Source: an optimization exercise on an open RTL-to-GDS flow (aim: small area, a short achievable clock period and few clock cycles). Production flows keep margins and buffers that such runs may drop.
Function was checked by simulation only, so behaviour that the tests miss may differ from the original.
The series may have gaps, and a smaller design here may also do less where the tests do not look.

**flow/flow/run.sh**
```bash
#!/bin/bash
# The standard layout (standard.sh), with these changes:
# - synthesis maps Yosys's carry-lookahead cells ($lcu) to ripple carry
#   (flow/ripple_lcu.v) instead of ORFS's Kogge-Stone map, which makes the
#   many small adders of this design about a fifth smaller;
# - every port is still buffered, with the smallest buffer cell;
# - the clock tree uses mid-sized clock buffers and no dummy loads (there are only
#   a few dozen flip-flops).
set -euo pipefail
export SYNTH_OPERATIONS_ARGS="-extra-map $PWD/flow/ripple_lcu.v"
export BUFFER_PORTS_ARGS="-buffer_cell sky130_fd_sc_hd__buf_1"
export CTS_ARGS="-sink_clustering_enable -repair_clock_nets -dont_use_dummy_load -root_buf sky130_fd_sc_hd__clkbuf_8 -buf_list sky130_fd_sc_hd__clkbuf_8"
bash standard.sh finish > standard.log 2>&1
```
**flow/flow/ripple_lcu.v**
```verilog
(* techmap_celltype = "$lcu" *)
module _80_lcu_ripple (P, G, CI, CO);
	parameter WIDTH = 2;

	(* force_downto *)
	input [WIDTH-1:0] P, G;
	input CI;

	(* force_downto *)
	output [WIDTH-1:0] CO;

	integer i;
	(* force_downto *)
	reg [WIDTH-1:0] c;

	wire [1023:0] _TECHMAP_DO_ = "proc; opt -fast";

	always @* begin
		c[0] = G[0] | (P[0] & CI);
		for (i = 1; i < WIDTH; i = i + 1)
			c[i] = G[i] | (P[i] & c[i - 1]);
	end

	assign CO = c;
endmodule
```
**flow/standard.sh**
```bash
#!/bin/bash
# synth_recipe.tcl (not shown) runs the flow's synth.tcl, then flattens the netlist and writes it again
# the make line also repeats each setting of config.mk as NAME=value (left out here)
make -C /OpenROAD-flow-scripts/flow DESIGN_CONFIG=/design/flow/config.mk WORK_HOME=/design/flow/orfs CLKGATE_MAP_FILE= SYNTH_SCRIPT=/design/flow/synth_recipe.tcl "${@:-finish}"
```
**flow/config.mk**
```make
export PLATFORM = sky130hd
export DESIGN_NAME = EC_TOP
export DESIGN_NICKNAME = EC_TOP
export VERILOG_FILES = /design/flow/design.v
export SDC_FILE = /design/flow/constraint.sdc
export NUM_CORES = 4
export LEC_CHECK = 0
export ABC_AREA = 1
export CAP_MARGIN = 20
export CORE_MARGIN = 2
export CORE_UTILIZATION = 30
export PLACE_DENSITY = 0.5
export SLEW_MARGIN = 20
```
**flow/constraint.sdc**
```tcl
create_clock -name core_clock -period 80.0 [get_ports {clk}]
set_input_delay 16.0000 -clock core_clock [delete_from_list [all_inputs] [get_ports {clk}]]
set_output_delay 16.0000 -clock core_clock [all_outputs]
set_load 0.01 [all_outputs]
```
**flow/design.v**
```verilog
module INV_IP (
    input  [5:0] IN_P,
    input  [4:0] IN_X,
    output [5:0] OUT_INV
);
reg [5:0] lo, hi;
always @(*) begin
    case ({IN_P[4:1], IN_X[3:0]})
        {4'd1, 4'd1}: lo = 6'd1;
        {4'd2, 4'd1}: lo = 6'd4;
        {4'd2, 4'd2}: lo = 6'd2;
        {4'd3, 4'd1}: lo = 6'd1;
        {4'd3, 4'd2}: lo = 6'd4;
        {4'd3, 4'd3}: lo = 6'd5;
        {4'd5, 4'd1}: lo = 6'd9;
        {4'd5, 4'd2}: lo = 6'd10;
        {4'd5, 4'd3}: lo = 6'd3;
        {4'd5, 4'd4}: lo = 6'd5;
        {4'd5, 4'd5}: lo = 6'd4;
        {4'd6, 4'd1}: lo = 6'd12;
        {4'd6, 4'd2}: lo = 6'd6;
        {4'd6, 4'd3}: lo = 6'd4;
        {4'd6, 4'd4}: lo = 6'd3;
        {4'd6, 4'd5}: lo = 6'd5;
        {4'd6, 4'd6}: lo = 6'd2;
        {4'd8, 4'd1}: lo = 6'd13;
        {4'd8, 4'd2}: lo = 6'd15;
        {4'd8, 4'd3}: lo = 6'd10;
        {4'd8, 4'd4}: lo = 6'd16;
        {4'd8, 4'd5}: lo = 6'd6;
        {4'd8, 4'd6}: lo = 6'd5;
        {4'd8, 4'd7}: lo = 6'd14;
        {4'd8, 4'd8}: lo = 6'd8;
        {4'd9, 4'd1}: lo = 6'd7;
        {4'd9, 4'd2}: lo = 6'd13;
        {4'd9, 4'd3}: lo = 6'd15;
        {4'd9, 4'd4}: lo = 6'd16;
        {4'd9, 4'd5}: lo = 6'd9;
        {4'd9, 4'd6}: lo = 6'd17;
        {4'd9, 4'd7}: lo = 6'd1;
        {4'd9, 4'd8}: lo = 6'd8;
        {4'd9, 4'd9}: lo = 6'd5;
        {4'd11, 4'd1}: lo = 6'd18;
        {4'd11, 4'd2}: lo = 6'd9;
        {4'd11, 4'd3}: lo = 6'd6;
        {4'd11, 4'd4}: lo = 6'd16;
        {4'd11, 4'd5}: lo = 6'd22;
        {4'd11, 4'd6}: lo = 6'd3;
        {4'd11, 4'd7}: lo = 6'd19;
        {4'd11, 4'd8}: lo = 6'd8;
        {4'd11, 4'd9}: lo = 6'd2;
        {4'd11, 4'd10}: lo = 6'd11;
        {4'd11, 4'd11}: lo = 6'd10;
        {4'd14, 4'd1}: lo = 6'd6;
        {4'd14, 4'd2}: lo = 6'd3;
        {4'd14, 4'd3}: lo = 6'd2;
        {4'd14, 4'd4}: lo = 6'd16;
        {4'd14, 4'd5}: lo = 6'd7;
        {4'd14, 4'd6}: lo = 6'd1;
        {4'd14, 4'd7}: lo = 6'd5;
        {4'd14, 4'd8}: lo = 6'd8;
        {4'd14, 4'd9}: lo = 6'd20;
        {4'd14, 4'd10}: lo = 6'd18;
        {4'd14, 4'd11}: lo = 6'd19;
        {4'd14, 4'd12}: lo = 6'd15;
        {4'd14, 4'd13}: lo = 6'd25;
        {4'd14, 4'd14}: lo = 6'd17;
        {4'd15, 4'd1}: lo = 6'd2;
        {4'd15, 4'd2}: lo = 6'd1;
        {4'd15, 4'd3}: lo = 6'd11;
        {4'd15, 4'd4}: lo = 6'd16;
        {4'd15, 4'd5}: lo = 6'd19;
        {4'd15, 4'd6}: lo = 6'd21;
        {4'd15, 4'd7}: lo = 6'd18;
        {4'd15, 4'd8}: lo = 6'd8;
        {4'd15, 4'd9}: lo = 6'd14;
        {4'd15, 4'd10}: lo = 6'd25;
        {4'd15, 4'd11}: lo = 6'd3;
        {4'd15, 4'd12}: lo = 6'd26;
        {4'd15, 4'd13}: lo = 6'd24;
        {4'd15, 4'd14}: lo = 6'd9;
        {4'd15, 4'd15}: lo = 6'd27;
        default: lo = 6'd0;
    endcase
end
always @(*) begin
    case ({IN_P[4:1], IN_X})
        {4'd2, 5'd1}: hi = 6'd27;
        {4'd2, 5'd2}: hi = 6'd32;
        {4'd2, 5'd3}: hi = 6'd9;
        {4'd2, 5'd4}: hi = 6'd16;
        {4'd2, 5'd5}: hi = 6'd35;
        {4'd2, 5'd6}: hi = 6'd23;
        {4'd2, 5'd7}: hi = 6'd25;
        {4'd2, 5'd8}: hi = 6'd8;
        {4'd2, 5'd9}: hi = 6'd3;
        {4'd2, 5'd10}: hi = 6'd36;
        {4'd2, 5'd11}: hi = 6'd26;
        {4'd2, 5'd12}: hi = 6'd30;
        {4'd2, 5'd13}: hi = 6'd22;
        {4'd2, 5'd14}: hi = 6'd31;
        {4'd2, 5'd15}: hi = 6'd24;
        {4'd2, 5'd16}: hi = 6'd4;
        {4'd2, 5'd17}: hi = 6'd19;
        {4'd2, 5'd18}: hi = 6'd20;
        {4'd4, 5'd1}: hi = 6'd23;
        {4'd4, 5'd2}: hi = 6'd32;
        {4'd4, 5'd3}: hi = 6'd35;
        {4'd4, 5'd4}: hi = 6'd16;
        {4'd4, 5'd5}: hi = 6'd21;
        {4'd4, 5'd6}: hi = 6'd38;
        {4'd4, 5'd7}: hi = 6'd15;
        {4'd4, 5'd8}: hi = 6'd8;
        {4'd4, 5'd9}: hi = 6'd39;
        {4'd4, 5'd10}: hi = 6'd31;
        {4'd4, 5'd11}: hi = 6'd17;
        {4'd4, 5'd12}: hi = 6'd19;
        {4'd4, 5'd13}: hi = 6'd27;
        {4'd4, 5'd14}: hi = 6'd28;
        {4'd4, 5'd15}: hi = 6'd7;
        {4'd4, 5'd16}: hi = 6'd4;
        {4'd4, 5'd17}: hi = 6'd11;
        {4'd4, 5'd18}: hi = 6'd40;
        {4'd4, 5'd19}: hi = 6'd12;
        {4'd4, 5'd20}: hi = 6'd36;
        {4'd5, 5'd1}: hi = 6'd21;
        {4'd5, 5'd2}: hi = 6'd32;
        {4'd5, 5'd3}: hi = 6'd7;
        {4'd5, 5'd4}: hi = 6'd16;
        {4'd5, 5'd5}: hi = 6'd30;
        {4'd5, 5'd6}: hi = 6'd25;
        {4'd5, 5'd7}: hi = 6'd3;
        {4'd5, 5'd8}: hi = 6'd8;
        {4'd5, 5'd9}: hi = 6'd31;
        {4'd5, 5'd10}: hi = 6'd15;
        {4'd5, 5'd11}: hi = 6'd41;
        {4'd5, 5'd12}: hi = 6'd34;
        {4'd5, 5'd13}: hi = 6'd38;
        {4'd5, 5'd14}: hi = 6'd23;
        {4'd5, 5'd15}: hi = 6'd10;
        {4'd5, 5'd16}: hi = 6'd4;
        {4'd5, 5'd17}: hi = 6'd24;
        {4'd5, 5'd18}: hi = 6'd37;
        {4'd5, 5'd19}: hi = 6'd26;
        {4'd5, 5'd20}: hi = 6'd29;
        {4'd5, 5'd21}: hi = 6'd1;
        {4'd7, 5'd1}: hi = 6'd17;
        {4'd7, 5'd2}: hi = 6'd32;
        {4'd7, 5'd3}: hi = 6'd37;
        {4'd7, 5'd4}: hi = 6'd16;
        {4'd7, 5'd5}: hi = 6'd41;
        {4'd7, 5'd6}: hi = 6'd42;
        {4'd7, 5'd7}: hi = 6'd36;
        {4'd7, 5'd8}: hi = 6'd8;
        {4'd7, 5'd9}: hi = 6'd28;
        {4'd7, 5'd10}: hi = 6'd44;
        {4'd7, 5'd11}: hi = 6'd40;
        {4'd7, 5'd12}: hi = 6'd21;
        {4'd7, 5'd13}: hi = 6'd23;
        {4'd7, 5'd14}: hi = 6'd18;
        {4'd7, 5'd15}: hi = 6'd45;
        {4'd7, 5'd16}: hi = 6'd4;
        {4'd7, 5'd17}: hi = 6'd1;
        {4'd7, 5'd18}: hi = 6'd14;
        {4'd7, 5'd19}: hi = 6'd38;
        {4'd7, 5'd20}: hi = 6'd22;
        {4'd7, 5'd21}: hi = 6'd12;
        {4'd7, 5'd22}: hi = 6'd20;
        {4'd7, 5'd23}: hi = 6'd13;
        {4'd10, 5'd1}: hi = 6'd11;
        {4'd10, 5'd2}: hi = 6'd32;
        {4'd10, 5'd3}: hi = 6'd39;
        {4'd10, 5'd4}: hi = 6'd16;
        {4'd10, 5'd5}: hi = 6'd34;
        {4'd10, 5'd6}: hi = 6'd46;
        {4'd10, 5'd7}: hi = 6'd47;
        {4'd10, 5'd8}: hi = 6'd8;
        {4'd10, 5'd9}: hi = 6'd13;
        {4'd10, 5'd10}: hi = 6'd17;
        {4'd10, 5'd11}: hi = 6'd1;
        {4'd10, 5'd12}: hi = 6'd23;
        {4'd10, 5'd13}: hi = 6'd9;
        {4'd10, 5'd14}: hi = 6'd50;
        {4'd10, 5'd15}: hi = 6'd29;
        {4'd10, 5'd16}: hi = 6'd4;
        {4'd10, 5'd17}: hi = 6'd10;
        {4'd10, 5'd18}: hi = 6'd33;
        {4'd10, 5'd19}: hi = 6'd48;
        {4'd10, 5'd20}: hi = 6'd35;
        {4'd10, 5'd21}: hi = 6'd51;
        {4'd10, 5'd22}: hi = 6'd27;
        {4'd10, 5'd23}: hi = 6'd12;
        {4'd10, 5'd24}: hi = 6'd38;
        {4'd10, 5'd25}: hi = 6'd28;
        {4'd10, 5'd26}: hi = 6'd31;
        {4'd13, 5'd1}: hi = 6'd5;
        {4'd13, 5'd2}: hi = 6'd32;
        {4'd13, 5'd3}: hi = 6'd41;
        {4'd13, 5'd4}: hi = 6'd16;
        {4'd13, 5'd5}: hi = 6'd1;
        {4'd13, 5'd6}: hi = 6'd50;
        {4'd13, 5'd7}: hi = 6'd26;
        {4'd13, 5'd8}: hi = 6'd8;
        {4'd13, 5'd9}: hi = 6'd53;
        {4'd13, 5'd10}: hi = 6'd30;
        {4'd13, 5'd11}: hi = 6'd38;
        {4'd13, 5'd12}: hi = 6'd25;
        {4'd13, 5'd13}: hi = 6'd14;
        {4'd13, 5'd14}: hi = 6'd13;
        {4'd13, 5'd15}: hi = 6'd20;
        {4'd13, 5'd16}: hi = 6'd4;
        {4'd13, 5'd17}: hi = 6'd35;
        {4'd13, 5'd18}: hi = 6'd56;
        {4'd13, 5'd19}: hi = 6'd22;
        {4'd13, 5'd20}: hi = 6'd15;
        {4'd13, 5'd21}: hi = 6'd48;
        {4'd13, 5'd22}: hi = 6'd19;
        {4'd13, 5'd23}: hi = 6'd31;
        {4'd13, 5'd24}: hi = 6'd42;
        {4'd13, 5'd25}: hi = 6'd12;
        {4'd13, 5'd26}: hi = 6'd7;
        {4'd13, 5'd27}: hi = 6'd57;
        {4'd13, 5'd28}: hi = 6'd36;
        {4'd13, 5'd29}: hi = 6'd49;
        {4'd14, 5'd1}: hi = 6'd3;
        {4'd14, 5'd2}: hi = 6'd32;
        {4'd14, 5'd3}: hi = 6'd1;
        {4'd14, 5'd4}: hi = 6'd16;
        {4'd14, 5'd5}: hi = 6'd25;
        {4'd14, 5'd6}: hi = 6'd31;
        {4'd14, 5'd7}: hi = 6'd44;
        {4'd14, 5'd8}: hi = 6'd8;
        {4'd14, 5'd9}: hi = 6'd41;
        {4'd14, 5'd10}: hi = 6'd43;
        {4'd14, 5'd11}: hi = 6'd28;
        {4'd14, 5'd12}: hi = 6'd46;
        {4'd14, 5'd13}: hi = 6'd19;
        {4'd14, 5'd14}: hi = 6'd22;
        {4'd14, 5'd15}: hi = 6'd49;
        {4'd14, 5'd16}: hi = 6'd4;
        {4'd14, 5'd17}: hi = 6'd54;
        {4'd14, 5'd18}: hi = 6'd51;
        {4'd14, 5'd19}: hi = 6'd13;
        {4'd14, 5'd20}: hi = 6'd52;
        {4'd14, 5'd21}: hi = 6'd35;
        {4'd14, 5'd22}: hi = 6'd14;
        {4'd14, 5'd23}: hi = 6'd24;
        {4'd14, 5'd24}: hi = 6'd23;
        {4'd14, 5'd25}: hi = 6'd5;
        {4'd14, 5'd26}: hi = 6'd40;
        {4'd14, 5'd27}: hi = 6'd34;
        {4'd14, 5'd28}: hi = 6'd11;
        {4'd14, 5'd29}: hi = 6'd59;
        {4'd14, 5'd30}: hi = 6'd55;
        default: hi = 6'd0;
    endcase
end
assign OUT_INV = IN_P[5] ? hi : lo;
endmodule
module SQ_IP (
    input  [5:0] IN_P,
    input  [4:0] IN_F,
    output [5:0] OUT_SQ
);
reg [5:0] lo, hi;
always @(*) begin
    case ({IN_P[4:1], IN_F[3:0]})
        {4'd1, 4'd0}: lo = 6'd0;
        {4'd1, 4'd1}: lo = 6'd0;
        {4'd2, 4'd0}: lo = 6'd0;
        {4'd2, 4'd1}: lo = 6'd3;
        {4'd2, 4'd2}: lo = 6'd2;
        {4'd3, 4'd0}: lo = 6'd0;
        {4'd3, 4'd1}: lo = 6'd3;
        {4'd3, 4'd2}: lo = 6'd5;
        {4'd3, 4'd3}: lo = 6'd6;
        {4'd5, 4'd0}: lo = 6'd0;
        {4'd5, 4'd1}: lo = 6'd3;
        {4'd5, 4'd2}: lo = 6'd1;
        {4'd5, 4'd3}: lo = 6'd5;
        {4'd5, 4'd4}: lo = 6'd4;
        {4'd5, 4'd5}: lo = 6'd9;
        {4'd6, 4'd0}: lo = 6'd0;
        {4'd6, 4'd1}: lo = 6'd3;
        {4'd6, 4'd2}: lo = 6'd12;
        {4'd6, 4'd3}: lo = 6'd1;
        {4'd6, 4'd4}: lo = 6'd9;
        {4'd6, 4'd5}: lo = 6'd10;
        {4'd6, 4'd6}: lo = 6'd4;
        {4'd8, 4'd0}: lo = 6'd0;
        {4'd8, 4'd1}: lo = 6'd3;
        {4'd8, 4'd2}: lo = 6'd12;
        {4'd8, 4'd3}: lo = 6'd10;
        {4'd8, 4'd4}: lo = 6'd14;
        {4'd8, 4'd5}: lo = 6'd7;
        {4'd8, 4'd6}: lo = 6'd6;
        {4'd8, 4'd7}: lo = 6'd11;
        {4'd8, 4'd8}: lo = 6'd5;
        {4'd9, 4'd0}: lo = 6'd0;
        {4'd9, 4'd1}: lo = 6'd3;
        {4'd9, 4'd2}: lo = 6'd12;
        {4'd9, 4'd3}: lo = 6'd8;
        {4'd9, 4'd4}: lo = 6'd10;
        {4'd9, 4'd5}: lo = 6'd18;
        {4'd9, 4'd6}: lo = 6'd13;
        {4'd9, 4'd7}: lo = 6'd14;
        {4'd9, 4'd8}: lo = 6'd2;
        {4'd9, 4'd9}: lo = 6'd15;
        {4'd11, 4'd0}: lo = 6'd0;
        {4'd11, 4'd1}: lo = 6'd3;
        {4'd11, 4'd2}: lo = 6'd12;
        {4'd11, 4'd3}: lo = 6'd4;
        {4'd11, 4'd4}: lo = 6'd2;
        {4'd11, 4'd5}: lo = 6'd6;
        {4'd11, 4'd6}: lo = 6'd16;
        {4'd11, 4'd7}: lo = 6'd9;
        {4'd11, 4'd8}: lo = 6'd8;
        {4'd11, 4'd9}: lo = 6'd13;
        {4'd11, 4'd10}: lo = 6'd1;
        {4'd11, 4'd11}: lo = 6'd18;
        {4'd14, 4'd0}: lo = 6'd0;
        {4'd14, 4'd1}: lo = 6'd3;
        {4'd14, 4'd2}: lo = 6'd12;
        {4'd14, 4'd3}: lo = 6'd27;
        {4'd14, 4'd4}: lo = 6'd19;
        {4'd14, 4'd5}: lo = 6'd17;
        {4'd14, 4'd6}: lo = 6'd21;
        {4'd14, 4'd7}: lo = 6'd2;
        {4'd14, 4'd8}: lo = 6'd18;
        {4'd14, 4'd9}: lo = 6'd11;
        {4'd14, 4'd10}: lo = 6'd10;
        {4'd14, 4'd11}: lo = 6'd15;
        {4'd14, 4'd12}: lo = 6'd26;
        {4'd14, 4'd13}: lo = 6'd14;
        {4'd14, 4'd14}: lo = 6'd8;
        {4'd15, 4'd0}: lo = 6'd0;
        {4'd15, 4'd1}: lo = 6'd3;
        {4'd15, 4'd2}: lo = 6'd12;
        {4'd15, 4'd3}: lo = 6'd27;
        {4'd15, 4'd4}: lo = 6'd17;
        {4'd15, 4'd5}: lo = 6'd13;
        {4'd15, 4'd6}: lo = 6'd15;
        {4'd15, 4'd7}: lo = 6'd23;
        {4'd15, 4'd8}: lo = 6'd6;
        {4'd15, 4'd9}: lo = 6'd26;
        {4'd15, 4'd10}: lo = 6'd21;
        {4'd15, 4'd11}: lo = 6'd22;
        {4'd15, 4'd12}: lo = 6'd29;
        {4'd15, 4'd13}: lo = 6'd11;
        {4'd15, 4'd14}: lo = 6'd30;
        {4'd15, 4'd15}: lo = 6'd24;
        default: lo = 6'd0;
    endcase
end
always @(*) begin
    case ({IN_P[4:1], IN_F})
        {4'd2, 5'd0}: hi = 6'd0;
        {4'd2, 5'd1}: hi = 6'd3;
        {4'd2, 5'd2}: hi = 6'd12;
        {4'd2, 5'd3}: hi = 6'd27;
        {4'd2, 5'd4}: hi = 6'd11;
        {4'd2, 5'd5}: hi = 6'd1;
        {4'd2, 5'd6}: hi = 6'd34;
        {4'd2, 5'd7}: hi = 6'd36;
        {4'd2, 5'd8}: hi = 6'd7;
        {4'd2, 5'd9}: hi = 6'd21;
        {4'd2, 5'd10}: hi = 6'd4;
        {4'd2, 5'd11}: hi = 6'd30;
        {4'd2, 5'd12}: hi = 6'd25;
        {4'd2, 5'd13}: hi = 6'd26;
        {4'd2, 5'd14}: hi = 6'd33;
        {4'd2, 5'd15}: hi = 6'd9;
        {4'd2, 5'd16}: hi = 6'd28;
        {4'd2, 5'd17}: hi = 6'd16;
        {4'd2, 5'd18}: hi = 6'd10;
        {4'd4, 5'd0}: hi = 6'd0;
        {4'd4, 5'd1}: hi = 6'd3;
        {4'd4, 5'd2}: hi = 6'd12;
        {4'd4, 5'd3}: hi = 6'd27;
        {4'd4, 5'd4}: hi = 6'd7;
        {4'd4, 5'd5}: hi = 6'd34;
        {4'd4, 5'd6}: hi = 6'd26;
        {4'd4, 5'd7}: hi = 6'd24;
        {4'd4, 5'd8}: hi = 6'd28;
        {4'd4, 5'd9}: hi = 6'd38;
        {4'd4, 5'd10}: hi = 6'd13;
        {4'd4, 5'd11}: hi = 6'd35;
        {4'd4, 5'd12}: hi = 6'd22;
        {4'd4, 5'd13}: hi = 6'd15;
        {4'd4, 5'd14}: hi = 6'd14;
        {4'd4, 5'd15}: hi = 6'd19;
        {4'd4, 5'd16}: hi = 6'd30;
        {4'd4, 5'd17}: hi = 6'd6;
        {4'd4, 5'd18}: hi = 6'd29;
        {4'd4, 5'd19}: hi = 6'd17;
        {4'd4, 5'd20}: hi = 6'd11;
        {4'd5, 5'd0}: hi = 6'd0;
        {4'd5, 5'd1}: hi = 6'd3;
        {4'd5, 5'd2}: hi = 6'd12;
        {4'd5, 5'd3}: hi = 6'd27;
        {4'd5, 5'd4}: hi = 6'd5;
        {4'd5, 5'd5}: hi = 6'd32;
        {4'd5, 5'd6}: hi = 6'd22;
        {4'd5, 5'd7}: hi = 6'd18;
        {4'd5, 5'd8}: hi = 6'd20;
        {4'd5, 5'd9}: hi = 6'd28;
        {4'd5, 5'd10}: hi = 6'd42;
        {4'd5, 5'd11}: hi = 6'd19;
        {4'd5, 5'd12}: hi = 6'd2;
        {4'd5, 5'd13}: hi = 6'd34;
        {4'd5, 5'd14}: hi = 6'd29;
        {4'd5, 5'd15}: hi = 6'd30;
        {4'd5, 5'd16}: hi = 6'd37;
        {4'd5, 5'd17}: hi = 6'd7;
        {4'd5, 5'd18}: hi = 6'd26;
        {4'd5, 5'd19}: hi = 6'd8;
        {4'd5, 5'd20}: hi = 6'd39;
        {4'd5, 5'd21}: hi = 6'd33;
        {4'd7, 5'd0}: hi = 6'd0;
        {4'd7, 5'd1}: hi = 6'd3;
        {4'd7, 5'd2}: hi = 6'd12;
        {4'd7, 5'd3}: hi = 6'd27;
        {4'd7, 5'd4}: hi = 6'd1;
        {4'd7, 5'd5}: hi = 6'd28;
        {4'd7, 5'd6}: hi = 6'd14;
        {4'd7, 5'd7}: hi = 6'd6;
        {4'd7, 5'd8}: hi = 6'd4;
        {4'd7, 5'd9}: hi = 6'd8;
        {4'd7, 5'd10}: hi = 6'd18;
        {4'd7, 5'd11}: hi = 6'd34;
        {4'd7, 5'd12}: hi = 6'd9;
        {4'd7, 5'd13}: hi = 6'd37;
        {4'd7, 5'd14}: hi = 6'd24;
        {4'd7, 5'd15}: hi = 6'd17;
        {4'd7, 5'd16}: hi = 6'd16;
        {4'd7, 5'd17}: hi = 6'd21;
        {4'd7, 5'd18}: hi = 6'd32;
        {4'd7, 5'd19}: hi = 6'd2;
        {4'd7, 5'd20}: hi = 6'd25;
        {4'd7, 5'd21}: hi = 6'd7;
        {4'd7, 5'd22}: hi = 6'd42;
        {4'd7, 5'd23}: hi = 6'd36;
        {4'd10, 5'd0}: hi = 6'd0;
        {4'd10, 5'd1}: hi = 6'd3;
        {4'd10, 5'd2}: hi = 6'd12;
        {4'd10, 5'd3}: hi = 6'd27;
        {4'd10, 5'd4}: hi = 6'd48;
        {4'd10, 5'd5}: hi = 6'd22;
        {4'd10, 5'd6}: hi = 6'd2;
        {4'd10, 5'd7}: hi = 6'd41;
        {4'd10, 5'd8}: hi = 6'd33;
        {4'd10, 5'd9}: hi = 6'd31;
        {4'd10, 5'd10}: hi = 6'd35;
        {4'd10, 5'd11}: hi = 6'd45;
        {4'd10, 5'd12}: hi = 6'd8;
        {4'd10, 5'd13}: hi = 6'd30;
        {4'd10, 5'd14}: hi = 6'd5;
        {4'd10, 5'd15}: hi = 6'd39;
        {4'd10, 5'd16}: hi = 6'd26;
        {4'd10, 5'd17}: hi = 6'd19;
        {4'd10, 5'd18}: hi = 6'd18;
        {4'd10, 5'd19}: hi = 6'd23;
        {4'd10, 5'd20}: hi = 6'd34;
        {4'd10, 5'd21}: hi = 6'd51;
        {4'd10, 5'd22}: hi = 6'd21;
        {4'd10, 5'd23}: hi = 6'd50;
        {4'd10, 5'd24}: hi = 6'd32;
        {4'd10, 5'd25}: hi = 6'd20;
        {4'd10, 5'd26}: hi = 6'd14;
        {4'd13, 5'd0}: hi = 6'd0;
        {4'd13, 5'd1}: hi = 6'd3;
        {4'd13, 5'd2}: hi = 6'd12;
        {4'd13, 5'd3}: hi = 6'd27;
        {4'd13, 5'd4}: hi = 6'd48;
        {4'd13, 5'd5}: hi = 6'd16;
        {4'd13, 5'd6}: hi = 6'd49;
        {4'd13, 5'd7}: hi = 6'd29;
        {4'd13, 5'd8}: hi = 6'd15;
        {4'd13, 5'd9}: hi = 6'd7;
        {4'd13, 5'd10}: hi = 6'd5;
        {4'd13, 5'd11}: hi = 6'd9;
        {4'd13, 5'd12}: hi = 6'd19;
        {4'd13, 5'd13}: hi = 6'd35;
        {4'd13, 5'd14}: hi = 6'd57;
        {4'd13, 5'd15}: hi = 6'd26;
        {4'd13, 5'd16}: hi = 6'd1;
        {4'd13, 5'd17}: hi = 6'd41;
        {4'd13, 5'd18}: hi = 6'd28;
        {4'd13, 5'd19}: hi = 6'd21;
        {4'd13, 5'd20}: hi = 6'd20;
        {4'd13, 5'd21}: hi = 6'd25;
        {4'd13, 5'd22}: hi = 6'd36;
        {4'd13, 5'd23}: hi = 6'd53;
        {4'd13, 5'd24}: hi = 6'd17;
        {4'd13, 5'd25}: hi = 6'd46;
        {4'd13, 5'd26}: hi = 6'd22;
        {4'd13, 5'd27}: hi = 6'd4;
        {4'd13, 5'd28}: hi = 6'd51;
        {4'd13, 5'd29}: hi = 6'd45;
        {4'd14, 5'd0}: hi = 6'd0;
        {4'd14, 5'd1}: hi = 6'd3;
        {4'd14, 5'd2}: hi = 6'd12;
        {4'd14, 5'd3}: hi = 6'd27;
        {4'd14, 5'd4}: hi = 6'd48;
        {4'd14, 5'd5}: hi = 6'd14;
        {4'd14, 5'd6}: hi = 6'd47;
        {4'd14, 5'd7}: hi = 6'd25;
        {4'd14, 5'd8}: hi = 6'd9;
        {4'd14, 5'd9}: hi = 6'd60;
        {4'd14, 5'd10}: hi = 6'd56;
        {4'd14, 5'd11}: hi = 6'd58;
        {4'd14, 5'd12}: hi = 6'd5;
        {4'd14, 5'd13}: hi = 6'd19;
        {4'd14, 5'd14}: hi = 6'd39;
        {4'd14, 5'd15}: hi = 6'd4;
        {4'd14, 5'd16}: hi = 6'd36;
        {4'd14, 5'd17}: hi = 6'd13;
        {4'd14, 5'd18}: hi = 6'd57;
        {4'd14, 5'd19}: hi = 6'd46;
        {4'd14, 5'd20}: hi = 6'd41;
        {4'd14, 5'd21}: hi = 6'd42;
        {4'd14, 5'd22}: hi = 6'd49;
        {4'd14, 5'd23}: hi = 6'd1;
        {4'd14, 5'd24}: hi = 6'd20;
        {4'd14, 5'd25}: hi = 6'd45;
        {4'd14, 5'd26}: hi = 6'd15;
        {4'd14, 5'd27}: hi = 6'd52;
        {4'd14, 5'd28}: hi = 6'd34;
        {4'd14, 5'd29}: hi = 6'd22;
        {4'd14, 5'd30}: hi = 6'd16;
        default: hi = 6'd0;
    endcase
end
assign OUT_SQ = IN_P[5] ? hi : lo;
endmodule
module EC_TOP(
    clk, rst_n, in_valid,
    in_Px, in_Py, in_Qx, in_Qy, in_prime, in_a,
    out_valid, out_Rx, out_Ry
);
input clk, rst_n, in_valid;
input [5:0] in_Px, in_Py, in_Qx, in_Qy, in_prime, in_a;
output reg out_valid;
output [5:0] out_Rx, out_Ry;
wire [5:0] p = in_prime;
wire dbl = (in_Px == in_Qx) && (in_Py == in_Qy);
wire [6:0] fc, fp;
wire       fge;
ec_sub7 u_fc(.a({2'b0, p[5:1]}), .b(in_Px), .ge(fge), .d(fc));
ec_sub7 u_fp(.a({1'b0, p}), .b(in_Px), .ge(), .d(fp));
wire [4:0] pf = fge ? in_Px[4:0] : fp[4:0];         
wire [5:0] sq3;
SQ_IP u_sqt(.IN_P(p), .IN_F(pf), .OUT_SQ(sq3));
wire [6:0] n3 = sq3 + in_a;                          
wire [5:0] numD, numA, num;
wire [6:0] n3d;
wire       n3ge;
ec_sub7 u_r1(.a(n3), .b(p), .ge(n3ge), .d(n3d));
assign numD = n3ge ? n3d[5:0] : n3[5:0];
ec_subm u_na(.a(in_Qy), .b(in_Py), .p(p), .r(numA));
assign num = dbl ? numD : numA;
wire [6:0] py2;
wire       py2ge;
wire [5:0] denD, denA, den;
ec_sub7 u_py2(.a({in_Py, 1'b0}), .b(p), .ge(py2ge), .d(py2));
assign denD = py2ge ? py2[5:0] : {in_Py[4:0], 1'b0};
ec_subm u_da(.a(in_Qx), .b(in_Px), .p(p), .r(denA));
assign den = dbl ? denD : denA;
wire [6:0] hc, pd;
wire       hge;
ec_sub7 u_hc(.a({2'b0, p[5:1]}), .b(den), .ge(hge), .d(hc));
wire       neg = ~hge;                       
ec_sub7 u_pd(.a({1'b0, p}), .b(den), .ge(), .d(pd));
wire [4:0] dh = neg ? pd[4:0] : den[4:0];    
wire [5:0] im;
INV_IP u_inv(.IN_P(p), .IN_X(dh), .OUT_INV(im));
wire [12:0] prod;
wire [5:0]  s;
ec_muladd u_mu(.a(num), .b(im), .c(13'd0), .y(prod));
ec_mred   u_r2(.n(prod), .p(p), .r(s));
wire [6:0] pq, c2;
wire [6:0] pmy;
ec_add #(7) u_pq(.a({1'b0, in_Px}), .b({1'b0, in_Qx}), .cin(1'b0), .s(pq), .co());
ec_add #(7) u_c2(.a({p, 1'b0}), .b(~pq), .cin(1'b1), .s(c2), .co());     
ec_sub7     u_pm(.a({1'b0, p}), .b(in_Py), .ge(), .d(pmy));              
wire [12:0] xs;
wire [10:0] xs5;
wire [9:0]  xs4;
wire [8:0]  xs3;
ec_sqadd  u_xs(.a(s), .c({6'd0, c2}), .y(xs));               
ec_rstep #(5) u_x5(.n(xs), .p(p), .r(xs5));                  
ec_rstep #(4) u_x4(.n({1'b0, xs5}), .p(p), .r(xs4));
ec_rstep #(3) u_x3(.n({1'b0, xs4}), .p(p), .r(xs3));
reg [5:0]  s_r, px_r, d_r, p_r;
reg [8:0]  x_r;
reg       n_r;
always @(posedge clk) begin
    n_r  <= neg;
    s_r  <= s;
    px_r <= in_Px;
    x_r  <= xs3;
    d_r  <= pmy[5:0];
    p_r  <= in_prime;
end
always @(posedge clk or negedge rst_n)
    if (!rst_n) out_valid <= 1'b0;
    else        out_valid <= in_valid;
wire [12:0] ys;
wire [5:0]  t;
ec_redk #(3) u_rx(.n(x_r), .p(p_r), .r(out_Rx));
ec_subn   u_t (.a(px_r), .b(out_Rx), .p(p_r), .neg(n_r), .r(t));  
ec_muladd u_ys(.a(s_r), .b(t), .c({7'd0, d_r}), .y(ys));     
ec_red6   u_ry(.n(ys), .p(p_r), .r(out_Ry));
endmodule
module ec_add #(parameter W = 8) (
    input  [W-1:0] a, b,
    input          cin,
    output [W-1:0] s,
    output         co
);
assign {co, s} = a + b + cin;
endmodule
module ec_sub7 (
    input  [6:0] a,
    input  [5:0] b,
    output       ge,
    output [6:0] d
);
ec_add #(7) u(.a(a), .b({1'b1, ~b}), .cin(1'b1), .s(d), .co(ge));
endmodule
module ec_red6 (
    input  [12:0] n,
    input  [5:0]  p,
    output [5:0]  r
);
wire [12:0] v [0:6];
assign v[6] = n;
genvar k;
generate
    for (k = 5; k >= 0; k = k - 1) begin : g_st
        wire [6:0] d;
        wire       ge;
        ec_sub7 u(.a(v[k+1][k +: 7]), .b(p), .ge(ge), .d(d));     
        if (k > 0) begin : g_lo
            assign v[k] = {v[k+1][12:k+7] & {(6-k){1'b0}}, ge ? d : v[k+1][k +: 7], v[k+1][k-1:0]};
        end else begin : g_lo0
            assign v[k] = {6'd0, ge ? d : v[k+1][6:0]};
        end
    end
endgenerate
assign r = v[0][5:0];
endmodule
module ec_redk #(parameter K = 4) (
    input  [K+5:0] n,
    input  [5:0]   p,
    output [5:0]   r
);
wire [K+5:0] v [0:K];
assign v[K] = n;
genvar k;
generate
    for (k = K - 1; k >= 0; k = k - 1) begin : g_st
        wire [6:0] d;
        wire       ge;
        ec_sub7 u(.a(v[k+1][k +: 7]), .b(p), .ge(ge), .d(d));     
        if (k == K - 1 && k > 0) begin : g_top
            assign v[k] = {ge ? d : v[k+1][K+5:k], v[k+1][k-1:0]};
        end else if (k == K - 1) begin : g_top0
            assign v[k] = ge ? d : v[k+1][6:0];
        end else if (k > 0) begin : g_lo
            assign v[k] = {{(K-1-k){1'b0}}, ge ? d : v[k+1][k +: 7], v[k+1][k-1:0]};
        end else begin : g_lo0
            assign v[k] = {{(K-1){1'b0}}, ge ? d : v[k+1][6:0]};
        end
    end
endgenerate
assign r = v[0][5:0];
endmodule
module ec_rstep #(parameter K = 5) (
    input  [K+7:0] n,
    input  [5:0]   p,
    output [K+5:0] r
);
wire [6:0] d;
wire       ge;
ec_sub7 u(.a(n[K +: 7]), .b(p), .ge(ge), .d(d));
assign r = {ge ? d[5:0] : n[K +: 6], n[K-1:0]};
endmodule
module ec_mred (
    input  [12:0] n,
    input  [5:0]  p,
    output [5:0]  r
);
wire [12:0] v [0:6];              
assign v[0] = n;
genvar i;
generate
    for (i = 0; i < 6; i = i + 1) begin : g_st
        assign v[i+1] = v[i] + ({13{v[i][i]}} & ({7'd0, p} << i));
    end
endgenerate
wire [6:0] u = v[6][12:6];       
wire [6:0] d;
wire       ge;
ec_sub7 uc(.a(u), .b(p), .ge(ge), .d(d));
assign r = ge ? d[5:0] : u[5:0];
endmodule
module ec_subm (
    input  [5:0] a, b, p,
    output [5:0] r
);
wire [6:0] d;
wire       ge;
wire [5:0] dp;
ec_sub7 u0(.a({1'b0, a}), .b(b), .ge(ge), .d(d));
ec_add #(6) u1(.a(d[5:0]), .b(p), .cin(1'b0), .s(dp), .co());
assign r = ge ? d[5:0] : dp;
endmodule
module ec_subn (
    input  [5:0] a, b, p,
    input        neg,
    output [5:0] r
);
wire [6:0] d;
wire [5:0] dp;
ec_add #(7) u0(.a({1'b0, a} ^ {7{neg}}), .b(~{1'b0, b} ^ {7{neg}}), .cin(1'b1), .s(d), .co());
ec_add #(6) u1(.a(d[5:0]), .b(p), .cin(1'b0), .s(dp), .co());
assign r = d[6] ? dp : d[5:0];
endmodule
module ec_muladd (
    input  [5:0]  a, b,
    input  [12:0] c,
    output [12:0] y
);
wire [11:0] acc [0:6];            
assign acc[0] = c[11:0];
genvar i;
generate
    for (i = 0; i < 6; i = i + 1) begin : g_row
        wire [11:0] pp = {6'd0, a & {6{b[i]}}} << i;
        ec_add #(12) u(.a(acc[i]), .b(pp), .cin(1'b0), .s(acc[i+1]), .co());
    end
endgenerate
assign y = {1'b0, acc[6]};
endmodule
module ec_sqadd (
    input  [5:0]  a,
    input  [12:0] c,
    output [12:0] y
);
wire [11:0] acc [0:5];            
ec_add #(12) u0(.a(c[11:0]), .b({1'b0, a[5], 1'b0, a[4], 1'b0, a[3], 1'b0, a[2], 1'b0, a[1], 1'b0, a[0]}),
                .cin(1'b0), .s(acc[0]), .co());
genvar i;
generate
    for (i = 0; i < 5; i = i + 1) begin : g_row
        wire [11:0] pp = {6'd0, (a >> (i + 1)) & {6{a[i]}}} << (2 * i + 2);
        ec_add #(12) u(.a(acc[i]), .b(pp), .cin(1'b0), .s(acc[i+1]), .co());
    end
endgenerate
assign y = {1'b0, acc[5]};
endmodule
```
run_1/route_heat.png
Bar = 50 µm. The die is cut into 23 by 23 equal tiles; black is low, pale yellow is high, scaled to the fullest tile. Values are wire area over tile area, all layers added.
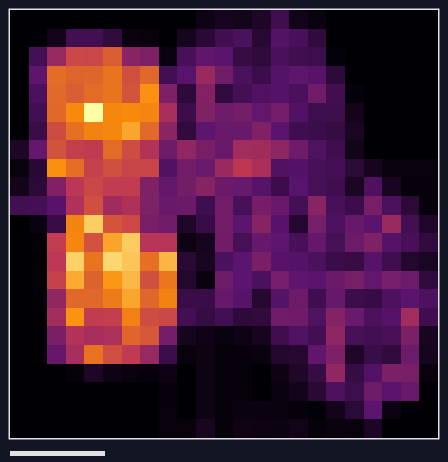
densest ninth of the die	middle left
nearly empty tiles	25%
fullest tile	0.79
tiles over half the peak	16%
mean over tiles	0.18
emptiest ninth of the die	upper right
DR vias: 14.5k
drt total wl: 55200 µm
wire per inst: 20.2 µm
gr usage total: 21.9%

run_1/util_map.png
The die is cut into 23 by 23 equal tiles; black is low, pale yellow is high, 0 to 100% covered.
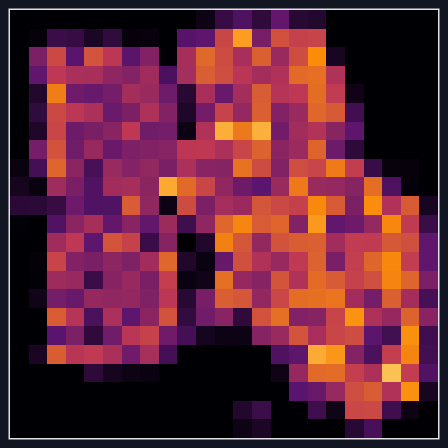
nearly empty tiles	27%
mean over tiles	29%
fullest tile	87%
tiles over 75% full	2.3%
Initial Util: 30.6%
core area: 47900 µm²
Util after Layout: 32.4%

==> impl_metrics.env, run 1 <==
export IMPL_synthTopCellsByCount="nand2_1 (542), inv_1 (358), fa_1 (223), nand3_1 (172), nor2_1 (159)"
export IMPL_final_common_cell="nand2_1"
export IMPL_timing_max_cap_violations=0
export IMPL_grt_pass1_vias=14600
export IMPL_yosysMostFrequentCell="nand2_1"
export IMPL_setup_violations_final=0
export IMPL_largest_register_ffs=9
export IMPL_clk_pin_slew_worst_paths_ns=0.07
export IMPL_crit_type="register to primary output"
export IMPL_ys_top_cells_by_area="fa_1 (30%), nand2_1 (14%), ha_1 (11%)"
export IMPL_netlist_area_leader_share_pct=30.5
export IMPL_antenna_found_initial=2
export IMPL_worstPathRequired_ns=64.00
export IMPL_first_pass_iters=6
export IMPL_ys_flop_type="dfxtp_1"
export IMPL_syn_to_final_growth_pct=6.03
export IMPL_crit_top_cell="fa_1"
export IMPL_crit_family="adder cells"
export IMPL_path_max_fanout=11
export IMPL_grt_use_met1_pct=28.6
export IMPL_h_tree_depth=2
export IMPL_dieHeight_um=225
export IMPL_crit_cells=113
export IMPL_most_common_layout_cells="nand2_1 (542), inv_1 (358), fa_1 (223), nand3_1 (172), nor2_1 (159)"
export IMPL_layout_drive_gt1_share_pct=4.34
export IMPL_arrival_ns=29.84
export IMPL_startpoint_type="register"
export IMPL_fin_crit_sh_pct=57.3
export IMPL_synth_compound_area_share_pct=11.8
export IMPL_endpoint_kind="primary output"
export IMPL_tightest_slew_ns=0.995
export IMPL_cts_setup_buffers=0
export IMPL_io_pins=52
export IMPL_die_area_um2=50600
export IMPL_num_rows=80
export IMPL_clock_path_buffers=2
export IMPL_status="no timing/DRC/antenna violations"
export IMPL_synth_xor_area_share_pct=1.67
export IMPL_fillCellCount=5274
export IMPL_syn_num_nets=2505
export IMPL_ys_seq_elements=35
export IMPL_synth_seq_area_share_pct=4.81
export IMPL_hold_path_class="primary input to asynchronous set/reset pin"
export IMPL_yosysWarnings=8
export IMPL_hold_viol_final=0
export IMPL_synth_simple_gate_area_share_pct=26.6
export IMPL_rsz0062_at_grt="false"
export IMPL_synth_edf_count=0
export IMPL_ctsResizeCount=0
export IMPL_top_layer="met5"
export IMPL_cts_buffers_inserted=5
export IMPL_async_flop_share_pct=2.86
export IMPL_synth_mux_area_share_pct=1.61
export IMPL_grt_met3_usage_pct=2.43
export IMPL_synth_top_family_by_area="adder cells"
export IMPL_crit_end="out_Ry[0]"
export IMPL_busiest_layer="met2"
export IMPL_maxSlewViolCount=0
export IMPL_cts_hold_buffers=0
export IMPL_via_per_inst=5.30
export IMPL_dpl_hpwl_um=43600
export IMPL_synthAdderAreaFrac_pct=41.7
export IMPL_yosysUniqueCellTypes=54
export IMPL_drc_errors=0
export IMPL_max_freq_mhz=21.8
export IMPL_cp_num_buf_inv=27
export IMPL_grt_start_max_net_pins=50
export IMPL_synth_area_um2=14700
export IMPL_synth_avg_cell_area_um2=6.94
export IMPL_cts_sinks=35
export IMPL_grt_pass1_wl_um=85100
export IMPL_chipWidth_um=225
export IMPL_gp_congestion=0.966
export IMPL_wl_met3_um=4310
export IMPL_met2_usage_pct=37.6
export IMPL_regMostFlops="x_r"
export IMPL_clk_root_buffer_cell="clkbuf_8"
export IMPL_crit_start="p_r[1]$_DFF_P_"
export IMPL_crit_slowest_cell="dfxtp_1"
export IMPL_dr_first_iter_drc_count=1702
export IMPL_gr_total_overflow=0
export IMPL_relSlewSlack_pct=33.6
export IMPL_yosysTopAreaCell="fa_1"
export IMPL_netlist_instances=2111
export IMPL_cpPeakStageDelay_ns=0.75
export IMPL_drtAntennaViolNets=0
export IMPL_wl_met1_um=22500
export IMPL_diodes=0
export IMPL_fin_nets=2514
export IMPL_met2_length_um=26400
export IMPL_tritoncts="done"
export IMPL_numPortBuffers=51
Testbench counts for the RTL of run 1, summed over its fixed seeds: cycles 1,600.
run_1/critical_path.png
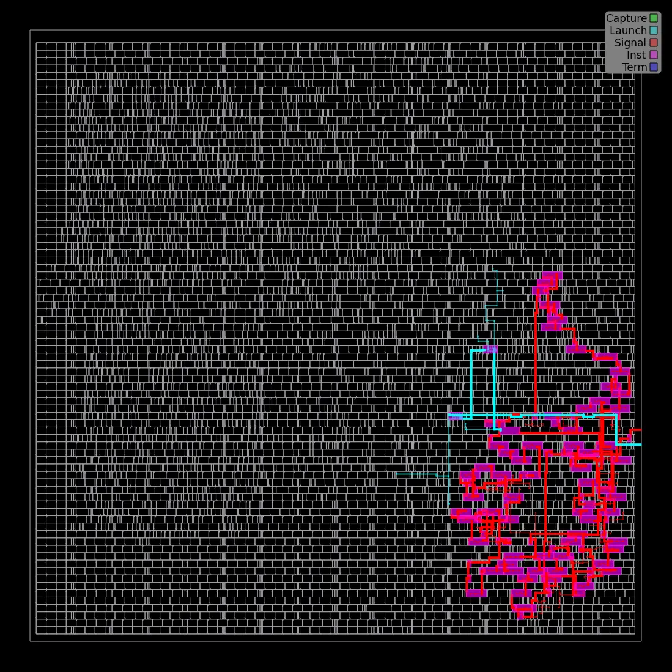
Non-Filler Instances: 2733
fin crit period: 45.84 ns
setup TNS: 0 ns

run_1/ff_map.png
Other sequential cells in the stronger gray, the rest of the logic in the fainter gray.
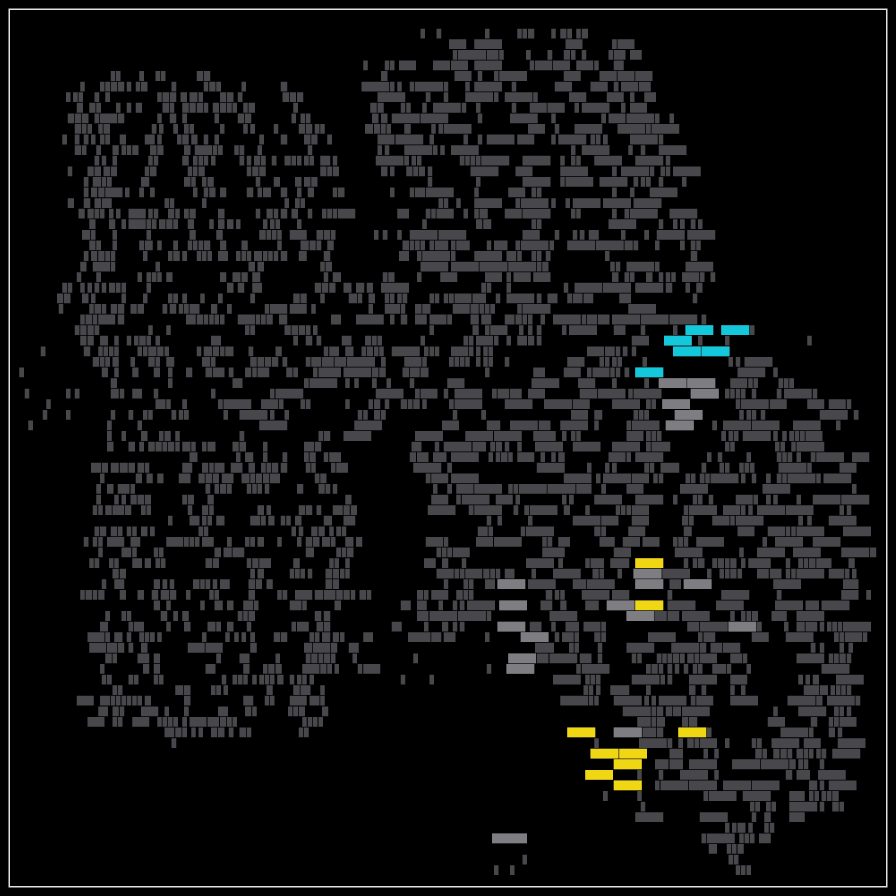
color	name in the netlist	flops
yellow	x_r	9
cyan	d_r	6
fraction of area in registers: 4.54%
Reg area: 706 µm²

run 1: stage by stage:
step                std cells  hold slack, ns  setup slack (ns)  area [µm²]
finish                   2733           15.46             34.16       15500
global route             2733           15.45             32.33       15500
CTS                      2733           15.45             33.99       15500
detailed placement       2728           15.77             34.33       15500
global placement         2728           15.76             35.04       15500
floorplan                2111           15.70             36.22       14700
run 1: cell type report:
| type | count | area (µm²) | share of cell area [%] |
|---|---|---|---|
| clock buffers | 5 | 68.8 | 0.443 |
| inverters | 375 | 1410 | 9.06 |
| multi-input cells | 1632 | 12200 | 78.8 |
| flip-flops and latches | 35 | 706 | 4.54 |
| well taps | 615 | 769 | 4.95 |
| repair buffers | 71 | 348 | 2.24 |
run 1: cells by family (layout without fill, tap and decap cells):
group	Yosys count	in the layout
multiplexers	23	23
AND/OR/NAND/NOR	937	937
AO/OA/AOI/OAI	289	289
buffers and inverters	444	451
flip-flops	35	35
adder cells (fa/ha/maj)	355	355
XOR/XNOR	28	28
==> run 1 -> run 2 <==
--- a/flow/design.v
+++ b/flow/design.v
@@ -584,21 +584,18 @@
 ec_add #(7) u_c2(.a({p, 1'b0}), .b(~pq), .cin(1'b1), .s(c2), .co());     
 ec_sub7     u_pm(.a({1'b0, p}), .b(in_Py), .ge(), .d(pmy));              
 wire [12:0] xs;
-wire [10:0] xs5;
 wire [9:0]  xs4;
-wire [8:0]  xs3;
+wire [7:0]  p3 = {p, 1'b0} + p;                              
 ec_sqadd  u_xs(.a(s), .c({6'd0, c2}), .y(xs));               
-ec_rstep #(5) u_x5(.n(xs), .p(p), .r(xs5));                  
-ec_rstep #(4) u_x4(.n({1'b0, xs5}), .p(p), .r(xs4));
-ec_rstep #(3) u_x3(.n({1'b0, xs4}), .p(p), .r(xs3));
+ec_qstep #(4) u_x4(.n(xs), .p(p), .p3(p3), .r(xs4));         
 reg [5:0]  s_r, px_r, d_r, p_r;
-reg [8:0]  x_r;
+reg [9:0]  x_r;
 reg       n_r;
 always @(posedge clk) begin
     n_r  <= neg;
     s_r  <= s;
     px_r <= in_Px;
-    x_r  <= xs3;
+    x_r  <= xs4;
     d_r  <= pmy[5:0];
     p_r  <= in_prime;
 end
@@ -607,10 +604,13 @@
     else        out_valid <= in_valid;
 wire [12:0] ys;
 wire [5:0]  t;
-ec_redk #(3) u_rx(.n(x_r), .p(p_r), .r(out_Rx));
+wire [7:0] p3_r = {p_r, 1'b0} + p_r;                         
+wire [7:0] x2;
+ec_qstep #(2) u_x2(.n({1'b0, x_r}), .p(p_r), .p3(p3_r), .r(x2));
+ec_qstep #(0) u_x0(.n({1'b0, x2}), .p(p_r), .p3(p3_r), .r(out_Rx));
 ec_subn   u_t (.a(px_r), .b(out_Rx), .p(p_r), .neg(n_r), .r(t));  
 ec_muladd u_ys(.a(s_r), .b(t), .c({7'd0, d_r}), .y(ys));     
-ec_red6   u_ry(.n(ys), .p(p_r), .r(out_Ry));
+ec_red6q  u_ry(.n(ys), .p(p_r), .p3(p3_r), .r(out_Ry));
 endmodule
 module ec_add #(parameter W = 8) (
     input  [W-1:0] a, b,
@@ -648,6 +648,50 @@
         end
     end
 endgenerate
+assign r = v[0][5:0];
+endmodule
+module ec_qstep #(parameter K = 4) (
+    input  [K+8:0] n,
+    input  [5:0]   p,
+    input  [7:0]   p3,
+    output [K+5:0] r
+);
+wire [7:0] w = n[K +: 8];
+wire [8:0] d1 = {1'b0, w} - {3'b0, p};
+wire [8:0] d2 = {1'b0, w} - {2'b0, p, 1'b0};
+wire [8:0] d3 = {1'b0, w} - {1'b0, p3};
+wire [5:0] q  = !d3[8] ? d3[5:0] : !d2[8] ? d2[5:0] : !d1[8] ? d1[5:0] : w[5:0];
+generate
+    if (K > 0) begin : g_lo
+        assign r = {q, n[K-1:0]};
+    end else begin : g_lo0
+        assign r = q;
+    end
+endgenerate
+endmodule
+module ec_red6q (
+    input  [12:0] n,
+    input  [5:0]  p,
+    input  [7:0]  p3,
+    output [5:0]  r
+);
+wire [12:0] v [0:3];
+assign v[3] = n;
+genvar j;
+generate
+    for (j = 2; j >= 0; j = j - 1) begin : g_st
+        wire [7:0] w = v[j+1][2*j +: 8];
+        wire [8:0] d1 = {1'b0, w} - {3'b0, p};
+        wire [8:0] d2 = {1'b0, w} - {2'b0, p, 1'b0};
+        wire [8:0] d3 = {1'b0, w} - {1'b0, p3};
+        wire [5:0] q  = !d3[8] ? d3[5:0] : !d2[8] ? d2[5:0] : !d1[8] ? d1[5:0] : w[5:0];
+        if (j > 0) begin : g_lo
+            assign v[j] = {{(7-2*j){1'b0}}, q, v[j+1][2*j-1:0]};
+        end else begin : g_lo0
+            assign v[j] = {7'd0, q};
+        end
+    end
+endgenerate
 assign r = v[0][5:0];
 endmodule
 module ec_redk #(parameter K = 4) (
run_2/ff_map.png
Other sequential cells in the stronger gray, the rest of the logic in the fainter gray.
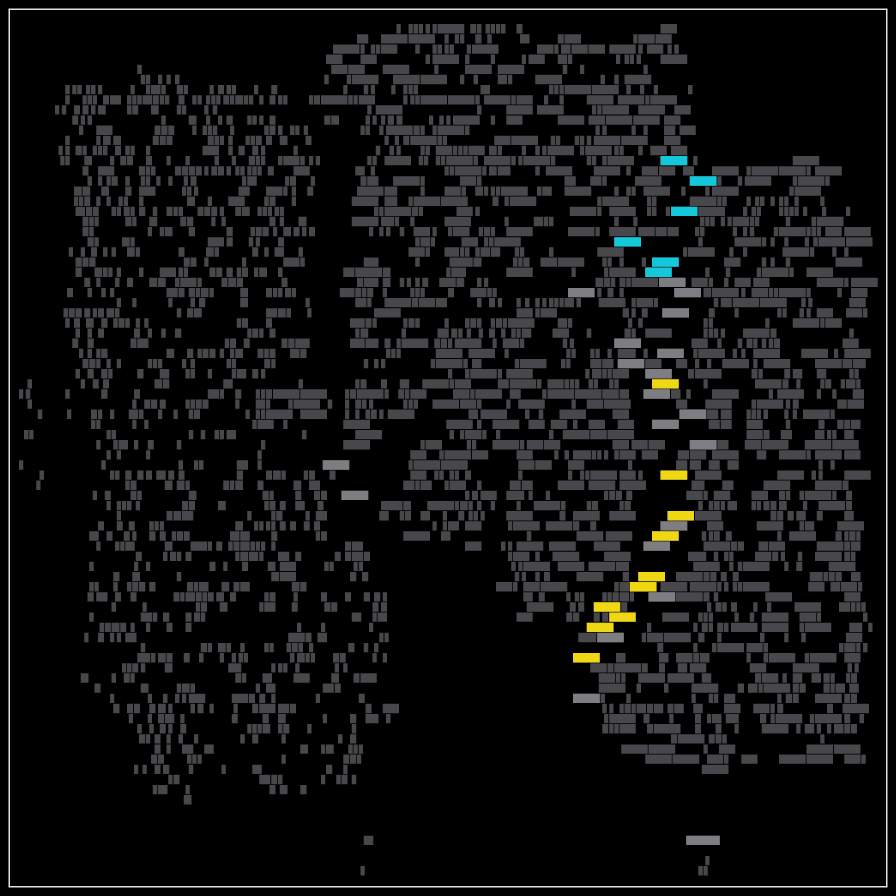
color	name in the netlist	flops
cyan	d_r	6
yellow	x_r	10
not colored	20
Util after Layout: 32.1%
Reg area: 726 µm²

run_2/critical_path.png
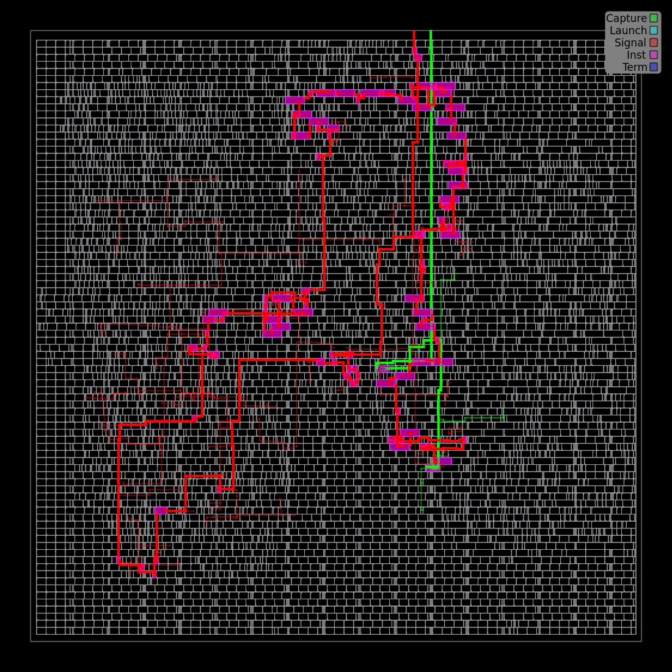
fin crit period: 40.28 ns
Non-Filler Instances: 2931
setup ws final: 39.72 ns

==> run 2 against run 1 <==
Compared with the run above: hold slack lost 0.027 ns; via count grew 8.1%; die area grew 8.9%; global-route usage grew 0.85 points; first-iteration DRC count shrank 21%; utilization shrank 0.29 points; critical path depth shrank 21.
==> impl_metrics.env, run 2 <==
export IMPL_busiest_layer="met2"
export IMPL_async_flop_share_pct=2.78
export IMPL_crit_type="primary input to register"
export IMPL_cts_setup_buffers=0
export IMPL_maxSlewViolCount=0
export IMPL_cpPeakStageDelay_ns=0.57
export IMPL_wl_met1_um=26400
export IMPL_gr_total_overflow=0
export IMPL_h_tree_depth=2
export IMPL_cp_num_buf_inv=24
export IMPL_endpoint_kind="register"
export IMPL_synth_avg_cell_area_um2=7.15
export IMPL_path_max_fanout=34
export IMPL_status="no timing/DRC/antenna violations"
export IMPL_tightest_slew_ns=1.02
export IMPL_ctsResizeCount=0
export IMPL_via_per_inst=5.34
export IMPL_hold_ws_ns=15.43
export IMPL_chipWidth_um=235
export IMPL_synthTopCellsByCount="nand2_1 (467), inv_1 (395), fa_1 (248), nor2_1 (175), ha_1 (156)"
export IMPL_netlist_area_leader_share_pct=31.0
export IMPL_rsz0062_at_grt="false"
export IMPL_drtAntennaViolNets=0
export IMPL_crit_top_cell="fa_1"
export IMPL_timing_max_cap_violations=0
export IMPL_yosysWarnings=7
export IMPL_setup_violations_final=0
export IMPL_synth_seq_area_share_pct=4.54
export IMPL_ys_seq_elements=36
export IMPL_layout_drive_gt1_share_pct=3.93
export IMPL_wl_per_cell_um=21.8
export IMPL_final_clk_cell_share_pct=0.407
export IMPL_gp_congestion=0.995
export IMPL_arrival_ns=40.44
export IMPL_largest_register_ffs=10
export IMPL_met2_usage_pct=38.8
export IMPL_ys_flop_type="dfxtp_1"
export IMPL_buffer_area_share_pct=2.05
export IMPL_crit_family="adder cells"
export IMPL_relSlewSlack_pct=31.5
export IMPL_drc_errors=0
export IMPL_grt_start_max_net_pins=46
export IMPL_buffers=71
export IMPL_ys_top_cells_by_area="fa_1 (31%), ha_1 (12%), nand2_1 (11%)"
export IMPL_syn_to_final_growth_pct=5.77
export IMPL_cts_buffers_inserted=5
export IMPL_netlist_instances=2238
export IMPL_met2_length_um=30600
export IMPL_final_common_cell="nand2_1"
export IMPL_wl_met3_um=3740
export IMPL_seq_cells=36
export IMPL_multi_input_area_um2=13400
export IMPL_nonClockInverterCount=413
export IMPL_grt_met3_usage_pct=2.64
export IMPL_numPortBuffers=51
export IMPL_grt_usage_pct=22.7
export IMPL_dieHeight_um=235
export IMPL_most_common_layout_cells="nand2_1 (467), inv_1 (395), fa_1 (248), nor2_1 (175), ha_1 (156)"
export IMPL_fillCellCount=5780
export IMPL_fin_nets=2686
export IMPL_clock_path_buffers=2
export IMPL_clock_buffers=5
export IMPL_regMostFlops="x_r"
export IMPL_dominant_cells="multi-input combinational cells"
export IMPL_tap_cell_count=688
export IMPL_dpl_hpwl_um=51000
export IMPL_hold_viol_final=0
export IMPL_max_freq_mhz=24.8
export IMPL_diodes=2
export IMPL_cts_hold_buffers=0
export IMPL_crit_slowest_cell="o21ai_0"
export IMPL_drt_wl_total_um=64000
export IMPL_hold_path_class="primary input to asynchronous set/reset pin"
export IMPL_synth_area_um2=16000
export IMPL_multi_input_gates=1716
export IMPL_grt_pass1_vias=15900
export IMPL_worstPathRequired_ns=80.16
export IMPL_yosysTopAreaCell="fa_1"
export IMPL_setup_tns_final_ns=0
export IMPL_die_area_um2=55200
export IMPL_cts_sinks=36
export IMPL_synth_edf_count=0
export IMPL_clk_pin_slew_worst_paths_ns=0.08
export IMPL_tritoncts="done"
export IMPL_startpoint_type="primary input"
export IMPL_yosysUniqueCellTypes=59
export IMPL_syn_num_nets=2681
export IMPL_io_pins=52
export IMPL_yosysMostFrequentCell="nand2_1"
export IMPL_top_layer="met4"
export IMPL_num_rows=84
export IMPL_first_pass_iters=6
export IMPL_clk_root_buffer_cell="clkbuf_8"
export IMPL_dr_first_iter_drc_count=1345
export IMPL_dp_cells=2924
export IMPL_crit_cells=92
export IMPL_seq_share_pct=4.29
export IMPL_fin_crit_sh_pct=50.3
export IMPL_antenna_found_initial=2
export IMPL_multi_input_area_share_pct=79.0
export IMPL_grt_pass1_wl_um=96500
Testbench counts for the RTL of run 2, summed over its fixed seeds: cycles 1,600.
run_2/util_map.png
The die is cut into 23 by 23 equal tiles; black is low, pale yellow is high, 0 to 100% covered.
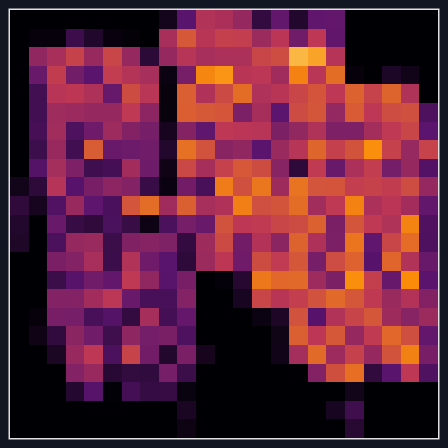
Initial Util: 30.4%
core area: 52700 µm²

run_2/m1.png
Bar = 50 µm.
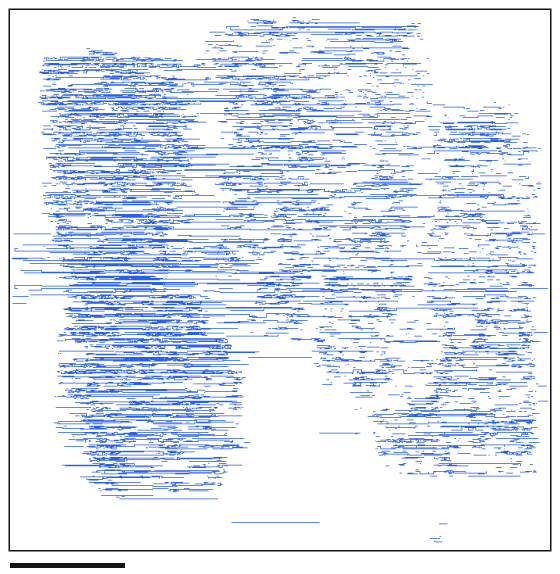
nets with wire on the layer	2497
wire length on this layer	26.4 mm
main direction	horizontal
met1 usage: 28.5%
DR vias: 15.7k

run 2: cell types whose count changed after synthesis, sizes merged, moves of 21 or more:
cell	change
a21oi	+37
nor2	+21
o21ai	+38
nand2	-65
inv	+34
fa	+25
ha	+24
nand3	-39
run 2: cell families after synthesis:
kind of cell,count (synthesis),synth area share [%]
muxes,9,0.563
xor gates and xnor gates,36,1.97
AOI/OAI and AO/OA,409,14.9
adders and majority gates,404,43.3
buffers and inverters,486,12.0
DFF,36,4.54
and+or+nand+nor,858,22.8
run 2: path summary, 6_finish.rpt:
path	slack (ns)	end	startpoint
worst max-delay path	39.72	x_r[8]$_DFF_P_	in_prime[1]
worst min-delay path	15.43	out_valid$_DFF_PN0_	rst_n
max in group asynchronous	64.47	out_valid$_DFF_PN0_	rst_n
min in group core_clock	15.79	out_valid$_DFF_PN0_	in_valid
run 2: stage by stage:
stage	worst slack (ns)	utilization [%]	area [µm²]
floorplan	42.06	-	16000
global placement	39.75	32.0	16800
detailed placement	39.57	32.0	16800
CTS	39.83	32.1	16900
global route	38.42	32.1	16900
finish	39.72	32.1	16900
run_2/route_heat.png
Bar = 50 µm. The die is cut into 23 by 23 equal tiles; black is low, pale yellow is high, scaled to the fullest tile. Values are wire area over tile area, all layers added.
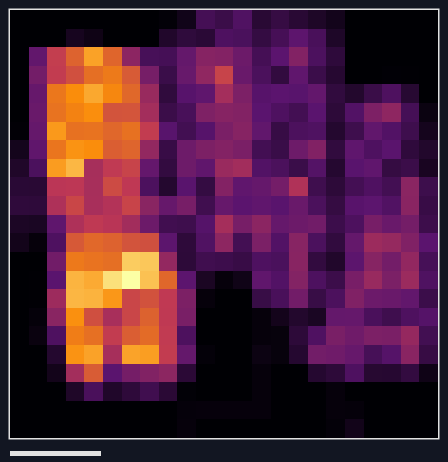

==> run 2 -> run 3 <==
--- a/flow/design.v
+++ b/flow/design.v
@@ -533,6 +533,282 @@
 end
 assign OUT_SQ = IN_P[5] ? hi : lo;
 endmodule
+module SQ1_IP (
+    input  [5:0] IN_P,
+    input  [4:0] IN_F,
+    output [5:0] OUT_SQ
+);
+reg [5:0] lo, hi;
+always @(*) begin
+    case ({IN_P[4:1], IN_F[3:0]})
+        {4'd1, 4'd0}: lo = 6'd0;
+        {4'd1, 4'd1}: lo = 6'd1;
+        {4'd2, 4'd0}: lo = 6'd0;
+        {4'd2, 4'd1}: lo = 6'd1;
+        {4'd2, 4'd2}: lo = 6'd4;
+        {4'd3, 4'd0}: lo = 6'd0;
+        {4'd3, 4'd1}: lo = 6'd1;
+        {4'd3, 4'd2}: lo = 6'd4;
+        {4'd3, 4'd3}: lo = 6'd2;
+        {4'd5, 4'd0}: lo = 6'd0;
+        {4'd5, 4'd1}: lo = 6'd1;
+        {4'd5, 4'd2}: lo = 6'd4;
+        {4'd5, 4'd3}: lo = 6'd9;
+        {4'd5, 4'd4}: lo = 6'd5;
+        {4'd5, 4'd5}: lo = 6'd3;
+        {4'd6, 4'd0}: lo = 6'd0;
+        {4'd6, 4'd1}: lo = 6'd1;
+        {4'd6, 4'd2}: lo = 6'd4;
+        {4'd6, 4'd3}: lo = 6'd9;
+        {4'd6, 4'd4}: lo = 6'd3;
+        {4'd6, 4'd5}: lo = 6'd12;
+        {4'd6, 4'd6}: lo = 6'd10;
+        {4'd8, 4'd0}: lo = 6'd0;
+        {4'd8, 4'd1}: lo = 6'd1;
+        {4'd8, 4'd2}: lo = 6'd4;
+        {4'd8, 4'd3}: lo = 6'd9;
+        {4'd8, 4'd4}: lo = 6'd16;
+        {4'd8, 4'd5}: lo = 6'd8;
+        {4'd8, 4'd6}: lo = 6'd2;
+        {4'd8, 4'd7}: lo = 6'd15;
+        {4'd8, 4'd8}: lo = 6'd13;
+        {4'd9, 4'd0}: lo = 6'd0;
+        {4'd9, 4'd1}: lo = 6'd1;
+        {4'd9, 4'd2}: lo = 6'd4;
+        {4'd9, 4'd3}: lo = 6'd9;
+        {4'd9, 4'd4}: lo = 6'd16;
+        {4'd9, 4'd5}: lo = 6'd6;
+        {4'd9, 4'd6}: lo = 6'd17;
+        {4'd9, 4'd7}: lo = 6'd11;
+        {4'd9, 4'd8}: lo = 6'd7;
+        {4'd9, 4'd9}: lo = 6'd5;
+        {4'd11, 4'd0}: lo = 6'd0;
+        {4'd11, 4'd1}: lo = 6'd1;
+        {4'd11, 4'd2}: lo = 6'd4;
+        {4'd11, 4'd3}: lo = 6'd9;
+        {4'd11, 4'd4}: lo = 6'd16;
+        {4'd11, 4'd5}: lo = 6'd2;
+        {4'd11, 4'd6}: lo = 6'd13;
+        {4'd11, 4'd7}: lo = 6'd3;
+        {4'd11, 4'd8}: lo = 6'd18;
+        {4'd11, 4'd9}: lo = 6'd12;
+        {4'd11, 4'd10}: lo = 6'd8;
+        {4'd11, 4'd11}: lo = 6'd6;
+        {4'd14, 4'd0}: lo = 6'd0;
+        {4'd14, 4'd1}: lo = 6'd1;
+        {4'd14, 4'd2}: lo = 6'd4;
+        {4'd14, 4'd3}: lo = 6'd9;
+        {4'd14, 4'd4}: lo = 6'd16;
+        {4'd14, 4'd5}: lo = 6'd25;
+        {4'd14, 4'd6}: lo = 6'd7;
+        {4'd14, 4'd7}: lo = 6'd20;
+        {4'd14, 4'd8}: lo = 6'd6;
+        {4'd14, 4'd9}: lo = 6'd23;
+        {4'd14, 4'd10}: lo = 6'd13;
+        {4'd14, 4'd11}: lo = 6'd5;
+        {4'd14, 4'd12}: lo = 6'd28;
+        {4'd14, 4'd13}: lo = 6'd24;
+        {4'd14, 4'd14}: lo = 6'd22;
+        {4'd15, 4'd0}: lo = 6'd0;
+        {4'd15, 4'd1}: lo = 6'd1;
+        {4'd15, 4'd2}: lo = 6'd4;
+        {4'd15, 4'd3}: lo = 6'd9;
+        {4'd15, 4'd4}: lo = 6'd16;
+        {4'd15, 4'd5}: lo = 6'd25;
+        {4'd15, 4'd6}: lo = 6'd5;
+        {4'd15, 4'd7}: lo = 6'd18;
+        {4'd15, 4'd8}: lo = 6'd2;
+        {4'd15, 4'd9}: lo = 6'd19;
+        {4'd15, 4'd10}: lo = 6'd7;
+        {4'd15, 4'd11}: lo = 6'd28;
+        {4'd15, 4'd12}: lo = 6'd20;
+        {4'd15, 4'd13}: lo = 6'd14;
+        {4'd15, 4'd14}: lo = 6'd10;
+        {4'd15, 4'd15}: lo = 6'd8;
+        default: lo = 6'd0;
+    endcase
+end
+always @(*) begin
+    case ({IN_P[4:1], IN_F})
+        {4'd2, 5'd0}: hi = 6'd0;
+        {4'd2, 5'd1}: hi = 6'd1;
+        {4'd2, 5'd2}: hi = 6'd4;
+        {4'd2, 5'd3}: hi = 6'd9;
+        {4'd2, 5'd4}: hi = 6'd16;
+        {4'd2, 5'd5}: hi = 6'd25;
+        {4'd2, 5'd6}: hi = 6'd36;
+        {4'd2, 5'd7}: hi = 6'd12;
+        {4'd2, 5'd8}: hi = 6'd27;
+        {4'd2, 5'd9}: hi = 6'd7;
+        {4'd2, 5'd10}: hi = 6'd26;
+        {4'd2, 5'd11}: hi = 6'd10;
+        {4'd2, 5'd12}: hi = 6'd33;
+        {4'd2, 5'd13}: hi = 6'd21;
+        {4'd2, 5'd14}: hi = 6'd11;
+        {4'd2, 5'd15}: hi = 6'd3;
+        {4'd2, 5'd16}: hi = 6'd34;
+        {4'd2, 5'd17}: hi = 6'd30;
+        {4'd2, 5'd18}: hi = 6'd28;
+        {4'd4, 5'd0}: hi = 6'd0;
+        {4'd4, 5'd1}: hi = 6'd1;
+        {4'd4, 5'd2}: hi = 6'd4;
+        {4'd4, 5'd3}: hi = 6'd9;
+        {4'd4, 5'd4}: hi = 6'd16;
+        {4'd4, 5'd5}: hi = 6'd25;
+        {4'd4, 5'd6}: hi = 6'd36;
+        {4'd4, 5'd7}: hi = 6'd8;
+        {4'd4, 5'd8}: hi = 6'd23;
+        {4'd4, 5'd9}: hi = 6'd40;
+        {4'd4, 5'd10}: hi = 6'd18;
+        {4'd4, 5'd11}: hi = 6'd39;
+        {4'd4, 5'd12}: hi = 6'd21;
+        {4'd4, 5'd13}: hi = 6'd5;
+        {4'd4, 5'd14}: hi = 6'd32;
+        {4'd4, 5'd15}: hi = 6'd20;
+        {4'd4, 5'd16}: hi = 6'd10;
+        {4'd4, 5'd17}: hi = 6'd2;
+        {4'd4, 5'd18}: hi = 6'd37;
+        {4'd4, 5'd19}: hi = 6'd33;
+        {4'd4, 5'd20}: hi = 6'd31;
+        {4'd5, 5'd0}: hi = 6'd0;
+        {4'd5, 5'd1}: hi = 6'd1;
+        {4'd5, 5'd2}: hi = 6'd4;
+        {4'd5, 5'd3}: hi = 6'd9;
+        {4'd5, 5'd4}: hi = 6'd16;
+        {4'd5, 5'd5}: hi = 6'd25;
+        {4'd5, 5'd6}: hi = 6'd36;
+        {4'd5, 5'd7}: hi = 6'd6;
+        {4'd5, 5'd8}: hi = 6'd21;
+        {4'd5, 5'd9}: hi = 6'd38;
+        {4'd5, 5'd10}: hi = 6'd14;
+        {4'd5, 5'd11}: hi = 6'd35;
+        {4'd5, 5'd12}: hi = 6'd15;
+        {4'd5, 5'd13}: hi = 6'd40;
+        {4'd5, 5'd14}: hi = 6'd24;
+        {4'd5, 5'd15}: hi = 6'd10;
+        {4'd5, 5'd16}: hi = 6'd41;
+        {4'd5, 5'd17}: hi = 6'd31;
+        {4'd5, 5'd18}: hi = 6'd23;
+        {4'd5, 5'd19}: hi = 6'd17;
+        {4'd5, 5'd20}: hi = 6'd13;
+        {4'd5, 5'd21}: hi = 6'd11;
+        {4'd7, 5'd0}: hi = 6'd0;
+        {4'd7, 5'd1}: hi = 6'd1;
+        {4'd7, 5'd2}: hi = 6'd4;
+        {4'd7, 5'd3}: hi = 6'd9;
+        {4'd7, 5'd4}: hi = 6'd16;
+        {4'd7, 5'd5}: hi = 6'd25;
+        {4'd7, 5'd6}: hi = 6'd36;
+        {4'd7, 5'd7}: hi = 6'd2;
+        {4'd7, 5'd8}: hi = 6'd17;
+        {4'd7, 5'd9}: hi = 6'd34;
+        {4'd7, 5'd10}: hi = 6'd6;
+        {4'd7, 5'd11}: hi = 6'd27;
+        {4'd7, 5'd12}: hi = 6'd3;
+        {4'd7, 5'd13}: hi = 6'd28;
+        {4'd7, 5'd14}: hi = 6'd8;
+        {4'd7, 5'd15}: hi = 6'd37;
+        {4'd7, 5'd16}: hi = 6'd21;
+        {4'd7, 5'd17}: hi = 6'd7;
+        {4'd7, 5'd18}: hi = 6'd42;
+        {4'd7, 5'd19}: hi = 6'd32;
+        {4'd7, 5'd20}: hi = 6'd24;
+        {4'd7, 5'd21}: hi = 6'd18;
+        {4'd7, 5'd22}: hi = 6'd14;
+        {4'd7, 5'd23}: hi = 6'd12;
+        {4'd10, 5'd0}: hi = 6'd0;
+        {4'd10, 5'd1}: hi = 6'd1;
+        {4'd10, 5'd2}: hi = 6'd4;
+        {4'd10, 5'd3}: hi = 6'd9;
+        {4'd10, 5'd4}: hi = 6'd16;
+        {4'd10, 5'd5}: hi = 6'd25;
+        {4'd10, 5'd6}: hi = 6'd36;
+        {4'd10, 5'd7}: hi = 6'd49;
+        {4'd10, 5'd8}: hi = 6'd11;
+        {4'd10, 5'd9}: hi = 6'd28;
+        {4'd10, 5'd10}: hi = 6'd47;
+        {4'd10, 5'd11}: hi = 6'd15;
+        {4'd10, 5'd12}: hi = 6'd38;
+        {4'd10, 5'd13}: hi = 6'd10;
+        {4'd10, 5'd14}: hi = 6'd37;
+        {4'd10, 5'd15}: hi = 6'd13;
+        {4'd10, 5'd16}: hi = 6'd44;
+        {4'd10, 5'd17}: hi = 6'd24;
+        {4'd10, 5'd18}: hi = 6'd6;
+        {4'd10, 5'd19}: hi = 6'd43;
+        {4'd10, 5'd20}: hi = 6'd29;
+        {4'd10, 5'd21}: hi = 6'd17;
+        {4'd10, 5'd22}: hi = 6'd7;
+        {4'd10, 5'd23}: hi = 6'd52;
+        {4'd10, 5'd24}: hi = 6'd46;
+        {4'd10, 5'd25}: hi = 6'd42;
+        {4'd10, 5'd26}: hi = 6'd40;
+        {4'd13, 5'd0}: hi = 6'd0;
+        {4'd13, 5'd1}: hi = 6'd1;
+        {4'd13, 5'd2}: hi = 6'd4;
+        {4'd13, 5'd3}: hi = 6'd9;
+        {4'd13, 5'd4}: hi = 6'd16;
+        {4'd13, 5'd5}: hi = 6'd25;
+        {4'd13, 5'd6}: hi = 6'd36;
+        {4'd13, 5'd7}: hi = 6'd49;
+        {4'd13, 5'd8}: hi = 6'd5;
+        {4'd13, 5'd9}: hi = 6'd22;
+        {4'd13, 5'd10}: hi = 6'd41;
+        {4'd13, 5'd11}: hi = 6'd3;
+        {4'd13, 5'd12}: hi = 6'd26;
+        {4'd13, 5'd13}: hi = 6'd51;
+        {4'd13, 5'd14}: hi = 6'd19;
+        {4'd13, 5'd15}: hi = 6'd48;
+        {4'd13, 5'd16}: hi = 6'd20;
+        {4'd13, 5'd17}: hi = 6'd53;
+        {4'd13, 5'd18}: hi = 6'd29;
+        {4'd13, 5'd19}: hi = 6'd7;
+        {4'd13, 5'd20}: hi = 6'd46;
+        {4'd13, 5'd21}: hi = 6'd28;
+        {4'd13, 5'd22}: hi = 6'd12;
+        {4'd13, 5'd23}: hi = 6'd57;
+        {4'd13, 5'd24}: hi = 6'd45;
+        {4'd13, 5'd25}: hi = 6'd35;
+        {4'd13, 5'd26}: hi = 6'd27;
+        {4'd13, 5'd27}: hi = 6'd21;
+        {4'd13, 5'd28}: hi = 6'd17;
+        {4'd13, 5'd29}: hi = 6'd15;
+        {4'd14, 5'd0}: hi = 6'd0;
+        {4'd14, 5'd1}: hi = 6'd1;
+        {4'd14, 5'd2}: hi = 6'd4;
+        {4'd14, 5'd3}: hi = 6'd9;
+        {4'd14, 5'd4}: hi = 6'd16;
+        {4'd14, 5'd5}: hi = 6'd25;
+        {4'd14, 5'd6}: hi = 6'd36;
+        {4'd14, 5'd7}: hi = 6'd49;
+        {4'd14, 5'd8}: hi = 6'd3;
+        {4'd14, 5'd9}: hi = 6'd20;
+        {4'd14, 5'd10}: hi = 6'd39;
+        {4'd14, 5'd11}: hi = 6'd60;
+        {4'd14, 5'd12}: hi = 6'd22;
+        {4'd14, 5'd13}: hi = 6'd47;
+        {4'd14, 5'd14}: hi = 6'd13;
+        {4'd14, 5'd15}: hi = 6'd42;
+        {4'd14, 5'd16}: hi = 6'd12;
+        {4'd14, 5'd17}: hi = 6'd45;
+        {4'd14, 5'd18}: hi = 6'd19;
+        {4'd14, 5'd19}: hi = 6'd56;
+        {4'd14, 5'd20}: hi = 6'd34;
+        {4'd14, 5'd21}: hi = 6'd14;
+        {4'd14, 5'd22}: hi = 6'd57;
+        {4'd14, 5'd23}: hi = 6'd41;
+        {4'd14, 5'd24}: hi = 6'd27;
+        {4'd14, 5'd25}: hi = 6'd15;
+        {4'd14, 5'd26}: hi = 6'd5;
+        {4'd14, 5'd27}: hi = 6'd58;
+        {4'd14, 5'd28}: hi = 6'd52;
+        {4'd14, 5'd29}: hi = 6'd48;
+        {4'd14, 5'd30}: hi = 6'd46;
+        default: hi = 6'd0;
+    endcase
+end
+assign OUT_SQ = IN_P[5] ? hi : lo;
+endmodule
 module EC_TOP(
     clk, rst_n, in_valid,
     in_Px, in_Py, in_Qx, in_Qy, in_prime, in_a,
@@ -577,25 +853,29 @@
 wire [12:0] prod;
 wire [5:0]  s;
 ec_muladd u_mu(.a(num), .b(im), .c(13'd0), .y(prod));
-ec_mred   u_r2(.n(prod), .p(p), .r(s));
+wire [7:0]  p3 = {p, 1'b0} + p;                              
+ec_mred4  u_r2(.n(prod), .p(p), .p3(p3), .r(s));
 wire [6:0] pq, c2;
 wire [6:0] pmy;
 ec_add #(7) u_pq(.a({1'b0, in_Px}), .b({1'b0, in_Qx}), .cin(1'b0), .s(pq), .co());
 ec_add #(7) u_c2(.a({p, 1'b0}), .b(~pq), .cin(1'b1), .s(c2), .co());     
 ec_sub7     u_pm(.a({1'b0, p}), .b(in_Py), .ge(), .d(pmy));              
-wire [12:0] xs;
-wire [9:0]  xs4;
-wire [7:0]  p3 = {p, 1'b0} + p;                              
-ec_sqadd  u_xs(.a(s), .c({6'd0, c2}), .y(xs));               
-ec_qstep #(4) u_x4(.n(xs), .p(p), .p3(p3), .r(xs4));         
-reg [5:0]  s_r, px_r, d_r, p_r;
-reg [9:0]  x_r;
+wire [6:0] sc, sp;
+wire       sge;
+ec_sub7 u_sc(.a({2'b0, p[5:1]}), .b(s), .ge(sge), .d(sc));
+ec_sub7 u_sp(.a({1'b0, p}), .b(s), .ge(), .d(sp));
+wire [4:0] sf = sge ? s[4:0] : sp[4:0];
+wire [5:0] w;
+SQ1_IP u_sq1(.IN_P(p), .IN_F(sf), .OUT_SQ(w));
+reg [5:0]  s_r, w_r, px_r, d_r, p_r;
+reg [6:0]  c_r;
 reg       n_r;
 always @(posedge clk) begin
     n_r  <= neg;
     s_r  <= s;
+    w_r  <= w;
     px_r <= in_Px;
-    x_r  <= xs4;
+    c_r  <= c2;
     d_r  <= pmy[5:0];
     p_r  <= in_prime;
 end
@@ -605,11 +885,11 @@
 wire [12:0] ys;
 wire [5:0]  t;
 wire [7:0] p3_r = {p_r, 1'b0} + p_r;                         
-wire [7:0] x2;
-ec_qstep #(2) u_x2(.n({1'b0, x_r}), .p(p_r), .p3(p3_r), .r(x2));
-ec_qstep #(0) u_x0(.n({1'b0, x2}), .p(p_r), .p3(p3_r), .r(out_Rx));
+wire [7:0] wc = w_r + c_r;                                    
+ec_qstep #(0) u_x0(.n({1'b0, wc}), .p(p_r), .p3(p3_r), .r(out_Rx));
 ec_subn   u_t (.a(px_r), .b(out_Rx), .p(p_r), .neg(n_r), .r(t));  
-ec_muladd u_ys(.a(s_r), .b(t), .c({7'd0, d_r}), .y(ys));     
+wire [7:0] s3_r = {s_r, 1'b0} + s_r;                         
+ec_muladd4 u_ys(.a(s_r), .a3(s3_r), .b(t), .c({7'd0, d_r}), .y(ys));  
 ec_red6q  u_ry(.n(ys), .p(p_r), .p3(p3_r), .r(out_Ry));
 endmodule
 module ec_add #(parameter W = 8) (
@@ -628,28 +908,6 @@
 );
 ec_add #(7) u(.a(a), .b({1'b1, ~b}), .cin(1'b1), .s(d), .co(ge));
 endmodule
-module ec_red6 (
-    input  [12:0] n,
-    input  [5:0]  p,
-    output [5:0]  r
-);
-wire [12:0] v [0:6];
-assign v[6] = n;
-genvar k;
-generate
-    for (k = 5; k >= 0; k = k - 1) begin : g_st
-        wire [6:0] d;
-        wire       ge;
-        ec_sub7 u(.a(v[k+1][k +: 7]), .b(p), .ge(ge), .d(d));     
-        if (k > 0) begin : g_lo
-            assign v[k] = {v[k+1][12:k+7] & {(6-k){1'b0}}, ge ? d : v[k+1][k +: 7], v[k+1][k-1:0]};
-        end else begin : g_lo0
-            assign v[k] = {6'd0, ge ? d : v[k+1][6:0]};
-        end
-    end
-endgenerate
-assign r = v[0][5:0];
-endmodule
 module ec_qstep #(parameter K = 4) (
     input  [K+8:0] n,
     input  [5:0]   p,
@@ -694,41 +952,29 @@
 endgenerate
 assign r = v[0][5:0];
 endmodule
-module ec_redk #(parameter K = 4) (
-    input  [K+5:0] n,
-    input  [5:0]   p,
-    output [5:0]   r
+module ec_mred4 (
+    input  [12:0] n,
+    input  [5:0]  p,
+    input  [7:0]  p3,
+    output [5:0]  r
 );
-wire [K+5:0] v [0:K];
-assign v[K] = n;
-genvar k;
+wire [12:0] v [0:3];              
+assign v[0] = n;
+genvar j;
 generate
-    for (k = K - 1; k >= 0; k = k - 1) begin : g_st
-        wire [6:0] d;
-        wire       ge;
-        ec_sub7 u(.a(v[k+1][k +: 7]), .b(p), .ge(ge), .d(d));     
-        if (k == K - 1 && k > 0) begin : g_top
-            assign v[k] = {ge ? d : v[k+1][K+5:k], v[k+1][k-1:0]};
-        end else if (k == K - 1) begin : g_top0
-            assign v[k] = ge ? d : v[k+1][6:0];
-        end else if (k > 0) begin : g_lo
-            assign v[k] = {{(K-1-k){1'b0}}, ge ? d : v[k+1][k +: 7], v[k+1][k-1:0]};
-        end else begin : g_lo0
-            assign v[k] = {{(K-1){1'b0}}, ge ? d : v[k+1][6:0]};
-        end
+    for (j = 0; j < 3; j = j + 1) begin : g_st
+        wire [1:0] b  = v[j][2*j +: 2];
+        wire [1:0] bp = b * p[1:0];
+        wire [1:0] q  = 2'd0 - bp;
+        wire [7:0] qp = (q == 2'd3) ? p3 : (q == 2'd2) ? {1'b0, p, 1'b0} : (q == 2'd1) ? {2'b0, p} : 8'd0;
+        assign v[j+1] = v[j] + ({5'd0, qp} << (2 * j));
     end
 endgenerate
-assign r = v[0][5:0];
-endmodule
-module ec_rstep #(parameter K = 5) (
-    input  [K+7:0] n,
-    input  [5:0]   p,
-    output [K+5:0] r
-);
+wire [6:0] u = v[3][12:6];       
 wire [6:0] d;
 wire       ge;
-ec_sub7 u(.a(n[K +: 7]), .b(p), .ge(ge), .d(d));
-assign r = {ge ? d[5:0] : n[K +: 6], n[K-1:0]};
+ec_sub7 uc(.a(u), .b(p), .ge(ge), .d(d));
+assign r = ge ? d[5:0] : u[5:0];
 endmodule
 module ec_mred (
     input  [12:0] n,
@@ -771,36 +1017,39 @@
 ec_add #(6) u1(.a(d[5:0]), .b(p), .cin(1'b0), .s(dp), .co());
 assign r = d[6] ? dp : d[5:0];
 endmodule
-module ec_muladd (
-    input  [5:0]  a, b,
+module ec_muladd4 (
+    input  [5:0]  a,
+    input  [7:0]  a3,
+    input  [5:0]  b,
     input  [12:0] c,
     output [12:0] y
 );
-wire [11:0] acc [0:6];            
+wire [11:0] acc [0:3];            
 assign acc[0] = c[11:0];
 genvar i;
 generate
-    for (i = 0; i < 6; i = i + 1) begin : g_row
-        wire [11:0] pp = {6'd0, a & {6{b[i]}}} << i;
+    for (i = 0; i < 3; i = i + 1) begin : g_row
+        wire [1:0]  d  = b[2*i +: 2];
+        wire [7:0]  m  = (d == 2'd3) ? a3 : (d == 2'd2) ? {1'b0, a, 1'b0} : (d == 2'd1) ? {2'b0, a} : 8'd0;
+        wire [11:0] pp = {4'd0, m} << (2 * i);
         ec_add #(12) u(.a(acc[i]), .b(pp), .cin(1'b0), .s(acc[i+1]), .co());
     end
 endgenerate
-assign y = {1'b0, acc[6]};
+assign y = {1'b0, acc[3]};
 endmodule
-module ec_sqadd (
-    input  [5:0]  a,
+module ec_muladd (
+    input  [5:0]  a, b,
     input  [12:0] c,
     output [12:0] y
 );
-wire [11:0] acc [0:5];            
-ec_add #(12) u0(.a(c[11:0]), .b({1'b0, a[5], 1'b0, a[4], 1'b0, a[3], 1'b0, a[2], 1'b0, a[1], 1'b0, a[0]}),
-                .cin(1'b0), .s(acc[0]), .co());
+wire [11:0] acc [0:6];            
+assign acc[0] = c[11:0];
 genvar i;
 generate
-    for (i = 0; i < 5; i = i + 1) begin : g_row
-        wire [11:0] pp = {6'd0, (a >> (i + 1)) & {6{a[i]}}} << (2 * i + 2);
+    for (i = 0; i < 6; i = i + 1) begin : g_row
+        wire [11:0] pp = {6'd0, a & {6{b[i]}}} << i;
         ec_add #(12) u(.a(acc[i]), .b(pp), .cin(1'b0), .s(acc[i+1]), .co());
     end
 endgenerate
-assign y = {1'b0, acc[5]};
+assign y = {1'b0, acc[6]};
 endmodule
run_3/route_heat.png
Bar = 50 µm. The die is cut into 24 by 24 equal tiles; black is low, pale yellow is high, scaled to the fullest tile. Values are wire area over tile area, all layers added.
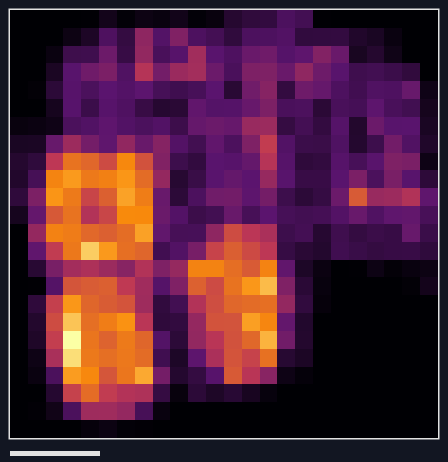
DR vias: 18.3k
drt total wl: 74300 µm
wire per inst: 23.7 µm
gr usage total: 25.8%

run_3/closeup.png
Window x 109 to 129, y 62 to 82 µm. Cells in gray, sequential cells in the stronger gray; small squares are vias.
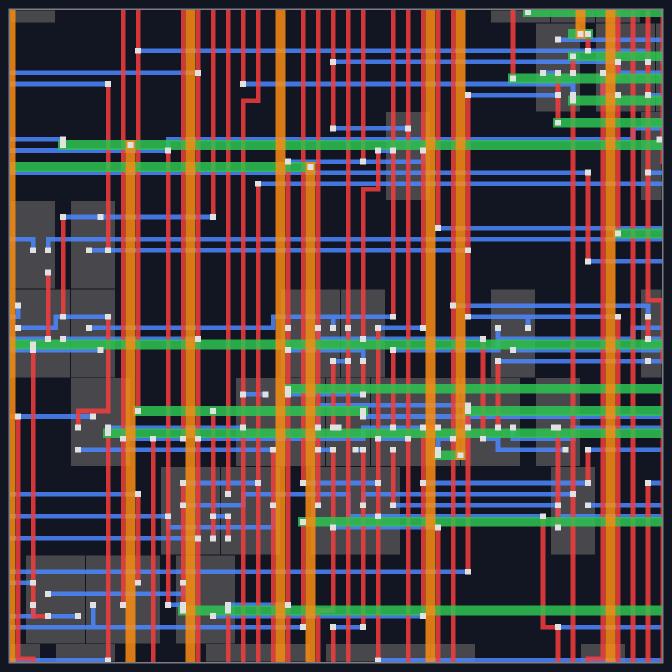
color	layer
red	M2
orange	M4
blue	M1
green	M3
sequential cells in the window	0
most frequent	inv_1 (4), a21oi_1 (4)
cells with their middle in the window	23

run_3/ff_map.png
Other sequential cells in the stronger gray, the rest of the logic in the fainter gray.
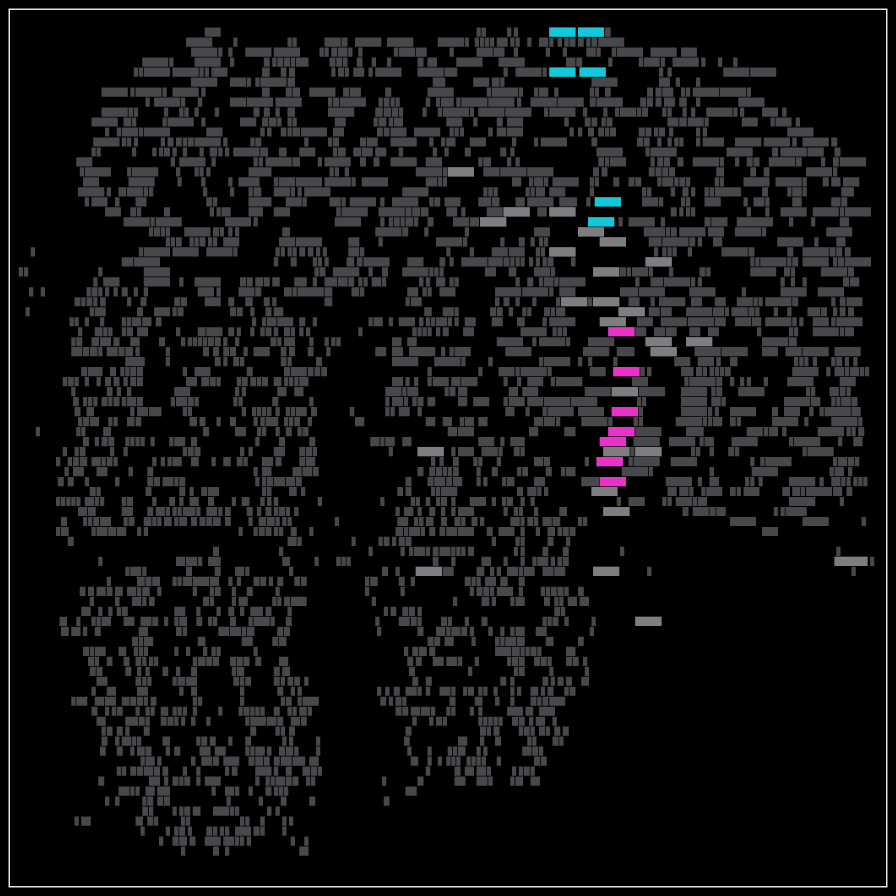
color	name in the netlist	flops
cyan	d_r	6
magenta	c_r	7
not colored	26
Reg area: 786 µm²
fraction of area in registers: 4.50%
Util after Layout: 32.2%

run_3/util_map.png
The die is cut into 24 by 24 equal tiles; black is low, pale yellow is high, 0 to 100% covered.
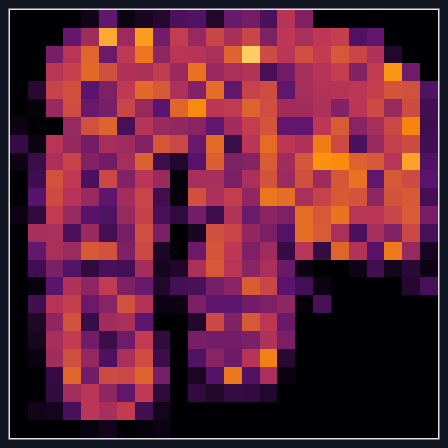
core area: 54100 µm²
Initial Util: 30.5%

==> run 3 against run 2 <==
Compared with the run above: utilization increased by 0.12 points; worst setup slack improved by 2.5 ns; non-clock buffer count increased by 15; die area increased by 3.2%; maximum frequency increased by 6.7%; highest routed layer is now met5; hold slack improved by 0.010 ns; still clean; sequential share of layout area increased by 0.21 points; critical path depth decreased by 5; first-iteration DRC count increased by 82%; area after synthesis increased by 3.2%.
==> impl_metrics.env, run 3 <==
export IMPL_status="no timing/DRC/antenna violations"
export IMPL_busiest_layer="met2"
export IMPL_netlist_instances=2440
export IMPL_met2_length_um=33500
export IMPL_max_freq_mhz=26.5
export IMPL_crit_end="w_r[1]$_DFF_P_"
export IMPL_fin_cells=3130
export IMPL_most_common_layout_cells="nand2_1 (493), inv_1 (380), fa_1 (201), o21ai_0 (197), nor2_1 (189)"
export IMPL_timing_max_cap_violations=0
export IMPL_drtAntennaViolNets=0
export IMPL_wl_met1_um=30000
export IMPL_crit_type="primary input to register"
export IMPL_crit_slowest_cell="o21ai_1"
export IMPL_dr_first_iter_drc_count=2452
export IMPL_dp_cells=3122
export IMPL_yosysTopAreaCell="fa_1"
export IMPL_ctsResizeCount=0
export IMPL_numPortBuffers=51
export IMPL_chipWidth_um=239
export IMPL_path_max_fanout=13
export IMPL_tightest_slew_ns=1.03
export IMPL_async_flop_share_pct=2.56
export IMPL_synth_avg_cell_area_um2=6.77
export IMPL_fin_nets=2797
export IMPL_syn_num_nets=2804
export IMPL_setup_violations_final=0
export IMPL_via_per_inst=5.84
export IMPL_clk_root_buffer_cell="clkbuf_8"
export IMPL_fillCellCount=5931
export IMPL_clk_pin_slew_worst_paths_ns=0.10
export IMPL_drc_errors=0
export IMPL_cts_hold_buffers=0
export IMPL_grt_pass1_vias=18200
export IMPL_synth_simple_gate_area_share_pct=24.6
export IMPL_setup_tns_final_ns=0
export IMPL_relSlewSlack_pct=31.2
export IMPL_arrival_ns=38.01
export IMPL_crit_start="in_Px[1]"
export IMPL_yosysMostFrequentCell="nand2_1"
export IMPL_ys_top_cells_by_area="fa_1 (24%), nand2_1 (11%), ha_1 (9.4%)"
export IMPL_synthAdderAreaFrac_pct=33.8
export IMPL_yosysWarnings=8
export IMPL_synth_mux_area_share_pct=0.424
export IMPL_cts_sinks=39
export IMPL_regMostFlops="c_r"
export IMPL_first_pass_iters=6
export IMPL_maxSlewViolCount=0
export IMPL_synth_edf_count=0
export IMPL_antenna_found_initial=4
export IMPL_startpoint_type="primary input"
export IMPL_min_period_ns=37.77
export IMPL_layout_setup_ws_ns=42.23
export IMPL_rsz0062_at_grt="false"
export IMPL_synth_seq_area_share_pct=4.76
export IMPL_hold_viol_final=0
export IMPL_gp_congestion=1.01
export IMPL_syn_to_final_growth_pct=5.73
export IMPL_grt_use_met1_pct=33.3
export IMPL_ys_flop_type="dfxtp_1"
export IMPL_synthTopCellsByCount="nand2_1 (493), inv_1 (380), fa_1 (201), o21ai_0 (199), nor2_1 (191)"
export IMPL_h_tree_depth=2
export IMPL_grt_pass1_wl_um=113000
export IMPL_io_pins=52
export IMPL_grt_met3_usage_pct=3.76
export IMPL_synth_area_um2=16500
export IMPL_die_area_um2=56900
export IMPL_synth_top_family_by_area="adder cells"
export IMPL_fin_crit_sh_pct=47.2
export IMPL_layout_drive_gt1_share_pct=5.39
export IMPL_cts_setup_buffers=0
export IMPL_dieHeight_um=239
export IMPL_synth_xor_area_share_pct=1.74
export IMPL_endpoint_kind="register"
export IMPL_cts_buffers_inserted=5
export IMPL_hold_path_class="primary input to asynchronous set/reset pin"
export IMPL_top_layer="met5"
export IMPL_netlist_area_leader_share_pct=24.4
export IMPL_wl_met3_um=6320
export IMPL_dp_slack_ns=42.26
export IMPL_grt_start_max_net_pins=48
export IMPL_final_common_cell="nand2_1"
export IMPL_cpPeakStageDelay_ns=0.78
export IMPL_crit_cells=87
export IMPL_ys_seq_elements=39
export IMPL_dpl_cell_area_um2=17400
export IMPL_crit_top_cell="fa_1"
export IMPL_dpl_hpwl_um=57300
export IMPL_gr_total_overflow=0
export IMPL_hold_ws_ns=15.44
export IMPL_met2_usage_pct=41.8
export IMPL_design_area_um2=17500
export IMPL_worstPathRequired_ns=80.24
export IMPL_largest_register_ffs=7
export IMPL_num_rows=85
export IMPL_tritoncts="done"
export IMPL_crit_family="adder cells"
export IMPL_yosysUniqueCellTypes=70
export IMPL_clock_path_buffers=2
export IMPL_synth_compound_area_share_pct=22.5
export IMPL_cp_num_buf_inv=18
Testbench counts for the RTL of run 3, summed over its fixed seeds: cycles 1,600.
## run 3: cell count changes in the layout (fill, tap and decap cells not counted), moves of 21 or more
| cell | change |
|---|---|
| fa_1 | -47 |
| ha_1 | -32 |
| nand2_1 | +26 |
| o211ai_1 | +22 |
| o21ai_0 | +56 |
| o221ai_1 | +21 |
## run 3: area by class of cell
type	count	area [µm²]	area share [%]
Timing Repair Buffer	86	460	2.64
Tap cell	696	871	4.99
Clock buffer	5	68.8	0.394
Multi-Input combinational cell	1894	13700	78.7
Inverter	407	1530	8.75
Antenna cell	3	7.51	0.0430
Sequential cell	39	786	4.50
## run 3: cell families after synthesis
logic type | Yosys count
AO/OA/AOI/OAI | 600
XOR/XNOR | 31
adder cells (fa/ha/maj) | 325
buffers and inverters | 507
flip-flops | 39
multiplexers | 7
AND/OR/NAND/NOR | 931
run_3/critical_path.png
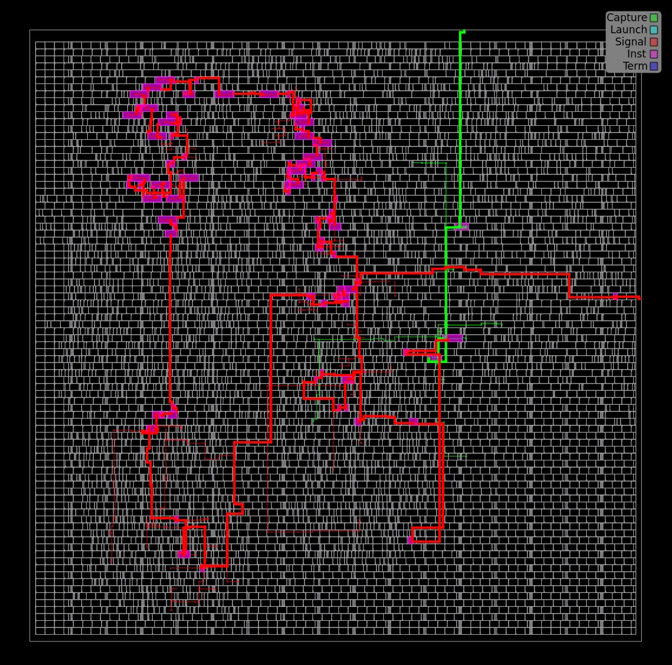

==> run 4: a larger rewrite; changed files in full <==
==> flow/design.v <==
module INV_IP (
    input  [5:0] IN_P,
    input  [4:0] IN_X,
    output [5:0] OUT_INV
);
reg [5:0] lo, hi;
always @(*) begin
    case ({IN_P[4:1], IN_X[3:0]})
        {4'd1, 4'd1}: lo = 6'd1;
        {4'd2, 4'd1}: lo = 6'd1;
        {4'd2, 4'd2}: lo = 6'd3;
        {4'd3, 4'd1}: lo = 6'd1;
        {4'd3, 4'd2}: lo = 6'd4;
        {4'd3, 4'd3}: lo = 6'd5;
        {4'd5, 4'd1}: lo = 6'd4;
        {4'd5, 4'd2}: lo = 6'd2;
        {4'd5, 4'd3}: lo = 6'd5;
        {4'd5, 4'd4}: lo = 6'd1;
        {4'd5, 4'd5}: lo = 6'd3;
        {4'd6, 4'd1}: lo = 6'd1;
        {4'd6, 4'd2}: lo = 6'd7;
        {4'd6, 4'd3}: lo = 6'd9;
        {4'd6, 4'd4}: lo = 6'd10;
        {4'd6, 4'd5}: lo = 6'd8;
        {4'd6, 4'd6}: lo = 6'd11;
        {4'd8, 4'd1}: lo = 6'd16;
        {4'd8, 4'd2}: lo = 6'd8;
        {4'd8, 4'd3}: lo = 6'd11;
        {4'd8, 4'd4}: lo = 6'd4;
        {4'd8, 4'd5}: lo = 6'd10;
        {4'd8, 4'd6}: lo = 6'd14;
        {4'd8, 4'd7}: lo = 6'd12;
        {4'd8, 4'd8}: lo = 6'd2;
        {4'd9, 4'd1}: lo = 6'd11;
        {4'd9, 4'd2}: lo = 6'd15;
        {4'd9, 4'd3}: lo = 6'd10;
        {4'd9, 4'd4}: lo = 6'd17;
        {4'd9, 4'd5}: lo = 6'd6;
        {4'd9, 4'd6}: lo = 6'd5;
        {4'd9, 4'd7}: lo = 6'd7;
        {4'd9, 4'd8}: lo = 6'd18;
        {4'd9, 4'd9}: lo = 6'd16;
        {4'd11, 4'd1}: lo = 6'd2;
        {4'd11, 4'd2}: lo = 6'd1;
        {4'd11, 4'd3}: lo = 6'd16;
        {4'd11, 4'd4}: lo = 6'd12;
        {4'd11, 4'd5}: lo = 6'd5;
        {4'd11, 4'd6}: lo = 6'd8;
        {4'd11, 4'd7}: lo = 6'd20;
        {4'd11, 4'd8}: lo = 6'd6;
        {4'd11, 4'd9}: lo = 6'd13;
        {4'd11, 4'd10}: lo = 6'd14;
        {4'd11, 4'd11}: lo = 6'd19;
        {4'd14, 4'd1}: lo = 6'd7;
        {4'd14, 4'd2}: lo = 6'd18;
        {4'd14, 4'd3}: lo = 6'd12;
        {4'd14, 4'd4}: lo = 6'd9;
        {4'd14, 4'd5}: lo = 6'd13;
        {4'd14, 4'd6}: lo = 6'd6;
        {4'd14, 4'd7}: lo = 6'd1;
        {4'd14, 4'd8}: lo = 6'd19;
        {4'd14, 4'd9}: lo = 6'd4;
        {4'd14, 4'd10}: lo = 6'd21;
        {4'd14, 4'd11}: lo = 6'd27;
        {4'd14, 4'd12}: lo = 6'd3;
        {4'd14, 4'd13}: lo = 6'd5;
        {4'd14, 4'd14}: lo = 6'd15;
        {4'd15, 4'd1}: lo = 6'd4;
        {4'd15, 4'd2}: lo = 6'd2;
        {4'd15, 4'd3}: lo = 6'd22;
        {4'd15, 4'd4}: lo = 6'd1;
        {4'd15, 4'd5}: lo = 6'd7;
        {4'd15, 4'd6}: lo = 6'd11;
        {4'd15, 4'd7}: lo = 6'd5;
        {4'd15, 4'd8}: lo = 6'd16;
        {4'd15, 4'd9}: lo = 6'd28;
        {4'd15, 4'd10}: lo = 6'd19;
        {4'd15, 4'd11}: lo = 6'd6;
        {4'd15, 4'd12}: lo = 6'd21;
        {4'd15, 4'd13}: lo = 6'd17;
        {4'd15, 4'd14}: lo = 6'd18;
        {4'd15, 4'd15}: lo = 6'd23;
        default: lo = 6'd0;
    endcase
end
always @(*) begin
    case ({IN_P[4:1], IN_X})
        {4'd2, 5'd1}: hi = 6'd26;
        {4'd2, 5'd2}: hi = 6'd13;
        {4'd2, 5'd3}: hi = 6'd21;
        {4'd2, 5'd4}: hi = 6'd25;
        {4'd2, 5'd5}: hi = 6'd20;
        {4'd2, 5'd6}: hi = 6'd29;
        {4'd2, 5'd7}: hi = 6'd9;
        {4'd2, 5'd8}: hi = 6'd31;
        {4'd2, 5'd9}: hi = 6'd7;
        {4'd2, 5'd10}: hi = 6'd10;
        {4'd2, 5'd11}: hi = 6'd36;
        {4'd2, 5'd12}: hi = 6'd33;
        {4'd2, 5'd13}: hi = 6'd2;
        {4'd2, 5'd14}: hi = 6'd23;
        {4'd2, 5'd15}: hi = 6'd19;
        {4'd2, 5'd16}: hi = 6'd34;
        {4'd2, 5'd17}: hi = 6'd32;
        {4'd2, 5'd18}: hi = 6'd22;
        {4'd4, 5'd1}: hi = 6'd37;
        {4'd4, 5'd2}: hi = 6'd39;
        {4'd4, 5'd3}: hi = 6'd26;
        {4'd4, 5'd4}: hi = 6'd40;
        {4'd4, 5'd5}: hi = 6'd32;
        {4'd4, 5'd6}: hi = 6'd13;
        {4'd4, 5'd7}: hi = 6'd17;
        {4'd4, 5'd8}: hi = 6'd20;
        {4'd4, 5'd9}: hi = 6'd36;
        {4'd4, 5'd10}: hi = 6'd16;
        {4'd4, 5'd11}: hi = 6'd22;
        {4'd4, 5'd12}: hi = 6'd27;
        {4'd4, 5'd13}: hi = 6'd6;
        {4'd4, 5'd14}: hi = 6'd29;
        {4'd4, 5'd15}: hi = 6'd38;
        {4'd4, 5'd16}: hi = 6'd10;
        {4'd4, 5'd17}: hi = 6'd7;
        {4'd4, 5'd18}: hi = 6'd18;
        {4'd4, 5'd19}: hi = 6'd30;
        {4'd4, 5'd20}: hi = 6'd8;
        {4'd5, 5'd1}: hi = 6'd11;
        {4'd5, 5'd2}: hi = 6'd27;
        {4'd5, 5'd3}: hi = 6'd18;
        {4'd5, 5'd4}: hi = 6'd35;
        {4'd5, 5'd5}: hi = 6'd28;
        {4'd5, 5'd6}: hi = 6'd9;
        {4'd5, 5'd7}: hi = 6'd20;
        {4'd5, 5'd8}: hi = 6'd39;
        {4'd5, 5'd9}: hi = 6'd6;
        {4'd5, 5'd10}: hi = 6'd14;
        {4'd5, 5'd11}: hi = 6'd1;
        {4'd5, 5'd12}: hi = 6'd26;
        {4'd5, 5'd13}: hi = 6'd24;
        {4'd5, 5'd14}: hi = 6'd10;
        {4'd5, 5'd15}: hi = 6'd38;
        {4'd5, 5'd16}: hi = 6'd41;
        {4'd5, 5'd17}: hi = 6'd31;
        {4'd5, 5'd18}: hi = 6'd3;
        {4'd5, 5'd19}: hi = 6'd30;
        {4'd5, 5'd20}: hi = 6'd7;
        {4'd5, 5'd21}: hi = 6'd21;
        {4'd7, 5'd1}: hi = 6'd7;
        {4'd7, 5'd2}: hi = 6'd27;
        {4'd7, 5'd3}: hi = 6'd18;
        {4'd7, 5'd4}: hi = 6'd37;
        {4'd7, 5'd5}: hi = 6'd39;
        {4'd7, 5'd6}: hi = 6'd9;
        {4'd7, 5'd7}: hi = 6'd1;
        {4'd7, 5'd8}: hi = 6'd42;
        {4'd7, 5'd9}: hi = 6'd6;
        {4'd7, 5'd10}: hi = 6'd43;
        {4'd7, 5'd11}: hi = 6'd22;
        {4'd7, 5'd12}: hi = 6'd28;
        {4'd7, 5'd13}: hi = 6'd15;
        {4'd7, 5'd14}: hi = 6'd24;
        {4'd7, 5'd15}: hi = 6'd13;
        {4'd7, 5'd16}: hi = 6'd21;
        {4'd7, 5'd17}: hi = 6'd17;
        {4'd7, 5'd18}: hi = 6'd3;
        {4'd7, 5'd19}: hi = 6'd35;
        {4'd7, 5'd20}: hi = 6'd45;
        {4'd7, 5'd21}: hi = 6'd16;
        {4'd7, 5'd22}: hi = 6'd11;
        {4'd7, 5'd23}: hi = 6'd33;
        {4'd10, 5'd1}: hi = 6'd15;
        {4'd10, 5'd2}: hi = 6'd34;
        {4'd10, 5'd3}: hi = 6'd5;
        {4'd10, 5'd4}: hi = 6'd17;
        {4'd10, 5'd5}: hi = 6'd3;
        {4'd10, 5'd6}: hi = 6'd29;
        {4'd10, 5'd7}: hi = 6'd40;
        {4'd10, 5'd8}: hi = 6'd35;
        {4'd10, 5'd9}: hi = 6'd37;
        {4'd10, 5'd10}: hi = 6'd28;
        {4'd10, 5'd11}: hi = 6'd11;
        {4'd10, 5'd12}: hi = 6'd41;
        {4'd10, 5'd13}: hi = 6'd46;
        {4'd10, 5'd14}: hi = 6'd20;
        {4'd10, 5'd15}: hi = 6'd1;
        {4'd10, 5'd16}: hi = 6'd44;
        {4'd10, 5'd17}: hi = 6'd4;
        {4'd10, 5'd18}: hi = 6'd45;
        {4'd10, 5'd19}: hi = 6'd51;
        {4'd10, 5'd20}: hi = 6'd14;
        {4'd10, 5'd21}: hi = 6'd31;
        {4'd10, 5'd22}: hi = 6'd32;
        {4'd10, 5'd23}: hi = 6'd26;
        {4'd10, 5'd24}: hi = 6'd47;
        {4'd10, 5'd25}: hi = 6'd43;
        {4'd10, 5'd26}: hi = 6'd23;
        {4'd13, 5'd1}: hi = 6'd25;
        {4'd13, 5'd2}: hi = 6'd42;
        {4'd13, 5'd3}: hi = 6'd28;
        {4'd13, 5'd4}: hi = 6'd21;
        {4'd13, 5'd5}: hi = 6'd5;
        {4'd13, 5'd6}: hi = 6'd14;
        {4'd13, 5'd7}: hi = 6'd12;
        {4'd13, 5'd8}: hi = 6'd40;
        {4'd13, 5'd9}: hi = 6'd29;
        {4'd13, 5'd10}: hi = 6'd32;
        {4'd13, 5'd11}: hi = 6'd13;
        {4'd13, 5'd12}: hi = 6'd7;
        {4'd13, 5'd13}: hi = 6'd11;
        {4'd13, 5'd14}: hi = 6'd6;
        {4'd13, 5'd15}: hi = 6'd41;
        {4'd13, 5'd16}: hi = 6'd20;
        {4'd13, 5'd17}: hi = 6'd57;
        {4'd13, 5'd18}: hi = 6'd44;
        {4'd13, 5'd19}: hi = 6'd51;
        {4'd13, 5'd20}: hi = 6'd16;
        {4'd13, 5'd21}: hi = 6'd4;
        {4'd13, 5'd22}: hi = 6'd36;
        {4'd13, 5'd23}: hi = 6'd37;
        {4'd13, 5'd24}: hi = 6'd33;
        {4'd13, 5'd25}: hi = 6'd1;
        {4'd13, 5'd26}: hi = 6'd35;
        {4'd13, 5'd27}: hi = 6'd49;
        {4'd13, 5'd28}: hi = 6'd3;
        {4'd13, 5'd29}: hi = 6'd9;
        {4'd14, 5'd1}: hi = 6'd9;
        {4'd14, 5'd2}: hi = 6'd35;
        {4'd14, 5'd3}: hi = 6'd3;
        {4'd14, 5'd4}: hi = 6'd48;
        {4'd14, 5'd5}: hi = 6'd14;
        {4'd14, 5'd6}: hi = 6'd32;
        {4'd14, 5'd7}: hi = 6'd10;
        {4'd14, 5'd8}: hi = 6'd24;
        {4'd14, 5'd9}: hi = 6'd1;
        {4'd14, 5'd10}: hi = 6'd7;
        {4'd14, 5'd11}: hi = 6'd23;
        {4'd14, 5'd12}: hi = 6'd16;
        {4'd14, 5'd13}: hi = 6'd57;
        {4'd14, 5'd14}: hi = 6'd5;
        {4'd14, 5'd15}: hi = 6'd25;
        {4'd14, 5'd16}: hi = 6'd12;
        {4'd14, 5'd17}: hi = 6'd40;
        {4'd14, 5'd18}: hi = 6'd31;
        {4'd14, 5'd19}: hi = 6'd39;
        {4'd14, 5'd20}: hi = 6'd34;
        {4'd14, 5'd21}: hi = 6'd44;
        {4'd14, 5'd22}: hi = 6'd42;
        {4'd14, 5'd23}: hi = 6'd11;
        {4'd14, 5'd24}: hi = 6'd8;
        {4'd14, 5'd25}: hi = 6'd15;
        {4'd14, 5'd26}: hi = 6'd59;
        {4'd14, 5'd27}: hi = 6'd41;
        {4'd14, 5'd28}: hi = 6'd33;
        {4'd14, 5'd29}: hi = 6'd55;
        {4'd14, 5'd30}: hi = 6'd43;
        default: hi = 6'd0;
    endcase
end
assign OUT_INV = IN_P[5] ? hi : lo;
endmodule
module SQ_IP (
    input  [5:0] IN_P,
    input  [4:0] IN_F,
    output [5:0] OUT_SQ
);
reg [5:0] lo, hi;
always @(*) begin
    case ({IN_P[4:1], IN_F[3:0]})
        {4'd1, 4'd0}: lo = 6'd0;
        {4'd1, 4'd1}: lo = 6'd0;
        {4'd2, 4'd0}: lo = 6'd0;
        {4'd2, 4'd1}: lo = 6'd3;
        {4'd2, 4'd2}: lo = 6'd2;
        {4'd3, 4'd0}: lo = 6'd0;
        {4'd3, 4'd1}: lo = 6'd3;
        {4'd3, 4'd2}: lo = 6'd5;
        {4'd3, 4'd3}: lo = 6'd6;
        {4'd5, 4'd0}: lo = 6'd0;
        {4'd5, 4'd1}: lo = 6'd3;
        {4'd5, 4'd2}: lo = 6'd1;
        {4'd5, 4'd3}: lo = 6'd5;
        {4'd5, 4'd4}: lo = 6'd4;
        {4'd5, 4'd5}: lo = 6'd9;
        {4'd6, 4'd0}: lo = 6'd0;
        {4'd6, 4'd1}: lo = 6'd3;
        {4'd6, 4'd2}: lo = 6'd12;
        {4'd6, 4'd3}: lo = 6'd1;
        {4'd6, 4'd4}: lo = 6'd9;
        {4'd6, 4'd5}: lo = 6'd10;
        {4'd6, 4'd6}: lo = 6'd4;
        {4'd8, 4'd0}: lo = 6'd0;
        {4'd8, 4'd1}: lo = 6'd3;
        {4'd8, 4'd2}: lo = 6'd12;
        {4'd8, 4'd3}: lo = 6'd10;
        {4'd8, 4'd4}: lo = 6'd14;
        {4'd8, 4'd5}: lo = 6'd7;
        {4'd8, 4'd6}: lo = 6'd6;
        {4'd8, 4'd7}: lo = 6'd11;
        {4'd8, 4'd8}: lo = 6'd5;
        {4'd9, 4'd0}: lo = 6'd0;
        {4'd9, 4'd1}: lo = 6'd3;
        {4'd9, 4'd2}: lo = 6'd12;
        {4'd9, 4'd3}: lo = 6'd8;
        {4'd9, 4'd4}: lo = 6'd10;
        {4'd9, 4'd5}: lo = 6'd18;
        {4'd9, 4'd6}: lo = 6'd13;
        {4'd9, 4'd7}: lo = 6'd14;
        {4'd9, 4'd8}: lo = 6'd2;
        {4'd9, 4'd9}: lo = 6'd15;
        {4'd11, 4'd0}: lo = 6'd0;
        {4'd11, 4'd1}: lo = 6'd3;
        {4'd11, 4'd2}: lo = 6'd12;
        {4'd11, 4'd3}: lo = 6'd4;
        {4'd11, 4'd4}: lo = 6'd2;
        {4'd11, 4'd5}: lo = 6'd6;
        {4'd11, 4'd6}: lo = 6'd16;
        {4'd11, 4'd7}: lo = 6'd9;
        {4'd11, 4'd8}: lo = 6'd8;
        {4'd11, 4'd9}: lo = 6'd13;
        {4'd11, 4'd10}: lo = 6'd1;
        {4'd11, 4'd11}: lo = 6'd18;
        {4'd14, 4'd0}: lo = 6'd0;
        {4'd14, 4'd1}: lo = 6'd3;
        {4'd14, 4'd2}: lo = 6'd12;
        {4'd14, 4'd3}: lo = 6'd27;
        {4'd14, 4'd4}: lo = 6'd19;
        {4'd14, 4'd5}: lo = 6'd17;
        {4'd14, 4'd6}: lo = 6'd21;
        {4'd14, 4'd7}: lo = 6'd2;
        {4'd14, 4'd8}: lo = 6'd18;
        {4'd14, 4'd9}: lo = 6'd11;
        {4'd14, 4'd10}: lo = 6'd10;
        {4'd14, 4'd11}: lo = 6'd15;
        {4'd14, 4'd12}: lo = 6'd26;
        {4'd14, 4'd13}: lo = 6'd14;
        {4'd14, 4'd14}: lo = 6'd8;
        {4'd15, 4'd0}: lo = 6'd0;
        {4'd15, 4'd1}: lo = 6'd3;
        {4'd15, 4'd2}: lo = 6'd12;
        {4'd15, 4'd3}: lo = 6'd27;
        {4'd15, 4'd4}: lo = 6'd17;
        {4'd15, 4'd5}: lo = 6'd13;
        {4'd15, 4'd6}: lo = 6'd15;
        {4'd15, 4'd7}: lo = 6'd23;
        {4'd15, 4'd8}: lo = 6'd6;
        {4'd15, 4'd9}: lo = 6'd26;
        {4'd15, 4'd10}: lo = 6'd21;
        {4'd15, 4'd11}: lo = 6'd22;
        {4'd15, 4'd12}: lo = 6'd29;
        {4'd15, 4'd13}: lo = 6'd11;
        {4'd15, 4'd14}: lo = 6'd30;
        {4'd15, 4'd15}: lo = 6'd24;
        default: lo = 6'd0;
    endcase
end
always @(*) begin
    case ({IN_P[4:1], IN_F})
        {4'd2, 5'd0}: hi = 6'd0;
        {4'd2, 5'd1}: hi = 6'd3;
        {4'd2, 5'd2}: hi = 6'd12;
        {4'd2, 5'd3}: hi = 6'd27;
        {4'd2, 5'd4}: hi = 6'd11;
        {4'd2, 5'd5}: hi = 6'd1;
        {4'd2, 5'd6}: hi = 6'd34;
        {4'd2, 5'd7}: hi = 6'd36;
        {4'd2, 5'd8}: hi = 6'd7;
        {4'd2, 5'd9}: hi = 6'd21;
        {4'd2, 5'd10}: hi = 6'd4;
        {4'd2, 5'd11}: hi = 6'd30;
        {4'd2, 5'd12}: hi = 6'd25;
        {4'd2, 5'd13}: hi = 6'd26;
        {4'd2, 5'd14}: hi = 6'd33;
        {4'd2, 5'd15}: hi = 6'd9;
        {4'd2, 5'd16}: hi = 6'd28;
        {4'd2, 5'd17}: hi = 6'd16;
        {4'd2, 5'd18}: hi = 6'd10;
        {4'd4, 5'd0}: hi = 6'd0;
        {4'd4, 5'd1}: hi = 6'd3;
        {4'd4, 5'd2}: hi = 6'd12;
        {4'd4, 5'd3}: hi = 6'd27;
        {4'd4, 5'd4}: hi = 6'd7;
        {4'd4, 5'd5}: hi = 6'd34;
        {4'd4, 5'd6}: hi = 6'd26;
        {4'd4, 5'd7}: hi = 6'd24;
        {4'd4, 5'd8}: hi = 6'd28;
        {4'd4, 5'd9}: hi = 6'd38;
        {4'd4, 5'd10}: hi = 6'd13;
        {4'd4, 5'd11}: hi = 6'd35;
        {4'd4, 5'd12}: hi = 6'd22;
        {4'd4, 5'd13}: hi = 6'd15;
        {4'd4, 5'd14}: hi = 6'd14;
        {4'd4, 5'd15}: hi = 6'd19;
        {4'd4, 5'd16}: hi = 6'd30;
        {4'd4, 5'd17}: hi = 6'd6;
        {4'd4, 5'd18}: hi = 6'd29;
        {4'd4, 5'd19}: hi = 6'd17;
        {4'd4, 5'd20}: hi = 6'd11;
        {4'd5, 5'd0}: hi = 6'd0;
        {4'd5, 5'd1}: hi = 6'd3;
        {4'd5, 5'd2}: hi = 6'd12;
        {4'd5, 5'd3}: hi = 6'd27;
        {4'd5, 5'd4}: hi = 6'd5;
        {4'd5, 5'd5}: hi = 6'd32;
        {4'd5, 5'd6}: hi = 6'd22;
        {4'd5, 5'd7}: hi = 6'd18;
        {4'd5, 5'd8}: hi = 6'd20;
        {4'd5, 5'd9}: hi = 6'd28;
        {4'd5, 5'd10}: hi = 6'd42;
        {4'd5, 5'd11}: hi = 6'd19;
        {4'd5, 5'd12}: hi = 6'd2;
        {4'd5, 5'd13}: hi = 6'd34;
        {4'd5, 5'd14}: hi = 6'd29;
        {4'd5, 5'd15}: hi = 6'd30;
        {4'd5, 5'd16}: hi = 6'd37;
        {4'd5, 5'd17}: hi = 6'd7;
        {4'd5, 5'd18}: hi = 6'd26;
        {4'd5, 5'd19}: hi = 6'd8;
        {4'd5, 5'd20}: hi = 6'd39;
        {4'd5, 5'd21}: hi = 6'd33;
        {4'd7, 5'd0}: hi = 6'd0;
        {4'd7, 5'd1}: hi = 6'd3;
        {4'd7, 5'd2}: hi = 6'd12;
        {4'd7, 5'd3}: hi = 6'd27;
        {4'd7, 5'd4}: hi = 6'd1;
        {4'd7, 5'd5}: hi = 6'd28;
        {4'd7, 5'd6}: hi = 6'd14;
        {4'd7, 5'd7}: hi = 6'd6;
        {4'd7, 5'd8}: hi = 6'd4;
        {4'd7, 5'd9}: hi = 6'd8;
        {4'd7, 5'd10}: hi = 6'd18;
        {4'd7, 5'd11}: hi = 6'd34;
        {4'd7, 5'd12}: hi = 6'd9;
        {4'd7, 5'd13}: hi = 6'd37;
        {4'd7, 5'd14}: hi = 6'd24;
        {4'd7, 5'd15}: hi = 6'd17;
        {4'd7, 5'd16}: hi = 6'd16;
        {4'd7, 5'd17}: hi = 6'd21;
        {4'd7, 5'd18}: hi = 6'd32;
        {4'd7, 5'd19}: hi = 6'd2;
        {4'd7, 5'd20}: hi = 6'd25;
        {4'd7, 5'd21}: hi = 6'd7;
        {4'd7, 5'd22}: hi = 6'd42;
        {4'd7, 5'd23}: hi = 6'd36;
        {4'd10, 5'd0}: hi = 6'd0;
        {4'd10, 5'd1}: hi = 6'd3;
        {4'd10, 5'd2}: hi = 6'd12;
        {4'd10, 5'd3}: hi = 6'd27;
        {4'd10, 5'd4}: hi = 6'd48;
        {4'd10, 5'd5}: hi = 6'd22;
        {4'd10, 5'd6}: hi = 6'd2;
        {4'd10, 5'd7}: hi = 6'd41;
        {4'd10, 5'd8}: hi = 6'd33;
        {4'd10, 5'd9}: hi = 6'd31;
        {4'd10, 5'd10}: hi = 6'd35;
        {4'd10, 5'd11}: hi = 6'd45;
        {4'd10, 5'd12}: hi = 6'd8;
        {4'd10, 5'd13}: hi = 6'd30;
        {4'd10, 5'd14}: hi = 6'd5;
        {4'd10, 5'd15}: hi = 6'd39;
        {4'd10, 5'd16}: hi = 6'd26;
        {4'd10, 5'd17}: hi = 6'd19;
        {4'd10, 5'd18}: hi = 6'd18;
        {4'd10, 5'd19}: hi = 6'd23;
        {4'd10, 5'd20}: hi = 6'd34;
        {4'd10, 5'd21}: hi = 6'd51;
        {4'd10, 5'd22}: hi = 6'd21;
        {4'd10, 5'd23}: hi = 6'd50;
        {4'd10, 5'd24}: hi = 6'd32;
        {4'd10, 5'd25}: hi = 6'd20;
        {4'd10, 5'd26}: hi = 6'd14;
        {4'd13, 5'd0}: hi = 6'd0;
        {4'd13, 5'd1}: hi = 6'd3;
        {4'd13, 5'd2}: hi = 6'd12;
        {4'd13, 5'd3}: hi = 6'd27;
        {4'd13, 5'd4}: hi = 6'd48;
        {4'd13, 5'd5}: hi = 6'd16;
        {4'd13, 5'd6}: hi = 6'd49;
        {4'd13, 5'd7}: hi = 6'd29;
        {4'd13, 5'd8}: hi = 6'd15;
        {4'd13, 5'd9}: hi = 6'd7;
        {4'd13, 5'd10}: hi = 6'd5;
        {4'd13, 5'd11}: hi = 6'd9;
        {4'd13, 5'd12}: hi = 6'd19;
        {4'd13, 5'd13}: hi = 6'd35;
        {4'd13, 5'd14}: hi = 6'd57;
        {4'd13, 5'd15}: hi = 6'd26;
        {4'd13, 5'd16}: hi = 6'd1;
        {4'd13, 5'd17}: hi = 6'd41;
        {4'd13, 5'd18}: hi = 6'd28;
        {4'd13, 5'd19}: hi = 6'd21;
        {4'd13, 5'd20}: hi = 6'd20;
        {4'd13, 5'd21}: hi = 6'd25;
        {4'd13, 5'd22}: hi = 6'd36;
        {4'd13, 5'd23}: hi = 6'd53;
        {4'd13, 5'd24}: hi = 6'd17;
        {4'd13, 5'd25}: hi = 6'd46;
        {4'd13, 5'd26}: hi = 6'd22;
        {4'd13, 5'd27}: hi = 6'd4;
        {4'd13, 5'd28}: hi = 6'd51;
        {4'd13, 5'd29}: hi = 6'd45;
        {4'd14, 5'd0}: hi = 6'd0;
        {4'd14, 5'd1}: hi = 6'd3;
        {4'd14, 5'd2}: hi = 6'd12;
        {4'd14, 5'd3}: hi = 6'd27;
        {4'd14, 5'd4}: hi = 6'd48;
        {4'd14, 5'd5}: hi = 6'd14;
        {4'd14, 5'd6}: hi = 6'd47;
        {4'd14, 5'd7}: hi = 6'd25;
        {4'd14, 5'd8}: hi = 6'd9;
        {4'd14, 5'd9}: hi = 6'd60;
        {4'd14, 5'd10}: hi = 6'd56;
        {4'd14, 5'd11}: hi = 6'd58;
        {4'd14, 5'd12}: hi = 6'd5;
        {4'd14, 5'd13}: hi = 6'd19;
        {4'd14, 5'd14}: hi = 6'd39;
        {4'd14, 5'd15}: hi = 6'd4;
        {4'd14, 5'd16}: hi = 6'd36;
        {4'd14, 5'd17}: hi = 6'd13;
        {4'd14, 5'd18}: hi = 6'd57;
        {4'd14, 5'd19}: hi = 6'd46;
        {4'd14, 5'd20}: hi = 6'd41;
        {4'd14, 5'd21}: hi = 6'd42;
        {4'd14, 5'd22}: hi = 6'd49;
        {4'd14, 5'd23}: hi = 6'd1;
        {4'd14, 5'd24}: hi = 6'd20;
        {4'd14, 5'd25}: hi = 6'd45;
        {4'd14, 5'd26}: hi = 6'd15;
        {4'd14, 5'd27}: hi = 6'd52;
        {4'd14, 5'd28}: hi = 6'd34;
        {4'd14, 5'd29}: hi = 6'd22;
        {4'd14, 5'd30}: hi = 6'd16;
        default: hi = 6'd0;
    endcase
end
assign OUT_SQ = IN_P[5] ? hi : lo;
endmodule
module SQ1_IP (
    input  [5:0] IN_P,
    input  [4:0] IN_F,
    output [5:0] OUT_SQ
);
reg [5:0] lo, hi;
always @(*) begin
    case ({IN_P[4:1], IN_F[3:0]})
        {4'd1, 4'd0}: lo = 6'd0;
        {4'd1, 4'd1}: lo = 6'd1;
        {4'd2, 4'd0}: lo = 6'd0;
        {4'd2, 4'd1}: lo = 6'd1;
        {4'd2, 4'd2}: lo = 6'd4;
        {4'd3, 4'd0}: lo = 6'd0;
        {4'd3, 4'd1}: lo = 6'd1;
        {4'd3, 4'd2}: lo = 6'd4;
        {4'd3, 4'd3}: lo = 6'd2;
        {4'd5, 4'd0}: lo = 6'd0;
        {4'd5, 4'd1}: lo = 6'd3;
        {4'd5, 4'd2}: lo = 6'd1;
        {4'd5, 4'd3}: lo = 6'd5;
        {4'd5, 4'd4}: lo = 6'd4;
        {4'd5, 4'd5}: lo = 6'd9;
        {4'd6, 4'd0}: lo = 6'd0;
        {4'd6, 4'd1}: lo = 6'd1;
        {4'd6, 4'd2}: lo = 6'd4;
        {4'd6, 4'd3}: lo = 6'd9;
        {4'd6, 4'd4}: lo = 6'd3;
        {4'd6, 4'd5}: lo = 6'd12;
        {4'd6, 4'd6}: lo = 6'd10;
        {4'd8, 4'd0}: lo = 6'd0;
        {4'd8, 4'd1}: lo = 6'd16;
        {4'd8, 4'd2}: lo = 6'd13;
        {4'd8, 4'd3}: lo = 6'd8;
        {4'd8, 4'd4}: lo = 6'd1;
        {4'd8, 4'd5}: lo = 6'd9;
        {4'd8, 4'd6}: lo = 6'd15;
        {4'd8, 4'd7}: lo = 6'd2;
        {4'd8, 4'd8}: lo = 6'd4;
        {4'd9, 4'd0}: lo = 6'd0;
        {4'd9, 4'd1}: lo = 6'd7;
        {4'd9, 4'd2}: lo = 6'd9;
        {4'd9, 4'd3}: lo = 6'd6;
        {4'd9, 4'd4}: lo = 6'd17;
        {4'd9, 4'd5}: lo = 6'd4;
        {4'd9, 4'd6}: lo = 6'd5;
        {4'd9, 4'd7}: lo = 6'd1;
        {4'd9, 4'd8}: lo = 6'd11;
        {4'd9, 4'd9}: lo = 6'd16;
        {4'd11, 4'd0}: lo = 6'd0;
        {4'd11, 4'd1}: lo = 6'd12;
        {4'd11, 4'd2}: lo = 6'd2;
        {4'd11, 4'd3}: lo = 6'd16;
        {4'd11, 4'd4}: lo = 6'd8;
        {4'd11, 4'd5}: lo = 6'd1;
        {4'd11, 4'd6}: lo = 6'd18;
        {4'd11, 4'd7}: lo = 6'd13;
        {4'd11, 4'd8}: lo = 6'd9;
        {4'd11, 4'd9}: lo = 6'd6;
        {4'd11, 4'd10}: lo = 6'd4;
        {4'd11, 4'd11}: lo = 6'd3;
        {4'd14, 4'd0}: lo = 6'd0;
        {4'd14, 4'd1}: lo = 6'd25;
        {4'd14, 4'd2}: lo = 6'd13;
        {4'd14, 4'd3}: lo = 6'd22;
        {4'd14, 4'd4}: lo = 6'd23;
        {4'd14, 4'd5}: lo = 6'd16;
        {4'd14, 4'd6}: lo = 6'd1;
        {4'd14, 4'd7}: lo = 6'd7;
        {4'd14, 4'd8}: lo = 6'd5;
        {4'd14, 4'd9}: lo = 6'd24;
        {4'd14, 4'd10}: lo = 6'd6;
        {4'd14, 4'd11}: lo = 6'd9;
        {4'd14, 4'd12}: lo = 6'd4;
        {4'd14, 4'd13}: lo = 6'd20;
        {4'd14, 4'd14}: lo = 6'd28;
        {4'd15, 4'd0}: lo = 6'd0;
        {4'd15, 4'd1}: lo = 6'd8;
        {4'd15, 4'd2}: lo = 6'd1;
        {4'd15, 4'd3}: lo = 6'd10;
        {4'd15, 4'd4}: lo = 6'd4;
        {4'd15, 4'd5}: lo = 6'd14;
        {4'd15, 4'd6}: lo = 6'd9;
        {4'd15, 4'd7}: lo = 6'd20;
        {4'd15, 4'd8}: lo = 6'd16;
        {4'd15, 4'd9}: lo = 6'd28;
        {4'd15, 4'd10}: lo = 6'd25;
        {4'd15, 4'd11}: lo = 6'd7;
        {4'd15, 4'd12}: lo = 6'd5;
        {4'd15, 4'd13}: lo = 6'd19;
        {4'd15, 4'd14}: lo = 6'd18;
        {4'd15, 4'd15}: lo = 6'd2;
        default: lo = 6'd0;
    endcase
end
always @(*) begin
    case ({IN_P[4:1], IN_F})
        {4'd2, 5'd0}: hi = 6'd0;
        {4'd2, 5'd1}: hi = 6'd10;
        {4'd2, 5'd2}: hi = 6'd3;
        {4'd2, 5'd3}: hi = 6'd16;
        {4'd2, 5'd4}: hi = 6'd12;
        {4'd2, 5'd5}: hi = 6'd28;
        {4'd2, 5'd6}: hi = 6'd27;
        {4'd2, 5'd7}: hi = 6'd9;
        {4'd2, 5'd8}: hi = 6'd11;
        {4'd2, 5'd9}: hi = 6'd33;
        {4'd2, 5'd10}: hi = 6'd1;
        {4'd2, 5'd11}: hi = 6'd26;
        {4'd2, 5'd12}: hi = 6'd34;
        {4'd2, 5'd13}: hi = 6'd25;
        {4'd2, 5'd14}: hi = 6'd36;
        {4'd2, 5'd15}: hi = 6'd30;
        {4'd2, 5'd16}: hi = 6'd7;
        {4'd2, 5'd17}: hi = 6'd4;
        {4'd2, 5'd18}: hi = 6'd21;
        {4'd4, 5'd0}: hi = 6'd0;
        {4'd4, 5'd1}: hi = 6'd10;
        {4'd4, 5'd2}: hi = 6'd40;
        {4'd4, 5'd3}: hi = 6'd8;
        {4'd4, 5'd4}: hi = 6'd37;
        {4'd4, 5'd5}: hi = 6'd4;
        {4'd4, 5'd6}: hi = 6'd32;
        {4'd4, 5'd7}: hi = 6'd39;
        {4'd4, 5'd8}: hi = 6'd25;
        {4'd4, 5'd9}: hi = 6'd31;
        {4'd4, 5'd10}: hi = 6'd16;
        {4'd4, 5'd11}: hi = 6'd21;
        {4'd4, 5'd12}: hi = 6'd5;
        {4'd4, 5'd13}: hi = 6'd9;
        {4'd4, 5'd14}: hi = 6'd33;
        {4'd4, 5'd15}: hi = 6'd36;
        {4'd4, 5'd16}: hi = 6'd18;
        {4'd4, 5'd17}: hi = 6'd20;
        {4'd4, 5'd18}: hi = 6'd1;
        {4'd4, 5'd19}: hi = 6'd2;
        {4'd4, 5'd20}: hi = 6'd23;
        {4'd5, 5'd0}: hi = 6'd0;
        {4'd5, 5'd1}: hi = 6'd4;
        {4'd5, 5'd2}: hi = 6'd16;
        {4'd5, 5'd3}: hi = 6'd36;
        {4'd5, 5'd4}: hi = 6'd21;
        {4'd5, 5'd5}: hi = 6'd14;
        {4'd5, 5'd6}: hi = 6'd15;
        {4'd5, 5'd7}: hi = 6'd24;
        {4'd5, 5'd8}: hi = 6'd41;
        {4'd5, 5'd9}: hi = 6'd23;
        {4'd5, 5'd10}: hi = 6'd13;
        {4'd5, 5'd11}: hi = 6'd11;
        {4'd5, 5'd12}: hi = 6'd17;
        {4'd5, 5'd13}: hi = 6'd31;
        {4'd5, 5'd14}: hi = 6'd10;
        {4'd5, 5'd15}: hi = 6'd40;
        {4'd5, 5'd16}: hi = 6'd35;
        {4'd5, 5'd17}: hi = 6'd38;
        {4'd5, 5'd18}: hi = 6'd6;
        {4'd5, 5'd19}: hi = 6'd25;
        {4'd5, 5'd20}: hi = 6'd9;
        {4'd5, 5'd21}: hi = 6'd1;
        {4'd7, 5'd0}: hi = 6'd0;
        {4'd7, 5'd1}: hi = 6'd27;
        {4'd7, 5'd2}: hi = 6'd14;
        {4'd7, 5'd3}: hi = 6'd8;
        {4'd7, 5'd4}: hi = 6'd9;
        {4'd7, 5'd5}: hi = 6'd17;
        {4'd7, 5'd6}: hi = 6'd32;
        {4'd7, 5'd7}: hi = 6'd7;
        {4'd7, 5'd8}: hi = 6'd36;
        {4'd7, 5'd9}: hi = 6'd25;
        {4'd7, 5'd10}: hi = 6'd21;
        {4'd7, 5'd11}: hi = 6'd24;
        {4'd7, 5'd12}: hi = 6'd34;
        {4'd7, 5'd13}: hi = 6'd4;
        {4'd7, 5'd14}: hi = 6'd28;
        {4'd7, 5'd15}: hi = 6'd12;
        {4'd7, 5'd16}: hi = 6'd3;
        {4'd7, 5'd17}: hi = 6'd1;
        {4'd7, 5'd18}: hi = 6'd6;
        {4'd7, 5'd19}: hi = 6'd18;
        {4'd7, 5'd20}: hi = 6'd37;
        {4'd7, 5'd21}: hi = 6'd16;
        {4'd7, 5'd22}: hi = 6'd2;
        {4'd7, 5'd23}: hi = 6'd42;
        {4'd10, 5'd0}: hi = 6'd0;
        {4'd10, 5'd1}: hi = 6'd46;
        {4'd10, 5'd2}: hi = 6'd25;
        {4'd10, 5'd3}: hi = 6'd43;
        {4'd10, 5'd4}: hi = 6'd47;
        {4'd10, 5'd5}: hi = 6'd37;
        {4'd10, 5'd6}: hi = 6'd13;
        {4'd10, 5'd7}: hi = 6'd28;
        {4'd10, 5'd8}: hi = 6'd29;
        {4'd10, 5'd9}: hi = 6'd16;
        {4'd10, 5'd10}: hi = 6'd42;
        {4'd10, 5'd11}: hi = 6'd1;
        {4'd10, 5'd12}: hi = 6'd52;
        {4'd10, 5'd13}: hi = 6'd36;
        {4'd10, 5'd14}: hi = 6'd6;
        {4'd10, 5'd15}: hi = 6'd15;
        {4'd10, 5'd16}: hi = 6'd10;
        {4'd10, 5'd17}: hi = 6'd44;
        {4'd10, 5'd18}: hi = 6'd11;
        {4'd10, 5'd19}: hi = 6'd17;
        {4'd10, 5'd20}: hi = 6'd9;
        {4'd10, 5'd21}: hi = 6'd40;
        {4'd10, 5'd22}: hi = 6'd4;
        {4'd10, 5'd23}: hi = 6'd7;
        {4'd10, 5'd24}: hi = 6'd49;
        {4'd10, 5'd25}: hi = 6'd24;
        {4'd10, 5'd26}: hi = 6'd38;
        {4'd13, 5'd0}: hi = 6'd0;
        {4'd13, 5'd1}: hi = 6'd26;
        {4'd13, 5'd2}: hi = 6'd45;
        {4'd13, 5'd3}: hi = 6'd57;
        {4'd13, 5'd4}: hi = 6'd3;
        {4'd13, 5'd5}: hi = 6'd1;
        {4'd13, 5'd6}: hi = 6'd51;
        {4'd13, 5'd7}: hi = 6'd35;
        {4'd13, 5'd8}: hi = 6'd12;
        {4'd13, 5'd9}: hi = 6'd41;
        {4'd13, 5'd10}: hi = 6'd4;
        {4'd13, 5'd11}: hi = 6'd19;
        {4'd13, 5'd12}: hi = 6'd27;
        {4'd13, 5'd13}: hi = 6'd28;
        {4'd13, 5'd14}: hi = 6'd22;
        {4'd13, 5'd15}: hi = 6'd9;
        {4'd13, 5'd16}: hi = 6'd48;
        {4'd13, 5'd17}: hi = 6'd21;
        {4'd13, 5'd18}: hi = 6'd46;
        {4'd13, 5'd19}: hi = 6'd5;
        {4'd13, 5'd20}: hi = 6'd16;
        {4'd13, 5'd21}: hi = 6'd20;
        {4'd13, 5'd22}: hi = 6'd17;
        {4'd13, 5'd23}: hi = 6'd7;
        {4'd13, 5'd24}: hi = 6'd49;
        {4'd13, 5'd25}: hi = 6'd25;
        {4'd13, 5'd26}: hi = 6'd53;
        {4'd13, 5'd27}: hi = 6'd15;
        {4'd13, 5'd28}: hi = 6'd29;
        {4'd13, 5'd29}: hi = 6'd36;
        {4'd14, 5'd0}: hi = 6'd0;
        {4'd14, 5'd1}: hi = 6'd34;
        {4'd14, 5'd2}: hi = 6'd14;
        {4'd14, 5'd3}: hi = 6'd1;
        {4'd14, 5'd4}: hi = 6'd56;
        {4'd14, 5'd5}: hi = 6'd57;
        {4'd14, 5'd6}: hi = 6'd4;
        {4'd14, 5'd7}: hi = 6'd19;
        {4'd14, 5'd8}: hi = 6'd41;
        {4'd14, 5'd9}: hi = 6'd9;
        {4'd14, 5'd10}: hi = 6'd45;
        {4'd14, 5'd11}: hi = 6'd27;
        {4'd14, 5'd12}: hi = 6'd16;
        {4'd14, 5'd13}: hi = 6'd12;
        {4'd14, 5'd14}: hi = 6'd15;
        {4'd14, 5'd15}: hi = 6'd25;
        {4'd14, 5'd16}: hi = 6'd42;
        {4'd14, 5'd17}: hi = 6'd5;
        {4'd14, 5'd18}: hi = 6'd36;
        {4'd14, 5'd19}: hi = 6'd13;
        {4'd14, 5'd20}: hi = 6'd58;
        {4'd14, 5'd21}: hi = 6'd49;
        {4'd14, 5'd22}: hi = 6'd47;
        {4'd14, 5'd23}: hi = 6'd52;
        {4'd14, 5'd24}: hi = 6'd3;
        {4'd14, 5'd25}: hi = 6'd22;
        {4'd14, 5'd26}: hi = 6'd48;
        {4'd14, 5'd27}: hi = 6'd20;
        {4'd14, 5'd28}: hi = 6'd60;
        {4'd14, 5'd29}: hi = 6'd46;
        {4'd14, 5'd30}: hi = 6'd39;
        default: hi = 6'd0;
    endcase
end
assign OUT_SQ = IN_P[5] ? hi : lo;
endmodule
module EC_TOP(
    clk, rst_n, in_valid,
    in_Px, in_Py, in_Qx, in_Qy, in_prime, in_a,
    out_valid, out_Rx, out_Ry
);
input clk, rst_n, in_valid;
input [5:0] in_Px, in_Py, in_Qx, in_Qy, in_prime, in_a;
output reg out_valid;
output [5:0] out_Rx, out_Ry;
wire [5:0] p = in_prime;
wire dbl = (in_Px == in_Qx) && (in_Py == in_Qy);
wire [6:0] fc, fp;
wire       fge;
ec_sub7 u_fc(.a({2'b0, p[5:1]}), .b(in_Px), .ge(fge), .d(fc));
ec_sub7 u_fp(.a({1'b0, p}), .b(in_Px), .ge(), .d(fp));
wire [4:0] pf = fge ? in_Px[4:0] : fp[4:0];         
wire [5:0] sq3;
SQ_IP u_sqt(.IN_P(p), .IN_F(pf), .OUT_SQ(sq3));
wire [6:0] n3 = sq3 + in_a;                          
wire [5:0] numD, numA, num;
wire [6:0] n3d;
wire       n3ge;
ec_sub7 u_r1(.a(n3), .b(p), .ge(n3ge), .d(n3d));
assign numD = n3ge ? n3d[5:0] : n3[5:0];
ec_subm u_na(.a(in_Qy), .b(in_Py), .p(p), .r(numA));
assign num = dbl ? numD : numA;
wire [6:0] py2;
wire       py2ge;
wire [5:0] denD, denA, den;
ec_sub7 u_py2(.a({in_Py, 1'b0}), .b(p), .ge(py2ge), .d(py2));
assign denD = py2ge ? py2[5:0] : {in_Py[4:0], 1'b0};
ec_subm u_da(.a(in_Qx), .b(in_Px), .p(p), .r(denA));
assign den = dbl ? denD : denA;
wire [6:0] hc, pd;
wire       hge;
ec_sub7 u_hc(.a({2'b0, p[5:1]}), .b(den), .ge(hge), .d(hc));
wire       neg = ~hge;                       
ec_sub7 u_pd(.a({1'b0, p}), .b(den), .ge(), .d(pd));
wire [4:0] dh = neg ? pd[4:0] : den[4:0];    
wire [5:0] im;
INV_IP u_inv(.IN_P(p), .IN_X(dh), .OUT_INV(im));
wire [12:0] prod;
wire [5:0]  sm;
ec_muladd u_mu(.a(num), .b(im), .c(13'd0), .y(prod));
wire [7:0]  p3 = {p, 1'b0} + p;                              
ec_mred4  u_r2(.n(prod), .p(p), .p3(p3), .r(sm));
wire [6:0] pq, c2;
wire [6:0] pmy;
ec_add #(7) u_pq(.a({1'b0, in_Px}), .b({1'b0, in_Qx}), .cin(1'b0), .s(pq), .co());
ec_add #(7) u_c2(.a({p, 1'b0}), .b(~pq), .cin(1'b1), .s(c2), .co());     
ec_sub7     u_pm(.a({1'b0, p}), .b(in_Py), .ge(), .d(pmy));              
wire [6:0] sc, sp;
wire       sge;
ec_sub7 u_sc(.a({2'b0, p[5:1]}), .b(sm), .ge(sge), .d(sc));
ec_sub7 u_sp(.a({1'b0, p}), .b(sm), .ge(), .d(sp));
wire [4:0] sf = sge ? sm[4:0] : sp[4:0];
wire [5:0] w;
SQ1_IP u_sq1(.IN_P(p), .IN_F(sf), .OUT_SQ(w));
reg [5:0]  s_r, w_r, px_r, d_r, p_r;
reg [6:0]  c_r;
reg       n_r;
always @(posedge clk) begin
    n_r  <= neg;
    s_r  <= sm;
    w_r  <= w;
    px_r <= in_Px;
    c_r  <= c2;
    d_r  <= pmy[5:0];
    p_r  <= in_prime;
end
always @(posedge clk or negedge rst_n)
    if (!rst_n) out_valid <= 1'b0;
    else        out_valid <= in_valid;
wire [12:0] ys;
wire [5:0]  t;
wire [7:0] p3_r = {p_r, 1'b0} + p_r;                         
wire [7:0] wc = w_r + c_r;                                    
ec_qstep #(0) u_x0(.n({1'b0, wc}), .p(p_r), .p3(p3_r), .r(out_Rx));
ec_subn   u_t (.a(px_r), .b(out_Rx), .p(p_r), .neg(n_r), .r(t));  
wire [7:0] s3_r = {s_r, 1'b0} + s_r;                         
wire [7:0] ym;
ec_muladd4 u_ys(.a(s_r), .a3(s3_r), .b(t), .c({1'b0, d_r, 6'd0}), .y(ys));
ec_redc4  u_ry(.n(ys), .p(p_r), .p3(p3_r), .r(ym));          
ec_qstep #(0) u_y0(.n({1'b0, ym}), .p(p_r), .p3(p3_r), .r(out_Ry));
endmodule
module ec_add #(parameter W = 8) (
    input  [W-1:0] a, b,
    input          cin,
    output [W-1:0] s,
    output         co
);
assign {co, s} = a + b + cin;
endmodule
module ec_sub7 (
    input  [6:0] a,
    input  [5:0] b,
    output       ge,
    output [6:0] d
);
ec_add #(7) u(.a(a), .b({1'b1, ~b}), .cin(1'b1), .s(d), .co(ge));
endmodule
module ec_qstep #(parameter K = 4) (
    input  [K+8:0] n,
    input  [5:0]   p,
    input  [7:0]   p3,
    output [K+5:0] r
);
wire [7:0] w = n[K +: 8];
wire [8:0] d1 = {1'b0, w} - {3'b0, p};
wire [8:0] d2 = {1'b0, w} - {2'b0, p, 1'b0};
wire [8:0] d3 = {1'b0, w} - {1'b0, p3};
wire [5:0] q  = !d3[8] ? d3[5:0] : !d2[8] ? d2[5:0] : !d1[8] ? d1[5:0] : w[5:0];
generate
    if (K > 0) begin : g_lo
        assign r = {q, n[K-1:0]};
    end else begin : g_lo0
        assign r = q;
    end
endgenerate
endmodule
module ec_red6q (
    input  [12:0] n,
    input  [5:0]  p,
    input  [7:0]  p3,
    output [5:0]  r
);
wire [12:0] v [0:3];
assign v[3] = n;
genvar j;
generate
    for (j = 2; j >= 0; j = j - 1) begin : g_st
        wire [7:0] w = v[j+1][2*j +: 8];
        wire [8:0] d1 = {1'b0, w} - {3'b0, p};
        wire [8:0] d2 = {1'b0, w} - {2'b0, p, 1'b0};
        wire [8:0] d3 = {1'b0, w} - {1'b0, p3};
        wire [5:0] q  = !d3[8] ? d3[5:0] : !d2[8] ? d2[5:0] : !d1[8] ? d1[5:0] : w[5:0];
        if (j > 0) begin : g_lo
            assign v[j] = {{(7-2*j){1'b0}}, q, v[j+1][2*j-1:0]};
        end else begin : g_lo0
            assign v[j] = {7'd0, q};
        end
    end
endgenerate
assign r = v[0][5:0];
endmodule
module ec_redc4 (
    input  [12:0] n,
    input  [5:0]  p,
    input  [7:0]  p3,
    output [7:0]  r
);
wire [13:0] v [0:3];              
assign v[0] = {1'b0, n};
genvar j;
generate
    for (j = 0; j < 3; j = j + 1) begin : g_st
        wire [1:0] b  = v[j][2*j +: 2];
        wire [1:0] bp = b * p[1:0];
        wire [1:0] q  = 2'd0 - bp;
        wire [7:0] qp = (q == 2'd3) ? p3 : (q == 2'd2) ? {1'b0, p, 1'b0} : (q == 2'd1) ? {2'b0, p} : 8'd0;
        assign v[j+1] = v[j] + ({6'd0, qp} << (2 * j));
    end
endgenerate
assign r = v[3][13:6];
endmodule
module ec_mred4 (
    input  [12:0] n,
    input  [5:0]  p,
    input  [7:0]  p3,
    output [5:0]  r
);
wire [12:0] v [0:3];              
assign v[0] = n;
genvar j;
generate
    for (j = 0; j < 3; j = j + 1) begin : g_st
        wire [1:0] b  = v[j][2*j +: 2];
        wire [1:0] bp = b * p[1:0];
        wire [1:0] q  = 2'd0 - bp;
        wire [7:0] qp = (q == 2'd3) ? p3 : (q == 2'd2) ? {1'b0, p, 1'b0} : (q == 2'd1) ? {2'b0, p} : 8'd0;
        assign v[j+1] = v[j] + ({5'd0, qp} << (2 * j));
    end
endgenerate
wire [6:0] u = v[3][12:6];       
wire [6:0] d;
wire       ge;
ec_sub7 uc(.a(u), .b(p), .ge(ge), .d(d));
assign r = ge ? d[5:0] : u[5:0];
endmodule
module ec_mred (
    input  [12:0] n,
    input  [5:0]  p,
    output [5:0]  r
);
wire [12:0] v [0:6];              
assign v[0] = n;
genvar i;
generate
    for (i = 0; i < 6; i = i + 1) begin : g_st
        assign v[i+1] = v[i] + ({13{v[i][i]}} & ({7'd0, p} << i));
    end
endgenerate
wire [6:0] u = v[6][12:6];       
wire [6:0] d;
wire       ge;
ec_sub7 uc(.a(u), .b(p), .ge(ge), .d(d));
assign r = ge ? d[5:0] : u[5:0];
endmodule
module ec_subm (
    input  [5:0] a, b, p,
    output [5:0] r
);
wire [6:0] d;
wire       ge;
wire [5:0] dp;
ec_sub7 u0(.a({1'b0, a}), .b(b), .ge(ge), .d(d));
ec_add #(6) u1(.a(d[5:0]), .b(p), .cin(1'b0), .s(dp), .co());
assign r = ge ? d[5:0] : dp;
endmodule
module ec_subn (
    input  [5:0] a, b, p,
    input        neg,
    output [5:0] r
);
wire [6:0] d;
wire [5:0] dp;
ec_add #(7) u0(.a({1'b0, a} ^ {7{neg}}), .b(~{1'b0, b} ^ {7{neg}}), .cin(1'b1), .s(d), .co());
ec_add #(6) u1(.a(d[5:0]), .b(p), .cin(1'b0), .s(dp), .co());
assign r = d[6] ? dp : d[5:0];
endmodule
module ec_muladd4 (
    input  [5:0]  a,
    input  [7:0]  a3,
    input  [5:0]  b,
    input  [12:0] c,
    output [12:0] y
);
wire [12:0] acc [0:3];            
assign acc[0] = c;
genvar i;
generate
    for (i = 0; i < 3; i = i + 1) begin : g_row
        wire [1:0]  d  = b[2*i +: 2];
        wire [7:0]  m  = (d == 2'd3) ? a3 : (d == 2'd2) ? {1'b0, a, 1'b0} : (d == 2'd1) ? {2'b0, a} : 8'd0;
        wire [12:0] pp = {5'd0, m} << (2 * i);
        ec_add #(13) u(.a(acc[i]), .b(pp), .cin(1'b0), .s(acc[i+1]), .co());
    end
endgenerate
assign y = acc[3];
endmodule
module ec_muladd (
    input  [5:0]  a, b,
    input  [12:0] c,
    output [12:0] y
);
wire [11:0] acc [0:6];            
assign acc[0] = c[11:0];
genvar i;
generate
    for (i = 0; i < 6; i = i + 1) begin : g_row
        wire [11:0] pp = {6'd0, a & {6{b[i]}}} << i;
        ec_add #(12) u(.a(acc[i]), .b(pp), .cin(1'b0), .s(acc[i+1]), .co());
    end
endgenerate
assign y = {1'b0, acc[6]};
endmodule
==> flow/flow/run.sh <==
#!/bin/bash
# The standard layout (standard.sh), with these changes:
# - synthesis maps Yosys's carry-lookahead cells ($lcu) to ripple carry
#   (flow/ripple_lcu.v) instead of ORFS's Kogge-Stone map, which makes the
#   many small adders of this design about a fifth smaller;
# - every port is still buffered, with the smallest buffer cell;
# - the clock tree uses mid-sized clock buffers and no dummy loads (there are only
#   a few dozen flip-flops).
set -euo pipefail
export SYNTH_OPERATIONS_ARGS="-extra-map $PWD/flow/ripple_lcu.v"
export BUFFER_PORTS_ARGS="-buffer_cell sky130_fd_sc_hd__buf_1"
export CTS_ARGS="-sink_clustering_enable -repair_clock_nets -dont_use_dummy_load -root_buf sky130_fd_sc_hd__clkbuf_8 -buf_list sky130_fd_sc_hd__clkbuf_8"
bash standard.sh SETUP_SLACK_MARGIN=44 finish > standard.log 2>&1
run_4/critical_path.png
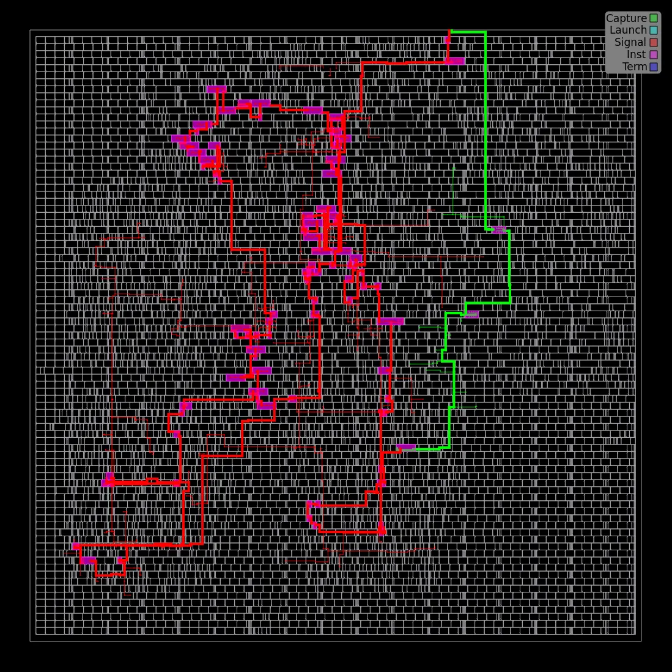
setup ws final: 44.87 ns
Util after Layout: 32.8%

run_4/ff_map.png
Other sequential cells in the stronger gray, the rest of the logic in the fainter gray.
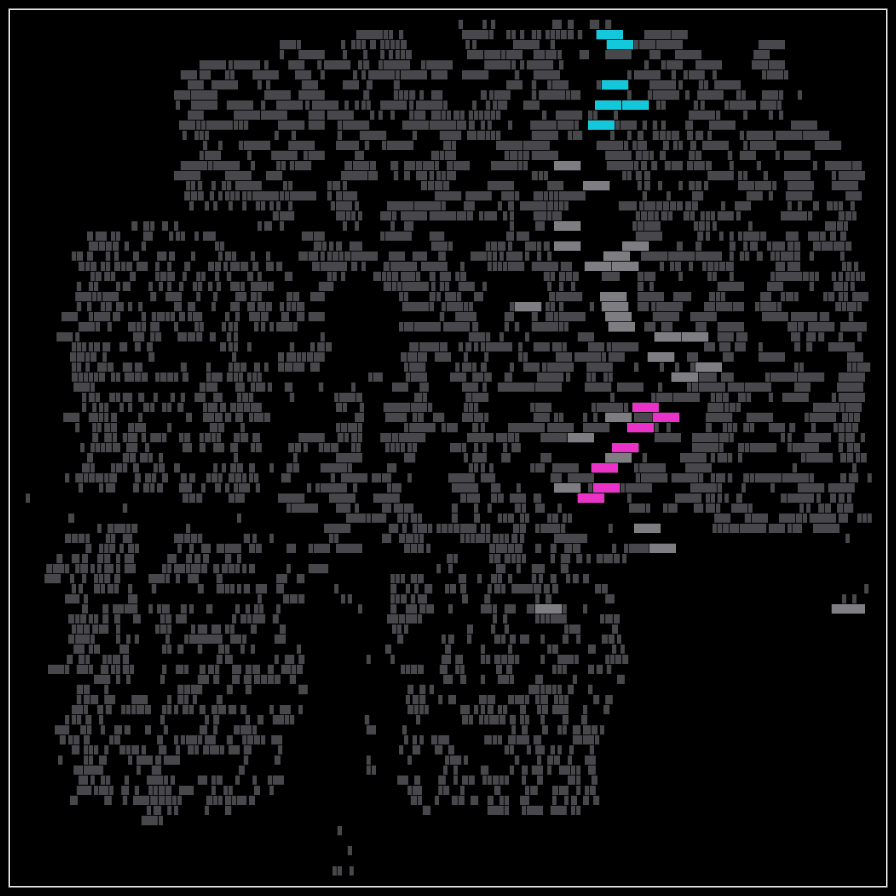
color	name in the netlist	flops
magenta	c_r	7
cyan	d_r	6
fraction of area in registers: 4.47%

run_4/closeup.png
Window x 108 to 128, y 61 to 81 µm. Cells in gray, sequential cells in the stronger gray; small squares are vias.
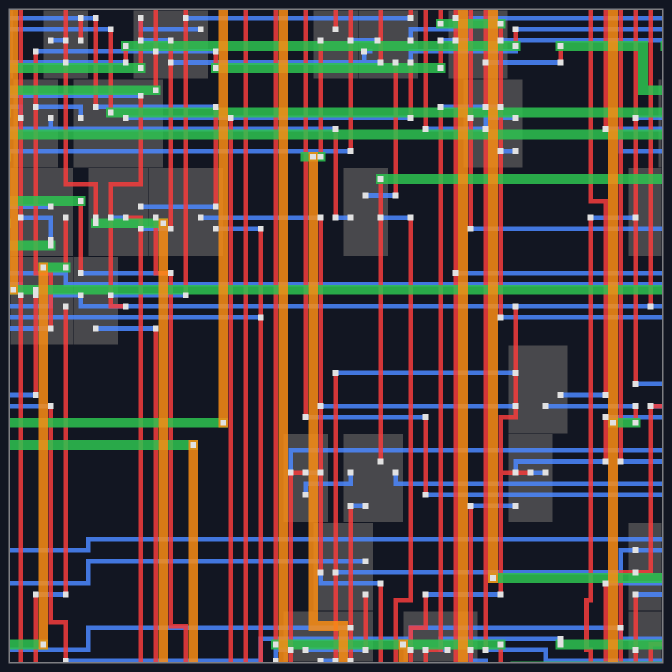
color	layer
red	M2
green	M3
orange	M4
blue	M1
most frequent	nand2_1 (5), nor2_1 (4), a21oi_1 (3)
sequential cells in the window	0
cells with their middle in the window	23

run_4/util_map.png
The die is cut into 24 by 24 equal tiles; black is low, pale yellow is high, 0 to 100% covered.
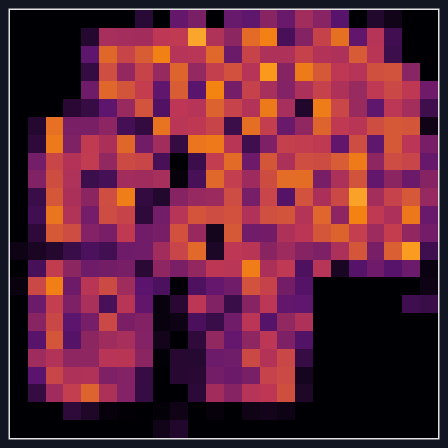
emptiest ninth of the die	lower right
mean over tiles	30%
densest ninth of the die	top center
nearly empty tiles	25%
tiles over 75% full	0.70%
Initial Util: 30.2%
core area: 53600 µm²

==> run 4 against run 3 <==
Compared with the run above: via count rose by 0.93%; global-route usage down 0.67 points; worst setup slack better by 2.6 ns; die area fell by 1.8%; maximum frequency grew 7.5%.
==> impl_metrics.env, run 4 <==
export IMPL_drtAntennaViolNets=0
export IMPL_register_area_um2=786
export IMPL_num_rows=85
export IMPL_min_period_ns=35.13
export IMPL_fin_crit_sh_pct=43.9
export IMPL_clk_pin_slew_worst_paths_ns=0.09
export IMPL_grt_pass1_wl_um=109000
export IMPL_synth_avg_cell_area_um2=6.59
export IMPL_async_flop_share_pct=2.56
export IMPL_synth_seq_area_share_pct=4.85
export IMPL_synthTopCellsByCount="nand2_1 (480), inv_1 (417), nor2_1 (229), o21ai_0 (219), fa_1 (191)"
export IMPL_dp_slack_ns=42.35
export IMPL_cts_sinks=39
export IMPL_syn_num_nets=2814
export IMPL_synth_mux_area_share_pct=0.309
export IMPL_drc_errors=0
export IMPL_hold_viol_final=0
export IMPL_relSlewSlack_pct=35.5
export IMPL_syn_to_final_growth_pct=8.41
export IMPL_synth_compound_area_share_pct=23.2
export IMPL_wl_met1_um=28300
export IMPL_gp_congestion=1.00
export IMPL_multi_input_area_um2=13600
export IMPL_grt_pass1_vias=18300
export IMPL_final_common_cell="nand2_1"
export IMPL_crit_slowest_cell="fa_1"
export IMPL_met2_length_um=33200
export IMPL_synth_xor_area_share_pct=1.78
export IMPL_fin_cells=3163
export IMPL_dpl_cell_area_um2=17100
export IMPL_layout_drive_gt1_share_pct=6.37
export IMPL_rsz0062_at_grt="false"
export IMPL_most_common_layout_cells="nand2_1 (469), inv_1 (410), nor2_1 (218), o21ai_0 (213), fa_1 (191)"
export IMPL_arrival_ns=35.31
export IMPL_worstPathRequired_ns=80.19
export IMPL_crit_end="w_r[3]$_DFF_P_"
export IMPL_design_area_um2=17600
export IMPL_cpPeakStageDelay_ns=0.55
export IMPL_crit_family="adder cells"
export IMPL_first_pass_iters=6
export IMPL_yosysWarnings=8
export IMPL_grt_met3_usage_pct=3.47
export IMPL_busiest_layer="met2"
export IMPL_numPortBuffers=51
export IMPL_status="no timing/DRC/antenna violations"
export IMPL_crit_start="in_prime[1]"
export IMPL_met2_usage_pct=42.1
export IMPL_wl_per_cell_um=22.9
export IMPL_chipWidth_um=236
export IMPL_dr_first_iter_drc_count=2171
export IMPL_netlist_instances=2460
export IMPL_largest_register_ffs=7
export IMPL_synthAdderAreaFrac_pct=33.2
export IMPL_top_layer="met5"
export IMPL_synth_area_um2=16200
export IMPL_cp_num_buf_inv=21
export IMPL_tritoncts="done"
export IMPL_cts_buffers_inserted=5
export IMPL_maxSlewViolCount=0
export IMPL_tightest_slew_ns=0.965
export IMPL_gr_total_overflow=0
export IMPL_grt_start_max_net_pins=53
export IMPL_timing_max_cap_violations=0
export IMPL_yosysMostFrequentCell="nand2_1"
export IMPL_grt_use_met1_pct=31.4
export IMPL_ys_top_cells_by_area="fa_1 (24%), nand2_1 (11%), inv_1 (9.7%)"
export IMPL_dp_cells=3146
export IMPL_cts_hold_buffers=0
export IMPL_netlist_area_leader_share_pct=23.6
export IMPL_yosysUniqueCellTypes=67
export IMPL_yosysTopAreaCell="fa_1"
export IMPL_fin_nets=2821
export IMPL_dpl_hpwl_um=55700
export IMPL_ys_seq_elements=39
export IMPL_max_freq_mhz=28.5
export IMPL_drt_wl_total_um=72500
Testbench counts for the RTL of run 4, summed over its fixed seeds: cycles 1,600.
[run 4: layout make-up]
cell class              count  share of cell area (%)
clock buffers               5                   0.392
flip-flops and latches     39                    4.47
diodes                      2                  0.0285
repair buffers             95                    3.56
inverters                 430                    9.35
multi-input cells        1896                    77.2
well taps                 696                    4.95
[run 4: repair_timing]
| item | CTS | global route |
|---|---|---|
| pin swaps | 1 | 5 |
| endpoints found under the setup margin | 6 | 6 |
| buffers inserted | 1 | 7 |
| cloned | 0 | 2 |
| gates resized for setup | 18 | 74 |
[run 4: logic make-up (layout without fill, tap and decap cells)]
| family | Yosys count | in the layout |
|---|---|---|
| AOI/OAI and AO/OA | 620 | 620 |
| xor gates and xnor gates | 32 | 33 |
| adders and majority gates | 315 | 315 |
| buffers and inverters | 526 | 530 |
| DFF | 39 | 39 |
| muxes | 5 | 5 |
| other | 0 | 2 |
| and+or+nand+nor | 923 | 923 |
run_4/route_heat.png
Bar = 50 µm. The die is cut into 24 by 24 equal tiles; black is low, pale yellow is high, scaled to the fullest tile. Values are wire area over tile area, all layers added.
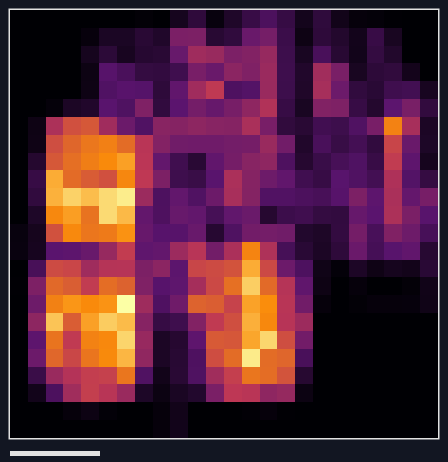

==> run 4 -> run 5 <==
--- a/flow/flow/run.sh
+++ b/flow/flow/run.sh
@@ -10,4 +10,4 @@
 export SYNTH_OPERATIONS_ARGS="-extra-map $PWD/flow/ripple_lcu.v"
 export BUFFER_PORTS_ARGS="-buffer_cell sky130_fd_sc_hd__buf_1"
 export CTS_ARGS="-sink_clustering_enable -repair_clock_nets -dont_use_dummy_load -root_buf sky130_fd_sc_hd__clkbuf_8 -buf_list sky130_fd_sc_hd__clkbuf_8"
-bash standard.sh SETUP_SLACK_MARGIN=44 finish > standard.log 2>&1
+bash standard.sh SETUP_SLACK_MARGIN=47 finish > standard.log 2>&1
run_5/route_heat.png
Bar = 50 µm. The die is cut into 24 by 24 equal tiles; black is low, pale yellow is high, scaled to the fullest tile. Values are wire area over tile area, all layers added.
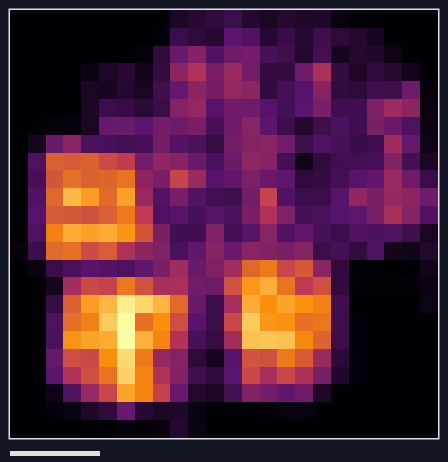
tiles over half the peak	18%
densest ninth of the die	middle left
emptiest ninth of the die	upper left
gr usage total: 27.5%
drt total wl: 79500 µm

run_5/critical_path.png
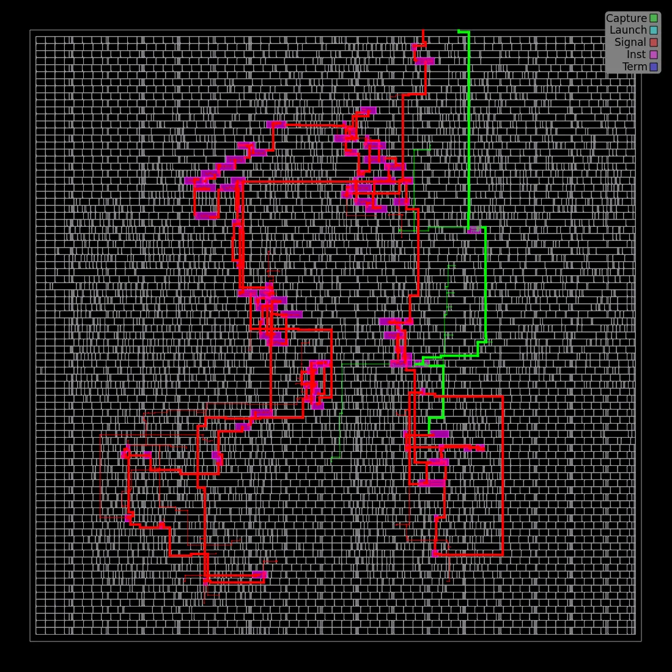
Util after Layout: 37.8%
setup ws final: 46.43 ns
Non-Filler Instances: 3293
fin crit period: 33.57 ns

run_5/util_map.png
The die is cut into 24 by 24 equal tiles; black is low, pale yellow is high, 0 to 100% covered.
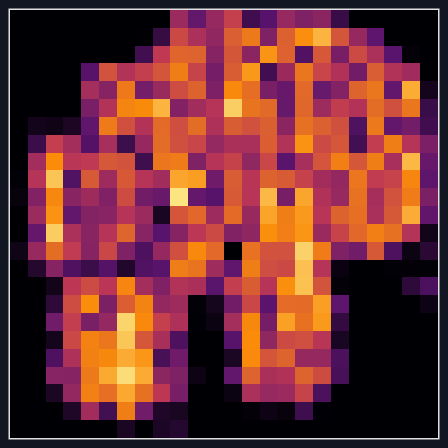
fullest tile	94%
emptiest ninth of the die	lower right
nearly empty tiles	26%
mean over tiles	35%

run_5/ff_map.png
Other sequential cells in the stronger gray, the rest of the logic in the fainter gray.
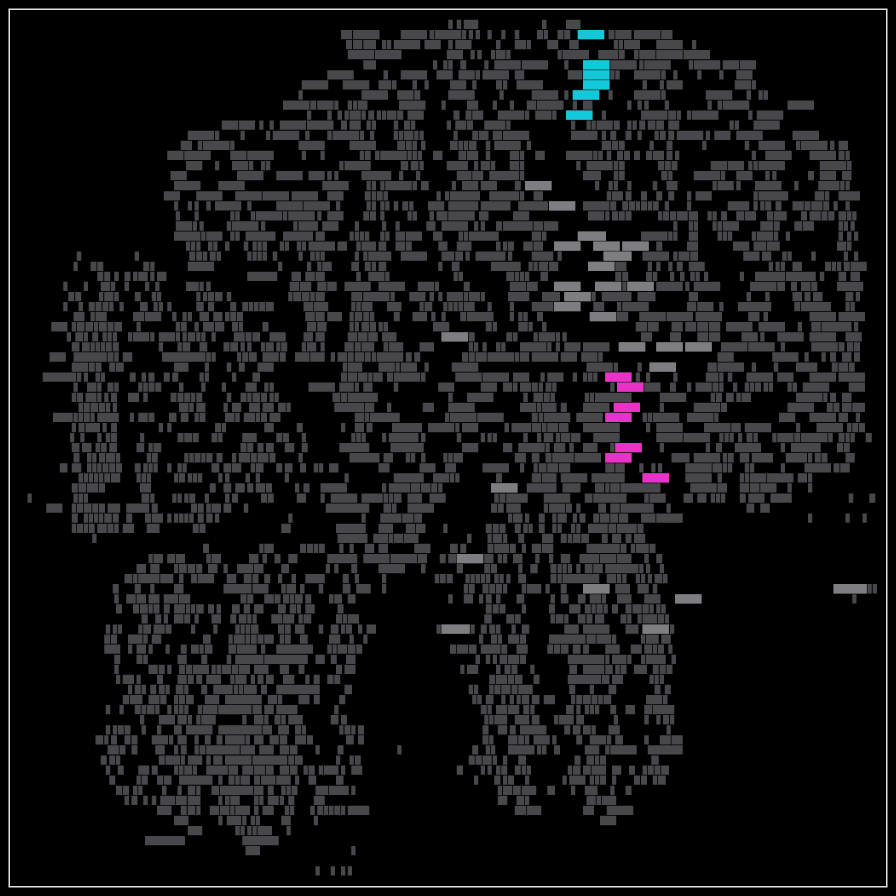
color	name in the netlist	flops
magenta	c_r	7
cyan	d_r	6
Reg area: 790 µm²
fraction of area in registers: 3.89%

==> run 5 against run 4 <==
Compared with the run above: hold slack got worse by 0.025 ns; area after synthesis unchanged; still clean; global-route usage is 2.3 points higher; highest routed layer unchanged; utilization grew 5.1 points; sequential share of layout area fell by 0.58 points.
==> impl_metrics.env, run 5 <==
export IMPL_die_area_um2=55900
export IMPL_rsz0062_at_grt="true"
export IMPL_fillCellCount=5662
export IMPL_cts_buffers_inserted=5
export IMPL_regMostFlops="c_r"
export IMPL_initial_core_util_pct=30.2
export IMPL_via_per_inst=5.95
export IMPL_cpPeakStageDelay_ns=0.56
export IMPL_crit_family="adder cells"
export IMPL_ys_seq_elements=39
export IMPL_clk_pin_slew_worst_paths_ns=0.09
export IMPL_clk_root_buffer_cell="clkbuf_8"
export IMPL_wl_per_cell_um=24.1
export IMPL_synthTopCellsByCount="nand2_1 (480), inv_1 (417), nor2_1 (229), o21ai_0 (219), fa_1 (191)"
export IMPL_fin_nets=2951
export IMPL_max_freq_mhz=29.8
export IMPL_relSlewSlack_pct=29.1
export IMPL_syn_num_nets=2814
export IMPL_startpoint_type="primary input"
export IMPL_async_flop_share_pct=2.56
export IMPL_crit_slowest_cell="fa_1"
export IMPL_netlist_area_leader_share_pct=23.6
export IMPL_yosysUniqueCellTypes=67
export IMPL_status="no timing/DRC/antenna violations"
export IMPL_gr_total_overflow=0
export IMPL_num_rows=85
export IMPL_synthAdderAreaFrac_pct=33.2
export IMPL_cts_hold_buffers=0
export IMPL_yosysWarnings=8
export IMPL_synth_seq_area_share_pct=4.85
export IMPL_final_common_cell="nand2_1"
export IMPL_dr_first_iter_drc_count=2669
export IMPL_synth_area_um2=16200
export IMPL_cp_num_buf_inv=20
export IMPL_first_pass_iters=10
export IMPL_most_common_layout_cells="nand2_1 (410), inv_1 (370), nor2_1 (185), o21ai_0 (179), fa_1 (158)"
export IMPL_h_tree_depth=2
export IMPL_chipWidth_um=236
export IMPL_cts_setup_buffers=84
export IMPL_timing_max_cap_violations=0
export IMPL_dieHeight_um=236
export IMPL_hold_viol_final=0
export IMPL_synth_simple_gate_area_share_pct=23.9
export IMPL_yosysTopAreaCell="fa_1"
export IMPL_maxSlewViolCount=0
export IMPL_syn_to_final_growth_pct=25.1
export IMPL_grt_pass1_wl_um=118000
export IMPL_netlist_instances=2460
export IMPL_ys_top_cells_by_area="fa_1 (24%), nand2_1 (11%), inv_1 (9.7%)"
export IMPL_dp_slack_ns=43.03
export IMPL_tightest_slew_ns=1.05
export IMPL_crit_top_cell="fa_2"
export IMPL_io_pins=52
export IMPL_synth_mux_area_share_pct=0.309
export IMPL_dp_cells=3147
export IMPL_crit_start="in_prime[2]"
export IMPL_synth_xor_area_share_pct=1.78
export IMPL_setup_tns_final_ns=0
export IMPL_hold_path_class="primary input to asynchronous set/reset pin"
export IMPL_grt_pass1_vias=19400
export IMPL_ctsResizeCount=327
export IMPL_ys_flop_type="dfxtp_1"
export IMPL_synth_edf_count=0
export IMPL_drc_errors=0
export IMPL_numPortBuffers=51
export IMPL_crit_type="primary input to register"
export IMPL_dpl_hpwl_um=55900
export IMPL_yosysMostFrequentCell="nand2_1"
export IMPL_drtAntennaViolNets=0
export IMPL_largest_register_ffs=7
export IMPL_path_max_fanout=15
export IMPL_layout_drive_gt1_share_pct=20.9
export IMPL_synth_top_family_by_area="adder cells"
export IMPL_dpl_cell_area_um2=17200
export IMPL_core_um2=53600
export IMPL_synth_compound_area_share_pct=23.2
export IMPL_antenna_found_initial=2
export IMPL_synth_avg_cell_area_um2=6.59
export IMPL_arrival_ns=33.79
export IMPL_setup_violations_final=0
export IMPL_clock_path_buffers=2
export IMPL_gp_congestion=1.05
export IMPL_fin_crit_sh_pct=42.0
export IMPL_worstPathRequired_ns=80.22
export IMPL_tritoncts="done"
export IMPL_endpoint_kind="register"
export IMPL_grt_start_max_net_pins=50
export IMPL_vias=19600
export IMPL_design_area_um2=20300
export IMPL_hold_ws_ns=15.43
export IMPL_cts_sinks=39
## run 5: layer usage
metal  GRT usage (%)  share of wire [%]
met5               0              0.029
met4            15.8                7.5
met3            4.88                 11
met2            44.6                 44
met1            34.3                 38
## run 5: path summary, 6_finish.rpt
kind	endpoint	slack (ns)	cells after the start
worst max-delay path	w_r[2]$_DFF_P_	46.43	92
worst min-delay path	out_valid$_DFF_PN0_	15.43	1
max in group asynchronous	out_valid$_DFF_PN0_	64.48	1
min in group core_clock	out_valid$_DFF_PN0_	15.79	1
## run 5: layout make-up
type | count | area (µm²) | area share [%]
antenna | 2 | 5.00 | 0.0247
clock buffer | 5 | 68.8 | 0.339
inverter | 430 | 1740 | 8.56
multi-input combinational | 1899 | 14800 | 73.2
sequential | 39 | 790 | 3.89
tap | 696 | 871 | 4.29
timing repair buffer | 218 | 1920 | 9.47
timing repair inverter | 4 | 50.0 | 0.247
run_5/closeup.png
Window x 108 to 128, y 61 to 81 µm. Cells in gray, sequential cells in the stronger gray; small squares are vias.
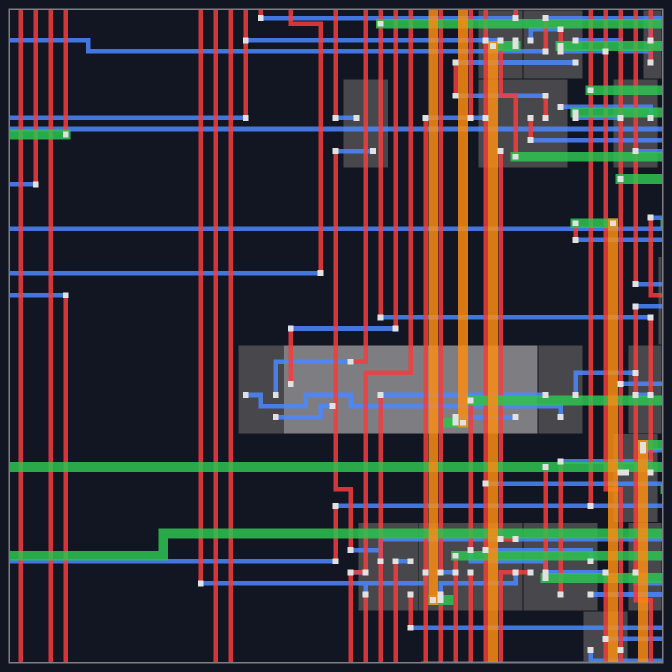

==> run 5 -> run 6 <==
--- a/flow/flow/run.sh
+++ b/flow/flow/run.sh
@@ -10,4 +10,4 @@
 export SYNTH_OPERATIONS_ARGS="-extra-map $PWD/flow/ripple_lcu.v"
 export BUFFER_PORTS_ARGS="-buffer_cell sky130_fd_sc_hd__buf_1"
 export CTS_ARGS="-sink_clustering_enable -repair_clock_nets -dont_use_dummy_load -root_buf sky130_fd_sc_hd__clkbuf_8 -buf_list sky130_fd_sc_hd__clkbuf_8"
-bash standard.sh SETUP_SLACK_MARGIN=47 finish > standard.log 2>&1
+bash standard.sh SETUP_SLACK_MARGIN=45 finish > standard.log 2>&1
run_6/closeup.png
Window x 108 to 128, y 61 to 81 µm. Cells in gray, sequential cells in the stronger gray; small squares are vias.
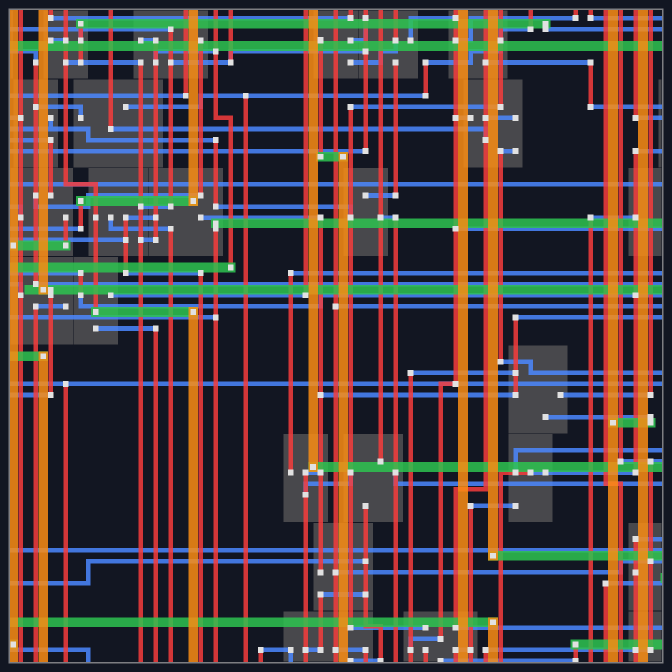
color	layer
orange	M4
blue	M1
green	M3
red	M2
sequential cells in the window	0
cells with their middle in the window	23
most frequent	nand2_1 (5), nor2_1 (4), a21oi_1 (3)

run_6/util_map.png
The die is cut into 24 by 24 equal tiles; black is low, pale yellow is high, 0 to 100% covered.
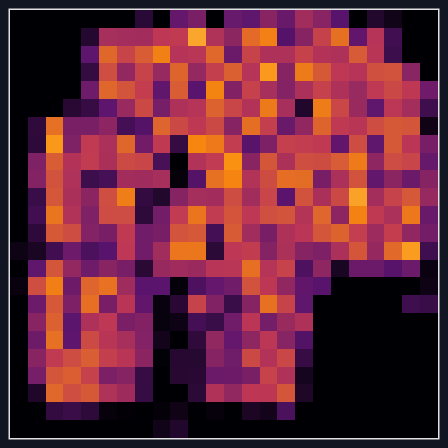
tiles over 75% full	1.0%
emptiest ninth of the die	lower right
nearly empty tiles	25%
fullest tile	81%
Util after Layout: 34.1%

==> run 6 against run 5 <==
Compared with the run above: hold slack improved by 0.025 ns; sequential share of layout area grew 0.40 points; final cell count is 2.9% lower; critical path type unchanged; critical endpoint is now w_r[3]$_DFF_P_.
==> impl_metrics.env, run 6 <==
export IMPL_cts_buffers_inserted=5
export IMPL_antenna_found_initial=2
export IMPL_cts_setup_buffers=9
export IMPL_grt_pass1_wl_um=110000
export IMPL_syn_num_nets=2814
export IMPL_timing_max_cap_violations=0
export IMPL_hold_viol_final=0
export IMPL_dpl_cell_area_um2=17100
export IMPL_maxSlewViolCount=0
export IMPL_netlist_instances=2460
export IMPL_hold_ws_ns=15.45
export IMPL_wl_met3_um=6820
export IMPL_worstPathRequired_ns=80.18
export IMPL_initial_core_util_pct=30.2
export IMPL_arrival_ns=34.55
export IMPL_async_flop_share_pct=2.56
export IMPL_tightest_slew_ns=0.961
export IMPL_synth_seq_area_share_pct=4.85
export IMPL_yosysWarnings=8
export IMPL_syn_to_final_growth_pct=12.9
export IMPL_synth_edf_count=0
export IMPL_rsz0062_at_grt="false"
export IMPL_ys_flop_type="dfxtp_1"
export IMPL_dr_first_iter_drc_count=2459
export IMPL_grt_pass1_vias=18400
export IMPL_startpoint_type="primary input"
export IMPL_synth_area_um2=16200
export IMPL_setup_violations_final=0
export IMPL_via_per_inst=5.85
export IMPL_layout_drive_gt1_share_pct=9.76
export IMPL_ctsResizeCount=72
export IMPL_wl_met1_um=28900
export IMPL_netlist_area_leader_share_pct=23.6
export IMPL_relSlewSlack_pct=35.8
export IMPL_most_common_layout_cells="nand2_1 (457), inv_1 (404), nor2_1 (212), o21ai_0 (208), fa_1 (184)"
export IMPL_io_pins=52
export IMPL_grt_met3_usage_pct=3.72
export IMPL_drc_errors=0
export IMPL_max_freq_mhz=29.1
export IMPL_met2_usage_pct=42.5
export IMPL_gp_congestion=1.00
export IMPL_clk_root_buffer_cell="clkbuf_8"
export IMPL_yosysMostFrequentCell="nand2_1"
export IMPL_design_area_um2=18300
export IMPL_numPortBuffers=51
export IMPL_dp_cells=3146
export IMPL_cpPeakStageDelay_ns=0.54
export IMPL_core_um2=53600
export IMPL_crit_type="primary input to register"
export IMPL_crit_family="adder cells"
export IMPL_setup_tns_final_ns=0
export IMPL_cts_hold_buffers=0
export IMPL_drtAntennaViolNets=0
export IMPL_endpoint_kind="register"
export IMPL_grt_start_max_net_pins=53
export IMPL_final_common_cell="nand2_1"
export IMPL_tritoncts="done"
export IMPL_dpl_hpwl_um=55700
export IMPL_status="no timing/DRC/antenna violations"
export IMPL_largest_register_ffs=7
export IMPL_clk_pin_slew_worst_paths_ns=0.09
export IMPL_crit_start="in_Px[1]"
export IMPL_ys_seq_elements=39
export IMPL_synthTopCellsByCount="nand2_1 (480), inv_1 (417), nor2_1 (229), o21ai_0 (219), fa_1 (191)"
export IMPL_fin_nets=2857
export IMPL_yosysUniqueCellTypes=67
export IMPL_crit_top_cell="fa_1"
export IMPL_grt_use_met1_pct=31.8
export IMPL_fin_crit_sh_pct=43.0
export IMPL_regMostFlops="c_r"
export IMPL_cp_num_buf_inv=20
export IMPL_cts_sinks=39
export IMPL_synth_avg_cell_area_um2=6.59
export IMPL_die_area_um2=55900
run_6/critical_path.png
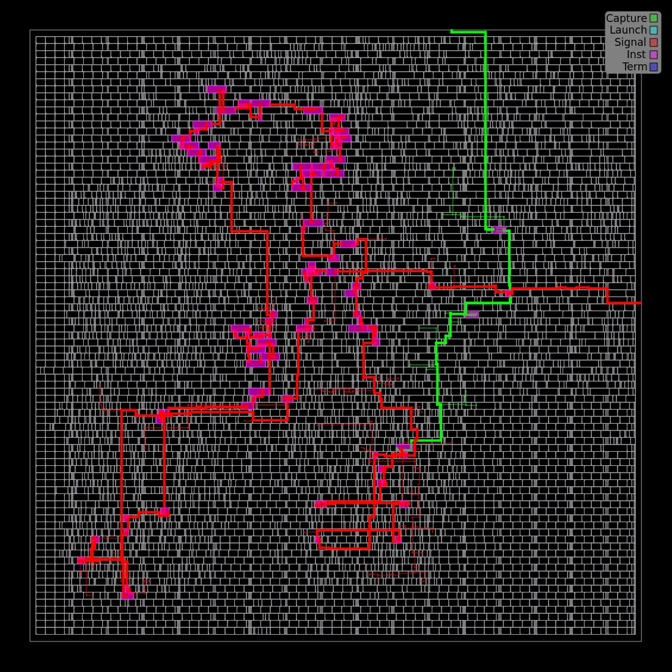
fin crit period: 34.37 ns
setup ws final: 45.63 ns
Non-Filler Instances: 3199

run_6/route_heat.png
Bar = 50 µm. The die is cut into 24 by 24 equal tiles; black is low, pale yellow is high, scaled to the fullest tile. Values are wire area over tile area, all layers added.
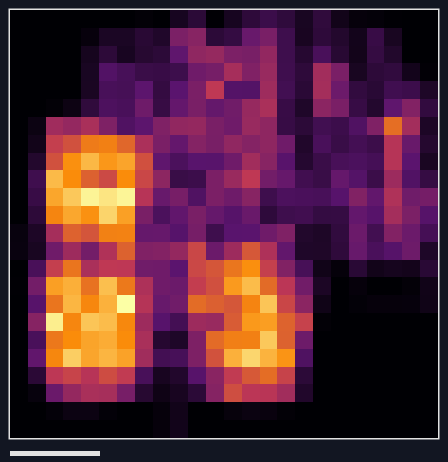
tiles over half the peak	18%
emptiest ninth of the die	lower right
densest ninth of the die	middle left
drt total wl: 74700 µm
DR vias: 18.7k
wire per inst: 23.3 µm
gr usage total: 25.5%

run 6: cell counts after synthesis:
No cell type changed its count.
run 6: how the worst max path moves through the flow:
stage / end / slack [ns] / cells past startpoint
global placement: w_r[5]$_SDFF_PN0_ / 42.40 / 81
floorplan: w_r[2]$_DFF_P_ / 46.03 / 87
CTS: w_r[4]$_DFF_P_ / 45.01 / 95
global route: w_r[2]$_DFF_P_ / 44.99 / 91
detailed placement: w_r[5]$_SDFF_PN0_ / 42.35 / 81
finish: w_r[3]$_DFF_P_ / 45.63 / 90
run 6: final cells by class:
class,instances,area (µm²)
multi-input cells,1896,13800
diodes,2,5.00
well taps,696,871
fillers,5997,35300
flip-flops and latches,39,786
clock buffers,5,68.8
inverters,430,1690
repair buffers,131,1060
run 6: cells by family after synthesis:
kind of cell,Yosys count,share of synthesized area [%]
and+or+nand+nor,923,23.9
AOI/OAI and AO/OA,620,23.2
buffers and inverters,526,12.8
adders and majority gates,315,33.2
DFF,39,4.85
xor gates and xnor gates,32,1.78
muxes,5,0.309
run_6/ff_map.png
Other sequential cells in the stronger gray, the rest of the logic in the fainter gray.
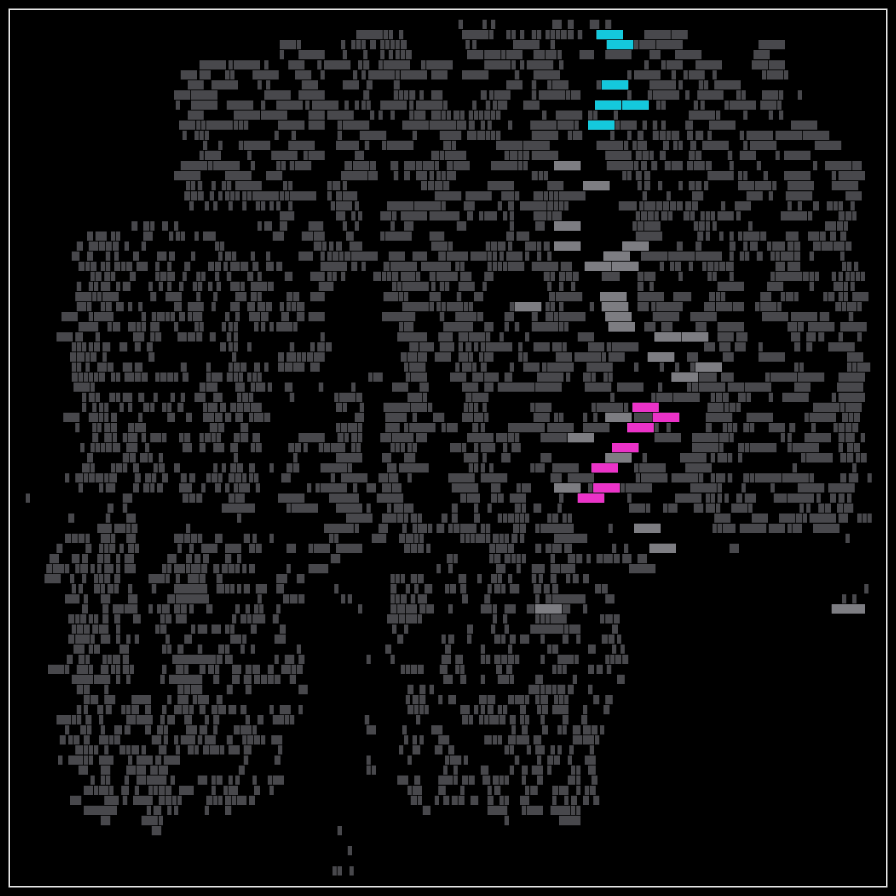

==> run 6 -> run 7 <==
--- a/flow/flow/run.sh
+++ b/flow/flow/run.sh
@@ -10,4 +10,4 @@
 export SYNTH_OPERATIONS_ARGS="-extra-map $PWD/flow/ripple_lcu.v"
 export BUFFER_PORTS_ARGS="-buffer_cell sky130_fd_sc_hd__buf_1"
 export CTS_ARGS="-sink_clustering_enable -repair_clock_nets -dont_use_dummy_load -root_buf sky130_fd_sc_hd__clkbuf_8 -buf_list sky130_fd_sc_hd__clkbuf_8"
-bash standard.sh SETUP_SLACK_MARGIN=45 finish > standard.log 2>&1
+bash standard.sh SETUP_SLACK_MARGIN=43 finish > standard.log 2>&1
run_7/ff_map.png
Other sequential cells in the stronger gray, the rest of the logic in the fainter gray.
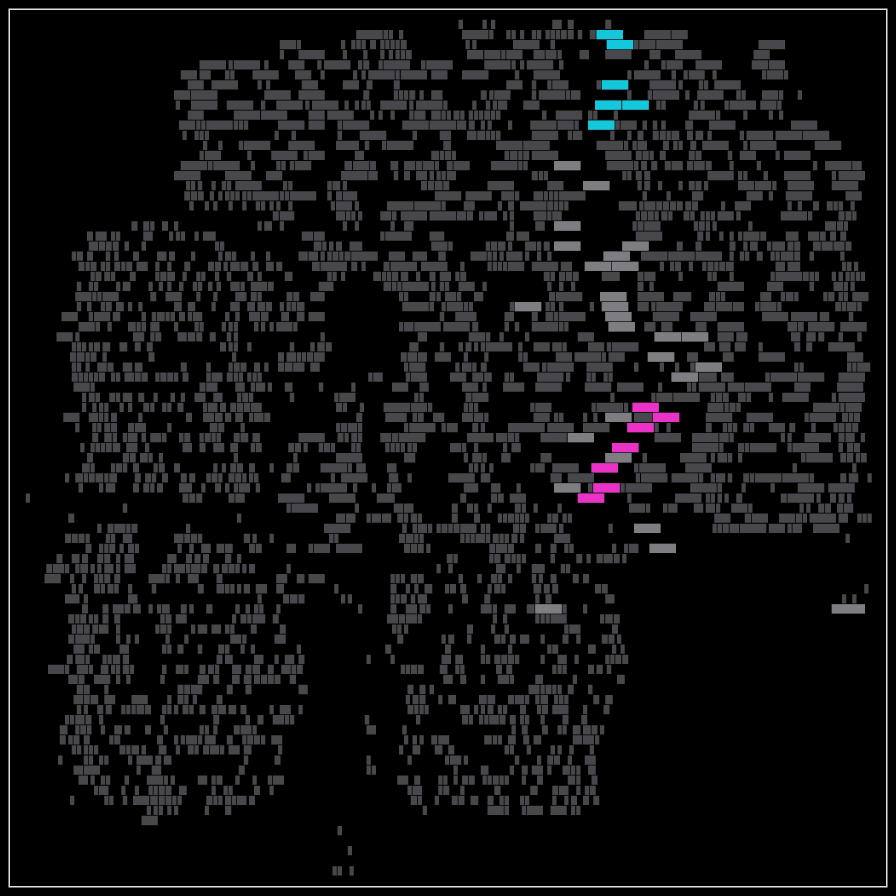
fraction of area in registers: 4.54%
Util after Layout: 32.3%
Reg area: 786 µm²

run_7/route_heat.png
Bar = 50 µm. The die is cut into 24 by 24 equal tiles; black is low, pale yellow is high, scaled to the fullest tile. Values are wire area over tile area, all layers added.
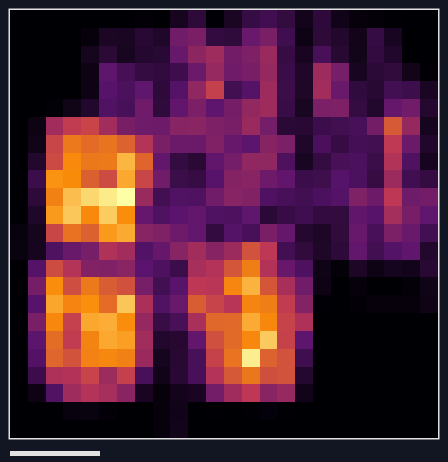
mean over tiles	0.22
densest ninth of the die	middle left
emptiest ninth of the die	lower right
fullest tile	0.89
tiles over half the peak	17%
wire per inst: 22.8 µm
drt total wl: 71900 µm

run_7/closeup.png
Window x 108 to 128, y 61 to 81 µm. Cells in gray, sequential cells in the stronger gray; small squares are vias.
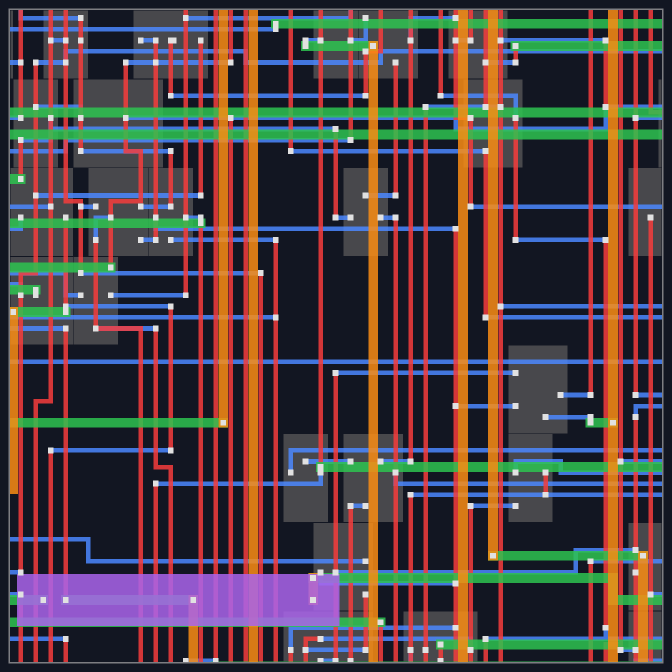
color	layer
orange	M4
purple	M5
red	M2
green	M3
blue	M1
most frequent	nor2_1 (5), nand2_1 (5), a21oi_1 (3)
cells with their middle in the window	23
sequential cells in the window	0

run_7/critical_path.png
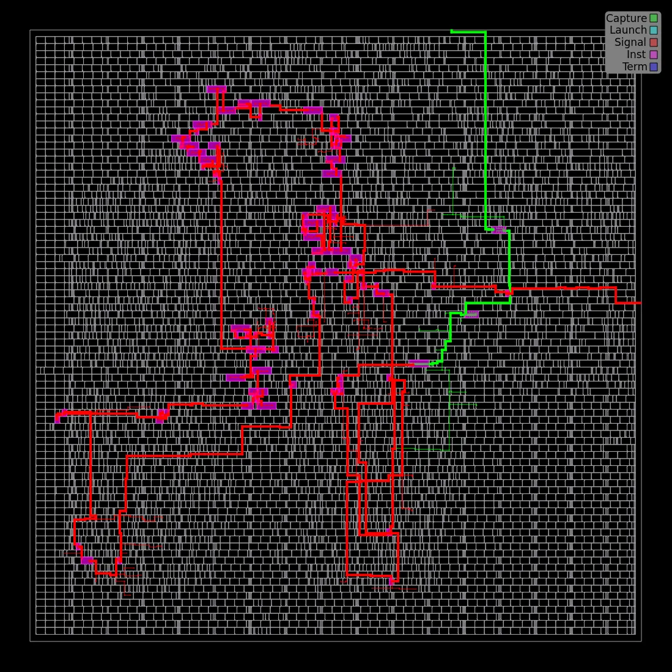
fin crit period: 36.10 ns
setup ws final: 43.90 ns
Non-Filler Instances: 3160

==> run 7 against run 6 <==
Compared with the run above: first-iteration DRC count is 17% lower; highest routed layer unchanged; critical endpoint is now w_r[5]$_SDFF_PN0_; still clean on timing, DRC and antenna; final cell count decreased by 1.2%; global-route usage shrank 0.31 points.
==> impl_metrics.env, run 7 <==
export IMPL_ys_flop_type="dfxtp_1"
export IMPL_ys_seq_elements=39
export IMPL_startpoint_type="primary input"
export IMPL_buffer_area_share_pct=3.10
export IMPL_buffers=93
export IMPL_gp_congestion=1.00
export IMPL_die_area_um2=55900
export IMPL_worstPathRequired_ns=80.21
export IMPL_drtAntennaViolNets=0
export IMPL_clk_pin_slew_worst_paths_ns=0.09
export IMPL_dpl_cell_area_um2=17100
export IMPL_endpoint_kind="register"
export IMPL_synth_edf_count=0
export IMPL_syn_num_nets=2814
export IMPL_cts_sinks=39
export IMPL_synthTopCellsByCount="nand2_1 (480), inv_1 (417), nor2_1 (229), o21ai_0 (219), fa_1 (191)"
export IMPL_yosysTopAreaCell="fa_1"
export IMPL_cpPeakStageDelay_ns=0.60
export IMPL_wl_met3_um=6410
export IMPL_dpl_hpwl_um=55700
export IMPL_async_flop_share_pct=2.56
export IMPL_crit_start="in_Px[1]"
export IMPL_drc_errors=0
export IMPL_nonClockInverterCount=430
export IMPL_top_layer="met5"
export IMPL_netlist_instances=2460
export IMPL_vias=18300
export IMPL_gr_total_overflow=0
export IMPL_grt_pass1_vias=18200
export IMPL_timing_max_cap_violations=0
export IMPL_h_tree_depth=2
export IMPL_initial_core_util_pct=30.2
export IMPL_dominant_cells="multi-input combinational cells"
export IMPL_dieHeight_um=236
export IMPL_grt_use_met1_pct=31.5
export IMPL_met2_usage_pct=42.0
export IMPL_largest_register_ffs=7
export IMPL_hold_ws_ns=15.45
export IMPL_hold_viol_final=0
export IMPL_grt_usage_pct=25.2
export IMPL_yosysUniqueCellTypes=67
export IMPL_hold_path_class="primary input to asynchronous set/reset pin"
export IMPL_core_um2=53600
export IMPL_yosysMostFrequentCell="nand2_1"
export IMPL_ctsResizeCount=2
export IMPL_numPortBuffers=51
export IMPL_tightest_slew_ns=0.986
export IMPL_rsz0062_at_grt="false"
export IMPL_status="no timing/DRC/antenna violations"
export IMPL_syn_to_final_growth_pct=6.78
export IMPL_max_freq_mhz=27.7
export IMPL_first_pass_iters=8
export IMPL_regMostFlops="c_r"
export IMPL_path_max_fanout=12
export IMPL_final_common_cell="nand2_1"
export IMPL_cts_hold_buffers=0
export IMPL_met2_length_um=32900
export IMPL_wl_met1_um=27900
export IMPL_fin_nets=2818
export IMPL_crit_slowest_cell="xor2_2"
export IMPL_busiest_layer="met2"
export IMPL_crit_top_cell="fa_1"
export IMPL_tap_cell_count=696
export IMPL_dr_first_iter_drc_count=2047
export IMPL_maxSlewViolCount=0
export IMPL_arrival_ns=36.31
export IMPL_synth_avg_cell_area_um2=6.59
export IMPL_cp_num_buf_inv=19
export IMPL_via_per_inst=5.80
export IMPL_design_area_um2=17300
export IMPL_dp_cells=3146
export IMPL_clk_root_buffer_cell="clkbuf_8"
export IMPL_clock_path_buffers=2
export IMPL_crit_type="primary input to register"
export IMPL_grt_met3_usage_pct=3.54
export IMPL_io_pins=52
export IMPL_grt_start_max_net_pins=53
export IMPL_clock_buffers=5
export IMPL_seq_cells=39
export IMPL_cts_buffers_inserted=5
export IMPL_final_clk_cell_share_pct=0.398
export IMPL_num_rows=85
export IMPL_setup_tns_final_ns=0
export IMPL_netlist_area_leader_share_pct=23.6
export IMPL_dp_slack_ns=42.35
export IMPL_multi_input_area_um2=13400
export IMPL_crit_end="w_r[5]$_SDFF_PN0_"
export IMPL_chipWidth_um=236
export IMPL_diodes=2
export IMPL_multi_input_area_share_pct=77.5
export IMPL_synth_area_um2=16200
export IMPL_setup_violations_final=0
export IMPL_cts_setup_buffers=0
export IMPL_ys_top_cells_by_area="fa_1 (24%), nand2_1 (11%), inv_1 (9.7%)"
export IMPL_fin_crit_sh_pct=45.1
export IMPL_crit_family="adder cells"
export IMPL_multi_input_gates=1895
export IMPL_fillCellCount=6037
export IMPL_yosysWarnings=8
export IMPL_layout_drive_gt1_share_pct=4.87
export IMPL_antenna_found_initial=5
export IMPL_relSlewSlack_pct=34.1
export IMPL_tritoncts="done"
export IMPL_most_common_layout_cells="nand2_1 (479), inv_1 (414), nor2_1 (226), o21ai_0 (217), fa_1 (191)"
export IMPL_crit_cells=89
export IMPL_grt_pass1_wl_um=109000
export IMPL_synth_seq_area_share_pct=4.85
[run 7: cell count changes in the layout (fill, tap and decap cells not counted), moves of 8 or more]
cell	delta
inv_1	+10
nor2_1	+14
ha_1	+11
nand2_1	+22
nand2_2	-12
nor2_2	-8
nand2_4	-11
o21ai_0	+9
buf_4	-19
ha_2	-8
[run 7: cell families (layout without fill, tap and decap cells)]
group / Yosys count / count (layout) / synth area share (%)
muxes: 5 / 5 / 0.309
adders and majority gates: 315 / 315 / 33.2
xor gates and xnor gates: 32 / 32 / 1.78
DFF: 39 / 39 / 4.85
buffers and inverters: 526 / 528 / 12.8
other: 0 / 2 / 0
AOI/OAI and AO/OA: 620 / 620 / 23.2
and+or+nand+nor: 923 / 923 / 23.9
[run 7: worst min-delay path by stage]
stage / endpoint / from / cells past startpoint
floorplan: out_valid$_DFF_PN0_ / rst_n / 0
global placement: out_valid$_DFF_PN0_ / rst_n / 1
detailed placement: out_valid$_DFF_PN0_ / rst_n / 1
CTS: out_valid$_DFF_PN0_ / rst_n / 1
global route: out_valid$_DFF_PN0_ / rst_n / 1
finish: out_valid$_DFF_PN0_ / rst_n / 1
run_7/util_map.png
The die is cut into 24 by 24 equal tiles; black is low, pale yellow is high, 0 to 100% covered.
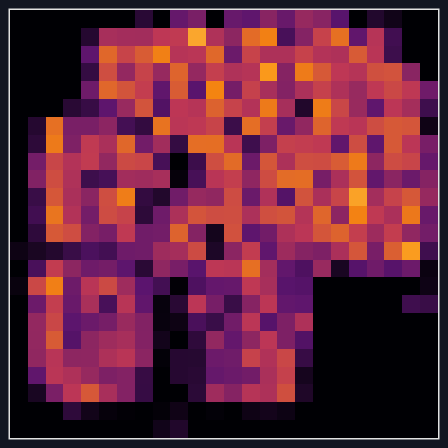

==> run 7 -> run 8 <==
--- a/flow/flow/run.sh
+++ b/flow/flow/run.sh
@@ -10,4 +10,4 @@
 export SYNTH_OPERATIONS_ARGS="-extra-map $PWD/flow/ripple_lcu.v"
 export BUFFER_PORTS_ARGS="-buffer_cell sky130_fd_sc_hd__buf_1"
 export CTS_ARGS="-sink_clustering_enable -repair_clock_nets -dont_use_dummy_load -root_buf sky130_fd_sc_hd__clkbuf_8 -buf_list sky130_fd_sc_hd__clkbuf_8"
-bash standard.sh SETUP_SLACK_MARGIN=43 finish > standard.log 2>&1
+bash standard.sh finish > standard.log 2>&1
run_8/util_map.png
The die is cut into 24 by 24 equal tiles; black is low, pale yellow is high, 0 to 100% covered.
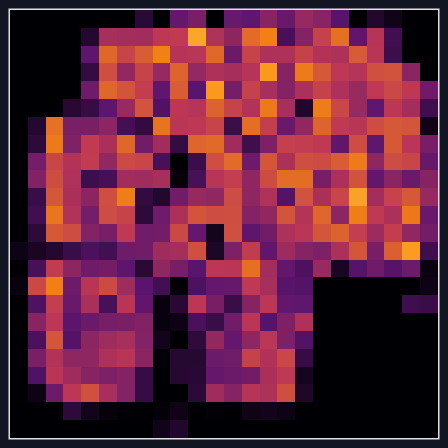
Util after Layout: 32.1%

run_8/closeup.png
Window x 108 to 128, y 61 to 81 µm. Cells in gray, sequential cells in the stronger gray; small squares are vias.
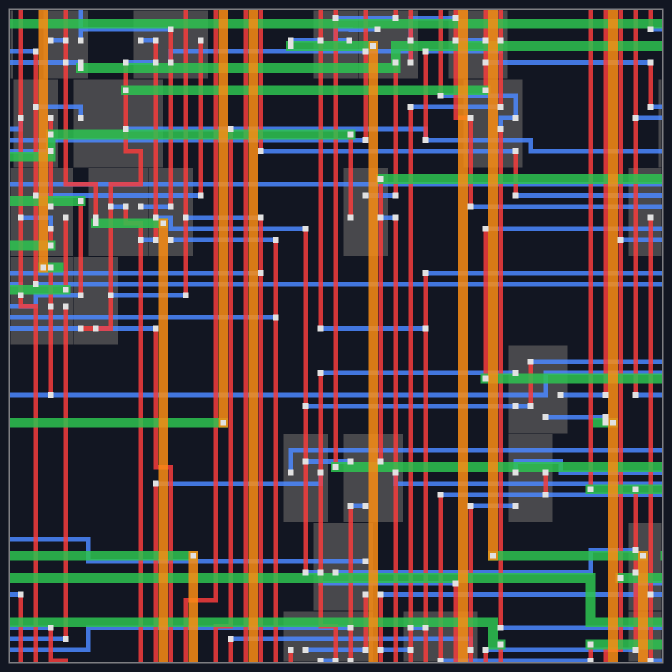
color	layer
blue	M1
green	M3
orange	M4
red	M2
sequential cells in the window	0
most frequent	nor2_1 (5), nand2_1 (5), a21oi_1 (3)
cells with their middle in the window	23

==> run 8 against run 7 <==
Compared with the run above: non-clock buffer count decreased by 7; critical path depth decreased by 8; flip-flop and latch count unchanged; utilization decreased by 0.23 points; worst setup slack got worse by 1.5 ns; first-iteration DRC count increased by 2.6%; via count about the same; critical endpoint unchanged; largest cell class unchanged.
==> impl_metrics.env, run 8 <==
export IMPL_hold_path_class="primary input to asynchronous set/reset pin"
export IMPL_num_rows=85
export IMPL_ctsResizeCount=0
export IMPL_final_common_cell="nand2_1"
export IMPL_drt_wl_total_um=72000
export IMPL_grt_pass1_wl_um=109000
export IMPL_hold_ws_ns=15.45
export IMPL_clk_root_buffer_cell="clkbuf_8"
export IMPL_grt_pass1_vias=18200
export IMPL_crit_top_cell="fa_1"
export IMPL_cts_buffers_inserted=5
export IMPL_setup_violations_final=0
export IMPL_ys_seq_elements=39
export IMPL_fin_nets=2811
export IMPL_timing_max_cap_violations=0
export IMPL_yosysWarnings=8
export IMPL_largest_register_ffs=7
export IMPL_syn_to_final_growth_pct=6.02
export IMPL_drc_errors=0
export IMPL_cts_hold_buffers=0
export IMPL_async_flop_share_pct=2.56
export IMPL_yosysUniqueCellTypes=67
export IMPL_design_area_um2=17200
export IMPL_cts_sinks=39
export IMPL_endpoint_kind="register"
export IMPL_wl_per_cell_um=22.8
export IMPL_ys_top_cells_by_area="fa_1 (24%), nand2_1 (11%), inv_1 (9.7%)"
export IMPL_fin_crit_sh_pct=47.1
export IMPL_ys_flop_type="dfxtp_1"
export IMPL_dp_cells=3146
export IMPL_fillCellCount=6045
export IMPL_dieHeight_um=236
export IMPL_layout_drive_gt1_share_pct=4.15
export IMPL_chipWidth_um=236
export IMPL_crit_end="w_r[5]$_SDFF_PN0_"
export IMPL_io_pins=52
export IMPL_hold_viol_final=0
export IMPL_rsz0062_at_grt="false"
export IMPL_dpl_cell_area_um2=17100
export IMPL_cpPeakStageDelay_ns=0.87
export IMPL_via_per_inst=5.81
export IMPL_regMostFlops="c_r"
export IMPL_dr_first_iter_drc_count=2100
export IMPL_numPortBuffers=51
export IMPL_synth_edf_count=0
export IMPL_max_freq_mhz=26.6
export IMPL_die_area_um2=55900
export IMPL_h_tree_depth=2
export IMPL_arrival_ns=37.86
export IMPL_clk_pin_slew_worst_paths_ns=0.09
export IMPL_core_um2=53600
export IMPL_first_pass_iters=7
export IMPL_crit_cells=81
export IMPL_crit_type="primary input to register"
export IMPL_status="no timing/DRC/antenna violations"
export IMPL_crit_slowest_cell="o21ai_0"
export IMPL_gr_total_overflow=0
export IMPL_crit_family="adder cells"
export IMPL_grt_usage_pct=25.2
export IMPL_dpl_hpwl_um=55700
export IMPL_netlist_area_leader_share_pct=23.6
export IMPL_drtAntennaViolNets=0
export IMPL_worstPathRequired_ns=80.21
export IMPL_synth_seq_area_share_pct=4.85
export IMPL_dp_slack_ns=42.35
export IMPL_cp_num_buf_inv=18
export IMPL_synth_avg_cell_area_um2=6.59
export IMPL_synthTopCellsByCount="nand2_1 (480), inv_1 (417), nor2_1 (229), o21ai_0 (219), fa_1 (191)"
export IMPL_yosysMostFrequentCell="nand2_1"
export IMPL_maxSlewViolCount=0
export IMPL_syn_num_nets=2814
export IMPL_tightest_slew_ns=1.03
export IMPL_setup_tns_final_ns=0
export IMPL_vias=18300
export IMPL_startpoint_type="primary input"
export IMPL_antenna_found_initial=5
export IMPL_most_common_layout_cells="nand2_1 (480), inv_1 (415), nor2_1 (229), o21ai_0 (219), fa_1 (191)"
export IMPL_path_max_fanout=31
export IMPL_gp_congestion=1.00
export IMPL_cts_setup_buffers=0
export IMPL_synth_area_um2=16200
export IMPL_grt_start_max_net_pins=53
export IMPL_netlist_instances=2460
export IMPL_tritoncts="done"
export IMPL_relSlewSlack_pct=31.1
export IMPL_clock_path_buffers=2
export IMPL_yosysTopAreaCell="fa_1"
export IMPL_crit_start="in_Px[0]"
export IMPL_initial_core_util_pct=30.2
export IMPL_layout_setup_ws_ns=42.35
run_8/ff_map.png
Other sequential cells in the stronger gray, the rest of the logic in the fainter gray.
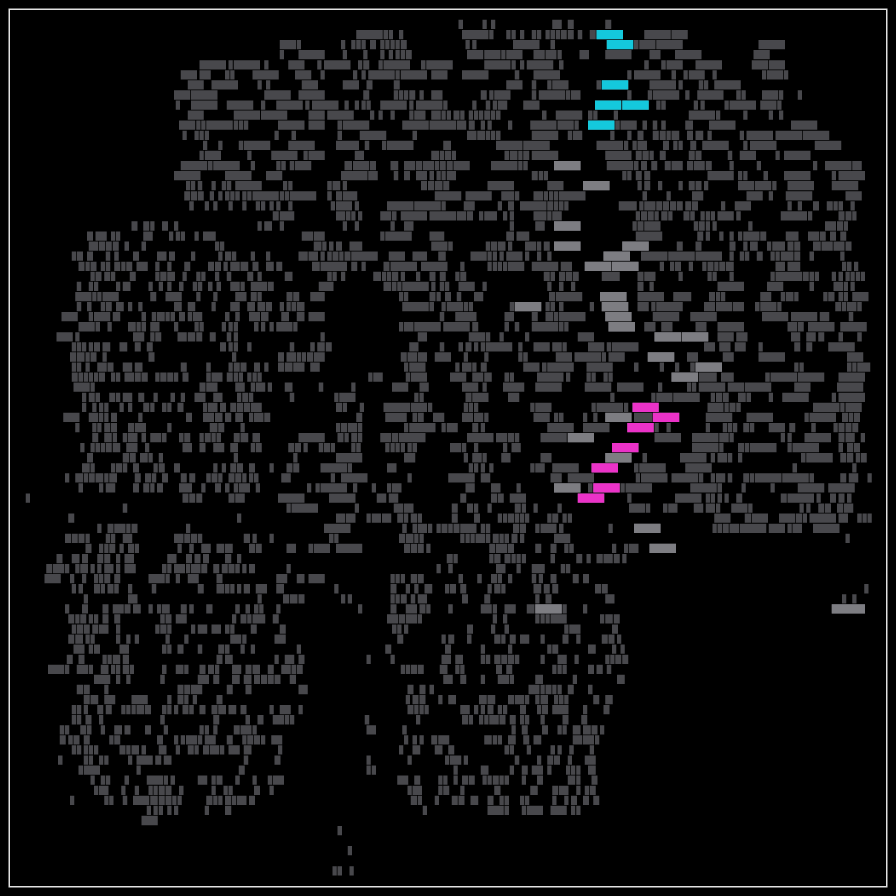
color	name in the netlist	flops
cyan	d_r	6
magenta	c_r	7
fraction of area in registers: 4.57%

run_8/critical_path.png
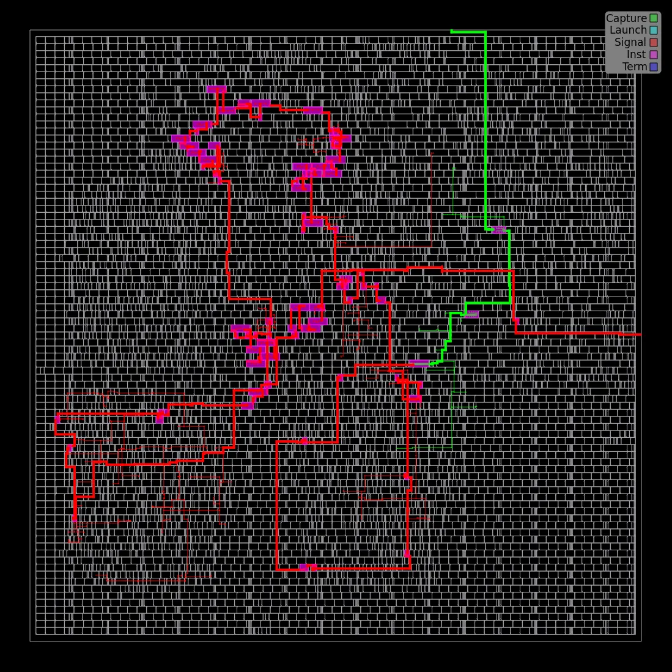
Non-Filler Instances: 3153
fin crit period: 37.65 ns

## run 8: cell counts after synthesis
No cell type changed its count.
## run 8: logic make-up after synthesis
logic type | share of synthesized area [%]
AOI/OAI and AO/OA | 23.2
xor gates and xnor gates | 1.78
adders and majority gates | 33.2
buffers and inverters | 12.8
DFF | 4.85
muxes | 0.309
and+or+nand+nor | 23.9
## run 8: metal layers
metal  GRT usage, %  share of wire, %  vias to the layer above
met5              0             0.044                        -
met4           13.3               6.2                        4
met3           3.54               8.7                      337
met1           31.6                39                     8673
met2           42.0                46                     1196
li1               -                 -                     8122
## run 8: layout make-up
cell class              count  area [µm²]  share of cell area (%)
clock buffers               5        68.8                   0.400
repair buffers             86         473                    2.75
multi-input cells        1895       13400                    77.8
diodes                      2        5.00                  0.0291
well taps                 696         871                    5.07
inverters                 430        1620                    9.40
flip-flops and latches     39         786                    4.57
==> run 8 -> run 9 <==
==> flow/flow/run.sh (replaced) <==
#!/bin/bash
# The standard layout (standard.sh), with these changes:
# - synthesis maps Yosys's carry-lookahead cells ($lcu) to ripple carry
#   (flow/ripple_lcu.v) instead of ORFS's Kogge-Stone map, which makes the
#   many small adders of this design about a fifth smaller;
# - every port is still buffered, with the smallest buffer cell;
# - the clock tree uses mid-sized clock buffers and no dummy loads (there are
#   only a few dozen flip-flops);
# - timing repair aims for MARGIN ns of setup slack, a few ns above what the
#   layout reaches without it, so that the resizer speeds up the slowest
#   paths (the clock period and constraints are unchanged).
set -euo pipefail
MARGIN=44
export SYNTH_OPERATIONS_ARGS="-extra-map $PWD/flow/ripple_lcu.v"
export BUFFER_PORTS_ARGS="-buffer_cell sky130_fd_sc_hd__buf_1"
export CTS_ARGS="-sink_clustering_enable -repair_clock_nets -dont_use_dummy_load -root_buf sky130_fd_sc_hd__clkbuf_8 -buf_list sky130_fd_sc_hd__clkbuf_8"
bash standard.sh SETUP_SLACK_MARGIN=$MARGIN finish > standard.log 2>&1
==> run 9 against run 8 <==
Compared with the run above: first-iteration DRC count up 3.4%; wire length up 0.68%; still clean; utilization up 0.72 points; largest cell class unchanged; critical path depth up 13.
==> impl_metrics.env, run 9 <==
export IMPL_clock_path_buffers=2
export IMPL_netlist_instances=2460
export IMPL_regMostFlops="c_r"
export IMPL_setup_tns_final_ns=0
export IMPL_cts_sinks=39
export IMPL_crit_type="primary input to register"
export IMPL_vias=18500
export IMPL_startpoint_type="primary input"
export IMPL_status="no timing/DRC/antenna violations"
export IMPL_drtAntennaViolNets=0
export IMPL_core_um2=53600
export IMPL_crit_top_cell="fa_1"
export IMPL_grt_pass1_wl_um=109000
export IMPL_synth_area_um2=16200
export IMPL_via_per_inst=5.84
export IMPL_grt_pass1_vias=18300
export IMPL_chipWidth_um=236
export IMPL_gp_congestion=1.00
export IMPL_initial_core_util_pct=30.2
export IMPL_dp_cells=3146
export IMPL_dpl_cell_area_um2=17100
export IMPL_seq_cells=39
export IMPL_yosysUniqueCellTypes=67
export IMPL_min_period_ns=35.13
export IMPL_crit_start="in_prime[1]"
export IMPL_rsz0062_at_grt="false"
export IMPL_worstPathRequired_ns=80.19
export IMPL_tritoncts="done"
export IMPL_wl_met3_um=6330
export IMPL_met2_usage_pct=42.1
export IMPL_first_pass_iters=6
export IMPL_dieHeight_um=236
export IMPL_ys_top_cells_by_area="fa_1 (24%), nand2_1 (11%), inv_1 (9.7%)"
export IMPL_multi_input_area_share_pct=77.2
export IMPL_synthTopCellsByCount="nand2_1 (480), inv_1 (417), nor2_1 (229), o21ai_0 (219), fa_1 (191)"
export IMPL_fin_cells=3163
export IMPL_yosysTopAreaCell="fa_1"
export IMPL_crit_end="w_r[3]$_DFF_P_"
export IMPL_fin_crit_sh_pct=43.9
export IMPL_max_freq_mhz=28.5
export IMPL_top_layer="met5"
export IMPL_clk_root_buffer_cell="clkbuf_8"
export IMPL_yosysMostFrequentCell="nand2_1"
export IMPL_dr_first_iter_drc_count=2171
export IMPL_fin_nets=2821
export IMPL_busiest_layer="met2"
export IMPL_diodes=2
export IMPL_buffers=95
export IMPL_netlist_area_leader_share_pct=23.6
export IMPL_buffer_area_share_pct=3.56
export IMPL_arrival_ns=35.31
export IMPL_largest_register_ffs=7
export IMPL_dp_slack_ns=42.35
export IMPL_tap_cell_count=696
export IMPL_ys_flop_type="dfxtp_1"
export IMPL_syn_to_final_growth_pct=8.41
export IMPL_fillCellCount=6027
export IMPL_endpoint_kind="register"
export IMPL_synth_seq_area_share_pct=4.85
export IMPL_async_flop_share_pct=2.56
export IMPL_maxSlewViolCount=0
export IMPL_drt_wl_total_um=72500
export IMPL_timing_max_cap_violations=0
export IMPL_clk_pin_slew_worst_paths_ns=0.09
export IMPL_antenna_found_initial=3
export IMPL_grt_start_max_net_pins=53
export IMPL_wl_per_cell_um=22.9
export IMPL_yosysWarnings=8
export IMPL_register_area_um2=786
export IMPL_h_tree_depth=2
export IMPL_dpl_hpwl_um=55700
export IMPL_cts_buffers_inserted=5
export IMPL_crit_slowest_cell="fa_1"
export IMPL_most_common_layout_cells="nand2_1 (469), inv_1 (410), nor2_1 (218), o21ai_0 (213), fa_1 (191)"
export IMPL_met2_length_um=33200
export IMPL_clock_buffers=5
export IMPL_final_common_cell="nand2_1"
export IMPL_hold_viol_final=0
export IMPL_path_max_fanout=52
export IMPL_numPortBuffers=51
export IMPL_layout_drive_gt1_share_pct=6.37
export IMPL_relSlewSlack_pct=35.5
export IMPL_drc_errors=0
export IMPL_multi_input_area_um2=13600
export IMPL_cts_hold_buffers=0
export IMPL_hold_path_class="primary input to asynchronous set/reset pin"
export IMPL_setup_violations_final=0
export IMPL_tightest_slew_ns=0.965
export IMPL_grt_use_met1_pct=31.4
export IMPL_hold_ws_ns=15.45
export IMPL_grt_met3_usage_pct=3.47
export IMPL_synth_edf_count=0
export IMPL_nonClockInverterCount=430
export IMPL_syn_num_nets=2814
export IMPL_synth_avg_cell_area_um2=6.59
export IMPL_final_clk_cell_share_pct=0.392
export IMPL_seq_share_pct=4.47
export IMPL_io_pins=52
export IMPL_dominant_cells="multi-input combinational cells"
export IMPL_design_area_um2=17600
export IMPL_layout_setup_ws_ns=44.87
export IMPL_ys_seq_elements=39
export IMPL_grt_usage_pct=25.2
export IMPL_multi_input_gates=1896
export IMPL_wl_met1_um=28300
export IMPL_gr_total_overflow=0
export IMPL_num_rows=85
export IMPL_cpPeakStageDelay_ns=0.55
export IMPL_finish_utilization_pct=32.8
export IMPL_die_area_um2=55900
[run 9: cells by family (layout without fill, tap and decap cells)]
family / count (synthesis) / in the layout / share of synthesized area [%]
AND/OR/NAND/NOR: 923 / 923 / 23.9
AO/OA/AOI/OAI: 620 / 620 / 23.2
buffers and inverters: 526 / 530 / 12.8
adder cells (fa/ha/maj): 315 / 315 / 33.2
flip-flops: 39 / 39 / 4.85
XOR/XNOR: 32 / 33 / 1.78
multiplexers: 5 / 5 / 0.309
other: 0 / 2 / 0
[run 9: worst max-delay path, delay by kind of cell]
family,cells,cell delay (ns)
adders and majority gates,28,10.64
AOI/OAI and AO/OA,23,3.61
and+or+nand+nor,21,2.42
xor gates and xnor gates,1,0.26
buffers and inverters,21,2.29
[run 9: repair_timing]
action                                  in CTS  in global routing
buffers inserted                             1                  7
endpoints found under the setup margin       6                  6
cloned                                       0                  2
gates resized for setup                     18                 74
pin swaps                                    1                  5
==> run 9 -> run 10 <==
--- a/flow/design.v
+++ b/flow/design.v
@@ -820,6 +820,7 @@
 output [5:0] out_Rx, out_Ry;
 wire [5:0] p = in_prime;
 wire dbl = (in_Px == in_Qx) && (in_Py == in_Qy);
+wire [7:0] p3 = {p, 1'b0} + p;                               
 wire [6:0] fc, fp;
 wire       fge;
 ec_sub7 u_fc(.a({2'b0, p[5:1]}), .b(in_Px), .ge(fge), .d(fc));
@@ -853,28 +854,22 @@
 wire [12:0] prod;
 wire [5:0]  sm;
 ec_muladd u_mu(.a(num), .b(im), .c(13'd0), .y(prod));
-wire [7:0]  p3 = {p, 1'b0} + p;                              
 ec_mred4  u_r2(.n(prod), .p(p), .p3(p3), .r(sm));
+wire [7:0] e3 = {1'b0, in_Px, 1'b0} + in_Qx;                 
+wire [5:0] e;
+ec_qstep #(0) u_e(.n({1'b0, e3}), .p(p), .p3(p3), .r(e));
 wire [6:0] pq, c2;
 wire [6:0] pmy;
 ec_add #(7) u_pq(.a({1'b0, in_Px}), .b({1'b0, in_Qx}), .cin(1'b0), .s(pq), .co());
 ec_add #(7) u_c2(.a({p, 1'b0}), .b(~pq), .cin(1'b1), .s(c2), .co());     
 ec_sub7     u_pm(.a({1'b0, p}), .b(in_Py), .ge(), .d(pmy));              
-wire [6:0] sc, sp;
-wire       sge;
-ec_sub7 u_sc(.a({2'b0, p[5:1]}), .b(sm), .ge(sge), .d(sc));
-ec_sub7 u_sp(.a({1'b0, p}), .b(sm), .ge(), .d(sp));
-wire [4:0] sf = sge ? sm[4:0] : sp[4:0];
-wire [5:0] w;
-SQ1_IP u_sq1(.IN_P(p), .IN_F(sf), .OUT_SQ(w));
-reg [5:0]  s_r, w_r, px_r, d_r, p_r;
+reg [5:0]  s_r, e_r, d_r, p_r;
 reg [6:0]  c_r;
 reg       n_r;
 always @(posedge clk) begin
     n_r  <= neg;
     s_r  <= sm;
-    w_r  <= w;
-    px_r <= in_Px;
+    e_r  <= e;
     c_r  <= c2;
     d_r  <= pmy[5:0];
     p_r  <= in_prime;
@@ -885,9 +880,16 @@
 wire [12:0] ys;
 wire [5:0]  t;
 wire [7:0] p3_r = {p_r, 1'b0} + p_r;                         
-wire [7:0] wc = w_r + c_r;                                    
+wire [6:0] sc, sp;
+wire       sge;
+ec_sub7 u_sc(.a({2'b0, p_r[5:1]}), .b(s_r), .ge(sge), .d(sc));
+ec_sub7 u_sp(.a({1'b0, p_r}), .b(s_r), .ge(), .d(sp));
+wire [4:0] sf = sge ? s_r[4:0] : sp[4:0];
+wire [5:0] w;
+SQ1_IP u_sq1(.IN_P(p_r), .IN_F(sf), .OUT_SQ(w));
+wire [7:0] wc = w + c_r;                                      
 ec_qstep #(0) u_x0(.n({1'b0, wc}), .p(p_r), .p3(p3_r), .r(out_Rx));
-ec_subn   u_t (.a(px_r), .b(out_Rx), .p(p_r), .neg(n_r), .r(t));  
+ec_subn   u_t (.a(e_r), .b(w), .p(p_r), .neg(n_r), .r(t));   
 wire [7:0] s3_r = {s_r, 1'b0} + s_r;                         
 wire [7:0] ym;
 ec_muladd4 u_ys(.a(s_r), .a3(s3_r), .b(t), .c({1'b0, d_r, 6'd0}), .y(ys));
@@ -929,31 +931,6 @@
     end
 endgenerate
 endmodule
-module ec_red6q (
-    input  [12:0] n,
-    input  [5:0]  p,
-    input  [7:0]  p3,
-    output [5:0]  r
-);
-wire [12:0] v [0:3];
-assign v[3] = n;
-genvar j;
-generate
-    for (j = 2; j >= 0; j = j - 1) begin : g_st
-        wire [7:0] w = v[j+1][2*j +: 8];
-        wire [8:0] d1 = {1'b0, w} - {3'b0, p};
-        wire [8:0] d2 = {1'b0, w} - {2'b0, p, 1'b0};
-        wire [8:0] d3 = {1'b0, w} - {1'b0, p3};
-        wire [5:0] q  = !d3[8] ? d3[5:0] : !d2[8] ? d2[5:0] : !d1[8] ? d1[5:0] : w[5:0];
-        if (j > 0) begin : g_lo
-            assign v[j] = {{(7-2*j){1'b0}}, q, v[j+1][2*j-1:0]};
-        end else begin : g_lo0
-            assign v[j] = {7'd0, q};
-        end
-    end
-endgenerate
-assign r = v[0][5:0];
-endmodule
 module ec_redc4 (
     input  [12:0] n,
     input  [5:0]  p,
@@ -996,25 +973,6 @@
 wire [6:0] d;
 wire       ge;
 ec_sub7 uc(.a(u), .b(p), .ge(ge), .d(d));
-assign r = ge ? d[5:0] : u[5:0];
-endmodule
-module ec_mred (
-    input  [12:0] n,
-    input  [5:0]  p,
-    output [5:0]  r
-);
-wire [12:0] v [0:6];              
-assign v[0] = n;
-genvar i;
-generate
-    for (i = 0; i < 6; i = i + 1) begin : g_st
-        assign v[i+1] = v[i] + ({13{v[i][i]}} & ({7'd0, p} << i));
-    end
-endgenerate
-wire [6:0] u = v[6][12:6];       
-wire [6:0] d;
-wire       ge;
-ec_sub7 uc(.a(u), .b(p), .ge(ge), .d(d));
 assign r = ge ? d[5:0] : u[5:0];
 endmodule
 module ec_subm (
--- a/flow/flow/run.sh
+++ b/flow/flow/run.sh
@@ -10,7 +10,7 @@
 #   layout reaches without it, so that the resizer speeds up the slowest
 #   paths (the clock period and constraints are unchanged).
 set -euo pipefail
-MARGIN=44
+MARGIN=48
 export SYNTH_OPERATIONS_ARGS="-extra-map $PWD/flow/ripple_lcu.v"
 export BUFFER_PORTS_ARGS="-buffer_cell sky130_fd_sc_hd__buf_1"
 export CTS_ARGS="-sink_clustering_enable -repair_clock_nets -dont_use_dummy_load -root_buf sky130_fd_sc_hd__clkbuf_8 -buf_list sky130_fd_sc_hd__clkbuf_8"
run_10/route_heat.png
Bar = 50 µm. The die is cut into 24 by 24 equal tiles; black is low, pale yellow is high, scaled to the fullest tile. Values are wire area over tile area, all layers added.
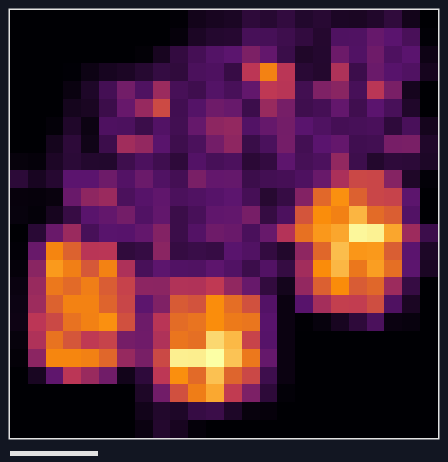
tiles over half the peak	17%
densest ninth of the die	middle right
mean over tiles	0.22
nearly empty tiles	25%
drt total wl: 75100 µm
wire per inst: 22.3 µm
gr usage total: 24.3%
DR vias: 19.7k

run_10/ff_map.png
Other sequential cells in the stronger gray, the rest of the logic in the fainter gray.
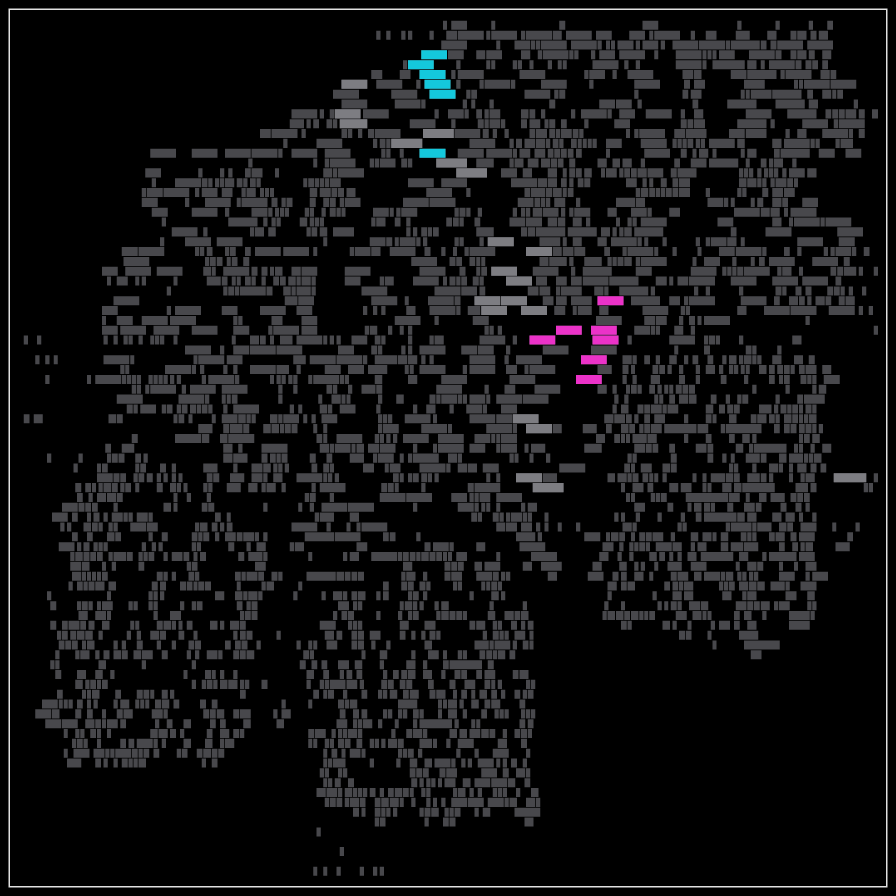
fraction of area in registers: 3.53%
Reg area: 686 µm²
Util after Layout: 34.5%

==> run 10 against run 9 <==
Compared with the run above: wire length increased by 3.5%; critical path type unchanged; still clean; maximum frequency increased by 12%; utilization increased by 1.7 points; sequential share of layout area decreased by 0.94 points; worst setup slack improved by 3.7 ns; count of clock-buffer cells in the layout unchanged.
==> impl_metrics.env, run 10 <==
export IMPL_status="no timing/DRC/antenna violations"
export IMPL_crit_family="adder cells"
export IMPL_rsz0062_at_grt="false"
export IMPL_synth_area_um2=17000
export IMPL_maxSlewViolCount=0
export IMPL_drtAntennaViolNets=0
export IMPL_yosysTopAreaCell="fa_1"
export IMPL_netlist_instances=2552
export IMPL_synthAdderAreaFrac_pct=34.8
export IMPL_yosysUniqueCellTypes=63
export IMPL_first_pass_iters=15
export IMPL_endpoint_kind="register"
export IMPL_via_per_inst=5.85
export IMPL_most_common_layout_cells="nand2_1 (477), inv_1 (400), o21ai_0 (213), fa_1 (192)"
export IMPL_io_pins=52
export IMPL_startpoint_type="primary input"
export IMPL_clk_pin_slew_worst_paths_ns=0.08
export IMPL_dr_first_iter_drc_count=2740
export IMPL_antenna_found_initial=3
export IMPL_synth_edf_count=0
export IMPL_setup_violations_final=0
export IMPL_largest_register_ffs=7
export IMPL_ys_seq_elements=33
export IMPL_yosysWarnings=8
export IMPL_dpl_hpwl_um=54500
export IMPL_dp_slack_ns=46.39
export IMPL_syn_num_nets=2938
export IMPL_hold_path_class="primary input to asynchronous set/reset pin"
export IMPL_grt_pass1_wl_um=112000
export IMPL_dp_cells=3288
export IMPL_design_area_um2=19400
export IMPL_async_flop_share_pct=3.03
export IMPL_max_freq_mhz=31.8
export IMPL_regMostFlops="c_r"
export IMPL_syn_to_final_growth_pct=13.9
export IMPL_tritoncts="done"
export IMPL_grt_pass1_vias=18800
export IMPL_met2_length_um=33800
export IMPL_fin_nets=2996
export IMPL_cts_sinks=33
export IMPL_top_layer="met5"
export IMPL_num_rows=87
export IMPL_synth_compound_area_share_pct=22.5
export IMPL_synthTopCellsByCount="nand2_1 (497), inv_1 (415), o21ai_0 (230), fa_1 (210), nor2_1 (191)"
export IMPL_synth_top_family_by_area="adder cells"
export IMPL_synth_simple_gate_area_share_pct=24.3
export IMPL_clk_root_buffer_cell="clkbuf_8"
export IMPL_layout_drive_gt1_share_pct=12.1
export IMPL_h_tree_depth=2
export IMPL_timing_max_cap_violations=0
export IMPL_diodes=0
export IMPL_die_area_um2=58700
export IMPL_fin_crit_sh_pct=39.3
export IMPL_cpPeakStageDelay_ns=0.53
export IMPL_drc_errors=0
export IMPL_ys_flop_type="dfxtp_1"
export IMPL_synth_xor_area_share_pct=1.44
export IMPL_clock_path_buffers=2
export IMPL_netlist_area_leader_share_pct=24.7
export IMPL_dieHeight_um=242
export IMPL_crit_cells=68
export IMPL_wl_met1_um=29500
export IMPL_crit_top_cell="fa_1"
export IMPL_crit_slowest_cell="fa_1"
export IMPL_hold_viol_final=0
export IMPL_numPortBuffers=51
export IMPL_synth_seq_area_share_pct=3.91
export IMPL_chipWidth_um=242
export IMPL_ys_top_cells_by_area="fa_1 (25%), nand2_1 (11%), ha_1 (10%)"
export IMPL_final_common_cell="nand2_1"
export IMPL_crit_start="in_prime[0]"
export IMPL_path_max_fanout=43
export IMPL_worstPathRequired_ns=80.23
export IMPL_cts_buffers_inserted=5
export IMPL_tightest_slew_ns=0.931
export IMPL_grt_start_max_net_pins=48
export IMPL_crit_end="s_r[5]$_DFF_P_"
export IMPL_wl_met3_um=7530
export IMPL_gp_congestion=1.05
export IMPL_crit_type="primary input to register"
export IMPL_arrival_ns=31.66
export IMPL_synth_mux_area_share_pct=0.411
export IMPL_synth_avg_cell_area_um2=6.67
export IMPL_cp_num_buf_inv=17
export IMPL_setup_tns_final_ns=0
export IMPL_relSlewSlack_pct=37.7
export IMPL_yosysMostFrequentCell="nand2_1"
export IMPL_gr_total_overflow=0
export IMPL_dpl_cell_area_um2=18000
export IMPL_hold_ws_ns=15.44
Testbench counts for the RTL of run 10, summed over its fixed seeds: cycles 1,600.
run_10/util_map.png
The die is cut into 24 by 24 equal tiles; black is low, pale yellow is high, 0 to 100% covered.
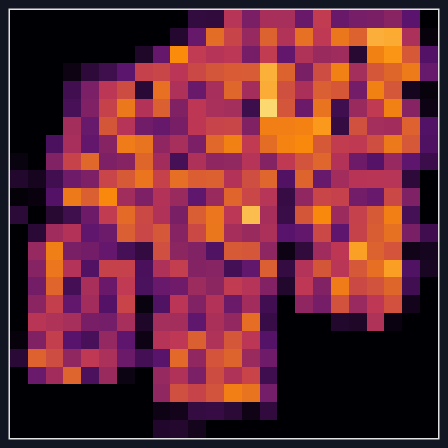
nearly empty tiles	26%
tiles over 75% full	1.7%
mean over tiles	31%
emptiest ninth of the die	lower right
fullest tile	92%
Initial Util: 30.3%
core area: 56300 µm²

run_10/critical_path.png
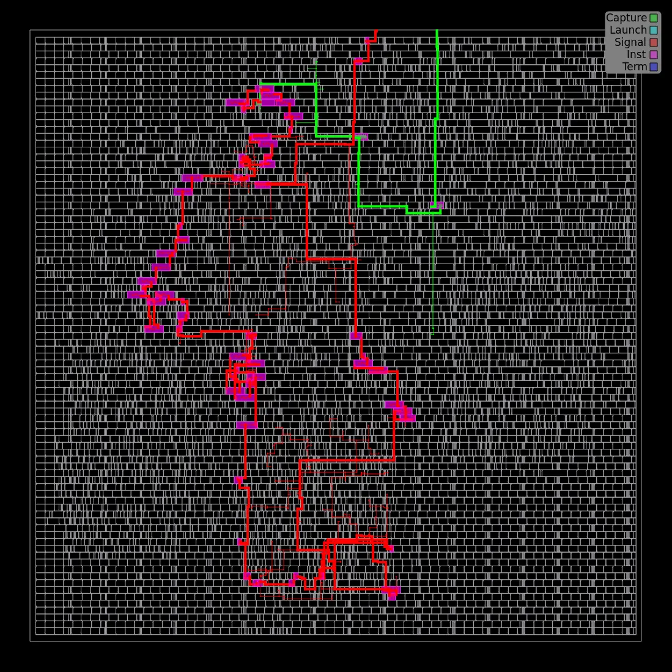
fin crit period: 31.43 ns
Non-Filler Instances: 3364
setup ws final: 48.57 ns

[run 10: final cells by class]
| type | count | area, µm² |
|---|---|---|
| flip-flops and latches | 33 | 686 |
| clock buffers | 5 | 68.8 |
| fillers | 6138 | 36900 |
| repair inverters | 2 | 10.0 |
| inverters | 442 | 1730 |
| well taps | 756 | 946 |
| multi-input cells | 1971 | 14700 |
| repair buffers | 155 | 1240 |
[run 10: timing repair]
| item | in CTS | in global routing |
|---|---|---|
| setup endpoints to repair | 12 | 12 |
| gates cloned | 3 | 9 |
| buffers inserted | 13 | 46 |
| pin swaps | 5 | 32 |
| hold buffers | 0 | 0 |
| gates resized for setup | 82 | 137 |
[run 10: layer usage]
layer  up-vias  global-route usage (%)
li1       8571                       -
met2      1470                    39.6
met4         6                    10.9
met5         -                       0
met3       366                    3.59
met1      9271                    31.7
[run 10: logic make-up after synthesis]
family / count (synthesis)
xor+xnor: 28
simple gates: 957
mux: 7
buf+inv: 549
fa+ha+maj: 347
flops: 33
compound gates: 631
run_10/closeup.png
Window x 111 to 131, y 63 to 83 µm. Cells in gray, sequential cells in the stronger gray; small squares are vias.
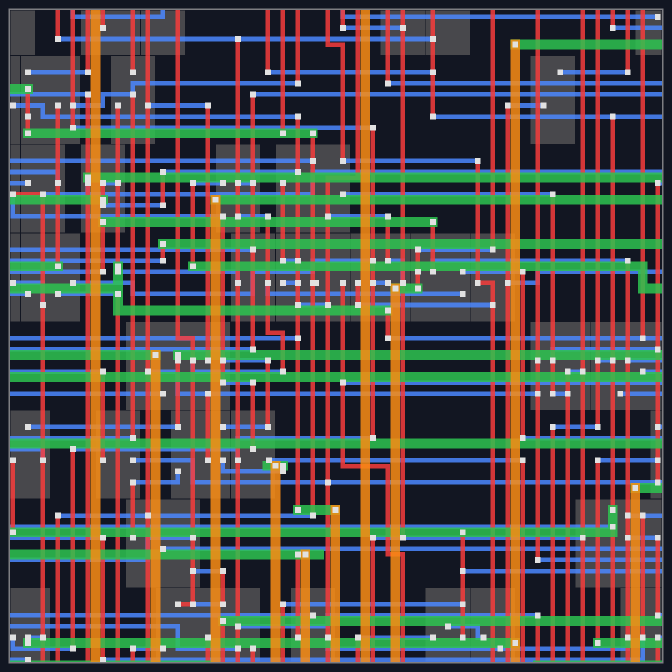

==> run 10 -> run 11 <==
--- a/flow/flow/run.sh
+++ b/flow/flow/run.sh
@@ -10,7 +10,7 @@
 #   layout reaches without it, so that the resizer speeds up the slowest
 #   paths (the clock period and constraints are unchanged).
 set -euo pipefail
-MARGIN=48
+MARGIN=44
 export SYNTH_OPERATIONS_ARGS="-extra-map $PWD/flow/ripple_lcu.v"
 export BUFFER_PORTS_ARGS="-buffer_cell sky130_fd_sc_hd__buf_1"
 export CTS_ARGS="-sink_clustering_enable -repair_clock_nets -dont_use_dummy_load -root_buf sky130_fd_sc_hd__clkbuf_8 -buf_list sky130_fd_sc_hd__clkbuf_8"
run_11/closeup.png
Window x 111 to 131, y 63 to 83 µm. Cells in gray, sequential cells in the stronger gray; small squares are vias.
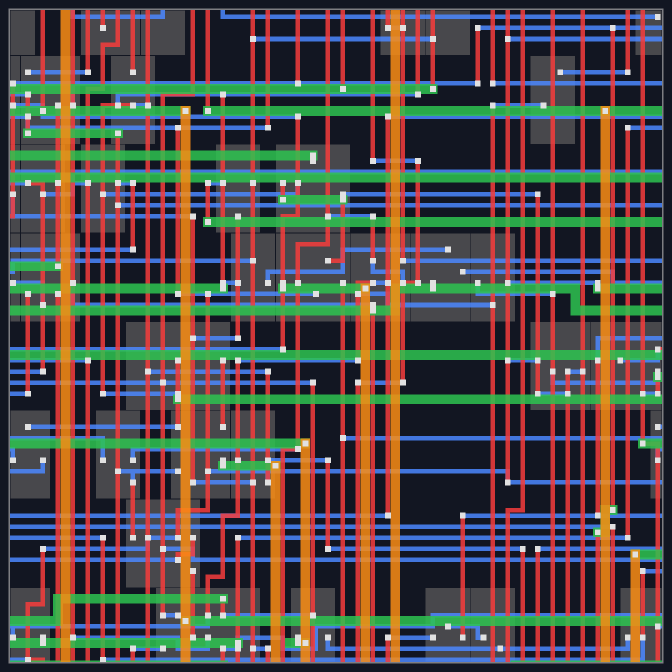

run_11/ff_map.png
Other sequential cells in the stronger gray, the rest of the logic in the fainter gray.
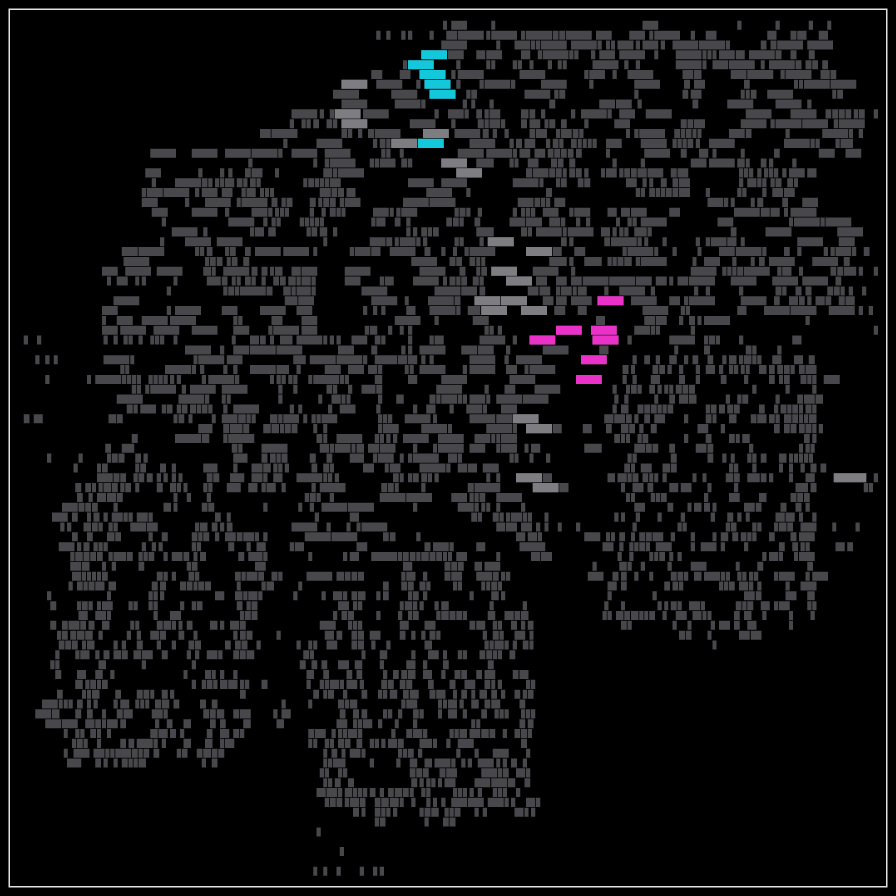
color	name in the netlist	flops
magenta	c_r	7
cyan	d_r	6
not colored	20
fraction of area in registers: 3.69%
Util after Layout: 32.1%
Reg area: 666 µm²

==> run 11 against run 10 <==
Compared with the run above: synthesized cell count unchanged; maximum frequency fell by 8.1%; still clean; area after synthesis unchanged; wire length down 4.0%; via count fell by 3.2%; die area is the same; count of clock-buffer cells in the layout is the same; worst setup slack lost 2.8 ns; hold slack worse by 0.0049 ns; critical endpoint is now out_Ry[1]; global-route usage is 0.30 points lower.
==> impl_metrics.env, run 11 <==
export IMPL_io_pins=52
export IMPL_clock_path_buffers=2
export IMPL_fin_cells=3295
export IMPL_antenna_found_initial=4
export IMPL_cts_setup_buffers=0
export IMPL_fin_crit_sh_pct=42.7
export IMPL_synth_avg_cell_area_um2=6.67
export IMPL_syn_to_final_growth_pct=6.01
export IMPL_num_rows=87
export IMPL_rsz0062_at_grt="false"
export IMPL_met2_usage_pct=39.1
export IMPL_hold_viol_final=0
export IMPL_endpoint_kind="primary output"
export IMPL_yosysMostFrequentCell="nand2_1"
export IMPL_grt_use_met1_pct=31.4
export IMPL_status="no timing/DRC/antenna violations"
export IMPL_setup_violations_final=0
export IMPL_first_pass_iters=6
export IMPL_core_um2=56300
export IMPL_yosysWarnings=8
export IMPL_crit_start="p_r[0]$_DFF_P_"
export IMPL_hold_ws_ns=15.44
export IMPL_tightest_slew_ns=1.01
export IMPL_relSlewSlack_pct=32.1
export IMPL_crit_end="out_Ry[1]"
export IMPL_multi_input_area_um2=14200
export IMPL_synth_seq_area_share_pct=3.91
export IMPL_dieHeight_um=242
export IMPL_netlist_instances=2552
export IMPL_synthTopCellsByCount="nand2_1 (497), inv_1 (415), o21ai_0 (230), fa_1 (210), nor2_1 (191)"
export IMPL_yosysUniqueCellTypes=63
export IMPL_chipWidth_um=242
export IMPL_cts_buffers_inserted=5
export IMPL_max_freq_mhz=29.2
export IMPL_gr_total_overflow=0
export IMPL_dp_cells=3288
export IMPL_maxSlewViolCount=0
export IMPL_cts_sinks=33
export IMPL_crit_type="register to primary output"
export IMPL_clk_root_buffer_cell="clkbuf_8"
export IMPL_ys_seq_elements=33
export IMPL_layout_setup_ws_ns=45.81
export IMPL_grt_start_max_net_pins=54
export IMPL_largest_register_ffs=7
export IMPL_wl_per_cell_um=21.9
export IMPL_regMostFlops="c_r"
export IMPL_fin_nets=2925
export IMPL_fillCellCount=6248
export IMPL_ctsResizeCount=0
export IMPL_syn_num_nets=2938
export IMPL_wl_met1_um=29200
export IMPL_initial_core_util_pct=30.3
export IMPL_tritoncts="done"
export IMPL_busiest_layer="met2"
export IMPL_drtAntennaViolNets=0
export IMPL_dpl_hpwl_um=54500
export IMPL_startpoint_type="register"
export IMPL_grt_pass1_vias=18700
export IMPL_wl_met3_um=6580
export IMPL_h_tree_depth=2
export IMPL_worstPathRequired_ns=64.00
export IMPL_final_common_cell="nand2_1"
export IMPL_cts_hold_buffers=0
export IMPL_synth_area_um2=17000
export IMPL_met2_length_um=32600
export IMPL_path_max_fanout=53
export IMPL_crit_slowest_cell="fa_1"
export IMPL_setup_tns_final_ns=0
export IMPL_grt_met3_usage_pct=3.28
export IMPL_dp_slack_ns=46.39
export IMPL_layout_drive_gt1_share_pct=4.81
export IMPL_most_common_layout_cells="nand2_1 (497), inv_1 (415), o21ai_0 (228), fa_1 (210), nor2_1 (190)"
export IMPL_numPortBuffers=51
export IMPL_synth_edf_count=0
export IMPL_dpl_cell_area_um2=18000
export IMPL_hold_path_class="primary input to asynchronous set/reset pin"
export IMPL_ys_flop_type="dfxtp_1"
export IMPL_cpPeakStageDelay_ns=0.54
export IMPL_netlist_area_leader_share_pct=24.7
export IMPL_gp_congestion=1.05
export IMPL_dr_first_iter_drc_count=2481
export IMPL_ys_top_cells_by_area="fa_1 (25%), nand2_1 (11%), ha_1 (10%)"
export IMPL_drc_errors=0
export IMPL_die_area_um2=58700
export IMPL_top_layer="met5"
export IMPL_async_flop_share_pct=3.03
export IMPL_timing_max_cap_violations=0
export IMPL_min_period_ns=34.19
export IMPL_clk_pin_slew_worst_paths_ns=0.08
export IMPL_design_area_um2=18100
export IMPL_yosysTopAreaCell="fa_1"
export IMPL_arrival_ns=18.19
export IMPL_crit_top_cell="fa_1"
export IMPL_grt_pass1_wl_um=111000
export IMPL_via_per_inst=5.78
run_11/util_map.png
The die is cut into 24 by 24 equal tiles; black is low, pale yellow is high, 0 to 100% covered.
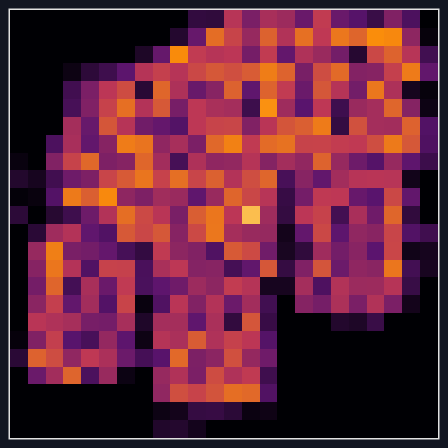
nearly empty tiles	26%
fullest tile	86%
emptiest ninth of the die	lower right

run_11/route_heat.png
Bar = 50 µm. The die is cut into 24 by 24 equal tiles; black is low, pale yellow is high, scaled to the fullest tile. Values are wire area over tile area, all layers added.
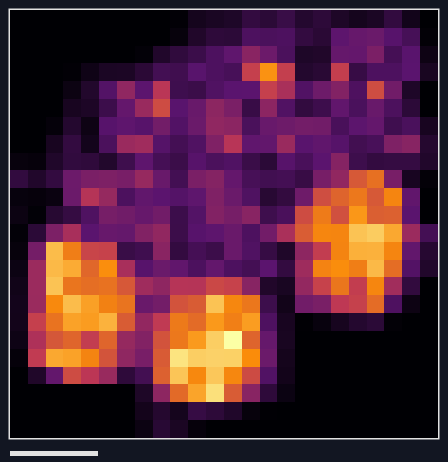
tiles over half the peak	19%
emptiest ninth of the die	lower right
nearly empty tiles	25%
fullest tile	0.81
mean over tiles	0.21
gr usage total: 24.0%
drt total wl: 72100 µm
DR vias: 19.1k

## run 11: cell counts after synthesis
No cell type changed its count.
## run 11: critical path: cells and delay by family, from the launching register on
family | cells | cell delay (ns)
XOR/XNOR | 2 | 0.39
adder cells (fa/ha/maj) | 25 | 9.17
AND/OR/NAND/NOR | 15 | 2.01
buffers and inverters | 18 | 2.74
AO/OA/AOI/OAI | 18 | 2.63
flip-flops | 1 | 0.46
multiplexers | 1 | 0.44
## run 11: kinds of logic after synthesis
logic type / share of synthesized area [%]
simple gates: 24.3
flops: 3.91
xor+xnor: 1.44
buf+inv: 12.6
fa+ha+maj: 34.8
compound gates: 22.5
mux: 0.412
## run 11: metrics by stage
step,util [%]
final,32.1
after global routing,32.1
after CTS,32.1
after detailed placement,31.9
after global placement,31.9
after floorplan,-
## run 11: cell type report
class | count | share of cell area, %
timing repair buffer | 87 | 2.59
antenna | 2 | 0.0277
sequential | 33 | 3.69
multi-input combinational | 1970 | 78.9
clock buffer | 5 | 0.381
inverter | 442 | 9.20
tap | 756 | 5.24
run_11/critical_path.png
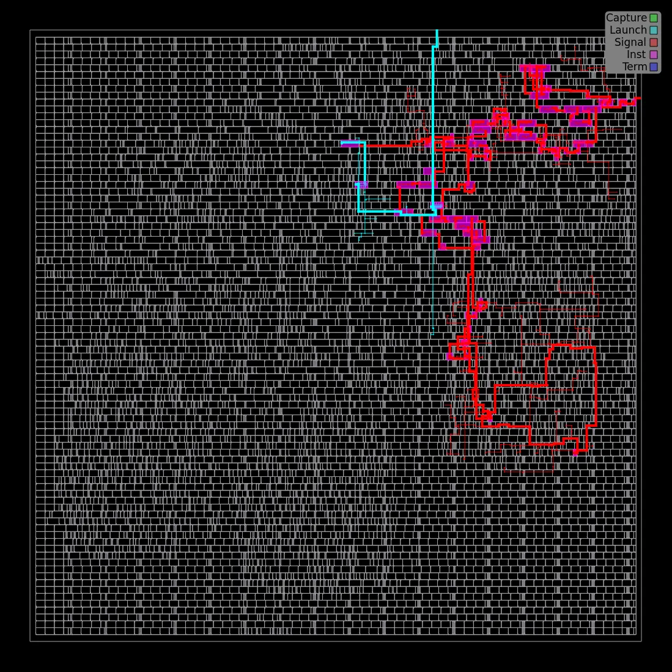

==> run 11 -> run 12 <==
--- a/flow/flow/run.sh
+++ b/flow/flow/run.sh
@@ -10,7 +10,7 @@
 #   layout reaches without it, so that the resizer speeds up the slowest
 #   paths (the clock period and constraints are unchanged).
 set -euo pipefail
-MARGIN=44
+MARGIN=46
 export SYNTH_OPERATIONS_ARGS="-extra-map $PWD/flow/ripple_lcu.v"
 export BUFFER_PORTS_ARGS="-buffer_cell sky130_fd_sc_hd__buf_1"
 export CTS_ARGS="-sink_clustering_enable -repair_clock_nets -dont_use_dummy_load -root_buf sky130_fd_sc_hd__clkbuf_8 -buf_list sky130_fd_sc_hd__clkbuf_8"
run_12/critical_path.png
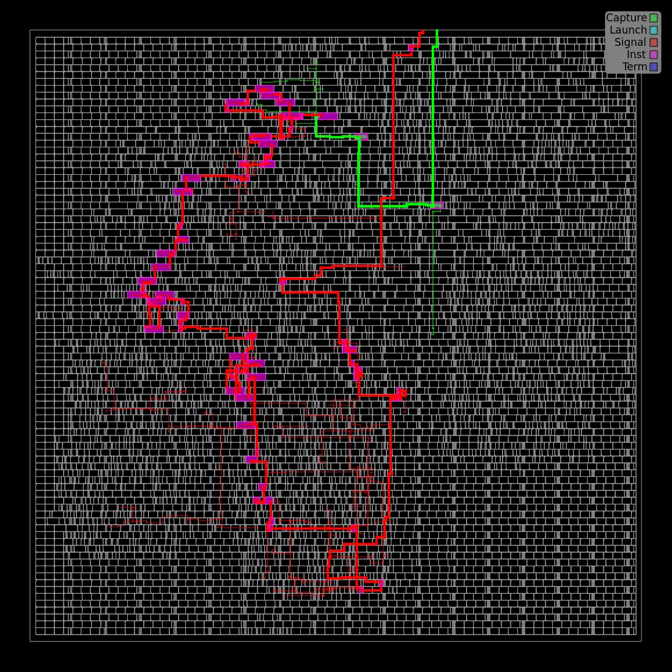
setup ws final: 47.07 ns
fin crit period: 32.93 ns

run_12/util_map.png
The die is cut into 24 by 24 equal tiles; black is low, pale yellow is high, 0 to 100% covered.
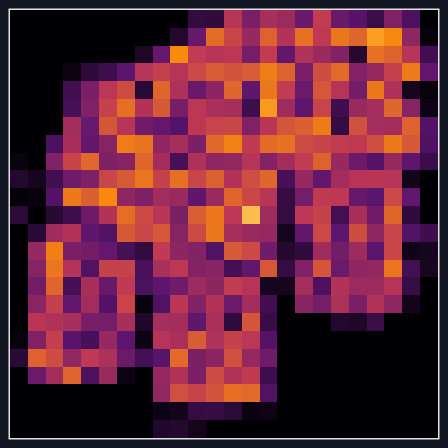
Util after Layout: 32.2%

run_12/ff_map.png
Other sequential cells in the stronger gray, the rest of the logic in the fainter gray.
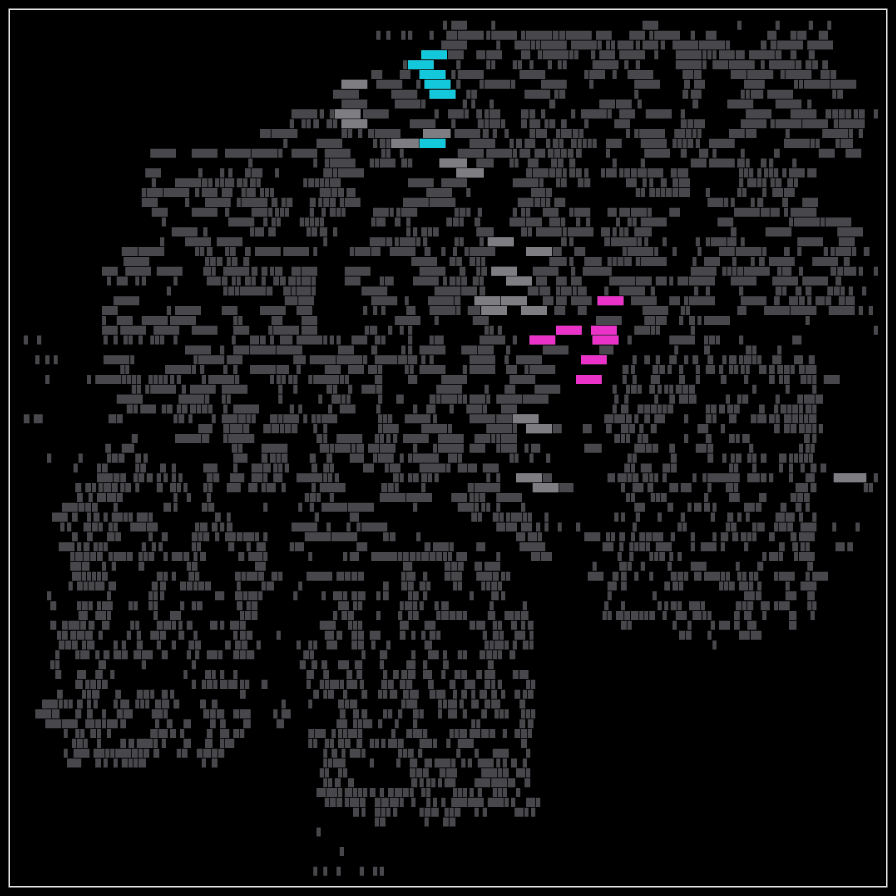
color	name in the netlist	flops
cyan	d_r	6
magenta	c_r	7
fraction of area in registers: 3.70%

run_12/route_heat.png
Bar = 50 µm. The die is cut into 24 by 24 equal tiles; black is low, pale yellow is high, scaled to the fullest tile. Values are wire area over tile area, all layers added.
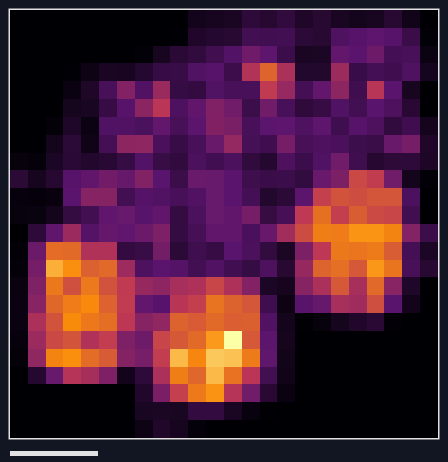
emptiest ninth of the die	lower right
nearly empty tiles	25%
mean over tiles	0.21
DR vias: 19.1k
drt total wl: 72600 µm
wire per inst: 22.0 µm

==> run 12 against run 11 <==
Compared with the run above: still clean on timing, DRC and antenna; die area unchanged; final area rose by 0.53%; worst setup slack better by 1.3 ns; synthesized cell count did not move; global-route usage is the same; count of clock-buffer cells in the layout unchanged; area after synthesis did not move; sequential share of layout area is essentially flat; critical path depth fell by 9; hold slack improved by 0.0039 ns; maximum frequency up 3.8%; largest cell class unchanged.
==> impl_metrics.env, run 12 <==
export IMPL_dr_first_iter_drc_count=2538
export IMPL_grt_pass1_vias=18700
export IMPL_dpl_cell_area_um2=18000
export IMPL_yosysTopAreaCell="fa_1"
export IMPL_dpl_hpwl_um=54500
export IMPL_clock_path_buffers=2
export IMPL_tritoncts="done"
export IMPL_initial_core_util_pct=30.3
export IMPL_relSlewSlack_pct=32.2
export IMPL_met2_length_um=32700
export IMPL_hold_ws_ns=15.44
export IMPL_fillCellCount=6234
export IMPL_yosysWarnings=8
export IMPL_grt_use_met1_pct=31.4
export IMPL_async_flop_share_pct=3.03
export IMPL_grt_usage_pct=24.0
export IMPL_regMostFlops="c_r"
export IMPL_max_freq_mhz=30.4
export IMPL_path_max_fanout=35
export IMPL_hold_path_class="primary input to asynchronous set/reset pin"
export IMPL_die_area_um2=58700
export IMPL_crit_top_cell="fa_1"
export IMPL_grt_pass1_wl_um=111000
export IMPL_syn_to_final_growth_pct=6.58
export IMPL_clk_pin_slew_worst_paths_ns=0.08
export IMPL_num_rows=87
export IMPL_endpoint_kind="register"
export IMPL_cts_setup_buffers=0
export IMPL_yosysMostFrequentCell="nand2_1"
export IMPL_synth_avg_cell_area_um2=6.67
export IMPL_timing_max_cap_violations=0
export IMPL_crit_slowest_cell="clkinv_1"
export IMPL_netlist_area_leader_share_pct=24.7
export IMPL_dieHeight_um=242
export IMPL_tightest_slew_ns=1.02
export IMPL_core_um2=56300
export IMPL_antenna_found_initial=4
export IMPL_drc_errors=0
export IMPL_numPortBuffers=51
export IMPL_gp_congestion=1.05
export IMPL_hold_viol_final=0
export IMPL_crit_family="adder cells"
export IMPL_synth_area_um2=17000
export IMPL_arrival_ns=33.11
export IMPL_gr_total_overflow=0
export IMPL_status="no timing/DRC/antenna violations"
export IMPL_first_pass_iters=8
export IMPL_setup_violations_final=0
export IMPL_ys_flop_type="dfxtp_1"
export IMPL_final_common_cell="nand2_1"
export IMPL_wl_met1_um=29400
export IMPL_setup_tns_final_ns=0
export IMPL_yosysUniqueCellTypes=63
export IMPL_top_layer="met5"
export IMPL_grt_start_max_net_pins=54
export IMPL_most_common_layout_cells="nand2_1 (496), inv_1 (414), o21ai_0 (228), fa_1 (209), nor2_1 (189)"
export IMPL_worstPathRequired_ns=80.18
export IMPL_dp_slack_ns=46.39
export IMPL_synth_edf_count=0
==> run 12: through the flow <==
stage,instances
after floorplan,2552
after global placement,3288
after detailed placement,3288
after CTS,3293
after global routing,3294
final,3296
==> run 12: cell type report <==
class	count	area, µm²	area share [%]
Antenna cell	2	5.00	0.0276
Sequential cell	33	671	3.70
Inverter	442	1670	9.18
Clock buffer	5	68.8	0.379
Timing Repair Buffer	88	512	2.82
Multi-Input combinational cell	1970	14300	78.7
Tap cell	756	946	5.21
==> run 12: logic make-up (layout without fill, tap and decap cells) <==
family,Yosys count,after routing,share of synthesized area [%]
adders and majority gates,347,347,34.8
AOI/OAI and AO/OA,631,631,22.5
other,0,2,0
and+or+nand+nor,957,957,24.3
buffers and inverters,549,535,12.6
DFF,33,33,3.91
xor gates and xnor gates,28,28,1.44
muxes,7,7,0.412
==> run 12: final timing paths <==
path	cells past startpoint	endpoint	slack, ns	startpoint
worst max-delay path	70	s_r[0]$_DFF_P_	47.07	in_prime[1]
worst min-delay path	1	out_valid$_DFF_PN0_	15.44	rst_n
max in group asynchronous	1	out_valid$_DFF_PN0_	64.46	rst_n
min in group core_clock	1	out_valid$_DFF_PN0_	15.80	in_valid

-- re-timing with driven ports --
The flow's constraints put no driver on any port. The routed layouts listed below were extracted and timed again, unchanged, in two steps.
Step 1 sets driving cells, clkbuf_16 on the clock port and buf_2 on the other inputs (assumed; they add their load-dependent delay and slew).
Step 2 adds t to the input delays and takes it off the output delays; t is the mean of the earliest and latest rising clock arrival at the registers after step 1. Input paths then give back, and output paths get back, about the clock's delay inside the block.
Three values: ideal, step 1, step 2; two values: the first two.
run | t, ns | setup slack, ns | worst setup path at the end
run 1 | 0.320 | 34.158 / 34.126 / 34.446 | register to output
run 2 | 0.346 | 39.722 / 39.745 / 39.399 | input to register
run 3 | 0.330 | 42.233 / 42.235 / 41.905 | input to register
run 4 | 0.322 | 44.872 / 44.839 / 44.518 | input to register
run 5 | 0.342 | 46.434 / 46.439 / 46.097 | input to register
run 6 | 0.321 | 45.633 / 45.586 / 45.266 | input to register
run 7 | 0.322 | 43.900 / 43.857 / 43.535 | input to register
run 8 | 0.322 | 42.351 / 42.312 / 41.990 | input to register
run 9 | 0.322 | 44.872 / 44.839 / 44.518 | input to register
run 10 | 0.318 | 48.570 / 48.558 / 48.240 | input to register
run 11 | 0.321 | 45.808 / 45.778 / 46.099 | register to output
run 12 | 0.318 | 47.069 / 47.069 / 46.751 | input to register
After both steps every run listed still meets setup and hold. For run 6, which loses most, drivers alone change the setup slack by -0.047 ns; drivers and shift together by -0.367 ns.
